This design comes from an exercise in tuning for small area, a short achievable clock period and few clock cycles per item on the open sky130 flow, not from production work. Where RTL was checked, it was by simulation tests only, not by an equivalence proof against the original. Some runs may be left out. An edit can pass the tests and still lose a function that they never use. No functional check of the RTL was part of runs 1 to 4. Power and IR drop assume default switching activity.

[flow/flow/run.sh]
#!/bin/bash
# The standard layout, with two changes to how it is made:
# - Yosys's generic abc pass in synth's fine stage is skipped (SYNTH_ARGS=-noabc)
#   so that extract_fa maps the RTL's carry-save full adders to adder cells
#   without inverters between them; the final abc mapping is unchanged.
# - every input and output port is still buffered, but with sky130_fd_sc_hd__buf_4
#   instead of the slow delay buffer buffer_ports picks by default.
set -euo pipefail
cd "$(dirname "$0")/.."
bash standard.sh SYNTH_ARGS=-noabc "BUFFER_PORTS_ARGS=-buffer_cell sky130_fd_sc_hd__buf_4" finish > standard_make.log 2>&1
[flow/standard.sh]
#!/bin/bash
# synth_recipe.tcl (not shown) runs the flow's synth.tcl, then flattens the netlist and writes it again
# the make line also repeats each setting of config.mk as NAME=value (left out here)
make -C /OpenROAD-flow-scripts/flow DESIGN_CONFIG=/design/flow/config.mk WORK_HOME=/design/flow/orfs CLKGATE_MAP_FILE= SYNTH_SCRIPT=/design/flow/synth_recipe.tcl "${@:-finish}"
[flow/config.mk]
export PLATFORM = sky130hd
export DESIGN_NAME = multiplier
export DESIGN_NICKNAME = multiplier
export VERILOG_FILES = /design/flow/design.v
export SDC_FILE = /design/flow/constraint.sdc
export NUM_CORES = 4
export LEC_CHECK = 0
export ABC_CLOCK_PERIOD_IN_PS = 3000
export CAP_MARGIN = 20
export CORE_MARGIN = 2
export CORE_UTILIZATION = 60
export SETUP_SLACK_MARGIN = 2.65
export SLEW_MARGIN = 20
[flow/constraint.sdc]
create_clock -name core_clock -period 8.0 [get_ports {clk}]
set_input_delay 1.6000 -clock core_clock [delete_from_list [all_inputs] [get_ports {clk}]]
set_output_delay 1.6000 -clock core_clock [all_outputs]
set_load 0.01 [all_outputs]
[flow/design.v]
module multiplier(
    input clk,
    input logic valid_in,
    input logic[31:0] a,
    input logic[31:0] b,
    output logic valid_out,
    output logic[63:0] r
);
    wire one1;
    wire two2;
    wire neg3;
    wire bx4;
    wire bx5;
    wire bx6;
    wire bx7;
    wire bx8;
    wire bx9;
    wire bx10;
    wire bx11;
    wire bx12;
    wire bx13;
    wire bx14;
    wire bx15;
    wire bx16;
    wire bx17;
    wire bx18;
    wire bx19;
    wire bx20;
    wire bx21;
    wire bx22;
    wire bx23;
    wire bx24;
    wire bx25;
    wire bx26;
    wire bx27;
    wire bx28;
    wire bx29;
    wire bx30;
    wire bx31;
    wire bx32;
    wire bx33;
    wire bx34;
    wire bx35;
    wire bx36;
    wire p37;
    wire p38;
    wire p39;
    wire p40;
    wire p41;
    wire p42;
    wire p43;
    wire p44;
    wire p45;
    wire p46;
    wire p47;
    wire p48;
    wire p49;
    wire p50;
    wire p51;
    wire p52;
    wire p53;
    wire p54;
    wire p55;
    wire p56;
    wire p57;
    wire p58;
    wire p59;
    wire p60;
    wire p61;
    wire p62;
    wire p63;
    wire p64;
    wire p65;
    wire p66;
    wire p67;
    wire p68;
    wire p69;
    wire ns70;
    wire one71;
    wire two72;
    wire neg73;
    wire bx74;
    wire bx75;
    wire bx76;
    wire bx77;
    wire bx78;
    wire bx79;
    wire bx80;
    wire bx81;
    wire bx82;
    wire bx83;
    wire bx84;
    wire bx85;
    wire bx86;
    wire bx87;
    wire bx88;
    wire bx89;
    wire bx90;
    wire bx91;
    wire bx92;
    wire bx93;
    wire bx94;
    wire bx95;
    wire bx96;
    wire bx97;
    wire bx98;
    wire bx99;
    wire bx100;
    wire bx101;
    wire bx102;
    wire bx103;
    wire bx104;
    wire bx105;
    wire bx106;
    wire p107;
    wire p108;
    wire p109;
    wire p110;
    wire p111;
    wire p112;
    wire p113;
    wire p114;
    wire p115;
    wire p116;
    wire p117;
    wire p118;
    wire p119;
    wire p120;
    wire p121;
    wire p122;
    wire p123;
    wire p124;
    wire p125;
    wire p126;
    wire p127;
    wire p128;
    wire p129;
    wire p130;
    wire p131;
    wire p132;
    wire p133;
    wire p134;
    wire p135;
    wire p136;
    wire p137;
    wire p138;
    wire p139;
    wire ns140;
    wire one141;
    wire two142;
    wire neg143;
    wire bx144;
    wire bx145;
    wire bx146;
    wire bx147;
    wire bx148;
    wire bx149;
    wire bx150;
    wire bx151;
    wire bx152;
    wire bx153;
    wire bx154;
    wire bx155;
    wire bx156;
    wire bx157;
    wire bx158;
    wire bx159;
    wire bx160;
    wire bx161;
    wire bx162;
    wire bx163;
    wire bx164;
    wire bx165;
    wire bx166;
    wire bx167;
    wire bx168;
    wire bx169;
    wire bx170;
    wire bx171;
    wire bx172;
    wire bx173;
    wire bx174;
    wire bx175;
    wire bx176;
    wire p177;
    wire p178;
    wire p179;
    wire p180;
    wire p181;
    wire p182;
    wire p183;
    wire p184;
    wire p185;
    wire p186;
    wire p187;
    wire p188;
    wire p189;
    wire p190;
    wire p191;
    wire p192;
    wire p193;
    wire p194;
    wire p195;
    wire p196;
    wire p197;
    wire p198;
    wire p199;
    wire p200;
    wire p201;
    wire p202;
    wire p203;
    wire p204;
    wire p205;
    wire p206;
    wire p207;
    wire p208;
    wire p209;
    wire ns210;
    wire one211;
    wire two212;
    wire neg213;
    wire bx214;
    wire bx215;
    wire bx216;
    wire bx217;
    wire bx218;
    wire bx219;
    wire bx220;
    wire bx221;
    wire bx222;
    wire bx223;
    wire bx224;
    wire bx225;
    wire bx226;
    wire bx227;
    wire bx228;
    wire bx229;
    wire bx230;
    wire bx231;
    wire bx232;
    wire bx233;
    wire bx234;
    wire bx235;
    wire bx236;
    wire bx237;
    wire bx238;
    wire bx239;
    wire bx240;
    wire bx241;
    wire bx242;
    wire bx243;
    wire bx244;
    wire bx245;
    wire bx246;
    wire p247;
    wire p248;
    wire p249;
    wire p250;
    wire p251;
    wire p252;
    wire p253;
    wire p254;
    wire p255;
    wire p256;
    wire p257;
    wire p258;
    wire p259;
    wire p260;
    wire p261;
    wire p262;
    wire p263;
    wire p264;
    wire p265;
    wire p266;
    wire p267;
    wire p268;
    wire p269;
    wire p270;
    wire p271;
    wire p272;
    wire p273;
    wire p274;
    wire p275;
    wire p276;
    wire p277;
    wire p278;
    wire p279;
    wire ns280;
    wire one281;
    wire two282;
    wire neg283;
    wire bx284;
    wire bx285;
    wire bx286;
    wire bx287;
    wire bx288;
    wire bx289;
    wire bx290;
    wire bx291;
    wire bx292;
    wire bx293;
    wire bx294;
    wire bx295;
    wire bx296;
    wire bx297;
    wire bx298;
    wire bx299;
    wire bx300;
    wire bx301;
    wire bx302;
    wire bx303;
    wire bx304;
    wire bx305;
    wire bx306;
    wire bx307;
    wire bx308;
    wire bx309;
    wire bx310;
    wire bx311;
    wire bx312;
    wire bx313;
    wire bx314;
    wire bx315;
    wire bx316;
    wire p317;
    wire p318;
    wire p319;
    wire p320;
    wire p321;
    wire p322;
    wire p323;
    wire p324;
    wire p325;
    wire p326;
    wire p327;
    wire p328;
    wire p329;
    wire p330;
    wire p331;
    wire p332;
    wire p333;
    wire p334;
    wire p335;
    wire p336;
    wire p337;
    wire p338;
    wire p339;
    wire p340;
    wire p341;
    wire p342;
    wire p343;
    wire p344;
    wire p345;
    wire p346;
    wire p347;
    wire p348;
    wire p349;
    wire ns350;
    wire one351;
    wire two352;
    wire neg353;
    wire bx354;
    wire bx355;
    wire bx356;
    wire bx357;
    wire bx358;
    wire bx359;
    wire bx360;
    wire bx361;
    wire bx362;
    wire bx363;
    wire bx364;
    wire bx365;
    wire bx366;
    wire bx367;
    wire bx368;
    wire bx369;
    wire bx370;
    wire bx371;
    wire bx372;
    wire bx373;
    wire bx374;
    wire bx375;
    wire bx376;
    wire bx377;
    wire bx378;
    wire bx379;
    wire bx380;
    wire bx381;
    wire bx382;
    wire bx383;
    wire bx384;
    wire bx385;
    wire bx386;
    wire p387;
    wire p388;
    wire p389;
    wire p390;
    wire p391;
    wire p392;
    wire p393;
    wire p394;
    wire p395;
    wire p396;
    wire p397;
    wire p398;
    wire p399;
    wire p400;
    wire p401;
    wire p402;
    wire p403;
    wire p404;
    wire p405;
    wire p406;
    wire p407;
    wire p408;
    wire p409;
    wire p410;
    wire p411;
    wire p412;
    wire p413;
    wire p414;
    wire p415;
    wire p416;
    wire p417;
    wire p418;
    wire p419;
    wire ns420;
    wire one421;
    wire two422;
    wire neg423;
    wire bx424;
    wire bx425;
    wire bx426;
    wire bx427;
    wire bx428;
    wire bx429;
    wire bx430;
    wire bx431;
    wire bx432;
    wire bx433;
    wire bx434;
    wire bx435;
    wire bx436;
    wire bx437;
    wire bx438;
    wire bx439;
    wire bx440;
    wire bx441;
    wire bx442;
    wire bx443;
    wire bx444;
    wire bx445;
    wire bx446;
    wire bx447;
    wire bx448;
    wire bx449;
    wire bx450;
    wire bx451;
    wire bx452;
    wire bx453;
    wire bx454;
    wire bx455;
    wire bx456;
    wire p457;
    wire p458;
    wire p459;
    wire p460;
    wire p461;
    wire p462;
    wire p463;
    wire p464;
    wire p465;
    wire p466;
    wire p467;
    wire p468;
    wire p469;
    wire p470;
    wire p471;
    wire p472;
    wire p473;
    wire p474;
    wire p475;
    wire p476;
    wire p477;
    wire p478;
    wire p479;
    wire p480;
    wire p481;
    wire p482;
    wire p483;
    wire p484;
    wire p485;
    wire p486;
    wire p487;
    wire p488;
    wire p489;
    wire ns490;
    wire one491;
    wire two492;
    wire neg493;
    wire bx494;
    wire bx495;
    wire bx496;
    wire bx497;
    wire bx498;
    wire bx499;
    wire bx500;
    wire bx501;
    wire bx502;
    wire bx503;
    wire bx504;
    wire bx505;
    wire bx506;
    wire bx507;
    wire bx508;
    wire bx509;
    wire bx510;
    wire bx511;
    wire bx512;
    wire bx513;
    wire bx514;
    wire bx515;
    wire bx516;
    wire bx517;
    wire bx518;
    wire bx519;
    wire bx520;
    wire bx521;
    wire bx522;
    wire bx523;
    wire bx524;
    wire bx525;
    wire bx526;
    wire p527;
    wire p528;
    wire p529;
    wire p530;
    wire p531;
    wire p532;
    wire p533;
    wire p534;
    wire p535;
    wire p536;
    wire p537;
    wire p538;
    wire p539;
    wire p540;
    wire p541;
    wire p542;
    wire p543;
    wire p544;
    wire p545;
    wire p546;
    wire p547;
    wire p548;
    wire p549;
    wire p550;
    wire p551;
    wire p552;
    wire p553;
    wire p554;
    wire p555;
    wire p556;
    wire p557;
    wire p558;
    wire p559;
    wire ns560;
    wire one561;
    wire two562;
    wire neg563;
    wire bx564;
    wire bx565;
    wire bx566;
    wire bx567;
    wire bx568;
    wire bx569;
    wire bx570;
    wire bx571;
    wire bx572;
    wire bx573;
    wire bx574;
    wire bx575;
    wire bx576;
    wire bx577;
    wire bx578;
    wire bx579;
    wire bx580;
    wire bx581;
    wire bx582;
    wire bx583;
    wire bx584;
    wire bx585;
    wire bx586;
    wire bx587;
    wire bx588;
    wire bx589;
    wire bx590;
    wire bx591;
    wire bx592;
    wire bx593;
    wire bx594;
    wire bx595;
    wire bx596;
    wire p597;
    wire p598;
    wire p599;
    wire p600;
    wire p601;
    wire p602;
    wire p603;
    wire p604;
    wire p605;
    wire p606;
    wire p607;
    wire p608;
    wire p609;
    wire p610;
    wire p611;
    wire p612;
    wire p613;
    wire p614;
    wire p615;
    wire p616;
    wire p617;
    wire p618;
    wire p619;
    wire p620;
    wire p621;
    wire p622;
    wire p623;
    wire p624;
    wire p625;
    wire p626;
    wire p627;
    wire p628;
    wire p629;
    wire ns630;
    wire one631;
    wire two632;
    wire neg633;
    wire bx634;
    wire bx635;
    wire bx636;
    wire bx637;
    wire bx638;
    wire bx639;
    wire bx640;
    wire bx641;
    wire bx642;
    wire bx643;
    wire bx644;
    wire bx645;
    wire bx646;
    wire bx647;
    wire bx648;
    wire bx649;
    wire bx650;
    wire bx651;
    wire bx652;
    wire bx653;
    wire bx654;
    wire bx655;
    wire bx656;
    wire bx657;
    wire bx658;
    wire bx659;
    wire bx660;
    wire bx661;
    wire bx662;
    wire bx663;
    wire bx664;
    wire bx665;
    wire bx666;
    wire p667;
    wire p668;
    wire p669;
    wire p670;
    wire p671;
    wire p672;
    wire p673;
    wire p674;
    wire p675;
    wire p676;
    wire p677;
    wire p678;
    wire p679;
    wire p680;
    wire p681;
    wire p682;
    wire p683;
    wire p684;
    wire p685;
    wire p686;
    wire p687;
    wire p688;
    wire p689;
    wire p690;
    wire p691;
    wire p692;
    wire p693;
    wire p694;
    wire p695;
    wire p696;
    wire p697;
    wire p698;
    wire p699;
    wire ns700;
    wire one701;
    wire two702;
    wire neg703;
    wire bx704;
    wire bx705;
    wire bx706;
    wire bx707;
    wire bx708;
    wire bx709;
    wire bx710;
    wire bx711;
    wire bx712;
    wire bx713;
    wire bx714;
    wire bx715;
    wire bx716;
    wire bx717;
    wire bx718;
    wire bx719;
    wire bx720;
    wire bx721;
    wire bx722;
    wire bx723;
    wire bx724;
    wire bx725;
    wire bx726;
    wire bx727;
    wire bx728;
    wire bx729;
    wire bx730;
    wire bx731;
    wire bx732;
    wire bx733;
    wire bx734;
    wire bx735;
    wire bx736;
    wire p737;
    wire p738;
    wire p739;
    wire p740;
    wire p741;
    wire p742;
    wire p743;
    wire p744;
    wire p745;
    wire p746;
    wire p747;
    wire p748;
    wire p749;
    wire p750;
    wire p751;
    wire p752;
    wire p753;
    wire p754;
    wire p755;
    wire p756;
    wire p757;
    wire p758;
    wire p759;
    wire p760;
    wire p761;
    wire p762;
    wire p763;
    wire p764;
    wire p765;
    wire p766;
    wire p767;
    wire p768;
    wire p769;
    wire ns770;
    wire one771;
    wire two772;
    wire neg773;
    wire bx774;
    wire bx775;
    wire bx776;
    wire bx777;
    wire bx778;
    wire bx779;
    wire bx780;
    wire bx781;
    wire bx782;
    wire bx783;
    wire bx784;
    wire bx785;
    wire bx786;
    wire bx787;
    wire bx788;
    wire bx789;
    wire bx790;
    wire bx791;
    wire bx792;
    wire bx793;
    wire bx794;
    wire bx795;
    wire bx796;
    wire bx797;
    wire bx798;
    wire bx799;
    wire bx800;
    wire bx801;
    wire bx802;
    wire bx803;
    wire bx804;
    wire bx805;
    wire bx806;
    wire p807;
    wire p808;
    wire p809;
    wire p810;
    wire p811;
    wire p812;
    wire p813;
    wire p814;
    wire p815;
    wire p816;
    wire p817;
    wire p818;
    wire p819;
    wire p820;
    wire p821;
    wire p822;
    wire p823;
    wire p824;
    wire p825;
    wire p826;
    wire p827;
    wire p828;
    wire p829;
    wire p830;
    wire p831;
    wire p832;
    wire p833;
    wire p834;
    wire p835;
    wire p836;
    wire p837;
    wire p838;
    wire p839;
    wire ns840;
    wire one841;
    wire two842;
    wire neg843;
    wire bx844;
    wire bx845;
    wire bx846;
    wire bx847;
    wire bx848;
    wire bx849;
    wire bx850;
    wire bx851;
    wire bx852;
    wire bx853;
    wire bx854;
    wire bx855;
    wire bx856;
    wire bx857;
    wire bx858;
    wire bx859;
    wire bx860;
    wire bx861;
    wire bx862;
    wire bx863;
    wire bx864;
    wire bx865;
    wire bx866;
    wire bx867;
    wire bx868;
    wire bx869;
    wire bx870;
    wire bx871;
    wire bx872;
    wire bx873;
    wire bx874;
    wire bx875;
    wire bx876;
    wire p877;
    wire p878;
    wire p879;
    wire p880;
    wire p881;
    wire p882;
    wire p883;
    wire p884;
    wire p885;
    wire p886;
    wire p887;
    wire p888;
    wire p889;
    wire p890;
    wire p891;
    wire p892;
    wire p893;
    wire p894;
    wire p895;
    wire p896;
    wire p897;
    wire p898;
    wire p899;
    wire p900;
    wire p901;
    wire p902;
    wire p903;
    wire p904;
    wire p905;
    wire p906;
    wire p907;
    wire p908;
    wire p909;
    wire ns910;
    wire one911;
    wire two912;
    wire neg913;
    wire bx914;
    wire bx915;
    wire bx916;
    wire bx917;
    wire bx918;
    wire bx919;
    wire bx920;
    wire bx921;
    wire bx922;
    wire bx923;
    wire bx924;
    wire bx925;
    wire bx926;
    wire bx927;
    wire bx928;
    wire bx929;
    wire bx930;
    wire bx931;
    wire bx932;
    wire bx933;
    wire bx934;
    wire bx935;
    wire bx936;
    wire bx937;
    wire bx938;
    wire bx939;
    wire bx940;
    wire bx941;
    wire bx942;
    wire bx943;
    wire bx944;
    wire bx945;
    wire bx946;
    wire p947;
    wire p948;
    wire p949;
    wire p950;
    wire p951;
    wire p952;
    wire p953;
    wire p954;
    wire p955;
    wire p956;
    wire p957;
    wire p958;
    wire p959;
    wire p960;
    wire p961;
    wire p962;
    wire p963;
    wire p964;
    wire p965;
    wire p966;
    wire p967;
    wire p968;
    wire p969;
    wire p970;
    wire p971;
    wire p972;
    wire p973;
    wire p974;
    wire p975;
    wire p976;
    wire p977;
    wire p978;
    wire p979;
    wire ns980;
    wire one981;
    wire two982;
    wire neg983;
    wire bx984;
    wire bx985;
    wire bx986;
    wire bx987;
    wire bx988;
    wire bx989;
    wire bx990;
    wire bx991;
    wire bx992;
    wire bx993;
    wire bx994;
    wire bx995;
    wire bx996;
    wire bx997;
    wire bx998;
    wire bx999;
    wire bx1000;
    wire bx1001;
    wire bx1002;
    wire bx1003;
    wire bx1004;
    wire bx1005;
    wire bx1006;
    wire bx1007;
    wire bx1008;
    wire bx1009;
    wire bx1010;
    wire bx1011;
    wire bx1012;
    wire bx1013;
    wire bx1014;
    wire bx1015;
    wire bx1016;
    wire p1017;
    wire p1018;
    wire p1019;
    wire p1020;
    wire p1021;
    wire p1022;
    wire p1023;
    wire p1024;
    wire p1025;
    wire p1026;
    wire p1027;
    wire p1028;
    wire p1029;
    wire p1030;
    wire p1031;
    wire p1032;
    wire p1033;
    wire p1034;
    wire p1035;
    wire p1036;
    wire p1037;
    wire p1038;
    wire p1039;
    wire p1040;
    wire p1041;
    wire p1042;
    wire p1043;
    wire p1044;
    wire p1045;
    wire p1046;
    wire p1047;
    wire p1048;
    wire p1049;
    wire ns1050;
    wire one1051;
    wire two1052;
    wire neg1053;
    wire bx1054;
    wire bx1055;
    wire bx1056;
    wire bx1057;
    wire bx1058;
    wire bx1059;
    wire bx1060;
    wire bx1061;
    wire bx1062;
    wire bx1063;
    wire bx1064;
    wire bx1065;
    wire bx1066;
    wire bx1067;
    wire bx1068;
    wire bx1069;
    wire bx1070;
    wire bx1071;
    wire bx1072;
    wire bx1073;
    wire bx1074;
    wire bx1075;
    wire bx1076;
    wire bx1077;
    wire bx1078;
    wire bx1079;
    wire bx1080;
    wire bx1081;
    wire bx1082;
    wire bx1083;
    wire bx1084;
    wire bx1085;
    wire bx1086;
    wire p1087;
    wire p1088;
    wire p1089;
    wire p1090;
    wire p1091;
    wire p1092;
    wire p1093;
    wire p1094;
    wire p1095;
    wire p1096;
    wire p1097;
    wire p1098;
    wire p1099;
    wire p1100;
    wire p1101;
    wire p1102;
    wire p1103;
    wire p1104;
    wire p1105;
    wire p1106;
    wire p1107;
    wire p1108;
    wire p1109;
    wire p1110;
    wire p1111;
    wire p1112;
    wire p1113;
    wire p1114;
    wire p1115;
    wire p1116;
    wire p1117;
    wire p1118;
    wire p1119;
    wire ns1120;
    wire p1121;
    wire p1122;
    wire p1123;
    wire p1124;
    wire p1125;
    wire p1126;
    wire p1127;
    wire p1128;
    wire p1129;
    wire p1130;
    wire p1131;
    wire p1132;
    wire p1133;
    wire p1134;
    wire p1135;
    wire p1136;
    wire p1137;
    wire p1138;
    wire p1139;
    wire p1140;
    wire p1141;
    wire p1142;
    wire p1143;
    wire p1144;
    wire p1145;
    wire p1146;
    wire p1147;
    wire p1148;
    wire p1149;
    wire p1150;
    wire p1151;
    wire p1152;
    wire s1153;
    wire c1154;
    wire s1155;
    wire c1156;
    wire s1157;
    wire c1158;
    wire s1159;
    wire c1160;
    wire s1161;
    wire c1162;
    wire s1163;
    wire c1164;
    wire s1165;
    wire c1166;
    wire s1167;
    wire c1168;
    wire s1169;
    wire c1170;
    wire s1171;
    wire c1172;
    wire s1173;
    wire c1174;
    wire s1175;
    wire c1176;
    wire s1177;
    wire c1178;
    wire s1179;
    wire c1180;
    wire s1181;
    wire c1182;
    wire s1183;
    wire c1184;
    wire s1185;
    wire c1186;
    wire s1187;
    wire c1188;
    wire s1189;
    wire c1190;
    wire s1191;
    wire c1192;
    wire s1193;
    wire c1194;
    wire s1195;
    wire c1196;
    wire s1197;
    wire c1198;
    wire s1199;
    wire c1200;
    wire s1201;
    wire c1202;
    wire s1203;
    wire c1204;
    wire s1205;
    wire c1206;
    wire s1207;
    wire c1208;
    wire s1209;
    wire c1210;
    wire s1211;
    wire c1212;
    wire s1213;
    wire c1214;
    wire s1215;
    wire c1216;
    wire s1217;
    wire c1218;
    wire s1219;
    wire c1220;
    wire s1221;
    wire c1222;
    wire s1223;
    wire c1224;
    wire s1225;
    wire c1226;
    wire s1227;
    wire c1228;
    wire s1229;
    wire c1230;
    wire s1231;
    wire c1232;
    wire s1233;
    wire c1234;
    wire s1235;
    wire c1236;
    wire s1237;
    wire c1238;
    wire s1239;
    wire c1240;
    wire s1241;
    wire c1242;
    wire s1243;
    wire c1244;
    wire s1245;
    wire c1246;
    wire s1247;
    wire c1248;
    wire s1249;
    wire c1250;
    wire s1251;
    wire c1252;
    wire s1253;
    wire c1254;
    wire s1255;
    wire c1256;
    wire s1257;
    wire c1258;
    wire s1259;
    wire c1260;
    wire s1261;
    wire c1262;
    wire s1263;
    wire c1264;
    wire s1265;
    wire c1266;
    wire s1267;
    wire c1268;
    wire s1269;
    wire c1270;
    wire s1271;
    wire c1272;
    wire s1273;
    wire c1274;
    wire s1275;
    wire c1276;
    wire s1277;
    wire c1278;
    wire s1279;
    wire c1280;
    wire s1281;
    wire c1282;
    wire s1283;
    wire c1284;
    wire s1285;
    wire c1286;
    wire s1287;
    wire c1288;
    wire s1289;
    wire c1290;
    wire s1291;
    wire c1292;
    wire s1293;
    wire c1294;
    wire s1295;
    wire c1296;
    wire s1297;
    wire c1298;
    wire s1299;
    wire c1300;
    wire s1301;
    wire c1302;
    wire s1303;
    wire c1304;
    wire s1305;
    wire c1306;
    wire s1307;
    wire c1308;
    wire s1309;
    wire c1310;
    wire s1311;
    wire c1312;
    wire s1313;
    wire c1314;
    wire s1315;
    wire c1316;
    wire s1317;
    wire c1318;
    wire s1319;
    wire c1320;
    wire s1321;
    wire c1322;
    wire s1323;
    wire c1324;
    wire s1325;
    wire c1326;
    wire s1327;
    wire c1328;
    wire s1329;
    wire c1330;
    wire s1331;
    wire c1332;
    wire s1333;
    wire c1334;
    wire s1335;
    wire c1336;
    wire s1337;
    wire c1338;
    wire s1339;
    wire c1340;
    wire s1341;
    wire c1342;
    wire s1343;
    wire c1344;
    wire s1345;
    wire c1346;
    wire s1347;
    wire c1348;
    wire s1349;
    wire c1350;
    wire s1351;
    wire c1352;
    wire s1353;
    wire c1354;
    wire s1355;
    wire c1356;
    wire s1357;
    wire c1358;
    wire s1359;
    wire c1360;
    wire s1361;
    wire c1362;
    wire s1363;
    wire c1364;
    wire s1365;
    wire c1366;
    wire s1367;
    wire c1368;
    wire s1369;
    wire c1370;
    wire s1371;
    wire c1372;
    wire s1373;
    wire c1374;
    wire s1375;
    wire c1376;
    wire s1377;
    wire c1378;
    wire s1379;
    wire c1380;
    wire s1381;
    wire c1382;
    wire s1383;
    wire c1384;
    wire s1385;
    wire c1386;
    wire s1387;
    wire c1388;
    wire s1389;
    wire c1390;
    wire s1391;
    wire c1392;
    wire s1393;
    wire c1394;
    wire s1395;
    wire c1396;
    wire s1397;
    wire c1398;
    wire s1399;
    wire c1400;
    wire s1401;
    wire c1402;
    wire s1403;
    wire c1404;
    wire s1405;
    wire c1406;
    wire s1407;
    wire c1408;
    wire s1409;
    wire c1410;
    wire s1411;
    wire c1412;
    wire s1413;
    wire c1414;
    wire s1415;
    wire c1416;
    wire s1417;
    wire c1418;
    wire s1419;
    wire c1420;
    wire s1421;
    wire c1422;
    wire s1423;
    wire c1424;
    wire s1425;
    wire c1426;
    wire s1427;
    wire c1428;
    wire s1429;
    wire c1430;
    wire s1431;
    wire c1432;
    wire s1433;
    wire c1434;
    wire s1435;
    wire c1436;
    wire s1437;
    wire c1438;
    wire s1439;
    wire c1440;
    wire s1441;
    wire c1442;
    wire s1443;
    wire c1444;
    wire s1445;
    wire c1446;
    wire s1447;
    wire c1448;
    wire s1449;
    wire c1450;
    wire s1451;
    wire c1452;
    wire s1453;
    wire c1454;
    wire s1455;
    wire c1456;
    wire s1457;
    wire c1458;
    wire s1459;
    wire c1460;
    wire s1461;
    wire c1462;
    wire s1463;
    wire c1464;
    wire s1465;
    wire c1466;
    wire s1467;
    wire c1468;
    wire s1469;
    wire c1470;
    wire s1471;
    wire c1472;
    wire s1473;
    wire c1474;
    wire s1475;
    wire c1476;
    wire s1477;
    wire c1478;
    wire s1479;
    wire c1480;
    wire s1481;
    wire c1482;
    wire s1483;
    wire c1484;
    wire s1485;
    wire c1486;
    wire s1487;
    wire c1488;
    wire s1489;
    wire c1490;
    wire s1491;
    wire c1492;
    wire s1493;
    wire c1494;
    wire s1495;
    wire c1496;
    wire s1497;
    wire c1498;
    wire s1499;
    wire c1500;
    wire s1501;
    wire c1502;
    wire s1503;
    wire c1504;
    wire s1505;
    wire c1506;
    wire s1507;
    wire c1508;
    wire s1509;
    wire c1510;
    wire s1511;
    wire c1512;
    wire s1513;
    wire c1514;
    wire s1515;
    wire c1516;
    wire s1517;
    wire c1518;
    wire s1519;
    wire c1520;
    wire s1521;
    wire c1522;
    wire s1523;
    wire c1524;
    wire s1525;
    wire c1526;
    wire s1527;
    wire c1528;
    wire s1529;
    wire c1530;
    wire s1531;
    wire c1532;
    wire s1533;
    wire c1534;
    wire s1535;
    wire c1536;
    wire s1537;
    wire c1538;
    wire s1539;
    wire c1540;
    wire s1541;
    wire c1542;
    wire s1543;
    wire c1544;
    wire s1545;
    wire c1546;
    wire s1547;
    wire c1548;
    wire s1549;
    wire c1550;
    wire s1551;
    wire c1552;
    wire s1553;
    wire c1554;
    wire s1555;
    wire c1556;
    wire s1557;
    wire c1558;
    wire s1559;
    wire c1560;
    wire s1561;
    wire c1562;
    wire s1563;
    wire c1564;
    wire s1565;
    wire c1566;
    wire s1567;
    wire c1568;
    wire s1569;
    wire c1570;
    wire s1571;
    wire c1572;
    wire s1573;
    wire c1574;
    wire s1575;
    wire c1576;
    wire s1577;
    wire c1578;
    wire s1579;
    wire c1580;
    wire s1581;
    wire c1582;
    wire s1583;
    wire c1584;
    wire s1585;
    wire c1586;
    wire s1587;
    wire c1588;
    wire s1589;
    wire c1590;
    wire s1591;
    wire c1592;
    wire s1593;
    wire c1594;
    wire s1595;
    wire c1596;
    wire s1597;
    wire c1598;
    wire s1599;
    wire c1600;
    wire s1601;
    wire c1602;
    wire s1603;
    wire c1604;
    wire s1605;
    wire c1606;
    wire s1607;
    wire c1608;
    wire s1609;
    wire c1610;
    wire s1611;
    wire c1612;
    wire s1613;
    wire c1614;
    wire s1615;
    wire c1616;
    wire s1617;
    wire c1618;
    wire s1619;
    wire c1620;
    wire s1621;
    wire c1622;
    wire s1623;
    wire c1624;
    wire s1625;
    wire c1626;
    wire s1627;
    wire c1628;
    wire s1629;
    wire c1630;
    wire s1631;
    wire c1632;
    wire s1633;
    wire c1634;
    wire s1635;
    wire c1636;
    wire s1637;
    wire c1638;
    wire s1639;
    wire c1640;
    wire s1641;
    wire c1642;
    wire s1643;
    wire c1644;
    wire s1645;
    wire c1646;
    wire s1647;
    wire c1648;
    wire s1649;
    wire c1650;
    wire s1651;
    wire c1652;
    wire s1653;
    wire c1654;
    wire s1655;
    wire c1656;
    wire s1657;
    wire c1658;
    wire s1659;
    wire c1660;
    wire s1661;
    wire c1662;
    wire s1663;
    wire c1664;
    wire s1665;
    wire c1666;
    wire s1667;
    wire c1668;
    wire s1669;
    wire c1670;
    wire s1671;
    wire c1672;
    wire s1673;
    wire c1674;
    wire s1675;
    wire c1676;
    wire s1677;
    wire c1678;
    wire s1679;
    wire c1680;
    wire s1681;
    wire c1682;
    wire s1683;
    wire c1684;
    wire s1685;
    wire c1686;
    wire s1687;
    wire c1688;
    wire s1689;
    wire c1690;
    wire s1691;
    wire c1692;
    wire s1693;
    wire c1694;
    wire s1695;
    wire c1696;
    wire s1697;
    wire c1698;
    wire s1699;
    wire c1700;
    wire s1701;
    wire c1702;
    wire s1703;
    wire c1704;
    wire s1705;
    wire c1706;
    wire s1707;
    wire c1708;
    wire s1709;
    wire c1710;
    wire s1711;
    wire c1712;
    wire s1713;
    wire c1714;
    wire s1715;
    wire c1716;
    wire s1717;
    wire c1718;
    wire s1719;
    wire c1720;
    wire s1721;
    wire c1722;
    wire s1723;
    wire c1724;
    wire s1725;
    wire c1726;
    wire s1727;
    wire c1728;
    wire s1729;
    wire c1730;
    wire s1731;
    wire c1732;
    wire s1733;
    wire c1734;
    wire s1735;
    wire c1736;
    wire s1737;
    wire c1738;
    wire s1739;
    wire c1740;
    wire s1741;
    wire c1742;
    wire s1743;
    wire c1744;
    wire s1745;
    wire c1746;
    wire s1747;
    wire c1748;
    wire s1749;
    wire c1750;
    wire s1751;
    wire c1752;
    wire s1753;
    wire c1754;
    wire s1755;
    wire c1756;
    wire s1757;
    wire c1758;
    wire s1759;
    wire c1760;
    wire s1761;
    wire c1762;
    wire s1763;
    wire c1764;
    wire s1765;
    wire c1766;
    wire s1767;
    wire c1768;
    wire s1769;
    wire c1770;
    wire s1771;
    wire c1772;
    wire s1773;
    wire c1774;
    wire s1775;
    wire c1776;
    wire s1777;
    wire c1778;
    wire s1779;
    wire c1780;
    wire s1781;
    wire c1782;
    wire s1783;
    wire c1784;
    wire s1785;
    wire c1786;
    wire s1787;
    wire c1788;
    wire s1789;
    wire c1790;
    wire s1791;
    wire c1792;
    wire s1793;
    wire c1794;
    wire s1795;
    wire c1796;
    wire s1797;
    wire c1798;
    wire s1799;
    wire c1800;
    wire s1801;
    wire c1802;
    wire s1803;
    wire c1804;
    wire s1805;
    wire c1806;
    wire s1807;
    wire c1808;
    wire s1809;
    wire c1810;
    wire s1811;
    wire c1812;
    wire s1813;
    wire c1814;
    wire s1815;
    wire c1816;
    wire s1817;
    wire c1818;
    wire s1819;
    wire c1820;
    wire s1821;
    wire c1822;
    wire s1823;
    wire c1824;
    wire s1825;
    wire c1826;
    wire s1827;
    wire c1828;
    wire s1829;
    wire c1830;
    wire s1831;
    wire c1832;
    wire s1833;
    wire c1834;
    wire s1835;
    wire c1836;
    wire s1837;
    wire c1838;
    wire s1839;
    wire c1840;
    wire s1841;
    wire c1842;
    wire s1843;
    wire c1844;
    wire s1845;
    wire c1846;
    wire s1847;
    wire c1848;
    wire s1849;
    wire c1850;
    wire s1851;
    wire c1852;
    wire s1853;
    wire c1854;
    wire s1855;
    wire c1856;
    wire s1857;
    wire c1858;
    wire s1859;
    wire c1860;
    wire s1861;
    wire c1862;
    wire s1863;
    wire c1864;
    wire s1865;
    wire c1866;
    wire s1867;
    wire c1868;
    wire s1869;
    wire c1870;
    wire s1871;
    wire c1872;
    wire s1873;
    wire c1874;
    wire s1875;
    wire c1876;
    wire s1877;
    wire c1878;
    wire s1879;
    wire c1880;
    wire s1881;
    wire c1882;
    wire s1883;
    wire c1884;
    wire s1885;
    wire c1886;
    wire s1887;
    wire c1888;
    wire s1889;
    wire c1890;
    wire s1891;
    wire c1892;
    wire s1893;
    wire c1894;
    wire s1895;
    wire c1896;
    wire s1897;
    wire c1898;
    wire s1899;
    wire c1900;
    wire s1901;
    wire c1902;
    wire s1903;
    wire c1904;
    wire s1905;
    wire c1906;
    wire s1907;
    wire c1908;
    wire s1909;
    wire c1910;
    wire s1911;
    wire c1912;
    wire s1913;
    wire c1914;
    wire s1915;
    wire c1916;
    wire s1917;
    wire c1918;
    wire s1919;
    wire c1920;
    wire s1921;
    wire c1922;
    wire s1923;
    wire c1924;
    wire s1925;
    wire c1926;
    wire s1927;
    wire c1928;
    wire s1929;
    wire c1930;
    wire s1931;
    wire c1932;
    wire s1933;
    wire c1934;
    wire s1935;
    wire c1936;
    wire s1937;
    wire c1938;
    wire s1939;
    wire c1940;
    wire s1941;
    wire c1942;
    wire s1943;
    wire c1944;
    wire s1945;
    wire c1946;
    wire s1947;
    wire c1948;
    wire s1949;
    wire c1950;
    wire s1951;
    wire c1952;
    wire s1953;
    wire c1954;
    wire s1955;
    wire c1956;
    wire s1957;
    wire c1958;
    wire s1959;
    wire c1960;
    wire s1961;
    wire c1962;
    wire s1963;
    wire c1964;
    wire s1965;
    wire c1966;
    wire s1967;
    wire c1968;
    wire s1969;
    wire c1970;
    wire s1971;
    wire c1972;
    wire s1973;
    wire c1974;
    wire s1975;
    wire c1976;
    wire s1977;
    wire c1978;
    wire s1979;
    wire c1980;
    wire s1981;
    wire c1982;
    wire s1983;
    wire c1984;
    wire s1985;
    wire c1986;
    wire s1987;
    wire c1988;
    wire s1989;
    wire c1990;
    wire s1991;
    wire c1992;
    wire s1993;
    wire c1994;
    wire s1995;
    wire c1996;
    wire s1997;
    wire c1998;
    wire s1999;
    wire c2000;
    wire s2001;
    wire c2002;
    wire s2003;
    wire c2004;
    wire s2005;
    wire c2006;
    wire s2007;
    wire c2008;
    wire s2009;
    wire c2010;
    wire s2011;
    wire c2012;
    wire s2013;
    wire c2014;
    wire s2015;
    wire c2016;
    wire s2017;
    wire c2018;
    wire s2019;
    wire c2020;
    wire s2021;
    wire c2022;
    wire s2023;
    wire c2024;
    wire s2025;
    wire c2026;
    wire s2027;
    wire c2028;
    wire s2029;
    wire c2030;
    wire s2031;
    wire c2032;
    wire s2033;
    wire c2034;
    wire s2035;
    wire c2036;
    wire s2037;
    wire c2038;
    wire s2039;
    wire c2040;
    wire s2041;
    wire c2042;
    wire s2043;
    wire c2044;
    wire s2045;
    wire c2046;
    wire s2047;
    wire c2048;
    wire s2049;
    wire c2050;
    wire s2051;
    wire c2052;
    wire s2053;
    wire c2054;
    wire s2055;
    wire c2056;
    wire s2057;
    wire c2058;
    wire s2059;
    wire c2060;
    wire s2061;
    wire c2062;
    wire s2063;
    wire c2064;
    wire s2065;
    wire c2066;
    wire s2067;
    wire c2068;
    wire s2069;
    wire c2070;
    wire s2071;
    wire c2072;
    wire s2073;
    wire c2074;
    wire s2075;
    wire c2076;
    wire s2077;
    wire c2078;
    wire s2079;
    wire c2080;
    wire s2081;
    wire c2082;
    wire s2083;
    wire c2084;
    wire s2085;
    wire c2086;
    wire s2087;
    wire c2088;
    wire s2089;
    wire c2090;
    wire s2091;
    wire c2092;
    wire s2093;
    wire c2094;
    wire s2095;
    wire c2096;
    wire s2097;
    wire c2098;
    wire s2099;
    wire c2100;
    wire s2101;
    wire c2102;
    wire s2103;
    wire c2104;
    wire s2105;
    wire c2106;
    wire s2107;
    wire c2108;
    wire s2109;
    wire c2110;
    wire s2111;
    wire c2112;
    wire s2113;
    wire c2114;
    wire s2115;
    wire c2116;
    wire s2117;
    wire c2118;
    wire s2119;
    wire c2120;
    wire s2121;
    wire c2122;
    wire s2123;
    wire c2124;
    wire s2125;
    wire c2126;
    wire s2127;
    wire c2128;
    wire s2129;
    wire c2130;
    wire s2131;
    wire c2132;
    wire s2133;
    wire c2134;
    wire s2135;
    wire c2136;
    wire s2137;
    wire c2138;
    wire s2139;
    wire c2140;
    wire s2141;
    wire c2142;
    wire s2143;
    wire c2144;
    wire s2145;
    wire c2146;
    wire s2147;
    wire c2148;
    wire s2149;
    wire c2150;
    wire s2151;
    wire c2152;
    wire s2153;
    wire c2154;
    wire s2155;
    wire c2156;
    wire s2157;
    wire c2158;
    wire s2159;
    wire c2160;
    wire s2161;
    wire c2162;
    wire s2163;
    wire c2164;
    wire s2165;
    wire c2166;
    wire s2167;
    wire c2168;
    wire s2169;
    wire c2170;
    wire s2171;
    wire c2172;
    wire s2173;
    wire c2174;
    wire s2175;
    wire c2176;
    wire s2177;
    wire c2178;
    wire s2179;
    wire c2180;
    wire s2181;
    wire c2182;
    wire s2183;
    wire c2184;
    wire s2185;
    wire c2186;
    wire s2187;
    wire c2188;
    wire s2189;
    wire c2190;
    wire s2191;
    wire c2192;
    wire s2193;
    wire c2194;
    wire s2195;
    wire c2196;
    wire s2197;
    wire c2198;
    wire s2199;
    wire c2200;
    wire s2201;
    wire c2202;
    wire s2203;
    wire c2204;
    wire [63:0] x, y;
    assign one1 = a[0] ^ 1'b0;
    assign two2 = (a[1] & ~a[0] & ~1'b0) | (~a[1] & a[0] & 1'b0);
    assign neg3 = a[1] & ~(a[0] & 1'b0);
    assign bx4 = b[0] ^ neg3;
    assign bx5 = b[1] ^ neg3;
    assign bx6 = b[2] ^ neg3;
    assign bx7 = b[3] ^ neg3;
    assign bx8 = b[4] ^ neg3;
    assign bx9 = b[5] ^ neg3;
    assign bx10 = b[6] ^ neg3;
    assign bx11 = b[7] ^ neg3;
    assign bx12 = b[8] ^ neg3;
    assign bx13 = b[9] ^ neg3;
    assign bx14 = b[10] ^ neg3;
    assign bx15 = b[11] ^ neg3;
    assign bx16 = b[12] ^ neg3;
    assign bx17 = b[13] ^ neg3;
    assign bx18 = b[14] ^ neg3;
    assign bx19 = b[15] ^ neg3;
    assign bx20 = b[16] ^ neg3;
    assign bx21 = b[17] ^ neg3;
    assign bx22 = b[18] ^ neg3;
    assign bx23 = b[19] ^ neg3;
    assign bx24 = b[20] ^ neg3;
    assign bx25 = b[21] ^ neg3;
    assign bx26 = b[22] ^ neg3;
    assign bx27 = b[23] ^ neg3;
    assign bx28 = b[24] ^ neg3;
    assign bx29 = b[25] ^ neg3;
    assign bx30 = b[26] ^ neg3;
    assign bx31 = b[27] ^ neg3;
    assign bx32 = b[28] ^ neg3;
    assign bx33 = b[29] ^ neg3;
    assign bx34 = b[30] ^ neg3;
    assign bx35 = b[31] ^ neg3;
    assign bx36 = 1'b0 ^ neg3;
    assign p37 = (one1 & bx4) | (two2 & neg3);
    assign p38 = (one1 & bx5) | (two2 & bx4);
    assign p39 = (one1 & bx6) | (two2 & bx5);
    assign p40 = (one1 & bx7) | (two2 & bx6);
    assign p41 = (one1 & bx8) | (two2 & bx7);
    assign p42 = (one1 & bx9) | (two2 & bx8);
    assign p43 = (one1 & bx10) | (two2 & bx9);
    assign p44 = (one1 & bx11) | (two2 & bx10);
    assign p45 = (one1 & bx12) | (two2 & bx11);
    assign p46 = (one1 & bx13) | (two2 & bx12);
    assign p47 = (one1 & bx14) | (two2 & bx13);
    assign p48 = (one1 & bx15) | (two2 & bx14);
    assign p49 = (one1 & bx16) | (two2 & bx15);
    assign p50 = (one1 & bx17) | (two2 & bx16);
    assign p51 = (one1 & bx18) | (two2 & bx17);
    assign p52 = (one1 & bx19) | (two2 & bx18);
    assign p53 = (one1 & bx20) | (two2 & bx19);
    assign p54 = (one1 & bx21) | (two2 & bx20);
    assign p55 = (one1 & bx22) | (two2 & bx21);
    assign p56 = (one1 & bx23) | (two2 & bx22);
    assign p57 = (one1 & bx24) | (two2 & bx23);
    assign p58 = (one1 & bx25) | (two2 & bx24);
    assign p59 = (one1 & bx26) | (two2 & bx25);
    assign p60 = (one1 & bx27) | (two2 & bx26);
    assign p61 = (one1 & bx28) | (two2 & bx27);
    assign p62 = (one1 & bx29) | (two2 & bx28);
    assign p63 = (one1 & bx30) | (two2 & bx29);
    assign p64 = (one1 & bx31) | (two2 & bx30);
    assign p65 = (one1 & bx32) | (two2 & bx31);
    assign p66 = (one1 & bx33) | (two2 & bx32);
    assign p67 = (one1 & bx34) | (two2 & bx33);
    assign p68 = (one1 & bx35) | (two2 & bx34);
    assign p69 = (one1 & bx36) | (two2 & bx35);
    assign ns70 = ~neg3;
    assign one71 = a[2] ^ a[1];
    assign two72 = (a[3] & ~a[2] & ~a[1]) | (~a[3] & a[2] & a[1]);
    assign neg73 = a[3] & ~(a[2] & a[1]);
    assign bx74 = b[0] ^ neg73;
    assign bx75 = b[1] ^ neg73;
    assign bx76 = b[2] ^ neg73;
    assign bx77 = b[3] ^ neg73;
    assign bx78 = b[4] ^ neg73;
    assign bx79 = b[5] ^ neg73;
    assign bx80 = b[6] ^ neg73;
    assign bx81 = b[7] ^ neg73;
    assign bx82 = b[8] ^ neg73;
    assign bx83 = b[9] ^ neg73;
    assign bx84 = b[10] ^ neg73;
    assign bx85 = b[11] ^ neg73;
    assign bx86 = b[12] ^ neg73;
    assign bx87 = b[13] ^ neg73;
    assign bx88 = b[14] ^ neg73;
    assign bx89 = b[15] ^ neg73;
    assign bx90 = b[16] ^ neg73;
    assign bx91 = b[17] ^ neg73;
    assign bx92 = b[18] ^ neg73;
    assign bx93 = b[19] ^ neg73;
    assign bx94 = b[20] ^ neg73;
    assign bx95 = b[21] ^ neg73;
    assign bx96 = b[22] ^ neg73;
    assign bx97 = b[23] ^ neg73;
    assign bx98 = b[24] ^ neg73;
    assign bx99 = b[25] ^ neg73;
    assign bx100 = b[26] ^ neg73;
    assign bx101 = b[27] ^ neg73;
    assign bx102 = b[28] ^ neg73;
    assign bx103 = b[29] ^ neg73;
    assign bx104 = b[30] ^ neg73;
    assign bx105 = b[31] ^ neg73;
    assign bx106 = 1'b0 ^ neg73;
    assign p107 = (one71 & bx74) | (two72 & neg73);
    assign p108 = (one71 & bx75) | (two72 & bx74);
    assign p109 = (one71 & bx76) | (two72 & bx75);
    assign p110 = (one71 & bx77) | (two72 & bx76);
    assign p111 = (one71 & bx78) | (two72 & bx77);
    assign p112 = (one71 & bx79) | (two72 & bx78);
    assign p113 = (one71 & bx80) | (two72 & bx79);
    assign p114 = (one71 & bx81) | (two72 & bx80);
    assign p115 = (one71 & bx82) | (two72 & bx81);
    assign p116 = (one71 & bx83) | (two72 & bx82);
    assign p117 = (one71 & bx84) | (two72 & bx83);
    assign p118 = (one71 & bx85) | (two72 & bx84);
    assign p119 = (one71 & bx86) | (two72 & bx85);
    assign p120 = (one71 & bx87) | (two72 & bx86);
    assign p121 = (one71 & bx88) | (two72 & bx87);
    assign p122 = (one71 & bx89) | (two72 & bx88);
    assign p123 = (one71 & bx90) | (two72 & bx89);
    assign p124 = (one71 & bx91) | (two72 & bx90);
    assign p125 = (one71 & bx92) | (two72 & bx91);
    assign p126 = (one71 & bx93) | (two72 & bx92);
    assign p127 = (one71 & bx94) | (two72 & bx93);
    assign p128 = (one71 & bx95) | (two72 & bx94);
    assign p129 = (one71 & bx96) | (two72 & bx95);
    assign p130 = (one71 & bx97) | (two72 & bx96);
    assign p131 = (one71 & bx98) | (two72 & bx97);
    assign p132 = (one71 & bx99) | (two72 & bx98);
    assign p133 = (one71 & bx100) | (two72 & bx99);
    assign p134 = (one71 & bx101) | (two72 & bx100);
    assign p135 = (one71 & bx102) | (two72 & bx101);
    assign p136 = (one71 & bx103) | (two72 & bx102);
    assign p137 = (one71 & bx104) | (two72 & bx103);
    assign p138 = (one71 & bx105) | (two72 & bx104);
    assign p139 = (one71 & bx106) | (two72 & bx105);
    assign ns140 = ~neg73;
    assign one141 = a[4] ^ a[3];
    assign two142 = (a[5] & ~a[4] & ~a[3]) | (~a[5] & a[4] & a[3]);
    assign neg143 = a[5] & ~(a[4] & a[3]);
    assign bx144 = b[0] ^ neg143;
    assign bx145 = b[1] ^ neg143;
    assign bx146 = b[2] ^ neg143;
    assign bx147 = b[3] ^ neg143;
    assign bx148 = b[4] ^ neg143;
    assign bx149 = b[5] ^ neg143;
    assign bx150 = b[6] ^ neg143;
    assign bx151 = b[7] ^ neg143;
    assign bx152 = b[8] ^ neg143;
    assign bx153 = b[9] ^ neg143;
    assign bx154 = b[10] ^ neg143;
    assign bx155 = b[11] ^ neg143;
    assign bx156 = b[12] ^ neg143;
    assign bx157 = b[13] ^ neg143;
    assign bx158 = b[14] ^ neg143;
    assign bx159 = b[15] ^ neg143;
    assign bx160 = b[16] ^ neg143;
    assign bx161 = b[17] ^ neg143;
    assign bx162 = b[18] ^ neg143;
    assign bx163 = b[19] ^ neg143;
    assign bx164 = b[20] ^ neg143;
    assign bx165 = b[21] ^ neg143;
    assign bx166 = b[22] ^ neg143;
    assign bx167 = b[23] ^ neg143;
    assign bx168 = b[24] ^ neg143;
    assign bx169 = b[25] ^ neg143;
    assign bx170 = b[26] ^ neg143;
    assign bx171 = b[27] ^ neg143;
    assign bx172 = b[28] ^ neg143;
    assign bx173 = b[29] ^ neg143;
    assign bx174 = b[30] ^ neg143;
    assign bx175 = b[31] ^ neg143;
    assign bx176 = 1'b0 ^ neg143;
    assign p177 = (one141 & bx144) | (two142 & neg143);
    assign p178 = (one141 & bx145) | (two142 & bx144);
    assign p179 = (one141 & bx146) | (two142 & bx145);
    assign p180 = (one141 & bx147) | (two142 & bx146);
    assign p181 = (one141 & bx148) | (two142 & bx147);
    assign p182 = (one141 & bx149) | (two142 & bx148);
    assign p183 = (one141 & bx150) | (two142 & bx149);
    assign p184 = (one141 & bx151) | (two142 & bx150);
    assign p185 = (one141 & bx152) | (two142 & bx151);
    assign p186 = (one141 & bx153) | (two142 & bx152);
    assign p187 = (one141 & bx154) | (two142 & bx153);
    assign p188 = (one141 & bx155) | (two142 & bx154);
    assign p189 = (one141 & bx156) | (two142 & bx155);
    assign p190 = (one141 & bx157) | (two142 & bx156);
    assign p191 = (one141 & bx158) | (two142 & bx157);
    assign p192 = (one141 & bx159) | (two142 & bx158);
    assign p193 = (one141 & bx160) | (two142 & bx159);
    assign p194 = (one141 & bx161) | (two142 & bx160);
    assign p195 = (one141 & bx162) | (two142 & bx161);
    assign p196 = (one141 & bx163) | (two142 & bx162);
    assign p197 = (one141 & bx164) | (two142 & bx163);
    assign p198 = (one141 & bx165) | (two142 & bx164);
    assign p199 = (one141 & bx166) | (two142 & bx165);
    assign p200 = (one141 & bx167) | (two142 & bx166);
    assign p201 = (one141 & bx168) | (two142 & bx167);
    assign p202 = (one141 & bx169) | (two142 & bx168);
    assign p203 = (one141 & bx170) | (two142 & bx169);
    assign p204 = (one141 & bx171) | (two142 & bx170);
    assign p205 = (one141 & bx172) | (two142 & bx171);
    assign p206 = (one141 & bx173) | (two142 & bx172);
    assign p207 = (one141 & bx174) | (two142 & bx173);
    assign p208 = (one141 & bx175) | (two142 & bx174);
    assign p209 = (one141 & bx176) | (two142 & bx175);
    assign ns210 = ~neg143;
    assign one211 = a[6] ^ a[5];
    assign two212 = (a[7] & ~a[6] & ~a[5]) | (~a[7] & a[6] & a[5]);
    assign neg213 = a[7] & ~(a[6] & a[5]);
    assign bx214 = b[0] ^ neg213;
    assign bx215 = b[1] ^ neg213;
    assign bx216 = b[2] ^ neg213;
    assign bx217 = b[3] ^ neg213;
    assign bx218 = b[4] ^ neg213;
    assign bx219 = b[5] ^ neg213;
    assign bx220 = b[6] ^ neg213;
    assign bx221 = b[7] ^ neg213;
    assign bx222 = b[8] ^ neg213;
    assign bx223 = b[9] ^ neg213;
    assign bx224 = b[10] ^ neg213;
    assign bx225 = b[11] ^ neg213;
    assign bx226 = b[12] ^ neg213;
    assign bx227 = b[13] ^ neg213;
    assign bx228 = b[14] ^ neg213;
    assign bx229 = b[15] ^ neg213;
    assign bx230 = b[16] ^ neg213;
    assign bx231 = b[17] ^ neg213;
    assign bx232 = b[18] ^ neg213;
    assign bx233 = b[19] ^ neg213;
    assign bx234 = b[20] ^ neg213;
    assign bx235 = b[21] ^ neg213;
    assign bx236 = b[22] ^ neg213;
    assign bx237 = b[23] ^ neg213;
    assign bx238 = b[24] ^ neg213;
    assign bx239 = b[25] ^ neg213;
    assign bx240 = b[26] ^ neg213;
    assign bx241 = b[27] ^ neg213;
    assign bx242 = b[28] ^ neg213;
    assign bx243 = b[29] ^ neg213;
    assign bx244 = b[30] ^ neg213;
    assign bx245 = b[31] ^ neg213;
    assign bx246 = 1'b0 ^ neg213;
    assign p247 = (one211 & bx214) | (two212 & neg213);
    assign p248 = (one211 & bx215) | (two212 & bx214);
    assign p249 = (one211 & bx216) | (two212 & bx215);
    assign p250 = (one211 & bx217) | (two212 & bx216);
    assign p251 = (one211 & bx218) | (two212 & bx217);
    assign p252 = (one211 & bx219) | (two212 & bx218);
    assign p253 = (one211 & bx220) | (two212 & bx219);
    assign p254 = (one211 & bx221) | (two212 & bx220);
    assign p255 = (one211 & bx222) | (two212 & bx221);
    assign p256 = (one211 & bx223) | (two212 & bx222);
    assign p257 = (one211 & bx224) | (two212 & bx223);
    assign p258 = (one211 & bx225) | (two212 & bx224);
    assign p259 = (one211 & bx226) | (two212 & bx225);
    assign p260 = (one211 & bx227) | (two212 & bx226);
    assign p261 = (one211 & bx228) | (two212 & bx227);
    assign p262 = (one211 & bx229) | (two212 & bx228);
    assign p263 = (one211 & bx230) | (two212 & bx229);
    assign p264 = (one211 & bx231) | (two212 & bx230);
    assign p265 = (one211 & bx232) | (two212 & bx231);
    assign p266 = (one211 & bx233) | (two212 & bx232);
    assign p267 = (one211 & bx234) | (two212 & bx233);
    assign p268 = (one211 & bx235) | (two212 & bx234);
    assign p269 = (one211 & bx236) | (two212 & bx235);
    assign p270 = (one211 & bx237) | (two212 & bx236);
    assign p271 = (one211 & bx238) | (two212 & bx237);
    assign p272 = (one211 & bx239) | (two212 & bx238);
    assign p273 = (one211 & bx240) | (two212 & bx239);
    assign p274 = (one211 & bx241) | (two212 & bx240);
    assign p275 = (one211 & bx242) | (two212 & bx241);
    assign p276 = (one211 & bx243) | (two212 & bx242);
    assign p277 = (one211 & bx244) | (two212 & bx243);
    assign p278 = (one211 & bx245) | (two212 & bx244);
    assign p279 = (one211 & bx246) | (two212 & bx245);
    assign ns280 = ~neg213;
    assign one281 = a[8] ^ a[7];
    assign two282 = (a[9] & ~a[8] & ~a[7]) | (~a[9] & a[8] & a[7]);
    assign neg283 = a[9] & ~(a[8] & a[7]);
    assign bx284 = b[0] ^ neg283;
    assign bx285 = b[1] ^ neg283;
    assign bx286 = b[2] ^ neg283;
    assign bx287 = b[3] ^ neg283;
    assign bx288 = b[4] ^ neg283;
    assign bx289 = b[5] ^ neg283;
    assign bx290 = b[6] ^ neg283;
    assign bx291 = b[7] ^ neg283;
    assign bx292 = b[8] ^ neg283;
    assign bx293 = b[9] ^ neg283;
    assign bx294 = b[10] ^ neg283;
    assign bx295 = b[11] ^ neg283;
    assign bx296 = b[12] ^ neg283;
    assign bx297 = b[13] ^ neg283;
    assign bx298 = b[14] ^ neg283;
    assign bx299 = b[15] ^ neg283;
    assign bx300 = b[16] ^ neg283;
    assign bx301 = b[17] ^ neg283;
    assign bx302 = b[18] ^ neg283;
    assign bx303 = b[19] ^ neg283;
    assign bx304 = b[20] ^ neg283;
    assign bx305 = b[21] ^ neg283;
    assign bx306 = b[22] ^ neg283;
    assign bx307 = b[23] ^ neg283;
    assign bx308 = b[24] ^ neg283;
    assign bx309 = b[25] ^ neg283;
    assign bx310 = b[26] ^ neg283;
    assign bx311 = b[27] ^ neg283;
    assign bx312 = b[28] ^ neg283;
    assign bx313 = b[29] ^ neg283;
    assign bx314 = b[30] ^ neg283;
    assign bx315 = b[31] ^ neg283;
    assign bx316 = 1'b0 ^ neg283;
    assign p317 = (one281 & bx284) | (two282 & neg283);
    assign p318 = (one281 & bx285) | (two282 & bx284);
    assign p319 = (one281 & bx286) | (two282 & bx285);
    assign p320 = (one281 & bx287) | (two282 & bx286);
    assign p321 = (one281 & bx288) | (two282 & bx287);
    assign p322 = (one281 & bx289) | (two282 & bx288);
    assign p323 = (one281 & bx290) | (two282 & bx289);
    assign p324 = (one281 & bx291) | (two282 & bx290);
    assign p325 = (one281 & bx292) | (two282 & bx291);
    assign p326 = (one281 & bx293) | (two282 & bx292);
    assign p327 = (one281 & bx294) | (two282 & bx293);
    assign p328 = (one281 & bx295) | (two282 & bx294);
    assign p329 = (one281 & bx296) | (two282 & bx295);
    assign p330 = (one281 & bx297) | (two282 & bx296);
    assign p331 = (one281 & bx298) | (two282 & bx297);
    assign p332 = (one281 & bx299) | (two282 & bx298);
    assign p333 = (one281 & bx300) | (two282 & bx299);
    assign p334 = (one281 & bx301) | (two282 & bx300);
    assign p335 = (one281 & bx302) | (two282 & bx301);
    assign p336 = (one281 & bx303) | (two282 & bx302);
    assign p337 = (one281 & bx304) | (two282 & bx303);
    assign p338 = (one281 & bx305) | (two282 & bx304);
    assign p339 = (one281 & bx306) | (two282 & bx305);
    assign p340 = (one281 & bx307) | (two282 & bx306);
    assign p341 = (one281 & bx308) | (two282 & bx307);
    assign p342 = (one281 & bx309) | (two282 & bx308);
    assign p343 = (one281 & bx310) | (two282 & bx309);
    assign p344 = (one281 & bx311) | (two282 & bx310);
    assign p345 = (one281 & bx312) | (two282 & bx311);
    assign p346 = (one281 & bx313) | (two282 & bx312);
    assign p347 = (one281 & bx314) | (two282 & bx313);
    assign p348 = (one281 & bx315) | (two282 & bx314);
    assign p349 = (one281 & bx316) | (two282 & bx315);
    assign ns350 = ~neg283;
    assign one351 = a[10] ^ a[9];
    assign two352 = (a[11] & ~a[10] & ~a[9]) | (~a[11] & a[10] & a[9]);
    assign neg353 = a[11] & ~(a[10] & a[9]);
    assign bx354 = b[0] ^ neg353;
    assign bx355 = b[1] ^ neg353;
    assign bx356 = b[2] ^ neg353;
    assign bx357 = b[3] ^ neg353;
    assign bx358 = b[4] ^ neg353;
    assign bx359 = b[5] ^ neg353;
    assign bx360 = b[6] ^ neg353;
    assign bx361 = b[7] ^ neg353;
    assign bx362 = b[8] ^ neg353;
    assign bx363 = b[9] ^ neg353;
    assign bx364 = b[10] ^ neg353;
    assign bx365 = b[11] ^ neg353;
    assign bx366 = b[12] ^ neg353;
    assign bx367 = b[13] ^ neg353;
    assign bx368 = b[14] ^ neg353;
    assign bx369 = b[15] ^ neg353;
    assign bx370 = b[16] ^ neg353;
    assign bx371 = b[17] ^ neg353;
    assign bx372 = b[18] ^ neg353;
    assign bx373 = b[19] ^ neg353;
    assign bx374 = b[20] ^ neg353;
    assign bx375 = b[21] ^ neg353;
    assign bx376 = b[22] ^ neg353;
    assign bx377 = b[23] ^ neg353;
    assign bx378 = b[24] ^ neg353;
    assign bx379 = b[25] ^ neg353;
    assign bx380 = b[26] ^ neg353;
    assign bx381 = b[27] ^ neg353;
    assign bx382 = b[28] ^ neg353;
    assign bx383 = b[29] ^ neg353;
    assign bx384 = b[30] ^ neg353;
    assign bx385 = b[31] ^ neg353;
    assign bx386 = 1'b0 ^ neg353;
    assign p387 = (one351 & bx354) | (two352 & neg353);
    assign p388 = (one351 & bx355) | (two352 & bx354);
    assign p389 = (one351 & bx356) | (two352 & bx355);
    assign p390 = (one351 & bx357) | (two352 & bx356);
    assign p391 = (one351 & bx358) | (two352 & bx357);
    assign p392 = (one351 & bx359) | (two352 & bx358);
    assign p393 = (one351 & bx360) | (two352 & bx359);
    assign p394 = (one351 & bx361) | (two352 & bx360);
    assign p395 = (one351 & bx362) | (two352 & bx361);
    assign p396 = (one351 & bx363) | (two352 & bx362);
    assign p397 = (one351 & bx364) | (two352 & bx363);
    assign p398 = (one351 & bx365) | (two352 & bx364);
    assign p399 = (one351 & bx366) | (two352 & bx365);
    assign p400 = (one351 & bx367) | (two352 & bx366);
    assign p401 = (one351 & bx368) | (two352 & bx367);
    assign p402 = (one351 & bx369) | (two352 & bx368);
    assign p403 = (one351 & bx370) | (two352 & bx369);
    assign p404 = (one351 & bx371) | (two352 & bx370);
    assign p405 = (one351 & bx372) | (two352 & bx371);
    assign p406 = (one351 & bx373) | (two352 & bx372);
    assign p407 = (one351 & bx374) | (two352 & bx373);
    assign p408 = (one351 & bx375) | (two352 & bx374);
    assign p409 = (one351 & bx376) | (two352 & bx375);
    assign p410 = (one351 & bx377) | (two352 & bx376);
    assign p411 = (one351 & bx378) | (two352 & bx377);
    assign p412 = (one351 & bx379) | (two352 & bx378);
    assign p413 = (one351 & bx380) | (two352 & bx379);
    assign p414 = (one351 & bx381) | (two352 & bx380);
    assign p415 = (one351 & bx382) | (two352 & bx381);
    assign p416 = (one351 & bx383) | (two352 & bx382);
    assign p417 = (one351 & bx384) | (two352 & bx383);
    assign p418 = (one351 & bx385) | (two352 & bx384);
    assign p419 = (one351 & bx386) | (two352 & bx385);
    assign ns420 = ~neg353;
    assign one421 = a[12] ^ a[11];
    assign two422 = (a[13] & ~a[12] & ~a[11]) | (~a[13] & a[12] & a[11]);
    assign neg423 = a[13] & ~(a[12] & a[11]);
    assign bx424 = b[0] ^ neg423;
    assign bx425 = b[1] ^ neg423;
    assign bx426 = b[2] ^ neg423;
    assign bx427 = b[3] ^ neg423;
    assign bx428 = b[4] ^ neg423;
    assign bx429 = b[5] ^ neg423;
    assign bx430 = b[6] ^ neg423;
    assign bx431 = b[7] ^ neg423;
    assign bx432 = b[8] ^ neg423;
    assign bx433 = b[9] ^ neg423;
    assign bx434 = b[10] ^ neg423;
    assign bx435 = b[11] ^ neg423;
    assign bx436 = b[12] ^ neg423;
    assign bx437 = b[13] ^ neg423;
    assign bx438 = b[14] ^ neg423;
    assign bx439 = b[15] ^ neg423;
    assign bx440 = b[16] ^ neg423;
    assign bx441 = b[17] ^ neg423;
    assign bx442 = b[18] ^ neg423;
    assign bx443 = b[19] ^ neg423;
    assign bx444 = b[20] ^ neg423;
    assign bx445 = b[21] ^ neg423;
    assign bx446 = b[22] ^ neg423;
    assign bx447 = b[23] ^ neg423;
    assign bx448 = b[24] ^ neg423;
    assign bx449 = b[25] ^ neg423;
    assign bx450 = b[26] ^ neg423;
    assign bx451 = b[27] ^ neg423;
    assign bx452 = b[28] ^ neg423;
    assign bx453 = b[29] ^ neg423;
    assign bx454 = b[30] ^ neg423;
    assign bx455 = b[31] ^ neg423;
    assign bx456 = 1'b0 ^ neg423;
    assign p457 = (one421 & bx424) | (two422 & neg423);
    assign p458 = (one421 & bx425) | (two422 & bx424);
    assign p459 = (one421 & bx426) | (two422 & bx425);
    assign p460 = (one421 & bx427) | (two422 & bx426);
    assign p461 = (one421 & bx428) | (two422 & bx427);
    assign p462 = (one421 & bx429) | (two422 & bx428);
    assign p463 = (one421 & bx430) | (two422 & bx429);
    assign p464 = (one421 & bx431) | (two422 & bx430);
    assign p465 = (one421 & bx432) | (two422 & bx431);
    assign p466 = (one421 & bx433) | (two422 & bx432);
    assign p467 = (one421 & bx434) | (two422 & bx433);
    assign p468 = (one421 & bx435) | (two422 & bx434);
    assign p469 = (one421 & bx436) | (two422 & bx435);
    assign p470 = (one421 & bx437) | (two422 & bx436);
    assign p471 = (one421 & bx438) | (two422 & bx437);
    assign p472 = (one421 & bx439) | (two422 & bx438);
    assign p473 = (one421 & bx440) | (two422 & bx439);
    assign p474 = (one421 & bx441) | (two422 & bx440);
    assign p475 = (one421 & bx442) | (two422 & bx441);
    assign p476 = (one421 & bx443) | (two422 & bx442);
    assign p477 = (one421 & bx444) | (two422 & bx443);
    assign p478 = (one421 & bx445) | (two422 & bx444);
    assign p479 = (one421 & bx446) | (two422 & bx445);
    assign p480 = (one421 & bx447) | (two422 & bx446);
    assign p481 = (one421 & bx448) | (two422 & bx447);
    assign p482 = (one421 & bx449) | (two422 & bx448);
    assign p483 = (one421 & bx450) | (two422 & bx449);
    assign p484 = (one421 & bx451) | (two422 & bx450);
    assign p485 = (one421 & bx452) | (two422 & bx451);
    assign p486 = (one421 & bx453) | (two422 & bx452);
    assign p487 = (one421 & bx454) | (two422 & bx453);
    assign p488 = (one421 & bx455) | (two422 & bx454);
    assign p489 = (one421 & bx456) | (two422 & bx455);
    assign ns490 = ~neg423;
    assign one491 = a[14] ^ a[13];
    assign two492 = (a[15] & ~a[14] & ~a[13]) | (~a[15] & a[14] & a[13]);
    assign neg493 = a[15] & ~(a[14] & a[13]);
    assign bx494 = b[0] ^ neg493;
    assign bx495 = b[1] ^ neg493;
    assign bx496 = b[2] ^ neg493;
    assign bx497 = b[3] ^ neg493;
    assign bx498 = b[4] ^ neg493;
    assign bx499 = b[5] ^ neg493;
    assign bx500 = b[6] ^ neg493;
    assign bx501 = b[7] ^ neg493;
    assign bx502 = b[8] ^ neg493;
    assign bx503 = b[9] ^ neg493;
    assign bx504 = b[10] ^ neg493;
    assign bx505 = b[11] ^ neg493;
    assign bx506 = b[12] ^ neg493;
    assign bx507 = b[13] ^ neg493;
    assign bx508 = b[14] ^ neg493;
    assign bx509 = b[15] ^ neg493;
    assign bx510 = b[16] ^ neg493;
    assign bx511 = b[17] ^ neg493;
    assign bx512 = b[18] ^ neg493;
    assign bx513 = b[19] ^ neg493;
    assign bx514 = b[20] ^ neg493;
    assign bx515 = b[21] ^ neg493;
    assign bx516 = b[22] ^ neg493;
    assign bx517 = b[23] ^ neg493;
    assign bx518 = b[24] ^ neg493;
    assign bx519 = b[25] ^ neg493;
    assign bx520 = b[26] ^ neg493;
    assign bx521 = b[27] ^ neg493;
    assign bx522 = b[28] ^ neg493;
    assign bx523 = b[29] ^ neg493;
    assign bx524 = b[30] ^ neg493;
    assign bx525 = b[31] ^ neg493;
    assign bx526 = 1'b0 ^ neg493;
    assign p527 = (one491 & bx494) | (two492 & neg493);
    assign p528 = (one491 & bx495) | (two492 & bx494);
    assign p529 = (one491 & bx496) | (two492 & bx495);
    assign p530 = (one491 & bx497) | (two492 & bx496);
    assign p531 = (one491 & bx498) | (two492 & bx497);
    assign p532 = (one491 & bx499) | (two492 & bx498);
    assign p533 = (one491 & bx500) | (two492 & bx499);
    assign p534 = (one491 & bx501) | (two492 & bx500);
    assign p535 = (one491 & bx502) | (two492 & bx501);
    assign p536 = (one491 & bx503) | (two492 & bx502);
    assign p537 = (one491 & bx504) | (two492 & bx503);
    assign p538 = (one491 & bx505) | (two492 & bx504);
    assign p539 = (one491 & bx506) | (two492 & bx505);
    assign p540 = (one491 & bx507) | (two492 & bx506);
    assign p541 = (one491 & bx508) | (two492 & bx507);
    assign p542 = (one491 & bx509) | (two492 & bx508);
    assign p543 = (one491 & bx510) | (two492 & bx509);
    assign p544 = (one491 & bx511) | (two492 & bx510);
    assign p545 = (one491 & bx512) | (two492 & bx511);
    assign p546 = (one491 & bx513) | (two492 & bx512);
    assign p547 = (one491 & bx514) | (two492 & bx513);
    assign p548 = (one491 & bx515) | (two492 & bx514);
    assign p549 = (one491 & bx516) | (two492 & bx515);
    assign p550 = (one491 & bx517) | (two492 & bx516);
    assign p551 = (one491 & bx518) | (two492 & bx517);
    assign p552 = (one491 & bx519) | (two492 & bx518);
    assign p553 = (one491 & bx520) | (two492 & bx519);
    assign p554 = (one491 & bx521) | (two492 & bx520);
    assign p555 = (one491 & bx522) | (two492 & bx521);
    assign p556 = (one491 & bx523) | (two492 & bx522);
    assign p557 = (one491 & bx524) | (two492 & bx523);
    assign p558 = (one491 & bx525) | (two492 & bx524);
    assign p559 = (one491 & bx526) | (two492 & bx525);
    assign ns560 = ~neg493;
    assign one561 = a[16] ^ a[15];
    assign two562 = (a[17] & ~a[16] & ~a[15]) | (~a[17] & a[16] & a[15]);
    assign neg563 = a[17] & ~(a[16] & a[15]);
    assign bx564 = b[0] ^ neg563;
    assign bx565 = b[1] ^ neg563;
    assign bx566 = b[2] ^ neg563;
    assign bx567 = b[3] ^ neg563;
    assign bx568 = b[4] ^ neg563;
    assign bx569 = b[5] ^ neg563;
    assign bx570 = b[6] ^ neg563;
    assign bx571 = b[7] ^ neg563;
    assign bx572 = b[8] ^ neg563;
    assign bx573 = b[9] ^ neg563;
    assign bx574 = b[10] ^ neg563;
    assign bx575 = b[11] ^ neg563;
    assign bx576 = b[12] ^ neg563;
    assign bx577 = b[13] ^ neg563;
    assign bx578 = b[14] ^ neg563;
    assign bx579 = b[15] ^ neg563;
    assign bx580 = b[16] ^ neg563;
    assign bx581 = b[17] ^ neg563;
    assign bx582 = b[18] ^ neg563;
    assign bx583 = b[19] ^ neg563;
    assign bx584 = b[20] ^ neg563;
    assign bx585 = b[21] ^ neg563;
    assign bx586 = b[22] ^ neg563;
    assign bx587 = b[23] ^ neg563;
    assign bx588 = b[24] ^ neg563;
    assign bx589 = b[25] ^ neg563;
    assign bx590 = b[26] ^ neg563;
    assign bx591 = b[27] ^ neg563;
    assign bx592 = b[28] ^ neg563;
    assign bx593 = b[29] ^ neg563;
    assign bx594 = b[30] ^ neg563;
    assign bx595 = b[31] ^ neg563;
    assign bx596 = 1'b0 ^ neg563;
    assign p597 = (one561 & bx564) | (two562 & neg563);
    assign p598 = (one561 & bx565) | (two562 & bx564);
    assign p599 = (one561 & bx566) | (two562 & bx565);
    assign p600 = (one561 & bx567) | (two562 & bx566);
    assign p601 = (one561 & bx568) | (two562 & bx567);
    assign p602 = (one561 & bx569) | (two562 & bx568);
    assign p603 = (one561 & bx570) | (two562 & bx569);
    assign p604 = (one561 & bx571) | (two562 & bx570);
    assign p605 = (one561 & bx572) | (two562 & bx571);
    assign p606 = (one561 & bx573) | (two562 & bx572);
    assign p607 = (one561 & bx574) | (two562 & bx573);
    assign p608 = (one561 & bx575) | (two562 & bx574);
    assign p609 = (one561 & bx576) | (two562 & bx575);
    assign p610 = (one561 & bx577) | (two562 & bx576);
    assign p611 = (one561 & bx578) | (two562 & bx577);
    assign p612 = (one561 & bx579) | (two562 & bx578);
    assign p613 = (one561 & bx580) | (two562 & bx579);
    assign p614 = (one561 & bx581) | (two562 & bx580);
    assign p615 = (one561 & bx582) | (two562 & bx581);
    assign p616 = (one561 & bx583) | (two562 & bx582);
    assign p617 = (one561 & bx584) | (two562 & bx583);
    assign p618 = (one561 & bx585) | (two562 & bx584);
    assign p619 = (one561 & bx586) | (two562 & bx585);
    assign p620 = (one561 & bx587) | (two562 & bx586);
    assign p621 = (one561 & bx588) | (two562 & bx587);
    assign p622 = (one561 & bx589) | (two562 & bx588);
    assign p623 = (one561 & bx590) | (two562 & bx589);
    assign p624 = (one561 & bx591) | (two562 & bx590);
    assign p625 = (one561 & bx592) | (two562 & bx591);
    assign p626 = (one561 & bx593) | (two562 & bx592);
    assign p627 = (one561 & bx594) | (two562 & bx593);
    assign p628 = (one561 & bx595) | (two562 & bx594);
    assign p629 = (one561 & bx596) | (two562 & bx595);
    assign ns630 = ~neg563;
    assign one631 = a[18] ^ a[17];
    assign two632 = (a[19] & ~a[18] & ~a[17]) | (~a[19] & a[18] & a[17]);
    assign neg633 = a[19] & ~(a[18] & a[17]);
    assign bx634 = b[0] ^ neg633;
    assign bx635 = b[1] ^ neg633;
    assign bx636 = b[2] ^ neg633;
    assign bx637 = b[3] ^ neg633;
    assign bx638 = b[4] ^ neg633;
    assign bx639 = b[5] ^ neg633;
    assign bx640 = b[6] ^ neg633;
    assign bx641 = b[7] ^ neg633;
    assign bx642 = b[8] ^ neg633;
    assign bx643 = b[9] ^ neg633;
    assign bx644 = b[10] ^ neg633;
    assign bx645 = b[11] ^ neg633;
    assign bx646 = b[12] ^ neg633;
    assign bx647 = b[13] ^ neg633;
    assign bx648 = b[14] ^ neg633;
    assign bx649 = b[15] ^ neg633;
    assign bx650 = b[16] ^ neg633;
    assign bx651 = b[17] ^ neg633;
    assign bx652 = b[18] ^ neg633;
    assign bx653 = b[19] ^ neg633;
    assign bx654 = b[20] ^ neg633;
    assign bx655 = b[21] ^ neg633;
    assign bx656 = b[22] ^ neg633;
    assign bx657 = b[23] ^ neg633;
    assign bx658 = b[24] ^ neg633;
    assign bx659 = b[25] ^ neg633;
    assign bx660 = b[26] ^ neg633;
    assign bx661 = b[27] ^ neg633;
    assign bx662 = b[28] ^ neg633;
    assign bx663 = b[29] ^ neg633;
    assign bx664 = b[30] ^ neg633;
    assign bx665 = b[31] ^ neg633;
    assign bx666 = 1'b0 ^ neg633;
    assign p667 = (one631 & bx634) | (two632 & neg633);
    assign p668 = (one631 & bx635) | (two632 & bx634);
    assign p669 = (one631 & bx636) | (two632 & bx635);
    assign p670 = (one631 & bx637) | (two632 & bx636);
    assign p671 = (one631 & bx638) | (two632 & bx637);
    assign p672 = (one631 & bx639) | (two632 & bx638);
    assign p673 = (one631 & bx640) | (two632 & bx639);
    assign p674 = (one631 & bx641) | (two632 & bx640);
    assign p675 = (one631 & bx642) | (two632 & bx641);
    assign p676 = (one631 & bx643) | (two632 & bx642);
    assign p677 = (one631 & bx644) | (two632 & bx643);
    assign p678 = (one631 & bx645) | (two632 & bx644);
    assign p679 = (one631 & bx646) | (two632 & bx645);
    assign p680 = (one631 & bx647) | (two632 & bx646);
    assign p681 = (one631 & bx648) | (two632 & bx647);
    assign p682 = (one631 & bx649) | (two632 & bx648);
    assign p683 = (one631 & bx650) | (two632 & bx649);
    assign p684 = (one631 & bx651) | (two632 & bx650);
    assign p685 = (one631 & bx652) | (two632 & bx651);
    assign p686 = (one631 & bx653) | (two632 & bx652);
    assign p687 = (one631 & bx654) | (two632 & bx653);
    assign p688 = (one631 & bx655) | (two632 & bx654);
    assign p689 = (one631 & bx656) | (two632 & bx655);
    assign p690 = (one631 & bx657) | (two632 & bx656);
    assign p691 = (one631 & bx658) | (two632 & bx657);
    assign p692 = (one631 & bx659) | (two632 & bx658);
    assign p693 = (one631 & bx660) | (two632 & bx659);
    assign p694 = (one631 & bx661) | (two632 & bx660);
    assign p695 = (one631 & bx662) | (two632 & bx661);
    assign p696 = (one631 & bx663) | (two632 & bx662);
    assign p697 = (one631 & bx664) | (two632 & bx663);
    assign p698 = (one631 & bx665) | (two632 & bx664);
    assign p699 = (one631 & bx666) | (two632 & bx665);
    assign ns700 = ~neg633;
    assign one701 = a[20] ^ a[19];
    assign two702 = (a[21] & ~a[20] & ~a[19]) | (~a[21] & a[20] & a[19]);
    assign neg703 = a[21] & ~(a[20] & a[19]);
    assign bx704 = b[0] ^ neg703;
    assign bx705 = b[1] ^ neg703;
    assign bx706 = b[2] ^ neg703;
    assign bx707 = b[3] ^ neg703;
    assign bx708 = b[4] ^ neg703;
    assign bx709 = b[5] ^ neg703;
    assign bx710 = b[6] ^ neg703;
    assign bx711 = b[7] ^ neg703;
    assign bx712 = b[8] ^ neg703;
    assign bx713 = b[9] ^ neg703;
    assign bx714 = b[10] ^ neg703;
    assign bx715 = b[11] ^ neg703;
    assign bx716 = b[12] ^ neg703;
    assign bx717 = b[13] ^ neg703;
    assign bx718 = b[14] ^ neg703;
    assign bx719 = b[15] ^ neg703;
    assign bx720 = b[16] ^ neg703;
    assign bx721 = b[17] ^ neg703;
    assign bx722 = b[18] ^ neg703;
    assign bx723 = b[19] ^ neg703;
    assign bx724 = b[20] ^ neg703;
    assign bx725 = b[21] ^ neg703;
    assign bx726 = b[22] ^ neg703;
    assign bx727 = b[23] ^ neg703;
    assign bx728 = b[24] ^ neg703;
    assign bx729 = b[25] ^ neg703;
    assign bx730 = b[26] ^ neg703;
    assign bx731 = b[27] ^ neg703;
    assign bx732 = b[28] ^ neg703;
    assign bx733 = b[29] ^ neg703;
    assign bx734 = b[30] ^ neg703;
    assign bx735 = b[31] ^ neg703;
    assign bx736 = 1'b0 ^ neg703;
    assign p737 = (one701 & bx704) | (two702 & neg703);
    assign p738 = (one701 & bx705) | (two702 & bx704);
    assign p739 = (one701 & bx706) | (two702 & bx705);
    assign p740 = (one701 & bx707) | (two702 & bx706);
    assign p741 = (one701 & bx708) | (two702 & bx707);
    assign p742 = (one701 & bx709) | (two702 & bx708);
    assign p743 = (one701 & bx710) | (two702 & bx709);
    assign p744 = (one701 & bx711) | (two702 & bx710);
    assign p745 = (one701 & bx712) | (two702 & bx711);
    assign p746 = (one701 & bx713) | (two702 & bx712);
    assign p747 = (one701 & bx714) | (two702 & bx713);
    assign p748 = (one701 & bx715) | (two702 & bx714);
    assign p749 = (one701 & bx716) | (two702 & bx715);
    assign p750 = (one701 & bx717) | (two702 & bx716);
    assign p751 = (one701 & bx718) | (two702 & bx717);
    assign p752 = (one701 & bx719) | (two702 & bx718);
    assign p753 = (one701 & bx720) | (two702 & bx719);
    assign p754 = (one701 & bx721) | (two702 & bx720);
    assign p755 = (one701 & bx722) | (two702 & bx721);
    assign p756 = (one701 & bx723) | (two702 & bx722);
    assign p757 = (one701 & bx724) | (two702 & bx723);
    assign p758 = (one701 & bx725) | (two702 & bx724);
    assign p759 = (one701 & bx726) | (two702 & bx725);
    assign p760 = (one701 & bx727) | (two702 & bx726);
    assign p761 = (one701 & bx728) | (two702 & bx727);
    assign p762 = (one701 & bx729) | (two702 & bx728);
    assign p763 = (one701 & bx730) | (two702 & bx729);
    assign p764 = (one701 & bx731) | (two702 & bx730);
    assign p765 = (one701 & bx732) | (two702 & bx731);
    assign p766 = (one701 & bx733) | (two702 & bx732);
    assign p767 = (one701 & bx734) | (two702 & bx733);
    assign p768 = (one701 & bx735) | (two702 & bx734);
    assign p769 = (one701 & bx736) | (two702 & bx735);
    assign ns770 = ~neg703;
    assign one771 = a[22] ^ a[21];
    assign two772 = (a[23] & ~a[22] & ~a[21]) | (~a[23] & a[22] & a[21]);
    assign neg773 = a[23] & ~(a[22] & a[21]);
    assign bx774 = b[0] ^ neg773;
    assign bx775 = b[1] ^ neg773;
    assign bx776 = b[2] ^ neg773;
    assign bx777 = b[3] ^ neg773;
    assign bx778 = b[4] ^ neg773;
    assign bx779 = b[5] ^ neg773;
    assign bx780 = b[6] ^ neg773;
    assign bx781 = b[7] ^ neg773;
    assign bx782 = b[8] ^ neg773;
    assign bx783 = b[9] ^ neg773;
    assign bx784 = b[10] ^ neg773;
    assign bx785 = b[11] ^ neg773;
    assign bx786 = b[12] ^ neg773;
    assign bx787 = b[13] ^ neg773;
    assign bx788 = b[14] ^ neg773;
    assign bx789 = b[15] ^ neg773;
    assign bx790 = b[16] ^ neg773;
    assign bx791 = b[17] ^ neg773;
    assign bx792 = b[18] ^ neg773;
    assign bx793 = b[19] ^ neg773;
    assign bx794 = b[20] ^ neg773;
    assign bx795 = b[21] ^ neg773;
    assign bx796 = b[22] ^ neg773;
    assign bx797 = b[23] ^ neg773;
    assign bx798 = b[24] ^ neg773;
    assign bx799 = b[25] ^ neg773;
    assign bx800 = b[26] ^ neg773;
    assign bx801 = b[27] ^ neg773;
    assign bx802 = b[28] ^ neg773;
    assign bx803 = b[29] ^ neg773;
    assign bx804 = b[30] ^ neg773;
    assign bx805 = b[31] ^ neg773;
    assign bx806 = 1'b0 ^ neg773;
    assign p807 = (one771 & bx774) | (two772 & neg773);
    assign p808 = (one771 & bx775) | (two772 & bx774);
    assign p809 = (one771 & bx776) | (two772 & bx775);
    assign p810 = (one771 & bx777) | (two772 & bx776);
    assign p811 = (one771 & bx778) | (two772 & bx777);
    assign p812 = (one771 & bx779) | (two772 & bx778);
    assign p813 = (one771 & bx780) | (two772 & bx779);
    assign p814 = (one771 & bx781) | (two772 & bx780);
    assign p815 = (one771 & bx782) | (two772 & bx781);
    assign p816 = (one771 & bx783) | (two772 & bx782);
    assign p817 = (one771 & bx784) | (two772 & bx783);
    assign p818 = (one771 & bx785) | (two772 & bx784);
    assign p819 = (one771 & bx786) | (two772 & bx785);
    assign p820 = (one771 & bx787) | (two772 & bx786);
    assign p821 = (one771 & bx788) | (two772 & bx787);
    assign p822 = (one771 & bx789) | (two772 & bx788);
    assign p823 = (one771 & bx790) | (two772 & bx789);
    assign p824 = (one771 & bx791) | (two772 & bx790);
    assign p825 = (one771 & bx792) | (two772 & bx791);
    assign p826 = (one771 & bx793) | (two772 & bx792);
    assign p827 = (one771 & bx794) | (two772 & bx793);
    assign p828 = (one771 & bx795) | (two772 & bx794);
    assign p829 = (one771 & bx796) | (two772 & bx795);
    assign p830 = (one771 & bx797) | (two772 & bx796);
    assign p831 = (one771 & bx798) | (two772 & bx797);
    assign p832 = (one771 & bx799) | (two772 & bx798);
    assign p833 = (one771 & bx800) | (two772 & bx799);
    assign p834 = (one771 & bx801) | (two772 & bx800);
    assign p835 = (one771 & bx802) | (two772 & bx801);
    assign p836 = (one771 & bx803) | (two772 & bx802);
    assign p837 = (one771 & bx804) | (two772 & bx803);
    assign p838 = (one771 & bx805) | (two772 & bx804);
    assign p839 = (one771 & bx806) | (two772 & bx805);
    assign ns840 = ~neg773;
    assign one841 = a[24] ^ a[23];
    assign two842 = (a[25] & ~a[24] & ~a[23]) | (~a[25] & a[24] & a[23]);
    assign neg843 = a[25] & ~(a[24] & a[23]);
    assign bx844 = b[0] ^ neg843;
    assign bx845 = b[1] ^ neg843;
    assign bx846 = b[2] ^ neg843;
    assign bx847 = b[3] ^ neg843;
    assign bx848 = b[4] ^ neg843;
    assign bx849 = b[5] ^ neg843;
    assign bx850 = b[6] ^ neg843;
    assign bx851 = b[7] ^ neg843;
    assign bx852 = b[8] ^ neg843;
    assign bx853 = b[9] ^ neg843;
    assign bx854 = b[10] ^ neg843;
    assign bx855 = b[11] ^ neg843;
    assign bx856 = b[12] ^ neg843;
    assign bx857 = b[13] ^ neg843;
    assign bx858 = b[14] ^ neg843;
    assign bx859 = b[15] ^ neg843;
    assign bx860 = b[16] ^ neg843;
    assign bx861 = b[17] ^ neg843;
    assign bx862 = b[18] ^ neg843;
    assign bx863 = b[19] ^ neg843;
    assign bx864 = b[20] ^ neg843;
    assign bx865 = b[21] ^ neg843;
    assign bx866 = b[22] ^ neg843;
    assign bx867 = b[23] ^ neg843;
    assign bx868 = b[24] ^ neg843;
    assign bx869 = b[25] ^ neg843;
    assign bx870 = b[26] ^ neg843;
    assign bx871 = b[27] ^ neg843;
    assign bx872 = b[28] ^ neg843;
    assign bx873 = b[29] ^ neg843;
    assign bx874 = b[30] ^ neg843;
    assign bx875 = b[31] ^ neg843;
    assign bx876 = 1'b0 ^ neg843;
    assign p877 = (one841 & bx844) | (two842 & neg843);
    assign p878 = (one841 & bx845) | (two842 & bx844);
    assign p879 = (one841 & bx846) | (two842 & bx845);
    assign p880 = (one841 & bx847) | (two842 & bx846);
    assign p881 = (one841 & bx848) | (two842 & bx847);
    assign p882 = (one841 & bx849) | (two842 & bx848);
    assign p883 = (one841 & bx850) | (two842 & bx849);
    assign p884 = (one841 & bx851) | (two842 & bx850);
    assign p885 = (one841 & bx852) | (two842 & bx851);
    assign p886 = (one841 & bx853) | (two842 & bx852);
    assign p887 = (one841 & bx854) | (two842 & bx853);
    assign p888 = (one841 & bx855) | (two842 & bx854);
    assign p889 = (one841 & bx856) | (two842 & bx855);
    assign p890 = (one841 & bx857) | (two842 & bx856);
    assign p891 = (one841 & bx858) | (two842 & bx857);
    assign p892 = (one841 & bx859) | (two842 & bx858);
    assign p893 = (one841 & bx860) | (two842 & bx859);
    assign p894 = (one841 & bx861) | (two842 & bx860);
    assign p895 = (one841 & bx862) | (two842 & bx861);
    assign p896 = (one841 & bx863) | (two842 & bx862);
    assign p897 = (one841 & bx864) | (two842 & bx863);
    assign p898 = (one841 & bx865) | (two842 & bx864);
    assign p899 = (one841 & bx866) | (two842 & bx865);
    assign p900 = (one841 & bx867) | (two842 & bx866);
    assign p901 = (one841 & bx868) | (two842 & bx867);
    assign p902 = (one841 & bx869) | (two842 & bx868);
    assign p903 = (one841 & bx870) | (two842 & bx869);
    assign p904 = (one841 & bx871) | (two842 & bx870);
    assign p905 = (one841 & bx872) | (two842 & bx871);
    assign p906 = (one841 & bx873) | (two842 & bx872);
    assign p907 = (one841 & bx874) | (two842 & bx873);
    assign p908 = (one841 & bx875) | (two842 & bx874);
    assign p909 = (one841 & bx876) | (two842 & bx875);
    assign ns910 = ~neg843;
    assign one911 = a[26] ^ a[25];
    assign two912 = (a[27] & ~a[26] & ~a[25]) | (~a[27] & a[26] & a[25]);
    assign neg913 = a[27] & ~(a[26] & a[25]);
    assign bx914 = b[0] ^ neg913;
    assign bx915 = b[1] ^ neg913;
    assign bx916 = b[2] ^ neg913;
    assign bx917 = b[3] ^ neg913;
    assign bx918 = b[4] ^ neg913;
    assign bx919 = b[5] ^ neg913;
    assign bx920 = b[6] ^ neg913;
    assign bx921 = b[7] ^ neg913;
    assign bx922 = b[8] ^ neg913;
    assign bx923 = b[9] ^ neg913;
    assign bx924 = b[10] ^ neg913;
    assign bx925 = b[11] ^ neg913;
    assign bx926 = b[12] ^ neg913;
    assign bx927 = b[13] ^ neg913;
    assign bx928 = b[14] ^ neg913;
    assign bx929 = b[15] ^ neg913;
    assign bx930 = b[16] ^ neg913;
    assign bx931 = b[17] ^ neg913;
    assign bx932 = b[18] ^ neg913;
    assign bx933 = b[19] ^ neg913;
    assign bx934 = b[20] ^ neg913;
    assign bx935 = b[21] ^ neg913;
    assign bx936 = b[22] ^ neg913;
    assign bx937 = b[23] ^ neg913;
    assign bx938 = b[24] ^ neg913;
    assign bx939 = b[25] ^ neg913;
    assign bx940 = b[26] ^ neg913;
    assign bx941 = b[27] ^ neg913;
    assign bx942 = b[28] ^ neg913;
    assign bx943 = b[29] ^ neg913;
    assign bx944 = b[30] ^ neg913;
    assign bx945 = b[31] ^ neg913;
    assign bx946 = 1'b0 ^ neg913;
    assign p947 = (one911 & bx914) | (two912 & neg913);
    assign p948 = (one911 & bx915) | (two912 & bx914);
    assign p949 = (one911 & bx916) | (two912 & bx915);
    assign p950 = (one911 & bx917) | (two912 & bx916);
    assign p951 = (one911 & bx918) | (two912 & bx917);
    assign p952 = (one911 & bx919) | (two912 & bx918);
    assign p953 = (one911 & bx920) | (two912 & bx919);
    assign p954 = (one911 & bx921) | (two912 & bx920);
    assign p955 = (one911 & bx922) | (two912 & bx921);
    assign p956 = (one911 & bx923) | (two912 & bx922);
    assign p957 = (one911 & bx924) | (two912 & bx923);
    assign p958 = (one911 & bx925) | (two912 & bx924);
    assign p959 = (one911 & bx926) | (two912 & bx925);
    assign p960 = (one911 & bx927) | (two912 & bx926);
    assign p961 = (one911 & bx928) | (two912 & bx927);
    assign p962 = (one911 & bx929) | (two912 & bx928);
    assign p963 = (one911 & bx930) | (two912 & bx929);
    assign p964 = (one911 & bx931) | (two912 & bx930);
    assign p965 = (one911 & bx932) | (two912 & bx931);
    assign p966 = (one911 & bx933) | (two912 & bx932);
    assign p967 = (one911 & bx934) | (two912 & bx933);
    assign p968 = (one911 & bx935) | (two912 & bx934);
    assign p969 = (one911 & bx936) | (two912 & bx935);
    assign p970 = (one911 & bx937) | (two912 & bx936);
    assign p971 = (one911 & bx938) | (two912 & bx937);
    assign p972 = (one911 & bx939) | (two912 & bx938);
    assign p973 = (one911 & bx940) | (two912 & bx939);
    assign p974 = (one911 & bx941) | (two912 & bx940);
    assign p975 = (one911 & bx942) | (two912 & bx941);
    assign p976 = (one911 & bx943) | (two912 & bx942);
    assign p977 = (one911 & bx944) | (two912 & bx943);
    assign p978 = (one911 & bx945) | (two912 & bx944);
    assign p979 = (one911 & bx946) | (two912 & bx945);
    assign ns980 = ~neg913;
    assign one981 = a[28] ^ a[27];
    assign two982 = (a[29] & ~a[28] & ~a[27]) | (~a[29] & a[28] & a[27]);
    assign neg983 = a[29] & ~(a[28] & a[27]);
    assign bx984 = b[0] ^ neg983;
    assign bx985 = b[1] ^ neg983;
    assign bx986 = b[2] ^ neg983;
    assign bx987 = b[3] ^ neg983;
    assign bx988 = b[4] ^ neg983;
    assign bx989 = b[5] ^ neg983;
    assign bx990 = b[6] ^ neg983;
    assign bx991 = b[7] ^ neg983;
    assign bx992 = b[8] ^ neg983;
    assign bx993 = b[9] ^ neg983;
    assign bx994 = b[10] ^ neg983;
    assign bx995 = b[11] ^ neg983;
    assign bx996 = b[12] ^ neg983;
    assign bx997 = b[13] ^ neg983;
    assign bx998 = b[14] ^ neg983;
    assign bx999 = b[15] ^ neg983;
    assign bx1000 = b[16] ^ neg983;
    assign bx1001 = b[17] ^ neg983;
    assign bx1002 = b[18] ^ neg983;
    assign bx1003 = b[19] ^ neg983;
    assign bx1004 = b[20] ^ neg983;
    assign bx1005 = b[21] ^ neg983;
    assign bx1006 = b[22] ^ neg983;
    assign bx1007 = b[23] ^ neg983;
    assign bx1008 = b[24] ^ neg983;
    assign bx1009 = b[25] ^ neg983;
    assign bx1010 = b[26] ^ neg983;
    assign bx1011 = b[27] ^ neg983;
    assign bx1012 = b[28] ^ neg983;
    assign bx1013 = b[29] ^ neg983;
    assign bx1014 = b[30] ^ neg983;
    assign bx1015 = b[31] ^ neg983;
    assign bx1016 = 1'b0 ^ neg983;
    assign p1017 = (one981 & bx984) | (two982 & neg983);
    assign p1018 = (one981 & bx985) | (two982 & bx984);
    assign p1019 = (one981 & bx986) | (two982 & bx985);
    assign p1020 = (one981 & bx987) | (two982 & bx986);
    assign p1021 = (one981 & bx988) | (two982 & bx987);
    assign p1022 = (one981 & bx989) | (two982 & bx988);
    assign p1023 = (one981 & bx990) | (two982 & bx989);
    assign p1024 = (one981 & bx991) | (two982 & bx990);
    assign p1025 = (one981 & bx992) | (two982 & bx991);
    assign p1026 = (one981 & bx993) | (two982 & bx992);
    assign p1027 = (one981 & bx994) | (two982 & bx993);
    assign p1028 = (one981 & bx995) | (two982 & bx994);
    assign p1029 = (one981 & bx996) | (two982 & bx995);
    assign p1030 = (one981 & bx997) | (two982 & bx996);
    assign p1031 = (one981 & bx998) | (two982 & bx997);
    assign p1032 = (one981 & bx999) | (two982 & bx998);
    assign p1033 = (one981 & bx1000) | (two982 & bx999);
    assign p1034 = (one981 & bx1001) | (two982 & bx1000);
    assign p1035 = (one981 & bx1002) | (two982 & bx1001);
    assign p1036 = (one981 & bx1003) | (two982 & bx1002);
    assign p1037 = (one981 & bx1004) | (two982 & bx1003);
    assign p1038 = (one981 & bx1005) | (two982 & bx1004);
    assign p1039 = (one981 & bx1006) | (two982 & bx1005);
    assign p1040 = (one981 & bx1007) | (two982 & bx1006);
    assign p1041 = (one981 & bx1008) | (two982 & bx1007);
    assign p1042 = (one981 & bx1009) | (two982 & bx1008);
    assign p1043 = (one981 & bx1010) | (two982 & bx1009);
    assign p1044 = (one981 & bx1011) | (two982 & bx1010);
    assign p1045 = (one981 & bx1012) | (two982 & bx1011);
    assign p1046 = (one981 & bx1013) | (two982 & bx1012);
    assign p1047 = (one981 & bx1014) | (two982 & bx1013);
    assign p1048 = (one981 & bx1015) | (two982 & bx1014);
    assign p1049 = (one981 & bx1016) | (two982 & bx1015);
    assign ns1050 = ~neg983;
    assign one1051 = a[30] ^ a[29];
    assign two1052 = (a[31] & ~a[30] & ~a[29]) | (~a[31] & a[30] & a[29]);
    assign neg1053 = a[31] & ~(a[30] & a[29]);
    assign bx1054 = b[0] ^ neg1053;
    assign bx1055 = b[1] ^ neg1053;
    assign bx1056 = b[2] ^ neg1053;
    assign bx1057 = b[3] ^ neg1053;
    assign bx1058 = b[4] ^ neg1053;
    assign bx1059 = b[5] ^ neg1053;
    assign bx1060 = b[6] ^ neg1053;
    assign bx1061 = b[7] ^ neg1053;
    assign bx1062 = b[8] ^ neg1053;
    assign bx1063 = b[9] ^ neg1053;
    assign bx1064 = b[10] ^ neg1053;
    assign bx1065 = b[11] ^ neg1053;
    assign bx1066 = b[12] ^ neg1053;
    assign bx1067 = b[13] ^ neg1053;
    assign bx1068 = b[14] ^ neg1053;
    assign bx1069 = b[15] ^ neg1053;
    assign bx1070 = b[16] ^ neg1053;
    assign bx1071 = b[17] ^ neg1053;
    assign bx1072 = b[18] ^ neg1053;
    assign bx1073 = b[19] ^ neg1053;
    assign bx1074 = b[20] ^ neg1053;
    assign bx1075 = b[21] ^ neg1053;
    assign bx1076 = b[22] ^ neg1053;
    assign bx1077 = b[23] ^ neg1053;
    assign bx1078 = b[24] ^ neg1053;
    assign bx1079 = b[25] ^ neg1053;
    assign bx1080 = b[26] ^ neg1053;
    assign bx1081 = b[27] ^ neg1053;
    assign bx1082 = b[28] ^ neg1053;
    assign bx1083 = b[29] ^ neg1053;
    assign bx1084 = b[30] ^ neg1053;
    assign bx1085 = b[31] ^ neg1053;
    assign bx1086 = 1'b0 ^ neg1053;
    assign p1087 = (one1051 & bx1054) | (two1052 & neg1053);
    assign p1088 = (one1051 & bx1055) | (two1052 & bx1054);
    assign p1089 = (one1051 & bx1056) | (two1052 & bx1055);
    assign p1090 = (one1051 & bx1057) | (two1052 & bx1056);
    assign p1091 = (one1051 & bx1058) | (two1052 & bx1057);
    assign p1092 = (one1051 & bx1059) | (two1052 & bx1058);
    assign p1093 = (one1051 & bx1060) | (two1052 & bx1059);
    assign p1094 = (one1051 & bx1061) | (two1052 & bx1060);
    assign p1095 = (one1051 & bx1062) | (two1052 & bx1061);
    assign p1096 = (one1051 & bx1063) | (two1052 & bx1062);
    assign p1097 = (one1051 & bx1064) | (two1052 & bx1063);
    assign p1098 = (one1051 & bx1065) | (two1052 & bx1064);
    assign p1099 = (one1051 & bx1066) | (two1052 & bx1065);
    assign p1100 = (one1051 & bx1067) | (two1052 & bx1066);
    assign p1101 = (one1051 & bx1068) | (two1052 & bx1067);
    assign p1102 = (one1051 & bx1069) | (two1052 & bx1068);
    assign p1103 = (one1051 & bx1070) | (two1052 & bx1069);
    assign p1104 = (one1051 & bx1071) | (two1052 & bx1070);
    assign p1105 = (one1051 & bx1072) | (two1052 & bx1071);
    assign p1106 = (one1051 & bx1073) | (two1052 & bx1072);
    assign p1107 = (one1051 & bx1074) | (two1052 & bx1073);
    assign p1108 = (one1051 & bx1075) | (two1052 & bx1074);
    assign p1109 = (one1051 & bx1076) | (two1052 & bx1075);
    assign p1110 = (one1051 & bx1077) | (two1052 & bx1076);
    assign p1111 = (one1051 & bx1078) | (two1052 & bx1077);
    assign p1112 = (one1051 & bx1079) | (two1052 & bx1078);
    assign p1113 = (one1051 & bx1080) | (two1052 & bx1079);
    assign p1114 = (one1051 & bx1081) | (two1052 & bx1080);
    assign p1115 = (one1051 & bx1082) | (two1052 & bx1081);
    assign p1116 = (one1051 & bx1083) | (two1052 & bx1082);
    assign p1117 = (one1051 & bx1084) | (two1052 & bx1083);
    assign p1118 = (one1051 & bx1085) | (two1052 & bx1084);
    assign p1119 = (one1051 & bx1086) | (two1052 & bx1085);
    assign ns1120 = ~neg1053;
    assign p1121 = a[31] & b[0];
    assign p1122 = a[31] & b[1];
    assign p1123 = a[31] & b[2];
    assign p1124 = a[31] & b[3];
    assign p1125 = a[31] & b[4];
    assign p1126 = a[31] & b[5];
    assign p1127 = a[31] & b[6];
    assign p1128 = a[31] & b[7];
    assign p1129 = a[31] & b[8];
    assign p1130 = a[31] & b[9];
    assign p1131 = a[31] & b[10];
    assign p1132 = a[31] & b[11];
    assign p1133 = a[31] & b[12];
    assign p1134 = a[31] & b[13];
    assign p1135 = a[31] & b[14];
    assign p1136 = a[31] & b[15];
    assign p1137 = a[31] & b[16];
    assign p1138 = a[31] & b[17];
    assign p1139 = a[31] & b[18];
    assign p1140 = a[31] & b[19];
    assign p1141 = a[31] & b[20];
    assign p1142 = a[31] & b[21];
    assign p1143 = a[31] & b[22];
    assign p1144 = a[31] & b[23];
    assign p1145 = a[31] & b[24];
    assign p1146 = a[31] & b[25];
    assign p1147 = a[31] & b[26];
    assign p1148 = a[31] & b[27];
    assign p1149 = a[31] & b[28];
    assign p1150 = a[31] & b[29];
    assign p1151 = a[31] & b[30];
    assign p1152 = a[31] & b[31];
    assign s1153 = neg843 ^ p129;
    assign c1154 = neg843 & p129;
    assign s1155 = p130 ^ p198;
    assign c1156 = p130 & p198;
    assign s1157 = neg913 ^ p131 ^ p199;
    assign c1158 = (neg913 & p131) | (neg913 & p199) | (p131 & p199);
    assign s1159 = p267 ^ p335;
    assign c1160 = p267 & p335;
    assign s1161 = p132 ^ p200 ^ p268;
    assign c1162 = (p132 & p200) | (p132 & p268) | (p200 & p268);
    assign s1163 = p336 ^ p404;
    assign c1164 = p336 & p404;
    assign s1165 = neg983 ^ p1017 ^ p133;
    assign c1166 = (neg983 & p1017) | (neg983 & p133) | (p1017 & p133);
    assign s1167 = p201 ^ p269 ^ p337;
    assign c1168 = (p201 & p269) | (p201 & p337) | (p269 & p337);
    assign s1169 = p405 ^ p473;
    assign c1170 = p405 & p473;
    assign s1171 = p1018 ^ p134 ^ p202;
    assign c1172 = (p1018 & p134) | (p1018 & p202) | (p134 & p202);
    assign s1173 = p270 ^ p338 ^ p406;
    assign c1174 = (p270 & p338) | (p270 & p406) | (p338 & p406);
    assign s1175 = p474 ^ p542;
    assign c1176 = p474 & p542;
    assign s1177 = neg1053 ^ p1019 ^ p1087;
    assign c1178 = (neg1053 & p1019) | (neg1053 & p1087) | (p1019 & p1087);
    assign s1179 = p135 ^ p203 ^ p271;
    assign c1180 = (p135 & p203) | (p135 & p271) | (p203 & p271);
    assign s1181 = p339 ^ p407 ^ p475;
    assign c1182 = (p339 & p407) | (p339 & p475) | (p407 & p475);
    assign s1183 = p543 ^ p611;
    assign c1184 = p543 & p611;
    assign s1185 = p1020 ^ p1088 ^ p136;
    assign c1186 = (p1020 & p1088) | (p1020 & p136) | (p1088 & p136);
    assign s1187 = p204 ^ p272 ^ p340;
    assign c1188 = (p204 & p272) | (p204 & p340) | (p272 & p340);
    assign s1189 = p408 ^ p476 ^ p544;
    assign c1190 = (p408 & p476) | (p408 & p544) | (p476 & p544);
    assign s1191 = p612 ^ p68;
    assign c1192 = p612 & p68;
    assign s1193 = p1121 ^ p1021 ^ p1089;
    assign c1194 = (p1121 & p1021) | (p1121 & p1089) | (p1021 & p1089);
    assign s1195 = p137 ^ p205 ^ p273;
    assign c1196 = (p137 & p205) | (p137 & p273) | (p205 & p273);
    assign s1197 = p341 ^ p409 ^ p477;
    assign c1198 = (p341 & p409) | (p341 & p477) | (p409 & p477);
    assign s1199 = p545 ^ p613 ^ p681;
    assign c1200 = (p545 & p613) | (p545 & p681) | (p613 & p681);
    assign s1201 = 1'b1 ^ ns70 ^ p1122;
    assign c1202 = (1'b1 & ns70) | (1'b1 & p1122) | (ns70 & p1122);
    assign s1203 = p1022 ^ p1090 ^ p138;
    assign c1204 = (p1022 & p1090) | (p1022 & p138) | (p1090 & p138);
    assign s1205 = p206 ^ p274 ^ p342;
    assign c1206 = (p206 & p274) | (p206 & p342) | (p274 & p342);
    assign s1207 = p410 ^ p478 ^ p546;
    assign c1208 = (p410 & p478) | (p410 & p546) | (p478 & p546);
    assign s1209 = p614 ^ p682;
    assign c1210 = p614 & p682;
    assign s1211 = 1'b1 ^ p1123 ^ p1023;
    assign c1212 = (1'b1 & p1123) | (1'b1 & p1023) | (p1123 & p1023);
    assign s1213 = p1091 ^ p139 ^ p207;
    assign c1214 = (p1091 & p139) | (p1091 & p207) | (p139 & p207);
    assign s1215 = p275 ^ p343 ^ p411;
    assign c1216 = (p275 & p343) | (p275 & p411) | (p343 & p411);
    assign s1217 = p479 ^ p547 ^ p615;
    assign c1218 = (p479 & p547) | (p479 & p615) | (p547 & p615);
    assign s1219 = p683 ^ p751;
    assign c1220 = p683 & p751;
    assign s1221 = ns140 ^ p1124 ^ p1024;
    assign c1222 = (ns140 & p1124) | (ns140 & p1024) | (p1124 & p1024);
    assign s1223 = p1092 ^ p208 ^ p276;
    assign c1224 = (p1092 & p208) | (p1092 & p276) | (p208 & p276);
    assign s1225 = p344 ^ p412 ^ p480;
    assign c1226 = (p344 & p412) | (p344 & p480) | (p412 & p480);
    assign s1227 = p548 ^ p616 ^ p684;
    assign c1228 = (p548 & p616) | (p548 & p684) | (p616 & p684);
    assign s1229 = 1'b1 ^ p1125 ^ p1025;
    assign c1230 = (1'b1 & p1125) | (1'b1 & p1025) | (p1125 & p1025);
    assign s1231 = p1093 ^ p209 ^ p277;
    assign c1232 = (p1093 & p209) | (p1093 & p277) | (p209 & p277);
    assign s1233 = p345 ^ p413 ^ p481;
    assign c1234 = (p345 & p413) | (p345 & p481) | (p413 & p481);
    assign s1235 = p549 ^ p617;
    assign c1236 = p549 & p617;
    assign s1237 = ns210 ^ p1126 ^ p1026;
    assign c1238 = (ns210 & p1126) | (ns210 & p1026) | (p1126 & p1026);
    assign s1239 = p1094 ^ p278 ^ p346;
    assign c1240 = (p1094 & p278) | (p1094 & p346) | (p278 & p346);
    assign s1241 = p414 ^ p482 ^ p550;
    assign c1242 = (p414 & p482) | (p414 & p550) | (p482 & p550);
    assign s1243 = 1'b1 ^ p1127 ^ p1027;
    assign c1244 = (1'b1 & p1127) | (1'b1 & p1027) | (p1127 & p1027);
    assign s1245 = p1095 ^ p279 ^ p347;
    assign c1246 = (p1095 & p279) | (p1095 & p347) | (p279 & p347);
    assign s1247 = p415 ^ p483;
    assign c1248 = p415 & p483;
    assign s1249 = ns280 ^ p1128 ^ p1028;
    assign c1250 = (ns280 & p1128) | (ns280 & p1028) | (p1128 & p1028);
    assign s1251 = p1096 ^ p348 ^ p416;
    assign c1252 = (p1096 & p348) | (p1096 & p416) | (p348 & p416);
    assign s1253 = 1'b1 ^ p1129 ^ p1029;
    assign c1254 = (1'b1 & p1129) | (1'b1 & p1029) | (p1129 & p1029);
    assign s1255 = p1097 ^ p349;
    assign c1256 = p1097 & p349;
    assign s1257 = ns350 ^ p1130 ^ p1030;
    assign c1258 = (ns350 & p1130) | (ns350 & p1030) | (p1130 & p1030);
    assign s1259 = 1'b1 ^ p1131;
    assign c1260 = 1'b1 & p1131;
    assign s1261 = neg563 ^ p121;
    assign c1262 = neg563 & p121;
    assign s1263 = p122 ^ p190;
    assign c1264 = p122 & p190;
    assign s1265 = neg633 ^ p123 ^ p191;
    assign c1266 = (neg633 & p123) | (neg633 & p191) | (p123 & p191);
    assign s1267 = p259 ^ p327;
    assign c1268 = p259 & p327;
    assign s1269 = p124 ^ p192 ^ p260;
    assign c1270 = (p124 & p192) | (p124 & p260) | (p192 & p260);
    assign s1271 = p328 ^ p396;
    assign c1272 = p328 & p396;
    assign s1273 = neg703 ^ p125 ^ p193;
    assign c1274 = (neg703 & p125) | (neg703 & p193) | (p125 & p193);
    assign s1275 = p261 ^ p329 ^ p397;
    assign c1276 = (p261 & p329) | (p261 & p397) | (p329 & p397);
    assign s1277 = p465 ^ p533;
    assign c1278 = p465 & p533;
    assign s1279 = p126 ^ p194 ^ p262;
    assign c1280 = (p126 & p194) | (p126 & p262) | (p194 & p262);
    assign s1281 = p330 ^ p398 ^ p466;
    assign c1282 = (p330 & p398) | (p330 & p466) | (p398 & p466);
    assign s1283 = p534 ^ p58;
    assign c1284 = p534 & p58;
    assign s1285 = neg773 ^ p127 ^ p195;
    assign c1286 = (neg773 & p127) | (neg773 & p195) | (p127 & p195);
    assign s1287 = p263 ^ p331 ^ p399;
    assign c1288 = (p263 & p331) | (p263 & p399) | (p331 & p399);
    assign s1289 = p467 ^ p535 ^ p59;
    assign c1290 = (p467 & p535) | (p467 & p59) | (p535 & p59);
    assign s1291 = p603 ^ p671;
    assign c1292 = p603 & p671;
    assign s1293 = p128 ^ p196 ^ p264;
    assign c1294 = (p128 & p196) | (p128 & p264) | (p196 & p264);
    assign s1295 = p332 ^ p400 ^ p468;
    assign c1296 = (p332 & p400) | (p332 & p468) | (p400 & p468);
    assign s1297 = p536 ^ p60 ^ p604;
    assign c1298 = (p536 & p60) | (p536 & p604) | (p60 & p604);
    assign s1299 = p672 ^ p740;
    assign c1300 = p672 & p740;
    assign s1301 = p197 ^ p265 ^ p333;
    assign c1302 = (p197 & p265) | (p197 & p333) | (p265 & p333);
    assign s1303 = p401 ^ p469 ^ p537;
    assign c1304 = (p401 & p469) | (p401 & p537) | (p469 & p537);
    assign s1305 = p605 ^ p61 ^ p673;
    assign c1306 = (p605 & p61) | (p605 & p673) | (p61 & p673);
    assign s1307 = p741 ^ p809 ^ p877;
    assign c1308 = (p741 & p809) | (p741 & p877) | (p809 & p877);
    assign s1309 = p266 ^ p334 ^ p402;
    assign c1310 = (p266 & p334) | (p266 & p402) | (p334 & p402);
    assign s1311 = p470 ^ p538 ^ p606;
    assign c1312 = (p470 & p538) | (p470 & p606) | (p538 & p606);
    assign s1313 = p62 ^ p674 ^ p742;
    assign c1314 = (p62 & p674) | (p62 & p742) | (p674 & p742);
    assign s1315 = p810 ^ p878 ^ c1154;
    assign c1316 = (p810 & p878) | (p810 & c1154) | (p878 & c1154);
    assign s1317 = p403 ^ p471 ^ p539;
    assign c1318 = (p403 & p471) | (p403 & p539) | (p471 & p539);
    assign s1319 = p607 ^ p63 ^ p675;
    assign c1320 = (p607 & p63) | (p607 & p675) | (p63 & p675);
    assign s1321 = p743 ^ p811 ^ p879;
    assign c1322 = (p743 & p811) | (p743 & p879) | (p811 & p879);
    assign s1323 = p947 ^ c1156 ^ s1159;
    assign c1324 = (p947 & c1156) | (p947 & s1159) | (c1156 & s1159);
    assign s1325 = p472 ^ p540 ^ p608;
    assign c1326 = (p472 & p540) | (p472 & p608) | (p540 & p608);
    assign s1327 = p64 ^ p676 ^ p744;
    assign c1328 = (p64 & p676) | (p64 & p744) | (p676 & p744);
    assign s1329 = p812 ^ p880 ^ p948;
    assign c1330 = (p812 & p880) | (p812 & p948) | (p880 & p948);
    assign s1331 = c1160 ^ s1163 ^ c1158;
    assign c1332 = (c1160 & s1163) | (c1160 & c1158) | (s1163 & c1158);
    assign s1333 = p541 ^ p609 ^ p65;
    assign c1334 = (p541 & p609) | (p541 & p65) | (p609 & p65);
    assign s1335 = p677 ^ p745 ^ p813;
    assign c1336 = (p677 & p745) | (p677 & p813) | (p745 & p813);
    assign s1337 = p881 ^ p949 ^ c1164;
    assign c1338 = (p881 & p949) | (p881 & c1164) | (p949 & c1164);
    assign s1339 = s1169 ^ c1162 ^ s1165;
    assign c1340 = (s1169 & c1162) | (s1169 & s1165) | (c1162 & s1165);
    assign s1341 = p610 ^ p66 ^ p678;
    assign c1342 = (p610 & p66) | (p610 & p678) | (p66 & p678);
    assign s1343 = p746 ^ p814 ^ p882;
    assign c1344 = (p746 & p814) | (p746 & p882) | (p814 & p882);
    assign s1345 = p950 ^ c1170 ^ s1175;
    assign c1346 = (p950 & c1170) | (p950 & s1175) | (c1170 & s1175);
    assign s1347 = c1166 ^ c1168 ^ s1171;
    assign c1348 = (c1166 & c1168) | (c1166 & s1171) | (c1168 & s1171);
    assign s1349 = p67 ^ p679 ^ p747;
    assign c1350 = (p67 & p679) | (p67 & p747) | (p679 & p747);
    assign s1351 = p815 ^ p883 ^ p951;
    assign c1352 = (p815 & p883) | (p815 & p951) | (p883 & p951);
    assign s1353 = c1176 ^ s1183 ^ c1172;
    assign c1354 = (c1176 & s1183) | (c1176 & c1172) | (s1183 & c1172);
    assign s1355 = c1174 ^ s1177 ^ s1179;
    assign c1356 = (c1174 & s1177) | (c1174 & s1179) | (s1177 & s1179);
    assign s1357 = p680 ^ p748 ^ p816;
    assign c1358 = (p680 & p748) | (p680 & p816) | (p748 & p816);
    assign s1359 = p884 ^ p952 ^ c1184;
    assign c1360 = (p884 & p952) | (p884 & c1184) | (p952 & c1184);
    assign s1361 = s1191 ^ c1178 ^ c1180;
    assign c1362 = (s1191 & c1178) | (s1191 & c1180) | (c1178 & c1180);
    assign s1363 = c1182 ^ s1185 ^ s1187;
    assign c1364 = (c1182 & s1185) | (c1182 & s1187) | (s1185 & s1187);
    assign s1365 = p69 ^ p749 ^ p817;
    assign c1366 = (p69 & p749) | (p69 & p817) | (p749 & p817);
    assign s1367 = p885 ^ p953 ^ c1192;
    assign c1368 = (p885 & p953) | (p885 & c1192) | (p953 & c1192);
    assign s1369 = c1186 ^ c1188 ^ c1190;
    assign c1370 = (c1186 & c1188) | (c1186 & c1190) | (c1188 & c1190);
    assign s1371 = s1193 ^ s1195 ^ s1197;
    assign c1372 = (s1193 & s1195) | (s1193 & s1197) | (s1195 & s1197);
    assign s1373 = p750 ^ p818 ^ p886;
    assign c1374 = (p750 & p818) | (p750 & p886) | (p818 & p886);
    assign s1375 = p954 ^ s1201 ^ s1209;
    assign c1376 = (p954 & s1201) | (p954 & s1209) | (s1201 & s1209);
    assign s1377 = c1194 ^ c1196 ^ c1198;
    assign c1378 = (c1194 & c1196) | (c1194 & c1198) | (c1196 & c1198);
    assign s1379 = c1200 ^ s1203 ^ s1205;
    assign c1380 = (c1200 & s1203) | (c1200 & s1205) | (s1203 & s1205);
    assign s1381 = p819 ^ p887 ^ p955;
    assign c1382 = (p819 & p887) | (p819 & p955) | (p887 & p955);
    assign s1383 = c1202 ^ c1210 ^ s1219;
    assign c1384 = (c1202 & c1210) | (c1202 & s1219) | (c1210 & s1219);
    assign s1385 = c1204 ^ c1206 ^ c1208;
    assign c1386 = (c1204 & c1206) | (c1204 & c1208) | (c1206 & c1208);
    assign s1387 = s1211 ^ s1213 ^ s1215;
    assign c1388 = (s1211 & s1213) | (s1211 & s1215) | (s1213 & s1215);
    assign s1389 = p752 ^ p820 ^ p888;
    assign c1390 = (p752 & p820) | (p752 & p888) | (p820 & p888);
    assign s1391 = p956 ^ c1220 ^ c1212;
    assign c1392 = (p956 & c1220) | (p956 & c1212) | (c1220 & c1212);
    assign s1393 = c1214 ^ c1216 ^ c1218;
    assign c1394 = (c1214 & c1216) | (c1214 & c1218) | (c1216 & c1218);
    assign s1395 = s1221 ^ s1223 ^ s1225;
    assign c1396 = (s1221 & s1223) | (s1221 & s1225) | (s1223 & s1225);
    assign s1397 = p685 ^ p753 ^ p821;
    assign c1398 = (p685 & p753) | (p685 & p821) | (p753 & p821);
    assign s1399 = p889 ^ p957 ^ s1235;
    assign c1400 = (p889 & p957) | (p889 & s1235) | (p957 & s1235);
    assign s1401 = c1222 ^ c1224 ^ c1226;
    assign c1402 = (c1222 & c1224) | (c1222 & c1226) | (c1224 & c1226);
    assign s1403 = c1228 ^ s1229 ^ s1231;
    assign c1404 = (c1228 & s1229) | (c1228 & s1231) | (s1229 & s1231);
    assign s1405 = p618 ^ p686 ^ p754;
    assign c1406 = (p618 & p686) | (p618 & p754) | (p686 & p754);
    assign s1407 = p822 ^ p890 ^ p958;
    assign c1408 = (p822 & p890) | (p822 & p958) | (p890 & p958);
    assign s1409 = c1236 ^ c1230 ^ c1232;
    assign c1410 = (c1236 & c1230) | (c1236 & c1232) | (c1230 & c1232);
    assign s1411 = c1234 ^ s1237 ^ s1239;
    assign c1412 = (c1234 & s1237) | (c1234 & s1239) | (s1237 & s1239);
    assign s1413 = p551 ^ p619 ^ p687;
    assign c1414 = (p551 & p619) | (p551 & p687) | (p619 & p687);
    assign s1415 = p755 ^ p823 ^ p891;
    assign c1416 = (p755 & p823) | (p755 & p891) | (p823 & p891);
    assign s1417 = p959 ^ s1247 ^ c1238;
    assign c1418 = (p959 & s1247) | (p959 & c1238) | (s1247 & c1238);
    assign s1419 = c1240 ^ c1242 ^ s1243;
    assign c1420 = (c1240 & c1242) | (c1240 & s1243) | (c1242 & s1243);
    assign s1421 = p484 ^ p552 ^ p620;
    assign c1422 = (p484 & p552) | (p484 & p620) | (p552 & p620);
    assign s1423 = p688 ^ p756 ^ p824;
    assign c1424 = (p688 & p756) | (p688 & p824) | (p756 & p824);
    assign s1425 = p892 ^ p960 ^ c1248;
    assign c1426 = (p892 & p960) | (p892 & c1248) | (p960 & c1248);
    assign s1427 = c1244 ^ c1246 ^ s1249;
    assign c1428 = (c1244 & c1246) | (c1244 & s1249) | (c1246 & s1249);
    assign s1429 = p417 ^ p485 ^ p553;
    assign c1430 = (p417 & p485) | (p417 & p553) | (p485 & p553);
    assign s1431 = p621 ^ p689 ^ p757;
    assign c1432 = (p621 & p689) | (p621 & p757) | (p689 & p757);
    assign s1433 = p825 ^ p893 ^ p961;
    assign c1434 = (p825 & p893) | (p825 & p961) | (p893 & p961);
    assign s1435 = s1255 ^ c1250 ^ c1252;
    assign c1436 = (s1255 & c1250) | (s1255 & c1252) | (c1250 & c1252);
    assign s1437 = p1098 ^ p418 ^ p486;
    assign c1438 = (p1098 & p418) | (p1098 & p486) | (p418 & p486);
    assign s1439 = p554 ^ p622 ^ p690;
    assign c1440 = (p554 & p622) | (p554 & p690) | (p622 & p690);
    assign s1441 = p758 ^ p826 ^ p894;
    assign c1442 = (p758 & p826) | (p758 & p894) | (p826 & p894);
    assign s1443 = p962 ^ c1256 ^ c1254;
    assign c1444 = (p962 & c1256) | (p962 & c1254) | (c1256 & c1254);
    assign s1445 = p1031 ^ p1099 ^ p419;
    assign c1446 = (p1031 & p1099) | (p1031 & p419) | (p1099 & p419);
    assign s1447 = p487 ^ p555 ^ p623;
    assign c1448 = (p487 & p555) | (p487 & p623) | (p555 & p623);
    assign s1449 = p691 ^ p759 ^ p827;
    assign c1450 = (p691 & p759) | (p691 & p827) | (p759 & p827);
    assign s1451 = p895 ^ p963 ^ s1259;
    assign c1452 = (p895 & p963) | (p895 & s1259) | (p963 & s1259);
    assign s1453 = ns420 ^ p1132 ^ c1260;
    assign c1454 = (ns420 & p1132) | (ns420 & c1260) | (p1132 & c1260);
    assign s1455 = p1032 ^ p1100 ^ p488;
    assign c1456 = (p1032 & p1100) | (p1032 & p488) | (p1100 & p488);
    assign s1457 = p556 ^ p624 ^ p692;
    assign c1458 = (p556 & p624) | (p556 & p692) | (p624 & p692);
    assign s1459 = p760 ^ p828 ^ p896;
    assign c1460 = (p760 & p828) | (p760 & p896) | (p828 & p896);
    assign s1461 = 1'b1 ^ p1133 ^ p1033;
    assign c1462 = (1'b1 & p1133) | (1'b1 & p1033) | (p1133 & p1033);
    assign s1463 = p1101 ^ p489 ^ p557;
    assign c1464 = (p1101 & p489) | (p1101 & p557) | (p489 & p557);
    assign s1465 = p625 ^ p693 ^ p761;
    assign c1466 = (p625 & p693) | (p625 & p761) | (p693 & p761);
    assign s1467 = p829 ^ p897;
    assign c1468 = p829 & p897;
    assign s1469 = ns490 ^ p1134 ^ p1034;
    assign c1470 = (ns490 & p1134) | (ns490 & p1034) | (p1134 & p1034);
    assign s1471 = p1102 ^ p558 ^ p626;
    assign c1472 = (p1102 & p558) | (p1102 & p626) | (p558 & p626);
    assign s1473 = p694 ^ p762 ^ p830;
    assign c1474 = (p694 & p762) | (p694 & p830) | (p762 & p830);
    assign s1475 = 1'b1 ^ p1135 ^ p1035;
    assign c1476 = (1'b1 & p1135) | (1'b1 & p1035) | (p1135 & p1035);
    assign s1477 = p1103 ^ p559 ^ p627;
    assign c1478 = (p1103 & p559) | (p1103 & p627) | (p559 & p627);
    assign s1479 = p695 ^ p763;
    assign c1480 = p695 & p763;
    assign s1481 = ns560 ^ p1136 ^ p1036;
    assign c1482 = (ns560 & p1136) | (ns560 & p1036) | (p1136 & p1036);
    assign s1483 = p1104 ^ p628 ^ p696;
    assign c1484 = (p1104 & p628) | (p1104 & p696) | (p628 & p696);
    assign s1485 = 1'b1 ^ p1137 ^ p1037;
    assign c1486 = (1'b1 & p1137) | (1'b1 & p1037) | (p1137 & p1037);
    assign s1487 = p1105 ^ p629;
    assign c1488 = p1105 & p629;
    assign s1489 = ns630 ^ p1138 ^ p1038;
    assign c1490 = (ns630 & p1138) | (ns630 & p1038) | (p1138 & p1038);
    assign s1491 = 1'b1 ^ p1139;
    assign c1492 = 1'b1 & p1139;
    assign s1493 = neg353 ^ p115;
    assign c1494 = neg353 & p115;
    assign s1495 = p116 ^ p184;
    assign c1496 = p116 & p184;
    assign s1497 = neg423 ^ p117 ^ p185;
    assign c1498 = (neg423 & p117) | (neg423 & p185) | (p117 & p185);
    assign s1499 = p253 ^ p321;
    assign c1500 = p253 & p321;
    assign s1501 = p118 ^ p186 ^ p254;
    assign c1502 = (p118 & p186) | (p118 & p254) | (p186 & p254);
    assign s1503 = p322 ^ p390;
    assign c1504 = p322 & p390;
    assign s1505 = neg493 ^ p119 ^ p187;
    assign c1506 = (neg493 & p119) | (neg493 & p187) | (p119 & p187);
    assign s1507 = p255 ^ p323 ^ p391;
    assign c1508 = (p255 & p323) | (p255 & p391) | (p323 & p391);
    assign s1509 = p459 ^ p51;
    assign c1510 = p459 & p51;
    assign s1511 = p120 ^ p188 ^ p256;
    assign c1512 = (p120 & p188) | (p120 & p256) | (p188 & p256);
    assign s1513 = p324 ^ p392 ^ p460;
    assign c1514 = (p324 & p392) | (p324 & p460) | (p392 & p460);
    assign s1515 = p52 ^ p528;
    assign c1516 = p52 & p528;
    assign s1517 = p189 ^ p257 ^ p325;
    assign c1518 = (p189 & p257) | (p189 & p325) | (p257 & p325);
    assign s1519 = p393 ^ p461 ^ p529;
    assign c1520 = (p393 & p461) | (p393 & p529) | (p461 & p529);
    assign s1521 = p53 ^ p597 ^ s1261;
    assign c1522 = (p53 & p597) | (p53 & s1261) | (p597 & s1261);
    assign s1523 = p258 ^ p326 ^ p394;
    assign c1524 = (p258 & p326) | (p258 & p394) | (p326 & p394);
    assign s1525 = p462 ^ p530 ^ p54;
    assign c1526 = (p462 & p530) | (p462 & p54) | (p530 & p54);
    assign s1527 = p598 ^ c1262 ^ s1263;
    assign c1528 = (p598 & c1262) | (p598 & s1263) | (c1262 & s1263);
    assign s1529 = p395 ^ p463 ^ p531;
    assign c1530 = (p395 & p463) | (p395 & p531) | (p463 & p531);
    assign s1531 = p55 ^ p599 ^ p667;
    assign c1532 = (p55 & p599) | (p55 & p667) | (p599 & p667);
    assign s1533 = c1264 ^ s1267 ^ s1265;
    assign c1534 = (c1264 & s1267) | (c1264 & s1265) | (s1267 & s1265);
    assign s1535 = p464 ^ p532 ^ p56;
    assign c1536 = (p464 & p532) | (p464 & p56) | (p532 & p56);
    assign s1537 = p600 ^ p668 ^ c1268;
    assign c1538 = (p600 & p668) | (p600 & c1268) | (p668 & c1268);
    assign s1539 = s1271 ^ c1266 ^ s1269;
    assign c1540 = (s1271 & c1266) | (s1271 & s1269) | (c1266 & s1269);
    assign s1541 = p57 ^ p601 ^ p669;
    assign c1542 = (p57 & p601) | (p57 & p669) | (p601 & p669);
    assign s1543 = p737 ^ c1272 ^ s1277;
    assign c1544 = (p737 & c1272) | (p737 & s1277) | (c1272 & s1277);
    assign s1545 = c1270 ^ s1273 ^ s1275;
    assign c1546 = (c1270 & s1273) | (c1270 & s1275) | (s1273 & s1275);
    assign s1547 = p602 ^ p670 ^ p738;
    assign c1548 = (p602 & p670) | (p602 & p738) | (p670 & p738);
    assign s1549 = c1278 ^ s1283 ^ c1274;
    assign c1550 = (c1278 & s1283) | (c1278 & c1274) | (s1283 & c1274);
    assign s1551 = c1276 ^ s1279 ^ s1281;
    assign c1552 = (c1276 & s1279) | (c1276 & s1281) | (s1279 & s1281);
    assign s1553 = p739 ^ p807 ^ c1284;
    assign c1554 = (p739 & p807) | (p739 & c1284) | (p807 & c1284);
    assign s1555 = s1291 ^ c1280 ^ c1282;
    assign c1556 = (s1291 & c1280) | (s1291 & c1282) | (c1280 & c1282);
    assign s1557 = s1285 ^ s1287 ^ s1289;
    assign c1558 = (s1285 & s1287) | (s1285 & s1289) | (s1287 & s1289);
    assign s1559 = p808 ^ c1292 ^ s1299;
    assign c1560 = (p808 & c1292) | (p808 & s1299) | (c1292 & s1299);
    assign s1561 = c1286 ^ c1288 ^ c1290;
    assign c1562 = (c1286 & c1288) | (c1286 & c1290) | (c1288 & c1290);
    assign s1563 = s1293 ^ s1295 ^ s1297;
    assign c1564 = (s1293 & s1295) | (s1293 & s1297) | (s1295 & s1297);
    assign s1565 = c1300 ^ s1153 ^ c1294;
    assign c1566 = (c1300 & s1153) | (c1300 & c1294) | (s1153 & c1294);
    assign s1567 = c1296 ^ c1298 ^ s1301;
    assign c1568 = (c1296 & c1298) | (c1296 & s1301) | (c1298 & s1301);
    assign s1569 = s1303 ^ s1305 ^ s1307;
    assign c1570 = (s1303 & s1305) | (s1303 & s1307) | (s1305 & s1307);
    assign s1571 = s1155 ^ c1302 ^ c1304;
    assign c1572 = (s1155 & c1302) | (s1155 & c1304) | (c1302 & c1304);
    assign s1573 = c1306 ^ c1308 ^ s1309;
    assign c1574 = (c1306 & c1308) | (c1306 & s1309) | (c1308 & s1309);
    assign s1575 = s1311 ^ s1313 ^ s1315;
    assign c1576 = (s1311 & s1313) | (s1311 & s1315) | (s1313 & s1315);
    assign s1577 = c1310 ^ c1312 ^ c1314;
    assign c1578 = (c1310 & c1312) | (c1310 & c1314) | (c1312 & c1314);
    assign s1579 = s1157 ^ s1317 ^ s1319;
    assign c1580 = (s1157 & s1317) | (s1157 & s1319) | (s1317 & s1319);
    assign s1581 = s1321 ^ c1316 ^ s1323;
    assign c1582 = (s1321 & c1316) | (s1321 & s1323) | (c1316 & s1323);
    assign s1583 = c1318 ^ c1320 ^ c1322;
    assign c1584 = (c1318 & c1320) | (c1318 & c1322) | (c1320 & c1322);
    assign s1585 = s1161 ^ s1325 ^ s1327;
    assign c1586 = (s1161 & s1325) | (s1161 & s1327) | (s1325 & s1327);
    assign s1587 = s1329 ^ c1324 ^ s1331;
    assign c1588 = (s1329 & c1324) | (s1329 & s1331) | (c1324 & s1331);
    assign s1589 = c1326 ^ c1328 ^ c1330;
    assign c1590 = (c1326 & c1328) | (c1326 & c1330) | (c1328 & c1330);
    assign s1591 = s1167 ^ s1333 ^ s1335;
    assign c1592 = (s1167 & s1333) | (s1167 & s1335) | (s1333 & s1335);
    assign s1593 = s1337 ^ c1332 ^ s1589;
    assign c1594 = (s1337 & c1332) | (s1337 & s1589) | (c1332 & s1589);
    assign s1595 = c1334 ^ c1336 ^ s1173;
    assign c1596 = (c1334 & c1336) | (c1334 & s1173) | (c1336 & s1173);
    assign s1597 = s1341 ^ s1343 ^ c1338;
    assign c1598 = (s1341 & s1343) | (s1341 & c1338) | (s1343 & c1338);
    assign s1599 = s1345 ^ c1340 ^ s1347;
    assign c1600 = (s1345 & c1340) | (s1345 & s1347) | (c1340 & s1347);
    assign s1601 = c1342 ^ c1344 ^ s1181;
    assign c1602 = (c1342 & c1344) | (c1342 & s1181) | (c1344 & s1181);
    assign s1603 = s1349 ^ s1351 ^ c1346;
    assign c1604 = (s1349 & s1351) | (s1349 & c1346) | (s1351 & c1346);
    assign s1605 = c1348 ^ s1353 ^ s1355;
    assign c1606 = (c1348 & s1353) | (c1348 & s1355) | (s1353 & s1355);
    assign s1607 = c1350 ^ c1352 ^ s1189;
    assign c1608 = (c1350 & c1352) | (c1350 & s1189) | (c1352 & s1189);
    assign s1609 = s1357 ^ s1359 ^ c1354;
    assign c1610 = (s1357 & s1359) | (s1357 & c1354) | (s1359 & c1354);
    assign s1611 = c1356 ^ s1361 ^ s1363;
    assign c1612 = (c1356 & s1361) | (c1356 & s1363) | (s1361 & s1363);
    assign s1613 = c1358 ^ s1199 ^ s1365;
    assign c1614 = (c1358 & s1199) | (c1358 & s1365) | (s1199 & s1365);
    assign s1615 = c1360 ^ s1367 ^ c1362;
    assign c1616 = (c1360 & s1367) | (c1360 & c1362) | (s1367 & c1362);
    assign s1617 = c1364 ^ s1369 ^ s1371;
    assign c1618 = (c1364 & s1369) | (c1364 & s1371) | (s1369 & s1371);
    assign s1619 = c1366 ^ s1207 ^ s1373;
    assign c1620 = (c1366 & s1207) | (c1366 & s1373) | (s1207 & s1373);
    assign s1621 = c1368 ^ s1375 ^ c1370;
    assign c1622 = (c1368 & s1375) | (c1368 & c1370) | (s1375 & c1370);
    assign s1623 = c1372 ^ s1377 ^ s1379;
    assign c1624 = (c1372 & s1377) | (c1372 & s1379) | (s1377 & s1379);
    assign s1625 = c1374 ^ s1217 ^ s1381;
    assign c1626 = (c1374 & s1217) | (c1374 & s1381) | (s1217 & s1381);
    assign s1627 = c1376 ^ s1383 ^ c1378;
    assign c1628 = (c1376 & s1383) | (c1376 & c1378) | (s1383 & c1378);
    assign s1629 = c1380 ^ s1385 ^ s1387;
    assign c1630 = (c1380 & s1385) | (c1380 & s1387) | (s1385 & s1387);
    assign s1631 = c1382 ^ s1227 ^ s1389;
    assign c1632 = (c1382 & s1227) | (c1382 & s1389) | (s1227 & s1389);
    assign s1633 = c1384 ^ c1386 ^ c1388;
    assign c1634 = (c1384 & c1386) | (c1384 & c1388) | (c1386 & c1388);
    assign s1635 = s1391 ^ s1393 ^ s1395;
    assign c1636 = (s1391 & s1393) | (s1391 & s1395) | (s1393 & s1395);
    assign s1637 = c1390 ^ s1233 ^ s1397;
    assign c1638 = (c1390 & s1233) | (c1390 & s1397) | (s1233 & s1397);
    assign s1639 = s1399 ^ c1392 ^ c1394;
    assign c1640 = (s1399 & c1392) | (s1399 & c1394) | (c1392 & c1394);
    assign s1641 = c1396 ^ s1401 ^ s1403;
    assign c1642 = (c1396 & s1401) | (c1396 & s1403) | (s1401 & s1403);
    assign s1643 = c1398 ^ s1241 ^ s1405;
    assign c1644 = (c1398 & s1241) | (c1398 & s1405) | (s1241 & s1405);
    assign s1645 = s1407 ^ c1400 ^ c1402;
    assign c1646 = (s1407 & c1400) | (s1407 & c1402) | (c1400 & c1402);
    assign s1647 = c1404 ^ s1409 ^ s1411;
    assign c1648 = (c1404 & s1409) | (c1404 & s1411) | (s1409 & s1411);
    assign s1649 = c1406 ^ c1408 ^ s1245;
    assign c1650 = (c1406 & c1408) | (c1406 & s1245) | (c1408 & s1245);
    assign s1651 = s1413 ^ s1415 ^ c1410;
    assign c1652 = (s1413 & s1415) | (s1413 & c1410) | (s1415 & c1410);
    assign s1653 = c1412 ^ s1417 ^ s1419;
    assign c1654 = (c1412 & s1417) | (c1412 & s1419) | (s1417 & s1419);
    assign s1655 = c1414 ^ c1416 ^ s1251;
    assign c1656 = (c1414 & c1416) | (c1414 & s1251) | (c1416 & s1251);
    assign s1657 = s1421 ^ s1423 ^ s1425;
    assign c1658 = (s1421 & s1423) | (s1421 & s1425) | (s1423 & s1425);
    assign s1659 = c1418 ^ c1420 ^ s1427;
    assign c1660 = (c1418 & c1420) | (c1418 & s1427) | (c1420 & s1427);
    assign s1661 = c1422 ^ c1424 ^ s1253;
    assign c1662 = (c1422 & c1424) | (c1422 & s1253) | (c1424 & s1253);
    assign s1663 = s1429 ^ s1431 ^ s1433;
    assign c1664 = (s1429 & s1431) | (s1429 & s1433) | (s1431 & s1433);
    assign s1665 = c1426 ^ c1428 ^ s1435;
    assign c1666 = (c1426 & c1428) | (c1426 & s1435) | (c1428 & s1435);
    assign s1667 = c1430 ^ c1432 ^ c1434;
    assign c1668 = (c1430 & c1432) | (c1430 & c1434) | (c1432 & c1434);
    assign s1669 = s1257 ^ s1437 ^ s1439;
    assign c1670 = (s1257 & s1437) | (s1257 & s1439) | (s1437 & s1439);
    assign s1671 = s1441 ^ c1436 ^ s1443;
    assign c1672 = (s1441 & c1436) | (s1441 & s1443) | (c1436 & s1443);
    assign s1673 = c1258 ^ c1438 ^ c1440;
    assign c1674 = (c1258 & c1438) | (c1258 & c1440) | (c1438 & c1440);
    assign s1675 = c1442 ^ s1445 ^ s1447;
    assign c1676 = (c1442 & s1445) | (c1442 & s1447) | (s1445 & s1447);
    assign s1677 = s1449 ^ s1451 ^ c1444;
    assign c1678 = (s1449 & s1451) | (s1449 & c1444) | (s1451 & c1444);
    assign s1679 = p964 ^ c1446 ^ c1448;
    assign c1680 = (p964 & c1446) | (p964 & c1448) | (c1446 & c1448);
    assign s1681 = c1450 ^ c1452 ^ s1453;
    assign c1682 = (c1450 & c1452) | (c1450 & s1453) | (c1452 & s1453);
    assign s1683 = s1455 ^ s1457 ^ s1459;
    assign c1684 = (s1455 & s1457) | (s1455 & s1459) | (s1457 & s1459);
    assign s1685 = p965 ^ s1467 ^ c1454;
    assign c1686 = (p965 & s1467) | (p965 & c1454) | (s1467 & c1454);
    assign s1687 = c1456 ^ c1458 ^ c1460;
    assign c1688 = (c1456 & c1458) | (c1456 & c1460) | (c1458 & c1460);
    assign s1689 = s1461 ^ s1463 ^ s1465;
    assign c1690 = (s1461 & s1463) | (s1461 & s1465) | (s1463 & s1465);
    assign s1691 = p898 ^ p966 ^ c1468;
    assign c1692 = (p898 & p966) | (p898 & c1468) | (p966 & c1468);
    assign s1693 = c1462 ^ c1464 ^ c1466;
    assign c1694 = (c1462 & c1464) | (c1462 & c1466) | (c1464 & c1466);
    assign s1695 = s1469 ^ s1471 ^ s1473;
    assign c1696 = (s1469 & s1471) | (s1469 & s1473) | (s1471 & s1473);
    assign s1697 = p831 ^ p899 ^ p967;
    assign c1698 = (p831 & p899) | (p831 & p967) | (p899 & p967);
    assign s1699 = s1479 ^ c1470 ^ c1472;
    assign c1700 = (s1479 & c1470) | (s1479 & c1472) | (c1470 & c1472);
    assign s1701 = c1474 ^ s1475 ^ s1477;
    assign c1702 = (c1474 & s1475) | (c1474 & s1477) | (s1475 & s1477);
    assign s1703 = p764 ^ p832 ^ p900;
    assign c1704 = (p764 & p832) | (p764 & p900) | (p832 & p900);
    assign s1705 = p968 ^ c1480 ^ c1476;
    assign c1706 = (p968 & c1480) | (p968 & c1476) | (c1480 & c1476);
    assign s1707 = c1478 ^ s1481 ^ s1483;
    assign c1708 = (c1478 & s1481) | (c1478 & s1483) | (s1481 & s1483);
    assign s1709 = p697 ^ p765 ^ p833;
    assign c1710 = (p697 & p765) | (p697 & p833) | (p765 & p833);
    assign s1711 = p901 ^ p969 ^ s1487;
    assign c1712 = (p901 & p969) | (p901 & s1487) | (p969 & s1487);
    assign s1713 = c1482 ^ c1484 ^ s1485;
    assign c1714 = (c1482 & c1484) | (c1482 & s1485) | (c1484 & s1485);
    assign s1715 = p1106 ^ p698 ^ p766;
    assign c1716 = (p1106 & p698) | (p1106 & p766) | (p698 & p766);
    assign s1717 = p834 ^ p902 ^ p970;
    assign c1718 = (p834 & p902) | (p834 & p970) | (p902 & p970);
    assign s1719 = c1488 ^ c1486 ^ s1489;
    assign c1720 = (c1488 & c1486) | (c1488 & s1489) | (c1486 & s1489);
    assign s1721 = p1039 ^ p1107 ^ p699;
    assign c1722 = (p1039 & p1107) | (p1039 & p699) | (p1107 & p699);
    assign s1723 = p767 ^ p835 ^ p903;
    assign c1724 = (p767 & p835) | (p767 & p903) | (p835 & p903);
    assign s1725 = p971 ^ s1491 ^ c1490;
    assign c1726 = (p971 & s1491) | (p971 & c1490) | (s1491 & c1490);
    assign s1727 = ns700 ^ p1140 ^ c1492;
    assign c1728 = (ns700 & p1140) | (ns700 & c1492) | (p1140 & c1492);
    assign s1729 = p1040 ^ p1108 ^ p768;
    assign c1730 = (p1040 & p1108) | (p1040 & p768) | (p1108 & p768);
    assign s1731 = p836 ^ p904 ^ p972;
    assign c1732 = (p836 & p904) | (p836 & p972) | (p904 & p972);
    assign s1733 = 1'b1 ^ p1141 ^ p1041;
    assign c1734 = (1'b1 & p1141) | (1'b1 & p1041) | (p1141 & p1041);
    assign s1735 = p1109 ^ p769 ^ p837;
    assign c1736 = (p1109 & p769) | (p1109 & p837) | (p769 & p837);
    assign s1737 = p905 ^ p973;
    assign c1738 = p905 & p973;
    assign s1739 = ns770 ^ p1142 ^ p1042;
    assign c1740 = (ns770 & p1142) | (ns770 & p1042) | (p1142 & p1042);
    assign s1741 = p1110 ^ p838 ^ p906;
    assign c1742 = (p1110 & p838) | (p1110 & p906) | (p838 & p906);
    assign s1743 = 1'b1 ^ p1143 ^ p1043;
    assign c1744 = (1'b1 & p1143) | (1'b1 & p1043) | (p1143 & p1043);
    assign s1745 = p1111 ^ p839;
    assign c1746 = p1111 & p839;
    assign s1747 = ns840 ^ p1144 ^ p1044;
    assign c1748 = (ns840 & p1144) | (ns840 & p1044) | (p1144 & p1044);
    assign s1749 = 1'b1 ^ p1145;
    assign c1750 = 1'b1 & p1145;
    assign s1751 = neg213 ^ p111;
    assign c1752 = neg213 & p111;
    assign s1753 = p112 ^ p180;
    assign c1754 = p112 & p180;
    assign s1755 = neg283 ^ p113 ^ p181;
    assign c1756 = (neg283 & p113) | (neg283 & p181) | (p113 & p181);
    assign s1757 = p249 ^ p317;
    assign c1758 = p249 & p317;
    assign s1759 = p114 ^ p182 ^ p250;
    assign c1760 = (p114 & p182) | (p114 & p250) | (p182 & p250);
    assign s1761 = p318 ^ p46;
    assign c1762 = p318 & p46;
    assign s1763 = p183 ^ p251 ^ p319;
    assign c1764 = (p183 & p251) | (p183 & p319) | (p251 & p319);
    assign s1765 = p387 ^ p47 ^ s1493;
    assign c1766 = (p387 & p47) | (p387 & s1493) | (p47 & s1493);
    assign s1767 = p252 ^ p320 ^ p388;
    assign c1768 = (p252 & p320) | (p252 & p388) | (p320 & p388);
    assign s1769 = p48 ^ c1494 ^ s1495;
    assign c1770 = (p48 & c1494) | (p48 & s1495) | (c1494 & s1495);
    assign s1771 = p389 ^ p457 ^ p49;
    assign c1772 = (p389 & p457) | (p389 & p49) | (p457 & p49);
    assign s1773 = c1496 ^ s1499 ^ s1497;
    assign c1774 = (c1496 & s1499) | (c1496 & s1497) | (s1499 & s1497);
    assign s1775 = p458 ^ p50 ^ c1500;
    assign c1776 = (p458 & p50) | (p458 & c1500) | (p50 & c1500);
    assign s1777 = s1503 ^ c1498 ^ s1501;
    assign c1778 = (s1503 & c1498) | (s1503 & s1501) | (c1498 & s1501);
    assign s1779 = p527 ^ c1504 ^ s1509;
    assign c1780 = (p527 & c1504) | (p527 & s1509) | (c1504 & s1509);
    assign s1781 = c1502 ^ s1505 ^ s1507;
    assign c1782 = (c1502 & s1505) | (c1502 & s1507) | (s1505 & s1507);
    assign s1783 = c1510 ^ s1515 ^ c1506;
    assign c1784 = (c1510 & s1515) | (c1510 & c1506) | (s1515 & c1506);
    assign s1785 = c1508 ^ s1511 ^ s1513;
    assign c1786 = (c1508 & s1511) | (c1508 & s1513) | (s1511 & s1513);
    assign s1787 = c1516 ^ c1512 ^ c1514;
    assign c1788 = (c1516 & c1512) | (c1516 & c1514) | (c1512 & c1514);
    assign s1789 = s1517 ^ s1519 ^ s1521;
    assign c1790 = (s1517 & s1519) | (s1517 & s1521) | (s1519 & s1521);
    assign s1791 = c1518 ^ c1520 ^ s1523;
    assign c1792 = (c1518 & c1520) | (c1518 & s1523) | (c1520 & s1523);
    assign s1793 = s1525 ^ c1522 ^ s1527;
    assign c1794 = (s1525 & c1522) | (s1525 & s1527) | (c1522 & s1527);
    assign s1795 = c1524 ^ c1526 ^ s1529;
    assign c1796 = (c1524 & c1526) | (c1524 & s1529) | (c1526 & s1529);
    assign s1797 = s1531 ^ c1528 ^ s1533;
    assign c1798 = (s1531 & c1528) | (s1531 & s1533) | (c1528 & s1533);
    assign s1799 = c1530 ^ c1532 ^ s1535;
    assign c1800 = (c1530 & c1532) | (c1530 & s1535) | (c1532 & s1535);
    assign s1801 = s1537 ^ c1534 ^ s1539;
    assign c1802 = (s1537 & c1534) | (s1537 & s1539) | (c1534 & s1539);
    assign s1803 = c1536 ^ s1541 ^ c1538;
    assign c1804 = (c1536 & s1541) | (c1536 & c1538) | (s1541 & c1538);
    assign s1805 = s1543 ^ c1540 ^ s1545;
    assign c1806 = (s1543 & c1540) | (s1543 & s1545) | (c1540 & s1545);
    assign s1807 = c1542 ^ s1547 ^ c1544;
    assign c1808 = (c1542 & s1547) | (c1542 & c1544) | (s1547 & c1544);
    assign s1809 = c1546 ^ s1549 ^ s1551;
    assign c1810 = (c1546 & s1549) | (c1546 & s1551) | (s1549 & s1551);
    assign s1811 = c1548 ^ s1553 ^ c1550;
    assign c1812 = (c1548 & s1553) | (c1548 & c1550) | (s1553 & c1550);
    assign s1813 = c1552 ^ s1555 ^ s1557;
    assign c1814 = (c1552 & s1555) | (c1552 & s1557) | (s1555 & s1557);
    assign s1815 = c1554 ^ s1559 ^ c1556;
    assign c1816 = (c1554 & s1559) | (c1554 & c1556) | (s1559 & c1556);
    assign s1817 = c1558 ^ s1561 ^ s1563;
    assign c1818 = (c1558 & s1561) | (c1558 & s1563) | (s1561 & s1563);
    assign s1819 = c1560 ^ c1562 ^ c1564;
    assign c1820 = (c1560 & c1562) | (c1560 & c1564) | (c1562 & c1564);
    assign s1821 = s1565 ^ s1567 ^ s1569;
    assign c1822 = (s1565 & s1567) | (s1565 & s1569) | (s1567 & s1569);
    assign s1823 = c1566 ^ c1568 ^ c1570;
    assign c1824 = (c1566 & c1568) | (c1566 & c1570) | (c1568 & c1570);
    assign s1825 = s1571 ^ s1573 ^ s1575;
    assign c1826 = (s1571 & s1573) | (s1571 & s1575) | (s1573 & s1575);
    assign s1827 = c1572 ^ c1574 ^ s1577;
    assign c1828 = (c1572 & c1574) | (c1572 & s1577) | (c1574 & s1577);
    assign s1829 = s1579 ^ c1576 ^ s1581;
    assign c1830 = (s1579 & c1576) | (s1579 & s1581) | (c1576 & s1581);
    assign s1831 = c1578 ^ c1580 ^ s1583;
    assign c1832 = (c1578 & c1580) | (c1578 & s1583) | (c1580 & s1583);
    assign s1833 = s1585 ^ c1582 ^ s1587;
    assign c1834 = (s1585 & c1582) | (s1585 & s1587) | (c1582 & s1587);
    assign s1835 = c1584 ^ c1586 ^ s1339;
    assign c1836 = (c1584 & c1586) | (c1584 & s1339) | (c1586 & s1339);
    assign s1837 = s1591 ^ c1588 ^ s1593;
    assign c1838 = (s1591 & c1588) | (s1591 & s1593) | (c1588 & s1593);
    assign s1839 = c1590 ^ c1592 ^ s1595;
    assign c1840 = (c1590 & c1592) | (c1590 & s1595) | (c1592 & s1595);
    assign s1841 = s1597 ^ c1594 ^ s1599;
    assign c1842 = (s1597 & c1594) | (s1597 & s1599) | (c1594 & s1599);
    assign s1843 = c1596 ^ s1601 ^ c1598;
    assign c1844 = (c1596 & s1601) | (c1596 & c1598) | (s1601 & c1598);
    assign s1845 = s1603 ^ c1600 ^ s1605;
    assign c1846 = (s1603 & c1600) | (s1603 & s1605) | (c1600 & s1605);
    assign s1847 = c1602 ^ s1607 ^ c1604;
    assign c1848 = (c1602 & s1607) | (c1602 & c1604) | (s1607 & c1604);
    assign s1849 = s1609 ^ c1606 ^ s1611;
    assign c1850 = (s1609 & c1606) | (s1609 & s1611) | (c1606 & s1611);
    assign s1851 = c1608 ^ s1613 ^ c1610;
    assign c1852 = (c1608 & s1613) | (c1608 & c1610) | (s1613 & c1610);
    assign s1853 = s1615 ^ c1612 ^ s1617;
    assign c1854 = (s1615 & c1612) | (s1615 & s1617) | (c1612 & s1617);
    assign s1855 = c1614 ^ s1619 ^ c1616;
    assign c1856 = (c1614 & s1619) | (c1614 & c1616) | (s1619 & c1616);
    assign s1857 = s1621 ^ c1618 ^ s1623;
    assign c1858 = (s1621 & c1618) | (s1621 & s1623) | (c1618 & s1623);
    assign s1859 = c1620 ^ s1625 ^ c1622;
    assign c1860 = (c1620 & s1625) | (c1620 & c1622) | (s1625 & c1622);
    assign s1861 = s1627 ^ c1624 ^ s1629;
    assign c1862 = (s1627 & c1624) | (s1627 & s1629) | (c1624 & s1629);
    assign s1863 = c1626 ^ s1631 ^ c1628;
    assign c1864 = (c1626 & s1631) | (c1626 & c1628) | (s1631 & c1628);
    assign s1865 = c1630 ^ s1633 ^ s1635;
    assign c1866 = (c1630 & s1633) | (c1630 & s1635) | (s1633 & s1635);
    assign s1867 = c1632 ^ s1637 ^ c1634;
    assign c1868 = (c1632 & s1637) | (c1632 & c1634) | (s1637 & c1634);
    assign s1869 = s1639 ^ c1636 ^ s1641;
    assign c1870 = (s1639 & c1636) | (s1639 & s1641) | (c1636 & s1641);
    assign s1871 = c1638 ^ s1643 ^ c1640;
    assign c1872 = (c1638 & s1643) | (c1638 & c1640) | (s1643 & c1640);
    assign s1873 = s1645 ^ c1642 ^ s1647;
    assign c1874 = (s1645 & c1642) | (s1645 & s1647) | (c1642 & s1647);
    assign s1875 = c1644 ^ s1649 ^ c1646;
    assign c1876 = (c1644 & s1649) | (c1644 & c1646) | (s1649 & c1646);
    assign s1877 = s1651 ^ c1648 ^ s1653;
    assign c1878 = (s1651 & c1648) | (s1651 & s1653) | (c1648 & s1653);
    assign s1879 = c1650 ^ s1655 ^ s1657;
    assign c1880 = (c1650 & s1655) | (c1650 & s1657) | (s1655 & s1657);
    assign s1881 = c1652 ^ c1654 ^ s1659;
    assign c1882 = (c1652 & c1654) | (c1652 & s1659) | (c1654 & s1659);
    assign s1883 = c1656 ^ s1661 ^ s1663;
    assign c1884 = (c1656 & s1661) | (c1656 & s1663) | (s1661 & s1663);
    assign s1885 = c1658 ^ c1660 ^ s1665;
    assign c1886 = (c1658 & c1660) | (c1658 & s1665) | (c1660 & s1665);
    assign s1887 = c1662 ^ c1664 ^ s1667;
    assign c1888 = (c1662 & c1664) | (c1662 & s1667) | (c1664 & s1667);
    assign s1889 = s1669 ^ c1666 ^ s1671;
    assign c1890 = (s1669 & c1666) | (s1669 & s1671) | (c1666 & s1671);
    assign s1891 = c1668 ^ c1670 ^ s1673;
    assign c1892 = (c1668 & c1670) | (c1668 & s1673) | (c1670 & s1673);
    assign s1893 = s1675 ^ c1672 ^ s1677;
    assign c1894 = (s1675 & c1672) | (s1675 & s1677) | (c1672 & s1677);
    assign s1895 = c1674 ^ c1676 ^ s1679;
    assign c1896 = (c1674 & c1676) | (c1674 & s1679) | (c1676 & s1679);
    assign s1897 = s1681 ^ s1683 ^ c1678;
    assign c1898 = (s1681 & s1683) | (s1681 & c1678) | (s1683 & c1678);
    assign s1899 = c1680 ^ c1682 ^ s1685;
    assign c1900 = (c1680 & c1682) | (c1680 & s1685) | (c1682 & s1685);
    assign s1901 = c1684 ^ s1687 ^ s1689;
    assign c1902 = (c1684 & s1687) | (c1684 & s1689) | (s1687 & s1689);
    assign s1903 = s1691 ^ c1686 ^ c1688;
    assign c1904 = (s1691 & c1686) | (s1691 & c1688) | (c1686 & c1688);
    assign s1905 = c1690 ^ s1693 ^ s1695;
    assign c1906 = (c1690 & s1693) | (c1690 & s1695) | (s1693 & s1695);
    assign s1907 = s1697 ^ c1692 ^ c1694;
    assign c1908 = (s1697 & c1692) | (s1697 & c1694) | (c1692 & c1694);
    assign s1909 = c1696 ^ s1699 ^ s1701;
    assign c1910 = (c1696 & s1699) | (c1696 & s1701) | (s1699 & s1701);
    assign s1911 = c1698 ^ s1703 ^ c1700;
    assign c1912 = (c1698 & s1703) | (c1698 & c1700) | (s1703 & c1700);
    assign s1913 = c1702 ^ s1705 ^ s1707;
    assign c1914 = (c1702 & s1705) | (c1702 & s1707) | (s1705 & s1707);
    assign s1915 = c1704 ^ s1709 ^ s1711;
    assign c1916 = (c1704 & s1709) | (c1704 & s1711) | (s1709 & s1711);
    assign s1917 = c1706 ^ c1708 ^ s1713;
    assign c1918 = (c1706 & c1708) | (c1706 & s1713) | (c1708 & s1713);
    assign s1919 = c1710 ^ s1715 ^ s1717;
    assign c1920 = (c1710 & s1715) | (c1710 & s1717) | (s1715 & s1717);
    assign s1921 = c1712 ^ c1714 ^ s1719;
    assign c1922 = (c1712 & c1714) | (c1712 & s1719) | (c1714 & s1719);
    assign s1923 = c1716 ^ c1718 ^ s1721;
    assign c1924 = (c1716 & c1718) | (c1716 & s1721) | (c1718 & s1721);
    assign s1925 = s1723 ^ c1720 ^ s1725;
    assign c1926 = (s1723 & c1720) | (s1723 & s1725) | (c1720 & s1725);
    assign s1927 = c1722 ^ c1724 ^ s1727;
    assign c1928 = (c1722 & c1724) | (c1722 & s1727) | (c1724 & s1727);
    assign s1929 = s1729 ^ s1731 ^ c1726;
    assign c1930 = (s1729 & s1731) | (s1729 & c1726) | (s1731 & c1726);
    assign s1931 = s1737 ^ c1728 ^ c1730;
    assign c1932 = (s1737 & c1728) | (s1737 & c1730) | (c1728 & c1730);
    assign s1933 = c1732 ^ s1733 ^ s1735;
    assign c1934 = (c1732 & s1733) | (c1732 & s1735) | (s1733 & s1735);
    assign s1935 = p974 ^ c1738 ^ c1734;
    assign c1936 = (p974 & c1738) | (p974 & c1734) | (c1738 & c1734);
    assign s1937 = c1736 ^ s1739 ^ s1741;
    assign c1938 = (c1736 & s1739) | (c1736 & s1741) | (s1739 & s1741);
    assign s1939 = p907 ^ p975 ^ s1745;
    assign c1940 = (p907 & p975) | (p907 & s1745) | (p975 & s1745);
    assign s1941 = c1740 ^ c1742 ^ s1743;
    assign c1942 = (c1740 & c1742) | (c1740 & s1743) | (c1742 & s1743);
    assign s1943 = p1112 ^ p908 ^ p976;
    assign c1944 = (p1112 & p908) | (p1112 & p976) | (p908 & p976);
    assign s1945 = c1746 ^ c1744 ^ s1747;
    assign c1946 = (c1746 & c1744) | (c1746 & s1747) | (c1744 & s1747);
    assign s1947 = p1045 ^ p1113 ^ p909;
    assign c1948 = (p1045 & p1113) | (p1045 & p909) | (p1113 & p909);
    assign s1949 = p977 ^ s1749 ^ c1748;
    assign c1950 = (p977 & s1749) | (p977 & c1748) | (s1749 & c1748);
    assign s1951 = ns910 ^ p1146 ^ c1750;
    assign c1952 = (ns910 & p1146) | (ns910 & c1750) | (p1146 & c1750);
    assign s1953 = p1046 ^ p1114 ^ p978;
    assign c1954 = (p1046 & p1114) | (p1046 & p978) | (p1114 & p978);
    assign s1955 = 1'b1 ^ p1147 ^ p1047;
    assign c1956 = (1'b1 & p1147) | (1'b1 & p1047) | (p1147 & p1047);
    assign s1957 = p1115 ^ p979;
    assign c1958 = p1115 & p979;
    assign s1959 = ns980 ^ p1148 ^ p1048;
    assign c1960 = (ns980 & p1148) | (ns980 & p1048) | (p1148 & p1048);
    assign s1961 = 1'b1 ^ p1149;
    assign c1962 = 1'b1 & p1149;
    assign s1963 = neg143 ^ p109;
    assign c1964 = neg143 & p109;
    assign s1965 = p110 ^ p178;
    assign c1966 = p110 & p178;
    assign s1967 = p179 ^ p247 ^ p43;
    assign c1968 = (p179 & p247) | (p179 & p43) | (p247 & p43);
    assign s1969 = p248 ^ p44 ^ c1752;
    assign c1970 = (p248 & p44) | (p248 & c1752) | (p44 & c1752);
    assign s1971 = p45 ^ c1754 ^ s1757;
    assign c1972 = (p45 & c1754) | (p45 & s1757) | (c1754 & s1757);
    assign s1973 = c1758 ^ s1761 ^ c1756;
    assign c1974 = (c1758 & s1761) | (c1758 & c1756) | (s1761 & c1756);
    assign s1975 = c1762 ^ c1760 ^ s1763;
    assign c1976 = (c1762 & c1760) | (c1762 & s1763) | (c1760 & s1763);
    assign s1977 = c1764 ^ s1767 ^ c1766;
    assign c1978 = (c1764 & s1767) | (c1764 & c1766) | (s1767 & c1766);
    assign s1979 = c1768 ^ s1771 ^ c1770;
    assign c1980 = (c1768 & s1771) | (c1768 & c1770) | (s1771 & c1770);
    assign s1981 = c1772 ^ s1775 ^ c1774;
    assign c1982 = (c1772 & s1775) | (c1772 & c1774) | (s1775 & c1774);
    assign s1983 = c1776 ^ s1779 ^ c1778;
    assign c1984 = (c1776 & s1779) | (c1776 & c1778) | (s1779 & c1778);
    assign s1985 = c1780 ^ c1782 ^ s1783;
    assign c1986 = (c1780 & c1782) | (c1780 & s1783) | (c1782 & s1783);
    assign s1987 = c1784 ^ c1786 ^ s1787;
    assign c1988 = (c1784 & c1786) | (c1784 & s1787) | (c1786 & s1787);
    assign s1989 = c1788 ^ s1791 ^ c1790;
    assign c1990 = (c1788 & s1791) | (c1788 & c1790) | (s1791 & c1790);
    assign s1991 = c1792 ^ s1795 ^ c1794;
    assign c1992 = (c1792 & s1795) | (c1792 & c1794) | (s1795 & c1794);
    assign s1993 = c1796 ^ s1799 ^ c1798;
    assign c1994 = (c1796 & s1799) | (c1796 & c1798) | (s1799 & c1798);
    assign s1995 = c1800 ^ s1803 ^ c1802;
    assign c1996 = (c1800 & s1803) | (c1800 & c1802) | (s1803 & c1802);
    assign s1997 = c1804 ^ s1807 ^ c1806;
    assign c1998 = (c1804 & s1807) | (c1804 & c1806) | (s1807 & c1806);
    assign s1999 = c1808 ^ s1811 ^ c1810;
    assign c2000 = (c1808 & s1811) | (c1808 & c1810) | (s1811 & c1810);
    assign s2001 = c1812 ^ s1815 ^ c1814;
    assign c2002 = (c1812 & s1815) | (c1812 & c1814) | (s1815 & c1814);
    assign s2003 = c1816 ^ c1818 ^ s1819;
    assign c2004 = (c1816 & c1818) | (c1816 & s1819) | (c1818 & s1819);
    assign s2005 = c1820 ^ c1822 ^ s1823;
    assign c2006 = (c1820 & c1822) | (c1820 & s1823) | (c1822 & s1823);
    assign s2007 = c1824 ^ s1827 ^ c1826;
    assign c2008 = (c1824 & s1827) | (c1824 & c1826) | (s1827 & c1826);
    assign s2009 = c1828 ^ s1831 ^ c1830;
    assign c2010 = (c1828 & s1831) | (c1828 & c1830) | (s1831 & c1830);
    assign s2011 = c1832 ^ s1835 ^ c1834;
    assign c2012 = (c1832 & s1835) | (c1832 & c1834) | (s1835 & c1834);
    assign s2013 = c1836 ^ s1839 ^ c1838;
    assign c2014 = (c1836 & s1839) | (c1836 & c1838) | (s1839 & c1838);
    assign s2015 = c1840 ^ s1843 ^ c1842;
    assign c2016 = (c1840 & s1843) | (c1840 & c1842) | (s1843 & c1842);
    assign s2017 = c1844 ^ s1847 ^ c1846;
    assign c2018 = (c1844 & s1847) | (c1844 & c1846) | (s1847 & c1846);
    assign s2019 = c1848 ^ s1851 ^ c1850;
    assign c2020 = (c1848 & s1851) | (c1848 & c1850) | (s1851 & c1850);
    assign s2021 = c1852 ^ s1855 ^ c1854;
    assign c2022 = (c1852 & s1855) | (c1852 & c1854) | (s1855 & c1854);
    assign s2023 = c1856 ^ s1859 ^ c1858;
    assign c2024 = (c1856 & s1859) | (c1856 & c1858) | (s1859 & c1858);
    assign s2025 = c1860 ^ s1863 ^ c1862;
    assign c2026 = (c1860 & s1863) | (c1860 & c1862) | (s1863 & c1862);
    assign s2027 = c1864 ^ s1867 ^ c1866;
    assign c2028 = (c1864 & s1867) | (c1864 & c1866) | (s1867 & c1866);
    assign s2029 = c1868 ^ s1871 ^ c1870;
    assign c2030 = (c1868 & s1871) | (c1868 & c1870) | (s1871 & c1870);
    assign s2031 = c1872 ^ s1875 ^ c1874;
    assign c2032 = (c1872 & s1875) | (c1872 & c1874) | (s1875 & c1874);
    assign s2033 = c1876 ^ s1879 ^ c1878;
    assign c2034 = (c1876 & s1879) | (c1876 & c1878) | (s1879 & c1878);
    assign s2035 = s1883 ^ c1880 ^ c1882;
    assign c2036 = (s1883 & c1880) | (s1883 & c1882) | (c1880 & c1882);
    assign s2037 = c1884 ^ s1887 ^ c1886;
    assign c2038 = (c1884 & s1887) | (c1884 & c1886) | (s1887 & c1886);
    assign s2039 = c1888 ^ s1891 ^ c1890;
    assign c2040 = (c1888 & s1891) | (c1888 & c1890) | (s1891 & c1890);
    assign s2041 = c1892 ^ s1895 ^ c1894;
    assign c2042 = (c1892 & s1895) | (c1892 & c1894) | (s1895 & c1894);
    assign s2043 = c1896 ^ s1899 ^ s1901;
    assign c2044 = (c1896 & s1899) | (c1896 & s1901) | (s1899 & s1901);
    assign s2045 = c1900 ^ s1903 ^ c1902;
    assign c2046 = (c1900 & s1903) | (c1900 & c1902) | (s1903 & c1902);
    assign s2047 = c1904 ^ s1907 ^ c1906;
    assign c2048 = (c1904 & s1907) | (c1904 & c1906) | (s1907 & c1906);
    assign s2049 = c1908 ^ s1911 ^ c1910;
    assign c2050 = (c1908 & s1911) | (c1908 & c1910) | (s1911 & c1910);
    assign s2051 = c1912 ^ s1915 ^ c1914;
    assign c2052 = (c1912 & s1915) | (c1912 & c1914) | (s1915 & c1914);
    assign s2053 = s1919 ^ c1916 ^ c1918;
    assign c2054 = (s1919 & c1916) | (s1919 & c1918) | (c1916 & c1918);
    assign s2055 = c1920 ^ s1923 ^ c1922;
    assign c2056 = (c1920 & s1923) | (c1920 & c1922) | (s1923 & c1922);
    assign s2057 = c1924 ^ s1927 ^ c1926;
    assign c2058 = (c1924 & s1927) | (c1924 & c1926) | (s1927 & c1926);
    assign s2059 = c1928 ^ s1931 ^ s1933;
    assign c2060 = (c1928 & s1931) | (c1928 & s1933) | (s1931 & s1933);
    assign s2061 = c1932 ^ c1934 ^ s1935;
    assign c2062 = (c1932 & c1934) | (c1932 & s1935) | (c1934 & s1935);
    assign s2063 = s1939 ^ c1936 ^ c1938;
    assign c2064 = (s1939 & c1936) | (s1939 & c1938) | (c1936 & c1938);
    assign s2065 = s1943 ^ c1940 ^ c1942;
    assign c2066 = (s1943 & c1940) | (s1943 & c1942) | (c1940 & c1942);
    assign s2067 = c1944 ^ s1947 ^ c1946;
    assign c2068 = (c1944 & s1947) | (c1944 & c1946) | (s1947 & c1946);
    assign s2069 = c1948 ^ s1951 ^ s1953;
    assign c2070 = (c1948 & s1951) | (c1948 & s1953) | (s1951 & s1953);
    assign s2071 = s1957 ^ c1952 ^ c1954;
    assign c2072 = (s1957 & c1952) | (s1957 & c1954) | (c1952 & c1954);
    assign s2073 = p1116 ^ c1958 ^ c1956;
    assign c2074 = (p1116 & c1958) | (p1116 & c1956) | (c1958 & c1956);
    assign s2075 = p1049 ^ p1117 ^ s1961;
    assign c2076 = (p1049 & p1117) | (p1049 & s1961) | (p1117 & s1961);
    assign s2077 = ns1050 ^ p1150 ^ c1962;
    assign c2078 = (ns1050 & p1150) | (ns1050 & c1962) | (p1150 & c1962);
    assign s2079 = 1'b1 ^ p1151;
    assign c2080 = 1'b1 & p1151;
    assign s2081 = neg73 ^ p107;
    assign c2082 = neg73 & p107;
    assign s2083 = p108 ^ p40;
    assign c2084 = p108 & p40;
    assign s2085 = p177 ^ p41 ^ s1963;
    assign c2086 = (p177 & p41) | (p177 & s1963) | (p41 & s1963);
    assign s2087 = p42 ^ c1964 ^ s1965;
    assign c2088 = (p42 & c1964) | (p42 & s1965) | (c1964 & s1965);
    assign s2089 = c1966 ^ s1751 ^ s1967;
    assign c2090 = (c1966 & s1751) | (c1966 & s1967) | (s1751 & s1967);
    assign s2091 = s1753 ^ c1968 ^ s1969;
    assign c2092 = (s1753 & c1968) | (s1753 & s1969) | (c1968 & s1969);
    assign s2093 = s1755 ^ c1970 ^ s1971;
    assign c2094 = (s1755 & c1970) | (s1755 & s1971) | (c1970 & s1971);
    assign s2095 = s1759 ^ c1972 ^ s1973;
    assign c2096 = (s1759 & c1972) | (s1759 & s1973) | (c1972 & s1973);
    assign s2097 = s1765 ^ c1974 ^ s1975;
    assign c2098 = (s1765 & c1974) | (s1765 & s1975) | (c1974 & s1975);
    assign s2099 = s1769 ^ c1976 ^ s1977;
    assign c2100 = (s1769 & c1976) | (s1769 & s1977) | (c1976 & s1977);
    assign s2101 = s1773 ^ c1978 ^ s1979;
    assign c2102 = (s1773 & c1978) | (s1773 & s1979) | (c1978 & s1979);
    assign s2103 = s1777 ^ c1980 ^ s1981;
    assign c2104 = (s1777 & c1980) | (s1777 & s1981) | (c1980 & s1981);
    assign s2105 = s1781 ^ c1982 ^ s1983;
    assign c2106 = (s1781 & c1982) | (s1781 & s1983) | (c1982 & s1983);
    assign s2107 = s1785 ^ c1984 ^ s1985;
    assign c2108 = (s1785 & c1984) | (s1785 & s1985) | (c1984 & s1985);
    assign s2109 = s1789 ^ c1986 ^ s1987;
    assign c2110 = (s1789 & c1986) | (s1789 & s1987) | (c1986 & s1987);
    assign s2111 = s1793 ^ c1988 ^ s1989;
    assign c2112 = (s1793 & c1988) | (s1793 & s1989) | (c1988 & s1989);
    assign s2113 = s1797 ^ c1990 ^ s1991;
    assign c2114 = (s1797 & c1990) | (s1797 & s1991) | (c1990 & s1991);
    assign s2115 = s1801 ^ c1992 ^ s1993;
    assign c2116 = (s1801 & c1992) | (s1801 & s1993) | (c1992 & s1993);
    assign s2117 = s1805 ^ c1994 ^ s1995;
    assign c2118 = (s1805 & c1994) | (s1805 & s1995) | (c1994 & s1995);
    assign s2119 = s1809 ^ c1996 ^ s1997;
    assign c2120 = (s1809 & c1996) | (s1809 & s1997) | (c1996 & s1997);
    assign s2121 = s1813 ^ c1998 ^ s1999;
    assign c2122 = (s1813 & c1998) | (s1813 & s1999) | (c1998 & s1999);
    assign s2123 = s1817 ^ c2000 ^ s2001;
    assign c2124 = (s1817 & c2000) | (s1817 & s2001) | (c2000 & s2001);
    assign s2125 = s1821 ^ c2002 ^ s2003;
    assign c2126 = (s1821 & c2002) | (s1821 & s2003) | (c2002 & s2003);
    assign s2127 = s1825 ^ c2004 ^ s2005;
    assign c2128 = (s1825 & c2004) | (s1825 & s2005) | (c2004 & s2005);
    assign s2129 = s1829 ^ c2006 ^ s2007;
    assign c2130 = (s1829 & c2006) | (s1829 & s2007) | (c2006 & s2007);
    assign s2131 = s1833 ^ c2008 ^ s2009;
    assign c2132 = (s1833 & c2008) | (s1833 & s2009) | (c2008 & s2009);
    assign s2133 = s1837 ^ c2010 ^ s2011;
    assign c2134 = (s1837 & c2010) | (s1837 & s2011) | (c2010 & s2011);
    assign s2135 = s1841 ^ c2012 ^ s2013;
    assign c2136 = (s1841 & c2012) | (s1841 & s2013) | (c2012 & s2013);
    assign s2137 = s1845 ^ c2014 ^ s2015;
    assign c2138 = (s1845 & c2014) | (s1845 & s2015) | (c2014 & s2015);
    assign s2139 = s1849 ^ c2016 ^ s2017;
    assign c2140 = (s1849 & c2016) | (s1849 & s2017) | (c2016 & s2017);
    assign s2141 = s1853 ^ c2018 ^ s2019;
    assign c2142 = (s1853 & c2018) | (s1853 & s2019) | (c2018 & s2019);
    assign s2143 = s1857 ^ c2020 ^ s2021;
    assign c2144 = (s1857 & c2020) | (s1857 & s2021) | (c2020 & s2021);
    assign s2145 = s1861 ^ c2022 ^ s2023;
    assign c2146 = (s1861 & c2022) | (s1861 & s2023) | (c2022 & s2023);
    assign s2147 = s1865 ^ c2024 ^ s2025;
    assign c2148 = (s1865 & c2024) | (s1865 & s2025) | (c2024 & s2025);
    assign s2149 = s1869 ^ c2026 ^ s2027;
    assign c2150 = (s1869 & c2026) | (s1869 & s2027) | (c2026 & s2027);
    assign s2151 = s1873 ^ c2028 ^ s2029;
    assign c2152 = (s1873 & c2028) | (s1873 & s2029) | (c2028 & s2029);
    assign s2153 = s1877 ^ c2030 ^ s2031;
    assign c2154 = (s1877 & c2030) | (s1877 & s2031) | (c2030 & s2031);
    assign s2155 = s1881 ^ c2032 ^ s2033;
    assign c2156 = (s1881 & c2032) | (s1881 & s2033) | (c2032 & s2033);
    assign s2157 = s1885 ^ c2034 ^ s2035;
    assign c2158 = (s1885 & c2034) | (s1885 & s2035) | (c2034 & s2035);
    assign s2159 = s1889 ^ c2036 ^ s2037;
    assign c2160 = (s1889 & c2036) | (s1889 & s2037) | (c2036 & s2037);
    assign s2161 = s1893 ^ c2038 ^ s2039;
    assign c2162 = (s1893 & c2038) | (s1893 & s2039) | (c2038 & s2039);
    assign s2163 = s1897 ^ c2040 ^ s2041;
    assign c2164 = (s1897 & c2040) | (s1897 & s2041) | (c2040 & s2041);
    assign s2165 = c1898 ^ s2043 ^ c2042;
    assign c2166 = (c1898 & s2043) | (c1898 & c2042) | (s2043 & c2042);
    assign s2167 = s1905 ^ c2044 ^ s2045;
    assign c2168 = (s1905 & c2044) | (s1905 & s2045) | (c2044 & s2045);
    assign s2169 = s1909 ^ c2046 ^ s2047;
    assign c2170 = (s1909 & c2046) | (s1909 & s2047) | (c2046 & s2047);
    assign s2171 = s1913 ^ c2048 ^ s2049;
    assign c2172 = (s1913 & c2048) | (s1913 & s2049) | (c2048 & s2049);
    assign s2173 = s1917 ^ c2050 ^ s2051;
    assign c2174 = (s1917 & c2050) | (s1917 & s2051) | (c2050 & s2051);
    assign s2175 = s1921 ^ c2052 ^ s2053;
    assign c2176 = (s1921 & c2052) | (s1921 & s2053) | (c2052 & s2053);
    assign s2177 = s1925 ^ c2054 ^ s2055;
    assign c2178 = (s1925 & c2054) | (s1925 & s2055) | (c2054 & s2055);
    assign s2179 = s1929 ^ c2056 ^ s2057;
    assign c2180 = (s1929 & c2056) | (s1929 & s2057) | (c2056 & s2057);
    assign s2181 = c1930 ^ s2059 ^ c2058;
    assign c2182 = (c1930 & s2059) | (c1930 & c2058) | (s2059 & c2058);
    assign s2183 = s1937 ^ c2060 ^ s2061;
    assign c2184 = (s1937 & c2060) | (s1937 & s2061) | (c2060 & s2061);
    assign s2185 = s1941 ^ c2062 ^ s2063;
    assign c2186 = (s1941 & c2062) | (s1941 & s2063) | (c2062 & s2063);
    assign s2187 = s1945 ^ c2064 ^ s2065;
    assign c2188 = (s1945 & c2064) | (s1945 & s2065) | (c2064 & s2065);
    assign s2189 = s1949 ^ c2066 ^ s2067;
    assign c2190 = (s1949 & c2066) | (s1949 & s2067) | (c2066 & s2067);
    assign s2191 = c1950 ^ s2069 ^ c2068;
    assign c2192 = (c1950 & s2069) | (c1950 & c2068) | (s2069 & c2068);
    assign s2193 = s1955 ^ c2070 ^ s2071;
    assign c2194 = (s1955 & c2070) | (s1955 & s2071) | (c2070 & s2071);
    assign s2195 = s1959 ^ c2072 ^ s2073;
    assign c2196 = (s1959 & c2072) | (s1959 & s2073) | (c2072 & s2073);
    assign s2197 = c1960 ^ s2075 ^ c2074;
    assign c2198 = (c1960 & s2075) | (c1960 & c2074) | (s2075 & c2074);
    assign s2199 = p1118 ^ c2076 ^ s2077;
    assign c2200 = (p1118 & c2076) | (p1118 & s2077) | (c2076 & s2077);
    assign s2201 = p1119 ^ s2079 ^ c2078;
    assign c2202 = (p1119 & s2079) | (p1119 & c2078) | (s2079 & c2078);
    assign s2203 = ns1120 ^ p1152 ^ c2080;
    assign c2204 = (ns1120 & p1152) | (ns1120 & c2080) | (p1152 & c2080);
    assign x = {s2203, c2200, s2199, c2196, c2194, s2193, c2190, c2188, c2186, c2184, s2183, c2180, c2178, c2176, c2174, c2172, c2170, c2168, s2167, c2164, c2162, c2160, c2158, c2156, c2154, c2152, c2150, c2148, c2146, c2144, c2142, c2140, c2138, c2136, c2134, c2132, c2130, c2128, c2126, c2124, c2122, c2120, c2118, c2116, c2114, c2112, c2110, c2108, c2106, c2104, c2102, c2100, c2098, c2096, c2094, c2092, c2090, c2088, c2086, c2084, c2082, p39, p38, neg3};
    assign y = {c2202, s2201, c2198, s2197, s2195, c2192, s2191, s2189, s2187, s2185, c2182, s2181, s2179, s2177, s2175, s2173, s2171, s2169, c2166, s2165, s2163, s2161, s2159, s2157, s2155, s2153, s2151, s2149, s2147, s2145, s2143, s2141, s2139, s2137, s2135, s2133, s2131, s2129, s2127, s2125, s2123, s2121, s2119, s2117, s2115, s2113, s2111, s2109, s2107, s2105, s2103, s2101, s2099, s2097, s2095, s2093, s2091, s2089, s2087, s2085, s2083, s2081, 1'b0, p37};
    wire [16:0] lo;
    assign lo = {1'b0, x[15:0]} + {1'b0, y[15:0]};
    logic [16:0] lr;
    logic [63:16] xr, yr;
    logic v;
    always_ff @(posedge clk) begin
        if (valid_in) begin
            lr <= lo;
            xr <= x[63:16];
            yr <= y[63:16];
            v <= 1'b1;
        end
    end
    assign valid_out = v;
    wire [48:0] hi;
    assign hi = {xr, lr[16]} + {yr, lr[16]};
    assign r = {hi[48:1], lr[15:0]};
endmodule
==> metrics.md, run 1 <==
| Metric | Value |
|---|---|
| Fillers | 3229 |
| Max Cap Violations | 0 |
| Xor/xnor cell area share of the yosys netlist | 0.187 |
| Post-synthesis mux area share | 0 |
| Fmax | between 150 and 200 MHz |
| Status | complete, no violations |
| Most common cell after layout, fill and taps aside | xnor2_1 |
| Post-DRT Antenna Nets | 0 |
| Most frequent cells in the layout | xnor2_1, o22ai_1, fa_1 |
| Vias | between 20000 and 25000 |
| Largest net degree at the start of global routing | between 60 and 70 |
| Mapped cell area | roughly 27000 um2 |
| Fin. Hold Viols | 0 |
| CTS H-tree lvls | 4 |
| Arrival time worst endpoint | 5.63 ns |
| Period minus WS final | between 5 and 6 ns |
| Routed wire length | around 99000 um |
| RSZ-0062 raised after global routing | yes |
| DR DRC count | 0 |
| CP max stage delay | 0.56 ns |
| Startpoint types | input port |
| CTS Buf Count | 17 |
| Pre-Repair DR Iteration Count | 8 |
| Post-route clock period utilization | 0.676 |
| Rel. slew slack | 0.331 |
| DR WL met2 | roughly 43000 um |
[run 1: state kept, by name, summed over array words and instances, names as in the netlist]
signal / count
lr: 17
xr: 48
yr: 48
[run 1: layer usage]
layer,global-route usage,up-vias
met5,0,-
met4,0.203,4
met3,0.132,455
met2,0.629,1819
met1,0.537,11600
li1,-,9495
[run 1: kinds of logic (layout without fill, tap and decap cells)]
logic type	count (synthesis)	count (layout)
other	1	1
AOI/OAI and AO/OA	741	744
xor gates and xnor gates	574	574
buffers and inverters	363	429
and+or+nand+nor	279	280
DFF	113	113
adders and majority gates	600	600
[run 1: final timing paths]
kind | startpoint | endpoint | slack [ns] | cells after the start
worst max-delay path | a[3] | yr[32] | 2.59 | 12
worst min-delay path | a[31] | xr[63] | 1.48 | 2
[run 1: area by class of cell]
type                    instances  area share
clock buffers                  18      0.0136
inverters                     105      0.0220
clock inverters                14     0.00500
repair buffers                279      0.0776
multi-input cells            2199       0.747
well taps                     592      0.0235
repair inverters               13     0.00401
flip-flops and latches        113       0.108
[run 1: stage by stage]
step	instances	area, um2	util	hold WS [ns]	power, W
5_1_grt	3333	31500	0.713	1.47	0.0160
3_5_place_dp	3185	28400	0.642	2.01	0.0130
4_1_cts	3247	29600	0.670	1.47	0.0141
3_3_place_gp	3185	28400	0.642	2.01	0.0126
2_1_floorplan	2671	27800	-	1.71	0.00940
6_report	3333	31500	0.713	1.48	0.0147
[run 1: cells in the mapped netlist (all sizes together), types with 2 or more instances]
cell type  instances  area share
xnor2            505        0.16
fa               469        0.35
o22ai            455        0.11
clkbuf           169       0.024
nand2            138       0.019
ha               131       0.061
edfxtp           113        0.13
inv              105       0.015
a21oi             91       0.017
buf               89       0.015
xor2              69       0.022
o21ai             66       0.014
nor2              61      0.0085
o31ai             31      0.0097
a21o              27      0.0075
nand2b            18      0.0042
nand4             18      0.0042
a22oi             16      0.0045
o21bai            15      0.0042
nor2b             11      0.0026
nand3             10      0.0019
o21a               8      0.0023
a31oi              7      0.0019
nor3               7      0.0015
a211oi             4      0.0013
nor3b              4      0.0013
and3               3     0.00070
o41ai              3      0.0013
a221oi             2     0.00065
a22o               2     0.00065
a41oi              2     0.00093
and2               2     0.00047
o211ai             2     0.00056
o221ai             2     0.00065
o22a               2     0.00065
or3                2     0.00047
[run 1: timing repair]
action | 4_1_cts | 5_1_grt
endpoints found under the setup margin | 80 | 51
pin swaps | 4 | 44
resized for setup | 84 | 183
gates cloned | 8 | 14
setup buffers | 22 | 72
[run 1: power breakdown]
part	switching, W	internal (W)
Clock	0.000337	0.000460
Sequential	0.000136	0.00169
Combinational	0.00653	0.00556
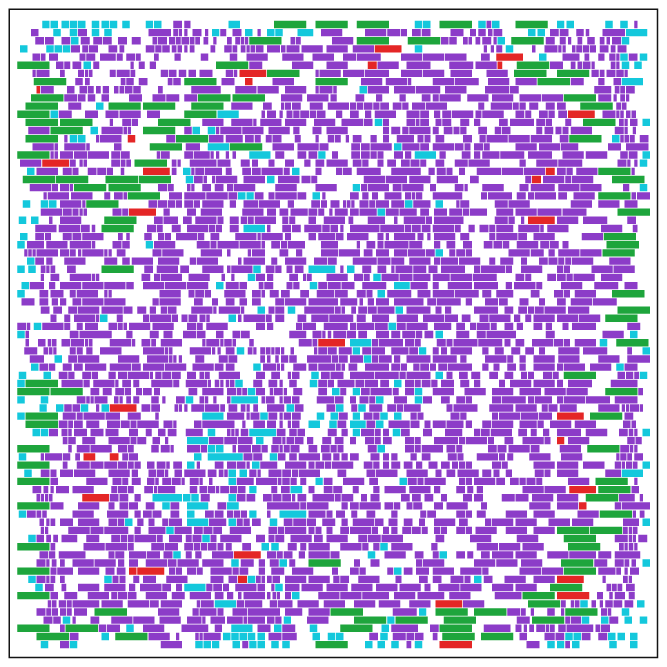
*Placed cells, one colour a class, run 1*
(3 px per um)
Key: cyan = remaining buffers and delay cells [cells 279, share of their area 7.9%]; green = registers [cells 113, share of their area 11%]; red = clock drivers and dummy loads [cells 32, share of their area 1.9%]; purple = remaining logic cells [cells 2317, share of their area 79%]

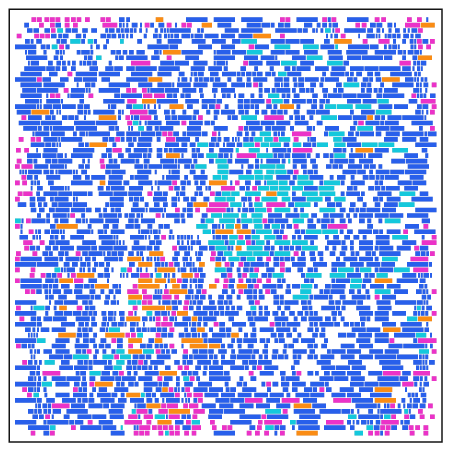
*Cells by drive strength, run 1*
(2 px per um)
Key: orange = x6 and larger [cells 76]; cyan = x2 [cells 193]; blue = x1 and smaller [cells 2142]; magenta = x3 and x4 [cells 330]

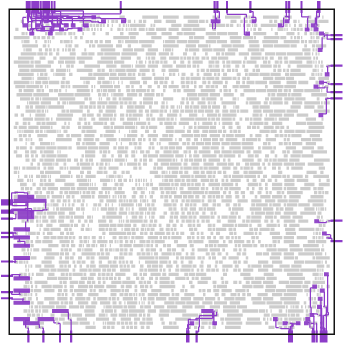
*I/O nets highlighted, run 1*
(1.5 px per um)
Key: purple = `r` [direction output, edge 26 top, 18 bottom, 12 left, 8 right, end cells 64, buffers 64, wire 1410 um]

### Register map, names as in the netlist, run 1

(3 px per um)
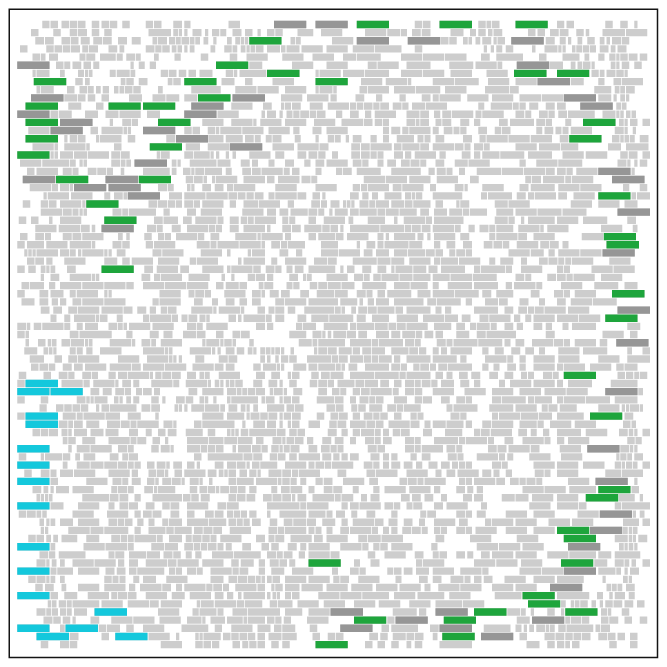

==> run 2, diff against run 1 <==
--- a/flow/config.mk
+++ b/flow/config.mk
@@ -11,3 +11,3 @@
 export CORE_UTILIZATION = 60
-export SETUP_SLACK_MARGIN = 2.65
+export SETUP_SLACK_MARGIN = 2.5
 export SLEW_MARGIN = 20
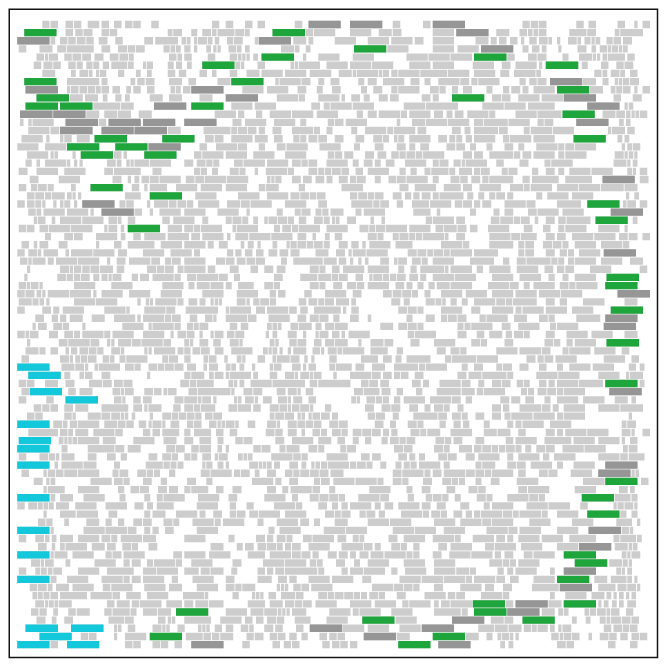
*Register map, names as in the netlist, run 2*
(3 px per um)
Key: green = `xr` [flops 48, where widely spread]; cyan = `lr` [flops 17]
Another 48 sequential cells are not coloured.

==> run 2 against run 1 <==
Effect of this change: maximum frequency decreased by 1.9%; worst hold slack improved by 0.12 ns; critical path type unchanged; global-route usage decreased by 0.76 points; sequential share of layout area increased by 0.56 points; sequential power about the same; wire length decreased by 4.5%; count of clock-buffer cells in the layout decreased by 1; die area unchanged; setup slack got worse by 0.10 ns; clock power decreased by 1%.
==> metrics.md, run 2 <==
| Metric | Value |
|---|---|
| Status | complete, no violations (unchanged) |
| Startpoint types | input port (unchanged) |
| Synth top cells by count | xnor2_1, fa_1, o22ai_1 (unchanged) |
| Non-Filler Instances | 3281 (was 3333) |
| Routed wire length | 94400 um (was 98900 um) |
| Stages on the worst setup path | 11 (was 12) |
| CTS H-tree lvls | 4 (unchanged) |
| Fin util | 0.678 (was 0.713) |
| RSZ-0062 raised after global routing | yes (unchanged) |
| Fillers | 3463 (was 3229) |
| Rel. slew slack | 0.329 (was 0.331) |
| Most common cell after layout, fill and taps aside | xnor2_1 (unchanged) |
| Pre-Repair DR Iteration Count | 5 (was 8) |
| Post-DRT Antenna Nets | 0 (unchanged) |
| Worst Setup EP | yr[24] (was yr[32]) |
| CP max stage delay | 0.65 ns (was 0.56 ns) |
| Mapped cell area | 26900 um2 (unchanged) |
| Post-route clock period utilization | 0.689 (was 0.676) |
| Max Cap Violations | 0 (unchanged) |
| Most frequent cells in the layout | xnor2_1, fa_1, o22ai_1 (was xnor2_1, o22ai_1, fa_1) |
| Fin. Hold Viols | 0 (unchanged) |
| DR DRC count | 0 (unchanged) |
| Post-synth top area share | 0.349 (unchanged) |
| Crit path launch | a[21] (was a[3]) |
| Largest net degree at the start of global routing | 65 (was 64) |
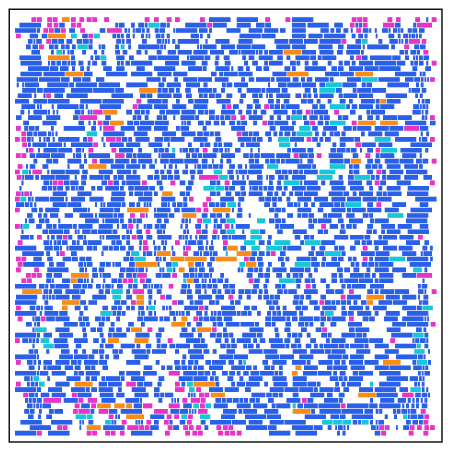
*Cells by drive strength, run 2*
(2 px per um)
Key: orange = x6 and larger [cells 58]; magenta = x3 and x4 [cells 261]; blue = x1 and smaller [cells 2274]; cyan = x2 [cells 95]

==> run 2: cell counts after synthesis <==
No cell type changed its count.
==> run 2: repair_timing <==
item | in CTS | in global routing
buffers inserted | 8 | 30
gates resized for setup | 78 | 84
endpoints found under the setup margin | 81 | 47
cloned | 5 | 7
pin swaps | 2 | 4
==> run 2: where the power goes <==
group / switching (W) / internal, W
logic: 0.00633 / 0.00520
registers: 0.000110 / 0.00169
clock network: 0.000327 / 0.000458
total: 0.00677 / 0.00735
==> run 2: metal layers <==
| layer | part of all wire | wire [um] | up-vias | track usage |
|---|---|---|---|---|
| li1 | - | - | 9413 | - |
| met1 | 0.38 | 36000 | 11200 | 0.521 |
| met2 | 0.45 | 42200 | 1411 | 0.627 |
| met3 | 0.12 | 10900 | 344 | 0.122 |
| met4 | 0.056 | 5310 | 8 | 0.205 |
| met5 | 0.00057 | 54 | - | 0 |
==> run 2: final cells by class <==
type | instances | share of cell area
repair inverters | 11 | 0.00276
inverters | 105 | 0.0220
repair buffers | 231 | 0.0635
clock buffers | 17 | 0.0142
well taps | 592 | 0.0247
flip-flops and latches | 113 | 0.113
clock inverters | 15 | 0.00522
diodes | 1 | 0.0000835
multi-input cells | 2196 | 0.754
==> run 2: worst min-delay path by stage <==
stage,from,end,depth (start not counted)
floorplan,valid_in,lr[0],0
global placement,lr[12],r[12],1
detailed placement,lr[12],r[12],1
CTS,a[31],xr[63],2
global route,a[31],xr[63],2
finish,a[31],xr[63],2
==> run 2: kinds of logic (layout without fill, tap and decap cells) <==
| family | count (synthesis) | in the layout | synth area share |
|---|---|---|---|
| buf+inv | 363 | 379 | 0.0536 |
| fa+ha+maj | 600 | 600 | 0.410 |
| simple gates | 279 | 280 | 0.0467 |
| compound gates | 741 | 741 | 0.176 |
| other cells | 1 | 2 | 0.000140 |
| xor+xnor | 574 | 574 | 0.187 |
| flops | 113 | 113 | 0.126 |
==> run 2: per-stage QoR <==
step / total power [W] / setup WS [ns]
final: 0.0141 / 2.49
after global routing: 0.0153 / 2.41
after CTS: 0.0139 / 2.47
after detailed placement: 0.0130 / 1.35
after global placement: 0.0125 / 1.47
after floorplan: 0.00931 / 2.48
### Placed cells, one colour a class, run 2

(3 px per um)
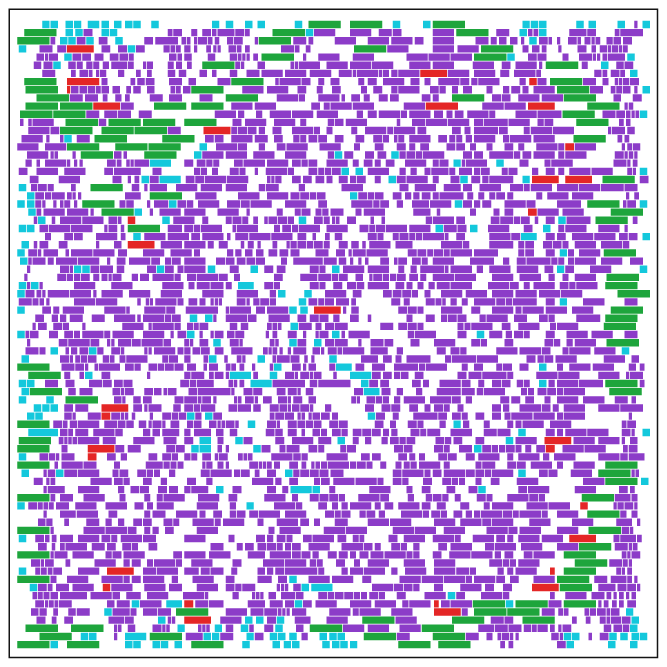

==> run 3, diff against run 2 <==
--- a/flow/config.mk
+++ b/flow/config.mk
@@ -11,2 +11,3 @@
 export CORE_UTILIZATION = 60
+export GPL_ROUTABILITY_DRIVEN = 0
 export SETUP_SLACK_MARGIN = 2.5
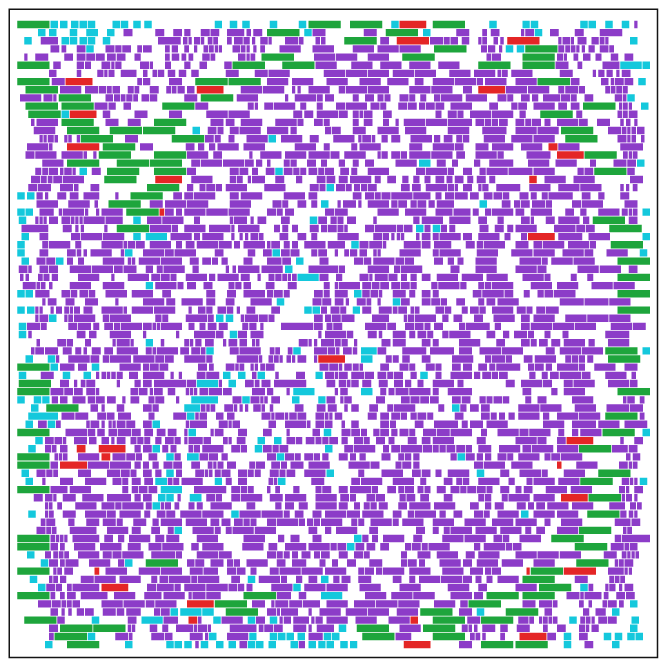
*Placed cells, one colour a class, run 3*
(3 px per um)
Key: red = clock drivers and dummy loads [cells 31, share of their area 2.1%]; purple = remaining logic cells [cells 2311, share of their area 80%]; cyan = remaining buffers and delay cells [cells 226, share of their area 6.5%]; green = registers [cells 113, share of their area 12%]

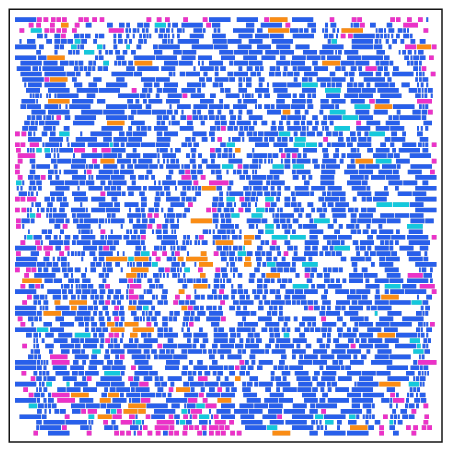
*Cells by drive strength, run 3*
(2 px per um)
Key: blue = x1 and smaller [cells 2280]; cyan = x2 [cells 83]; orange = x6 and larger [cells 62]; magenta = x3 and x4 [cells 256]

==> run 3 against run 2 <==
Effect of this change: count of clock-buffer cells in the layout did not move; synthesized cell count did not move; clock power rose by 4.8%; die area did not move; flip-flop and latch count did not move; worst hold slack got worse by 0.036 ns; maximum frequency barely moved; utilization rose by 0.068 points; sequential share of layout area barely moved; total power barely moved; setup slack barely moved; synthesized area did not move; critical path type unchanged; critical endpoint is now yr[34]; highest routed layer unchanged.
==> metrics.md, run 3 <==
| Metric | Value |
|---|---|
| Synth top cells by count | xnor2_1, fa_1, o22ai_1 (unchanged) |
| Routed wire length | 93900 um (was 94400 um) |
| Most common cell after layout, fill and taps aside | xnor2_1 (unchanged) |
| Status | complete, no violations (unchanged) |
| Compound-Gate Fraction of Synth Area | 0.176 (unchanged) |
| Die span in x | 216 um (unchanged) |
| Post-synthesis mux area share | 0 (unchanged) |
| # placed instances | 3193 (was 3198) |
| Largest regs | xr: 48 flops, yr: 48 flops, lr: 17 flops (unchanged) |
| CTS H-tree lvls | 4 (unchanged) |
| Startpoint types | input port (unchanged) |
| Root Buffer | clkbuf_16 (unchanged) |
| Largest net degree at the start of global routing | 64 (was 65) |
| Count leader, synth | xnor2_1 (unchanged) |
| Xor/xnor cell area share of the yosys netlist | 0.187 (unchanged) |
| Yosys top cell by area | fa_1 (unchanged) |
| Non-Filler Instances | 3273 (was 3281) |
| Setup Viol. Count Final | 0 (unchanged) |
| Arrival time worst endpoint | 5.75 ns (was 5.74 ns) |
| Mapped cell area | 26900 um2 (unchanged) |
| Net Sw Power | 0.00669 W (was 0.00677 W) |
| Post-route clock period utilization | 0.689 (about the same) |
| Post-Synth Adder-Cell Area | 0.410 (unchanged) |
| DR DRC count | 0 (unchanged) |
| Post-DRT Antenna Nets | 0 (unchanged) |
| Pre-Repair DR Iteration Count | 6 (was 5) |
| Post-synth top area share | 0.349 (unchanged) |
| Crit path launch | a[3] (was a[21]) |
| Rel. slew slack | 0.445 (was 0.329) |
| Most frequent cells in the layout | xnor2_1, fa_1, o22ai_1 (unchanged) |
| Area contributors post-synth | fa_1, xnor2_1, edfxtp_1 (unchanged) |
| Switching Share | 0.474 (was 0.480) |
| Stages on the worst setup path | 12 (was 11) |
| Clock power share | 0.058 (was 0.056) |
| Asr flop ratio synth | 0 (unchanged) |
| CP max stage delay | 0.60 ns (was 0.65 ns) |
| CTS Buf Count | 17 (unchanged) |
| Max Cap Violations | 0 (unchanged) |
| Comb power frac | 0.814 (was 0.817) |
| Hold Crit Start | a[1] (was a[31]) |
| Seq pwr share | 0.127 (was 0.128) |
| Fin. Hold Viols | 0 (unchanged) |
[run 3: cell counts after synthesis]
No cell type changed its count.
[run 3: kinds of logic (layout without fill, tap and decap cells)]
kind of cell               after synthesis  count (layout)
AOI/OAI and AO/OA                      741             742
xor gates and xnor gates               574             574
adders and majority gates              600             600
buffers and inverters                  363             371
DFF                                    113             113
other                                    1               1
and+or+nand+nor                        279             280
[run 3: routing by layer]
layer | track usage | share of wire
met5 | 0 | 0.00028
met4 | 0.216 | 0.059
met1 | 0.526 | 0.38
met3 | 0.120 | 0.12
met2 | 0.625 | 0.44
[run 3: path summary, 6_finish.rpt]
check / end / slack (ns)
hold / removal: lr[0] / 1.56
setup / recovery: yr[34] / 2.49
[run 3: through the flow]
stage	total power (W)	hold WS (ns)	setup WS [ns]	instance area [um2]
6_report	0.0141	1.56	2.49	30000
5_1_grt	0.0154	1.55	2.41	30000
4_1_cts	0.0138	1.59	2.47	29400
3_5_place_dp	0.0129	2.01	1.40	28200
3_3_place_gp	0.0125	2.01	1.56	28200
2_1_floorplan	0.00931	1.71	2.48	27400
[run 3: area by class of cell]
type,instances,area (um2)
Clock buffer,17,425
Fill cell,3488,14200
Timing Repair inverter,9,76.3
Timing Repair Buffer,226,1890
Tap cell,592,741
Clock inverter,14,189
Inverter,105,629
Multi-Input combinational cell,2197,22600
Sequential cell,113,3390
[run 3: power by group through the flow]
| stage | registers (W) | logic (W) | clock network [W] |
|---|---|---|---|
| 6_report | 0.00180 | 0.0115 | 0.000823 |
| 5_1_grt | 0.00182 | 0.0127 | 0.000857 |
| 4_1_cts | 0.00180 | 0.0112 | 0.000840 |
| 3_5_place_dp | 0.00181 | 0.0110 | 0 |
| 3_3_place_gp | 0.00180 | 0.0107 | 0 |
| 2_1_floorplan | 0.00176 | 0.00754 | 0 |
[run 3: timing repair]
action                                  in CTS  in global routing
pin swaps                                    2                 14
resized for setup                           78                 71
gates cloned                                 8                  4
endpoints found under the setup margin      82                 55
buffers inserted                            10                 27
### I/O nets highlighted, run 3

(1.5 px per um)
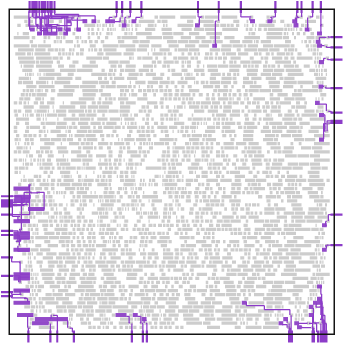

==> run 4, diff against run 3 <==
--- a/flow/config.mk
+++ b/flow/config.mk
@@ -8,7 +8,6 @@
 export ABC_CLOCK_PERIOD_IN_PS = 3000
-export CAP_MARGIN = 20
+export CAP_MARGIN = 0
 export CORE_MARGIN = 2
 export CORE_UTILIZATION = 60
-export GPL_ROUTABILITY_DRIVEN = 0
 export SETUP_SLACK_MARGIN = 2.5
-export SLEW_MARGIN = 20
+export SLEW_MARGIN = 0
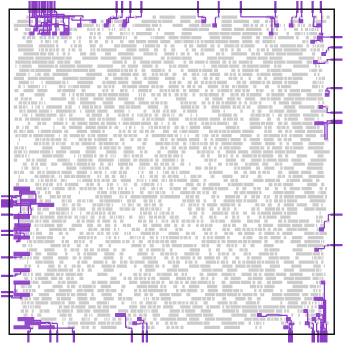
*I/O nets highlighted, run 4*
(1.5 px per um)
Key: purple = `r` [direction output, edge 25 top, 18 bottom, 12 left, 9 right, end cells 64, buffers 64, wire 1250 um]

==> run 4 against run 3 <==
Effect of this change: critical path depth fell by 1; largest power group unchanged; synthesized area stayed put; sequential power hardly changed; setup slack about the same; non-clock buffer count increased by 5.
==> metrics.md, run 4 <==
| Metric | Value |
|---|---|
| Hold Crit Start | a[31] (was a[1]) |
| Die span in x | 216 um (unchanged) |
| Post-synth top area share | 0.349 (unchanged) |
| Area contributors post-synth | fa_1, xnor2_1, edfxtp_1 (unchanged) |
| Largest net degree at the start of global routing | 65 (was 64) |
| Hold Crit Class | in -> reg (unchanged) |
| Pre-Repair DR Iteration Count | 5 (was 6) |
| Fin util | 0.678 (about the same) |
| Register area | 3390 um2 (unchanged) |
| Setup Viol. Count Final | 0 (unchanged) |
| Most frequent cells in the layout | xnor2_1, fa_1, o22ai_1 (unchanged) |
| Fillers | 3463 (was 3488) |
| Root Buffer | clkbuf_16 (unchanged) |
| TritonCTS clock tree | built (unchanged) |
| Syn. warnings | 1 (unchanged) |
| Largest regs | xr: 48 flops, yr: 48 flops, lr: 17 flops (unchanged) |
| CP Capture Type | flop (unchanged) |
| Num rows | 77 (unchanged) |
| Post-synth EDFFs | 113 (unchanged) |
| RSZ-0062 raised after global routing | yes (unchanged) |
| Port Buffers | 129 (unchanged) |
| CTS Hold Bufs | 0 (unchanged) |
| Fmax | 181 MHz (about the same) |
| Final Wtd Congestion | ~0.95 |
| First-pass GRT wire length | 140000 um (about the same) |
| Startpoint types | input port (unchanged) |
| Hold endpoint | xr[63] (was lr[0]) |
| Yosys top cell by area | fa_1 (unchanged) |
| Synth top cells by count | xnor2_1, fa_1, o22ai_1 (unchanged) |
| Max Cap Violations | 0 (unchanged) |
| Pre-CTS setup slack | 1.35 ns (was 1.40 ns) |
| CP max FO | 12 (was 15) |
| Die H | 216 um (unchanged) |
| Post-route clock period utilization | 0.689 (about the same) |
| CTS max path bufs | 2 (unchanged) |
| Routed wire length | 94400 um (was 93900 um) |
| Setup TNS | 0 ns (unchanged) |
| Asr flop ratio synth | 0 (unchanged) |
| Most common cell after layout, fill and taps aside | xnor2_1 (unchanged) |
| Post-DRT Antenna Nets | 0 (unchanged) |
| Status | complete, no violations (unchanged) |
| Crit path launch | a[21] (was a[3]) |
| Arrival time worst endpoint | 5.74 ns (was 5.75 ns) |
| CTS H-tree lvls | 4 (unchanged) |
| Syn_nets | 3337 (unchanged) |
| Period minus WS final | 5.51 ns (about the same) |
| Rel. slew slack | 0.329 (was 0.445) |
| Fin worst setup slack | 2.49 ns (about the same) |
| Vias | 22400 (was 22500) |
| DRT iter0 DRCs | 2391 (was 2367) |
| Slew @ Worst Pin | 0.999 ns (was 0.825 ns) |
| DR DRC count | 0 (unchanged) |
| Count leader, synth | xnor2_1 (unchanged) |
| Multi-input logic area | 22600 um2 (about the same) |
| Vias per inst | 6.82 (was 6.86) |
| Register area share after synthesis | 0.126 (unchanged) |
| Fin. Hold Viols | 0 (unchanged) |
| Mapped cell area | 26900 um2 (unchanged) |
| CTS Buf Count | 17 (unchanged) |
| Hold path depth | 2 (unchanged) |
run 4: final cells by class:
cell class,count,share of cell area
Antenna cell,1,0.0000835
Clock buffer,17,0.0142
Clock inverter,15,0.00522
Inverter,105,0.0220
Multi-Input combinational cell,2196,0.754
Sequential cell,113,0.113
Tap cell,592,0.0247
Timing Repair Buffer,231,0.0635
Timing Repair inverter,11,0.00276
run 4: worst max-delay path by stage:
stage | end | slack, ns | depth (start not counted)
floorplan | yr[34] | 2.48 | 12
global placement | yr[38] | 1.47 | 12
detailed placement | yr[37] | 1.35 | 12
CTS | yr[38] | 2.47 | 12
global route | lr[14] | 2.41 | 17
finish | yr[24] | 2.49 | 11
run 4: worst max-delay path: stages:
cell and delay (ns):
buf_4 0.15, ha_1 0.14, nand2b_1 0.28, clkinv_4 0.23, buf_4 0.19, xnor2_1 0.65
o22ai_1 0.45, fa_1 0.57, fa_1 0.48, fa_1 0.58, fa_1 0.41
run 4: through the flow:
step                      power (W)  instances  hold slack [ns]  area, um2
final                        0.0141       3281             1.60      30000
after global routing         0.0153       3280             1.58      30000
after CTS                    0.0139       3243             1.57      29300
after detailed placement     0.0130       3198             2.01      28200
after global placement       0.0125       3198             2.01      28200
after floorplan             0.00931       2671             1.71      27400
run 4: kinds of logic after synthesis:
logic type,share of synthesized area
simple gates,0.0467
fa+ha+maj,0.410
compound gates,0.176
buf+inv,0.0536
flops,0.126
other cells,0.000140
xor+xnor,0.187
run 4: where the power goes:
group	leakage, nW	internal [W]	switching (W)
logic	9.98	0.00520	0.00633
clock network	0.275	0.000458	0.000327
registers	1.10	0.00169	0.000110
run 4: layer usage:
layer / up-vias / GRT usage / wire length (um)
met4: 8 / 0.205 / 5310
met2: 1411 / 0.627 / 42200
met1: 11200 / 0.521 / 36000
met3: 344 / 0.122 / 10900
met5: - / 0 / 54
li1: 9413 / - / -
run 4: repair_timing:
action | 4_1_cts | 5_1_grt
pin swaps | 2 | 4
gates resized for setup | 78 | 84
endpoints found under the setup margin | 81 | 47
setup buffers | 8 | 30
cloned | 5 | 7
==> run 5, diff against run 4 <==
--- a/flow/design.v
+++ b/flow/design.v
@@ -4419,6 +4419,6 @@
     assign y = {c2202, s2201, c2198, s2197, s2195, c2192, s2191, s2189, s2187, s2185, c2182, s2181, s2179, s2177, s2175, s2173, s2171, s2169, c2166, s2165, s2163, s2161, s2159, s2157, s2155, s2153, s2151, s2149, s2147, s2145, s2143, s2141, s2139, s2137, s2135, s2133, s2131, s2129, s2127, s2125, s2123, s2121, s2119, s2117, s2115, s2113, s2111, s2109, s2107, s2105, s2103, s2101, s2099, s2097, s2095, s2093, s2091, s2089, s2087, s2085, s2083, s2081, 1'b0, p37};
-    wire [16:0] lo;
-    assign lo = {1'b0, x[15:0]} + {1'b0, y[15:0]};
-    logic [16:0] lr;
-    logic [63:16] xr, yr;
+    wire [12:0] lo;
+    assign lo = {1'b0, x[11:0]} + {1'b0, y[11:0]};
+    logic [12:0] lr;
+    logic [63:12] xr, yr;
     logic v;
@@ -4427,4 +4427,4 @@
             lr <= lo;
-            xr <= x[63:16];
-            yr <= y[63:16];
+            xr <= x[63:12];
+            yr <= y[63:12];
             v <= 1'b1;
@@ -4433,5 +4433,5 @@
     assign valid_out = v;
-    wire [48:0] hi;
-    assign hi = {xr, lr[16]} + {yr, lr[16]};
-    assign r = {hi[48:1], lr[15:0]};
+    wire [52:0] hi;
+    assign hi = {xr, lr[12]} + {yr, lr[12]};
+    assign r = {hi[52:1], lr[11:0]};
 endmodule
--- a/flow/config.mk
+++ b/flow/config.mk
@@ -8,6 +8,6 @@
 export ABC_CLOCK_PERIOD_IN_PS = 3000
-export CAP_MARGIN = 0
+export CAP_MARGIN = 20
 export CORE_MARGIN = 2
-export CORE_UTILIZATION = 60
+export CORE_UTILIZATION = 65
 export SETUP_SLACK_MARGIN = 2.5
-export SLEW_MARGIN = 0
+export SLEW_MARGIN = 20
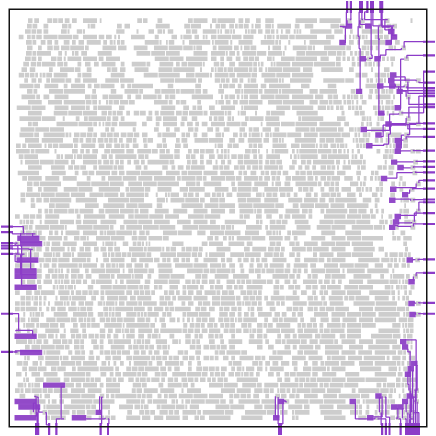
*I/O nets highlighted, run 5*
(2 px per um)
Key: purple = `r` [direction output, edge 27 right, 20 bottom, 9 top, 8 left, end cells 64, buffers 64, wire 1400 um]

==> run 5 against run 4 <==
Effect of this change: still clean; sequential power is 8% higher; design area is 0.53% higher; utilization is 5.8 points higher; final cell count is 1.0% lower.
==> metrics.md, run 5 <==
| Metric | Value |
|---|---|
| Port Buffers | 129 (unchanged) |
| Most frequent cells in the layout | xnor2_1, o22ai_1, fa_1 (was xnor2_1, fa_1, o22ai_1) |
| Synth top cells by count | xnor2_1, fa_1, o22ai_1 (unchanged) |
| Rel. slew slack | 0.253 (was 0.329) |
| Post-Synth Adder-Cell Area | 0.408 (was 0.410) |
| Period minus WS final | 5.48 ns (was 5.51 ns) |
| DR DRC count | 0 (unchanged) |
| Multi-input logic area | 22700 um2 (was 22600 um2) |
| Num rows | 74 (was 77) |
| CTS max path bufs | 2 (unchanged) |
| Fin. Hold Viols | 0 (unchanged) |
| CP Capture Type | flop (unchanged) |
| Register area share after synthesis | 0.130 (was 0.126) |
| Die H | 208 um (was 216 um) |
| Pre-Repair DR Iteration Count | 6 (was 5) |
| CTS Buf Count | 17 (unchanged) |
| Die span in x | 208 um (was 216 um) |
| DRT iter0 DRCs | 3215 (was 2391) |
| Fillers | 2939 (was 3463) |
| Asr flop ratio synth | 0 (unchanged) |
| Routed wire length | 99200 um (was 94400 um) |
| Main combinational cell family by area after synthesis | adder cells (unchanged) |
| Setup TNS | 0 ns (unchanged) |
| Post-DRT Antenna Nets | 0 (unchanged) |
| Seq pwr share | 0.137 (was 0.128) |
| Xor/xnor cell area share of the yosys netlist | 0.186 (was 0.187) |
| TritonCTS clock tree | built (unchanged) |
| CP max stage delay | 0.56 ns (was 0.65 ns) |
| Mapped cell area | 27000 um2 (was 26900 um2) |
| Arrival time worst endpoint | 5.67 ns (was 5.74 ns) |
| Net Sw Power | 0.00693 W (was 0.00677 W) |
| Buf+Inv Stages, Crit Path | 2 (was 3) |
| Status | complete, no violations (unchanged) |
| Startpoint types | input port (unchanged) |
| Final Wtd Congestion | 1.05 (was 0.954) |
| Crit-path slowest cell | fa_1 (was xnor2_1) |
| CTS H-tree lvls | 4 (unchanged) |
| Clock power share | 0.055 (was 0.056) |
| Area contributors post-synth | fa_1, xnor2_1, edfxtp_1 (unchanged) |
Testbench counts for the RTL of run 5, summed over its fixed seeds: cycles 16,000, items 16,000.
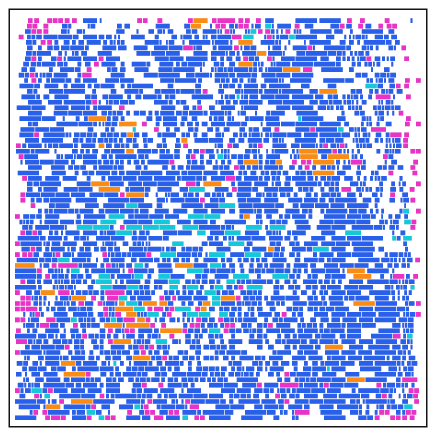
*Cells by drive strength, run 5*
(2 px per um)
Key: orange = x6 and larger [cells 53]; blue = x1 and smaller [cells 2308]; cyan = x2 [cells 85]; magenta = x3 and x4 [cells 264]

## run 5: changes by cell type after synthesis, sizes merged, moves of 4 or more
cell,delta
and2,+4
edfxtp,+4
nand2,+9
nand3,+6
nand4,-4
nor4,+6
o21ai,-6
o22ai,+4
## run 5: cell type report
class | count | area share
repair inverters | 11 | 0.00291
diodes | 6 | 0.000498
clock inverters | 13 | 0.00444
well taps | 532 | 0.0221
clock buffers | 19 | 0.0144
inverters | 103 | 0.0216
multi-input cells | 2219 | 0.754
repair buffers | 228 | 0.0629
flip-flops and latches | 117 | 0.117
## run 5: per-layer routing
| metal | GRT usage | vias up | routed length (um) |
|---|---|---|---|
| li1 | - | 9500 | - |
| met1 | 0.580 | 11600 | 35400 |
| met2 | 0.638 | 2112 | 41000 |
| met3 | 0.169 | 508 | 15400 |
| met4 | 0.255 | 4 | 7290 |
| met5 | 0.00445 | - | 87 |
## run 5: cells by family (layout without fill, tap and decap cells)
logic type | count (synthesis) | in the layout
buffers and inverters | 361 | 374
other | 1 | 7
AOI/OAI and AO/OA | 737 | 737
and+or+nand+nor | 305 | 307
xor gates and xnor gates | 574 | 574
adders and majority gates | 600 | 600
DFF | 117 | 117
## run 5: timing repair
action	in CTS	in global routing
hold endpoints to repair	0	0
hold buffers	0	0
gates resized for setup	59	92
buffers inserted	8	39
gates cloned	7	8
pin swaps	1	11
endpoints found under the setup margin	83	63
## run 5: worst paths after layout
kind                 end  slack [ns]  depth (start not counted)
hold / removal     lr[0]        1.72                          2
setup / recovery  yr[32]        2.52                         12
## run 5: through the flow
stage	std cells	hold WS [ns]	setup slack [ns]	instance area, um2
2_1_floorplan	2695	1.71	2.49	27500
4_1_cts	3195	1.70	2.48	29200
6_report	3248	1.72	2.52	30100
3_3_place_gp	3148	2.01	1.64	28200
3_5_place_dp	3148	2.01	1.57	28200
5_1_grt	3242	1.72	2.48	30100
## run 5: power by group through the flow
stage / combinational, W / sequential (W) / clock [W]
2_1_floorplan: 0.00734 / 0.00178 / 0
3_3_place_gp: 0.0106 / 0.00192 / 0
3_5_place_dp: 0.0110 / 0.00192 / 0
4_1_cts: 0.0111 / 0.00191 / 0.000787
5_1_grt: 0.0126 / 0.00195 / 0.000814
6_report: 0.0115 / 0.00195 / 0.000790
### Register map, names as in the netlist, run 5

(3 px per um)
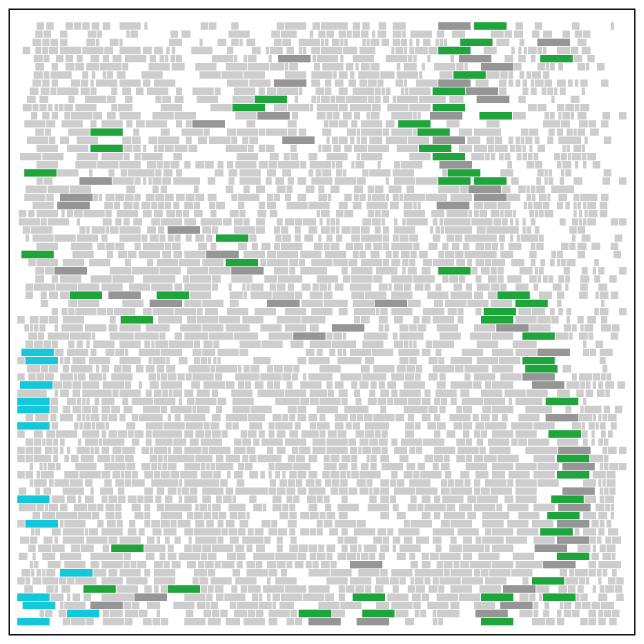

==> run 6, diff against run 5 <==
--- a/flow/config.mk
+++ b/flow/config.mk
@@ -10,3 +10,3 @@
 export CORE_MARGIN = 2
-export CORE_UTILIZATION = 65
+export CORE_UTILIZATION = 60
 export SETUP_SLACK_MARGIN = 2.5
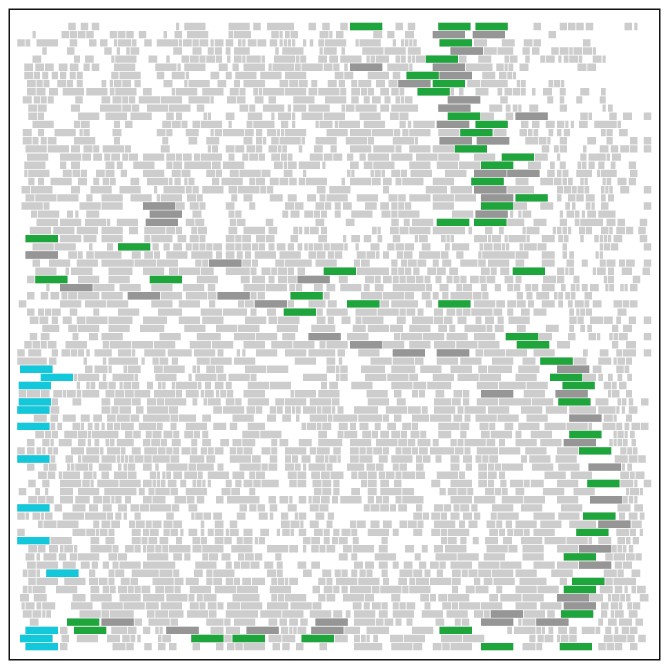
*Register map, names as in the netlist, run 6*
(3 px per um)
Key: green = `xr` [flops 52, where widely spread]; cyan = `lr` [flops 13]
Another 52 sequential cells are not coloured.

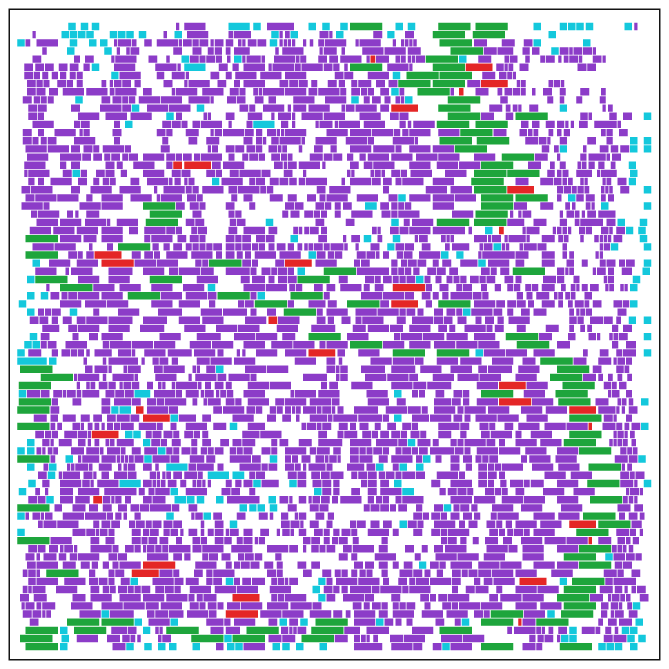
*Placed cells, one colour a class, run 6*
(3 px per um)
Key: green = registers [cells 117, share of their area 12%]; purple = remaining logic cells [cells 2327, share of their area 80%]; cyan = remaining buffers and delay cells [cells 227, share of their area 6.2%]; red = clock drivers and dummy loads [cells 32, share of their area 2.2%]

==> run 6 against run 5 <==
Effect of this change: setup slack got worse by 0.013 ns; count of clock-buffer cells in the layout down 2; worst hold slack got worse by 0.12 ns; flip-flop and latch count unchanged; critical endpoint is now xr[45]; synthesized area did not move.
==> metrics.md, run 6 <==
| Metric | Value |
|---|---|
| # placed instances | 3212 (was 3148) |
| Die span in x | 216 um (was 208 um) |
| Most common cell after layout, fill and taps aside | xnor2_1 (unchanged) |
| Worst-path cell chain | buf_4 > ha_1 > nand2b_2 > bufinv_16 > buf_6 > xnor2_1 > o22ai_1 > fa_1 > fa_1 > fa_1 > fa_1 > fa_1 (was buf_4 > ha_1 > nand2b_4 > bufinv_16 > xnor2_1 > o22ai_1 > fa_1 > fa_1 > fa_1 > fa_2 > fa_1 > fa_1) |
| CTS Buf Count | 17 (unchanged) |
| First-pass GRT wire length | 144000 um (was 143000 um) |
| Count leader, synth | xnor2_1 (unchanged) |
| Area contributors post-synth | fa_1, xnor2_1, edfxtp_1 (unchanged) |
| Syn_nets | 3361 (unchanged) |
| Post-layout instance area | 30100 um2 (about the same) |
| Port Buffers | 129 (unchanged) |
| Yosys top cell by area | fa_1 (unchanged) |
| Period minus WS final | 5.50 ns (was 5.48 ns) |
| Most frequent cell on the critical path | fa_1 (unchanged) |
| Post-route clock period utilization | 0.687 (was 0.685) |
| Largest net degree at the start of global routing | 77 (was 81) |
| Slew @ Worst Pin | 1.03 ns (was 1.12 ns) |
| Final Wtd Congestion | 1.01 (was 1.05) |
| DR DRC count | 0 (unchanged) |
| Fin. Hold Viols | 0 (unchanged) |
| Synth top cells by count | xnor2_1, fa_1, o22ai_1 (unchanged) |
| Fmax | 182 MHz (about the same) |
| Root Buffer | clkbuf_16 (unchanged) |
| Post-synth EDFFs | 117 (unchanged) |
| Rel. slew slack | 0.314 (was 0.253) |
| Buf+Inv Stages, Crit Path | 3 (was 2) |
| TritonCTS clock tree | built (unchanged) |
| CTS Hold Bufs | 0 (unchanged) |
| Register area | 3510 um2 (unchanged) |
| Vias per inst | 7.00 (was 7.30) |
| Vias | 23100 (was 23700) |
| Status | complete, no violations (unchanged) |
## run 6: cell counts after synthesis
Identical to the previous run, type by type.
## run 6: layer usage
metal / GRT usage / vias up / wire, um
met5: 0 / - / 0
met4: 0.193 / 0 / 5260
met3: 0.142 / 338 / 14300
met2: 0.598 / 1798 / 40700
met1: 0.572 / 11400 / 37500
li1: - / 9502 / -
## run 6: layout make-up
| type | instances | area share |
|---|---|---|
| Timing Repair inverter | 7 | 0.00204 |
| Multi-Input combinational cell | 2217 | 0.753 |
| Clock buffer | 17 | 0.0141 |
| Tap cell | 592 | 0.0246 |
| Clock inverter | 15 | 0.00698 |
| Timing Repair Buffer | 227 | 0.0606 |
| Sequential cell | 117 | 0.117 |
| Antenna cell | 1 | 0.0000831 |
| Inverter | 103 | 0.0218 |
## run 6: path summary, 6_finish.rpt
path,startpoint,to,slack (ns),cells past startpoint
max,a[23],xr[45],2.50,12
min,a[1],lr[0],1.60,2
## run 6: cell families (layout without fill, tap and decap cells)
| group | count (synthesis) | in the layout | share of synthesized area |
|---|---|---|---|
| xor gates and xnor gates | 574 | 574 | 0.186 |
| adders and majority gates | 600 | 600 | 0.408 |
| DFF | 117 | 117 | 0.130 |
| AOI/OAI and AO/OA | 737 | 737 | 0.172 |
| and+or+nand+nor | 305 | 305 | 0.0522 |
| buffers and inverters | 361 | 369 | 0.0521 |
| other | 1 | 2 | 0.000139 |
## run 6: per-stage QoR
stage          worst slack (ns)  power (W)  hold WS (ns)
3_5_place_dp               1.51     0.0130          2.01
4_1_cts                    2.50     0.0140          1.59
2_1_floorplan              2.49    0.00912          1.71
3_3_place_gp               1.58     0.0126          2.01
6_report                   2.50     0.0144          1.60
5_1_grt                    2.46     0.0155          1.62
## run 6: what timing repair did
action	CTS	global route
pin swaps	2	8
resized for setup	54	87
endpoints found under the setup margin	84	56
setup buffers	12	32
gates cloned	0	7
## run 6: report_power, final
part / leakage, nW / internal, W / switching, W
Clock: 0.310 / 0.000547 / 0.000324
Sequential: 1.14 / 0.00171 / 0.000211
Combinational: 9.97 / 0.00517 / 0.00640
### I/O nets highlighted, run 6

(1.5 px per um)
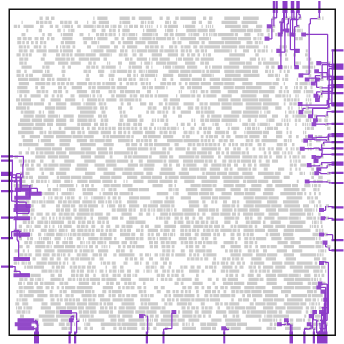

==> run 7, diff against run 6 <==
==> flow/flow/run.sh (replaced) <==
#!/bin/bash
# The standard layout, with two changes to how it is made:
# - Yosys's generic abc pass in synth's fine stage is skipped (SYNTH_ARGS=-noabc)
#   so that extract_fa maps the RTL's carry-save full adders to adder cells
#   without inverters between them; the final abc mapping is unchanged.
# - every input and output port is still buffered, but with sky130_fd_sc_hd__buf_1
#   instead of the slow delay buffer buffer_ports picks by default.
set -euo pipefail
cd "$(dirname "$0")/.."
bash standard.sh SYNTH_ARGS=-noabc "BUFFER_PORTS_ARGS=-buffer_cell sky130_fd_sc_hd__buf_1" finish > standard_make.log 2>&1
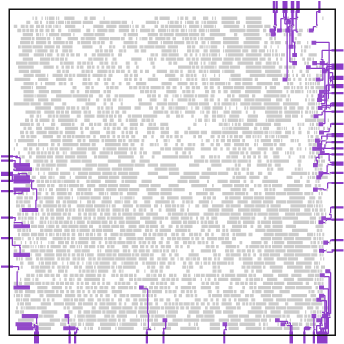
*I/O nets highlighted, run 7*
(1.5 px per um)
Key: purple = `r` [direction output, edge 26 right, 19 bottom, 10 top, 9 left, end cells 64, buffers 64, wire 1220 um]

==> run 7 against run 6 <==
Effect of this change: clock power decreased by about 10%; design area increased by 3.6%; setup slack got worse by 0.067 ns; flip-flop and latch count unchanged; critical path type unchanged; wire length increased by 6.6%; final cell count increased by 3.2%; die area unchanged; via count increased by 3.4%; worst hold slack improved by 0.11 ns; count of clock-buffer cells in the layout unchanged; still clean; critical endpoint is now yr[33]; sequential share of layout area decreased by 0.40 points.
==> metrics.md, run 7 <==
| Metric | Value |
|---|---|
| Status | complete, no violations (unchanged) |
| Pre-Repair DR Iteration Count | 6 (was 7) |
| Crit Path Category | in -> reg (unchanged) |
| First-pass GRT wire length | 147000 um (was 144000 um) |
| CP Capture Type | flop (unchanged) |
| Syn_nets | 3361 (unchanged) |
| Clk sinks | 117 (unchanged) |
| Synth top cells by count | xnor2_1, fa_1, o22ai_1 (unchanged) |
| CTS max path bufs | 2 (unchanged) |
| Leak | 11.8 nW (was 11.4 nW) |
| Num rows | 77 (unchanged) |
| Fillers | 3384 (was 3483) |
| DR DRC count | 0 (unchanged) |
| Fin. Hold Viols | 0 (unchanged) |
| Post-DRT Antenna Nets | 0 (unchanged) |
| Largest net degree at the start of global routing | 78 (was 77) |
| Post-route clock period utilization | 0.695 (was 0.687) |
| CTS H-tree lvls | 4 (unchanged) |
| Root Buffer | clkbuf_16 (unchanged) |
| Fin util | 0.704 (was 0.680) |
| Period minus WS final | 5.56 ns (was 5.50 ns) |
| Fmax | 180 MHz (was 182 MHz) |
| Most common cell after layout, fill and taps aside | xnor2_1 (unchanged) |
| Die span in x | 216 um (unchanged) |
| Final Wtd Congestion | 1.02 (was 1.01) |
| CP max FO | 16 (was 15) |
| Largest regs | xr: 52 flops, yr: 52 flops, lr: 13 flops (unchanged) |
| Register area share after synthesis | 0.130 (unchanged) |
| Post-synth top area share | 0.347 (unchanged) |
| RSZ-0062 raised after global routing | yes (unchanged) |
| Count leader, synth | xnor2_1 (unchanged) |
| Startpoint types | input port (unchanged) |
| Final total power | 0.0144 W (about the same) |
| Die H | 216 um (unchanged) |
| Area contributors post-synth | fa_1, xnor2_1, edfxtp_1 (unchanged) |
| Vias per inst | 7.01 (was 7.00) |
| Synthesized area per cell | 10.0 um2 (unchanged) |
| Asr flop ratio synth | 0 (unchanged) |
| Yosys top cell by area | fa_1 (unchanged) |
| Rel. slew slack | 0.315 (was 0.314) |
| TritonCTS clock tree | built (unchanged) |
| Syn. warnings | 1 (unchanged) |
| Setup TNS | 0 ns (unchanged) |
| Arrival time worst endpoint | 5.74 ns (was 5.71 ns) |
| Setup Viol. Count Final | 0 (unchanged) |
| Routed wire length | 104000 um (was 97700 um) |
| # placed instances | 3263 (was 3212) |
| CTS Buf Count | 17 (unchanged) |
| Slew @ Worst Pin | 1.03 ns (about the same) |
| Post-synth EDFFs | 117 (unchanged) |
| Top FF cell, synth | edfxtp_1 (unchanged) |
| DRT iter0 DRCs | 3200 (was 2908) |
| Port Buffers | 129 (unchanged) |
| Vias | 23800 (was 23100) |
| Mapped cell area | 27000 um2 (unchanged) |
| Max Cap Violations | 0 (unchanged) |
| Non-Filler Instances | 3403 (was 3296) |
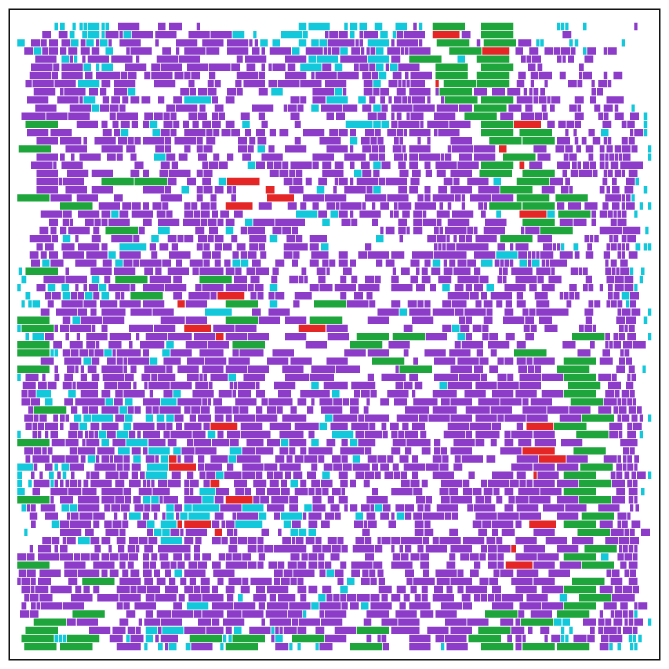
*Placed cells, one colour a class, run 7*
(3 px per um)
Key: purple = remaining logic cells [cells 2334, share of their area 78%]; red = clock drivers and dummy loads [cells 31, share of their area 1.8%]; green = registers [cells 117, share of their area 12%]; cyan = remaining buffers and delay cells [cells 328, share of their area 8.4%]

==> run 7: per-stage QoR <==
step	hold slack (ns)	setup WS, ns	instance area (um2)
2_1_floorplan	1.71	2.49	27500
3_3_place_gp	2.04	1.47	28300
3_5_place_dp	2.04	1.45	28300
4_1_cts	1.65	2.49	29600
5_1_grt	1.73	2.38	31200
6_report	1.71	2.44	31200
==> run 7: power by group <==
group          switching, W  internal (W)  total, W
clock              0.000331      0.000452  0.000783
combinational       0.00675       0.00492    0.0117
sequential         0.000207       0.00171   0.00192
total               0.00728       0.00708    0.0144
==> run 7: cell families after synthesis <==
kind of cell,share of synthesized area
AO/OA/AOI/OAI,0.172
adder cells (fa/ha/maj),0.408
XOR/XNOR,0.186
buffers and inverters,0.0521
AND/OR/NAND/NOR,0.0522
flip-flops,0.130
other,0.000139
==> run 7: cell type report <==
cell class,instances,area [um2],share of cell area
timing repair inverter,13,111,0.00357
antenna,1,2.50,0.0000802
inverter,103,642,0.0206
tap,592,741,0.0237
clock inverter,14,138,0.00441
multi-input combinational,2218,23100,0.740
sequential,117,3510,0.113
clock buffer,17,425,0.0136
timing repair buffer,328,2550,0.0818
==> run 7: layer usage <==
metal,wire length [um],track usage,part of all wire,vias up
met3,15600,0.148,0.15,392
met1,38600,0.574,0.37,11700
met5,121,0,0.0012,-
met4,5890,0.189,0.057,12
li1,-,-,-,9702
met2,43900,0.633,0.42,2027
==> run 7: path summary, 6_finish.rpt <==
path	slack, ns	end	from	depth (start not counted)
worst max-delay path	2.44	yr[33]	a[1]	12
worst min-delay path	1.71	xr[63]	a[31]	3
==> run 7: critical path: stages <==
cell and delay, ns:
clkbuf_8 0.21, ha_1 0.21, nand2b_4 0.21, inv_8 0.07
xnor2_1 0.26, o22ai_1 0.16, fa_1 0.60, fa_1 0.47
fa_2 0.52, fa_2 0.41, fa_1 0.47, fa_1 0.52
==> run 7: timing repair <==
| item | 4_1_cts | 5_1_grt |
|---|---|---|
| hold buffers | 0 | 0 |
| buffers inserted | 22 | 66 |
| setup endpoints to repair | 83 | 61 |
| pin swaps | 10 | 43 |
| resized for setup | 125 | 175 |
| cloned | 4 | 16 |

-- static timing again, ports no longer ideal --
Ports are ideal in the flow. The routed layouts listed here were re-timed in OpenROAD.
Step 1 sets driving cells, clkbuf_16 on the clock port and buf_2 on the other inputs (assumed; they add their load-dependent delay and slew).
Step 2 moves the port delays by t, midway between the first and last clock arrival at a register: inputs arrive t later, outputs are due t later. That takes back most of the time a late clock gives input paths.
a / b / c = no drivers / after step 1 / after step 2; a / b = the first two.
run | t (ns) | setup WS [ns] | worst setup path after step 2 | worst data-port slew with drivers (ns)
run 1 | 0.560 | 2.592 / 2.512 / 1.952 | input to register | 0.21
run 2 | 0.550 | 2.489 / 2.460 / 1.925 | input to register | 0.09
run 3 | 0.554 | 2.489 / 2.447 / 1.893 | input to register | 0.17
run 4 | 0.550 | 2.489 / 2.460 / 1.925 | input to register | 0.09
run 5 | 0.518 | 2.518 / 2.365 / 1.846 | input to register | 0.24
run 6 | 0.538 | 2.505 / 2.513 / 1.975 | input to register | 0.08
run 7 | 0.516 | 2.438 / 2.458 / 1.941 | input to register | 0.06
After both steps setup and hold are still met in every run listed. For run 5, which loses most, drivers alone change the setup slack by -0.153 ns; drivers and shift together by -0.672 ns.
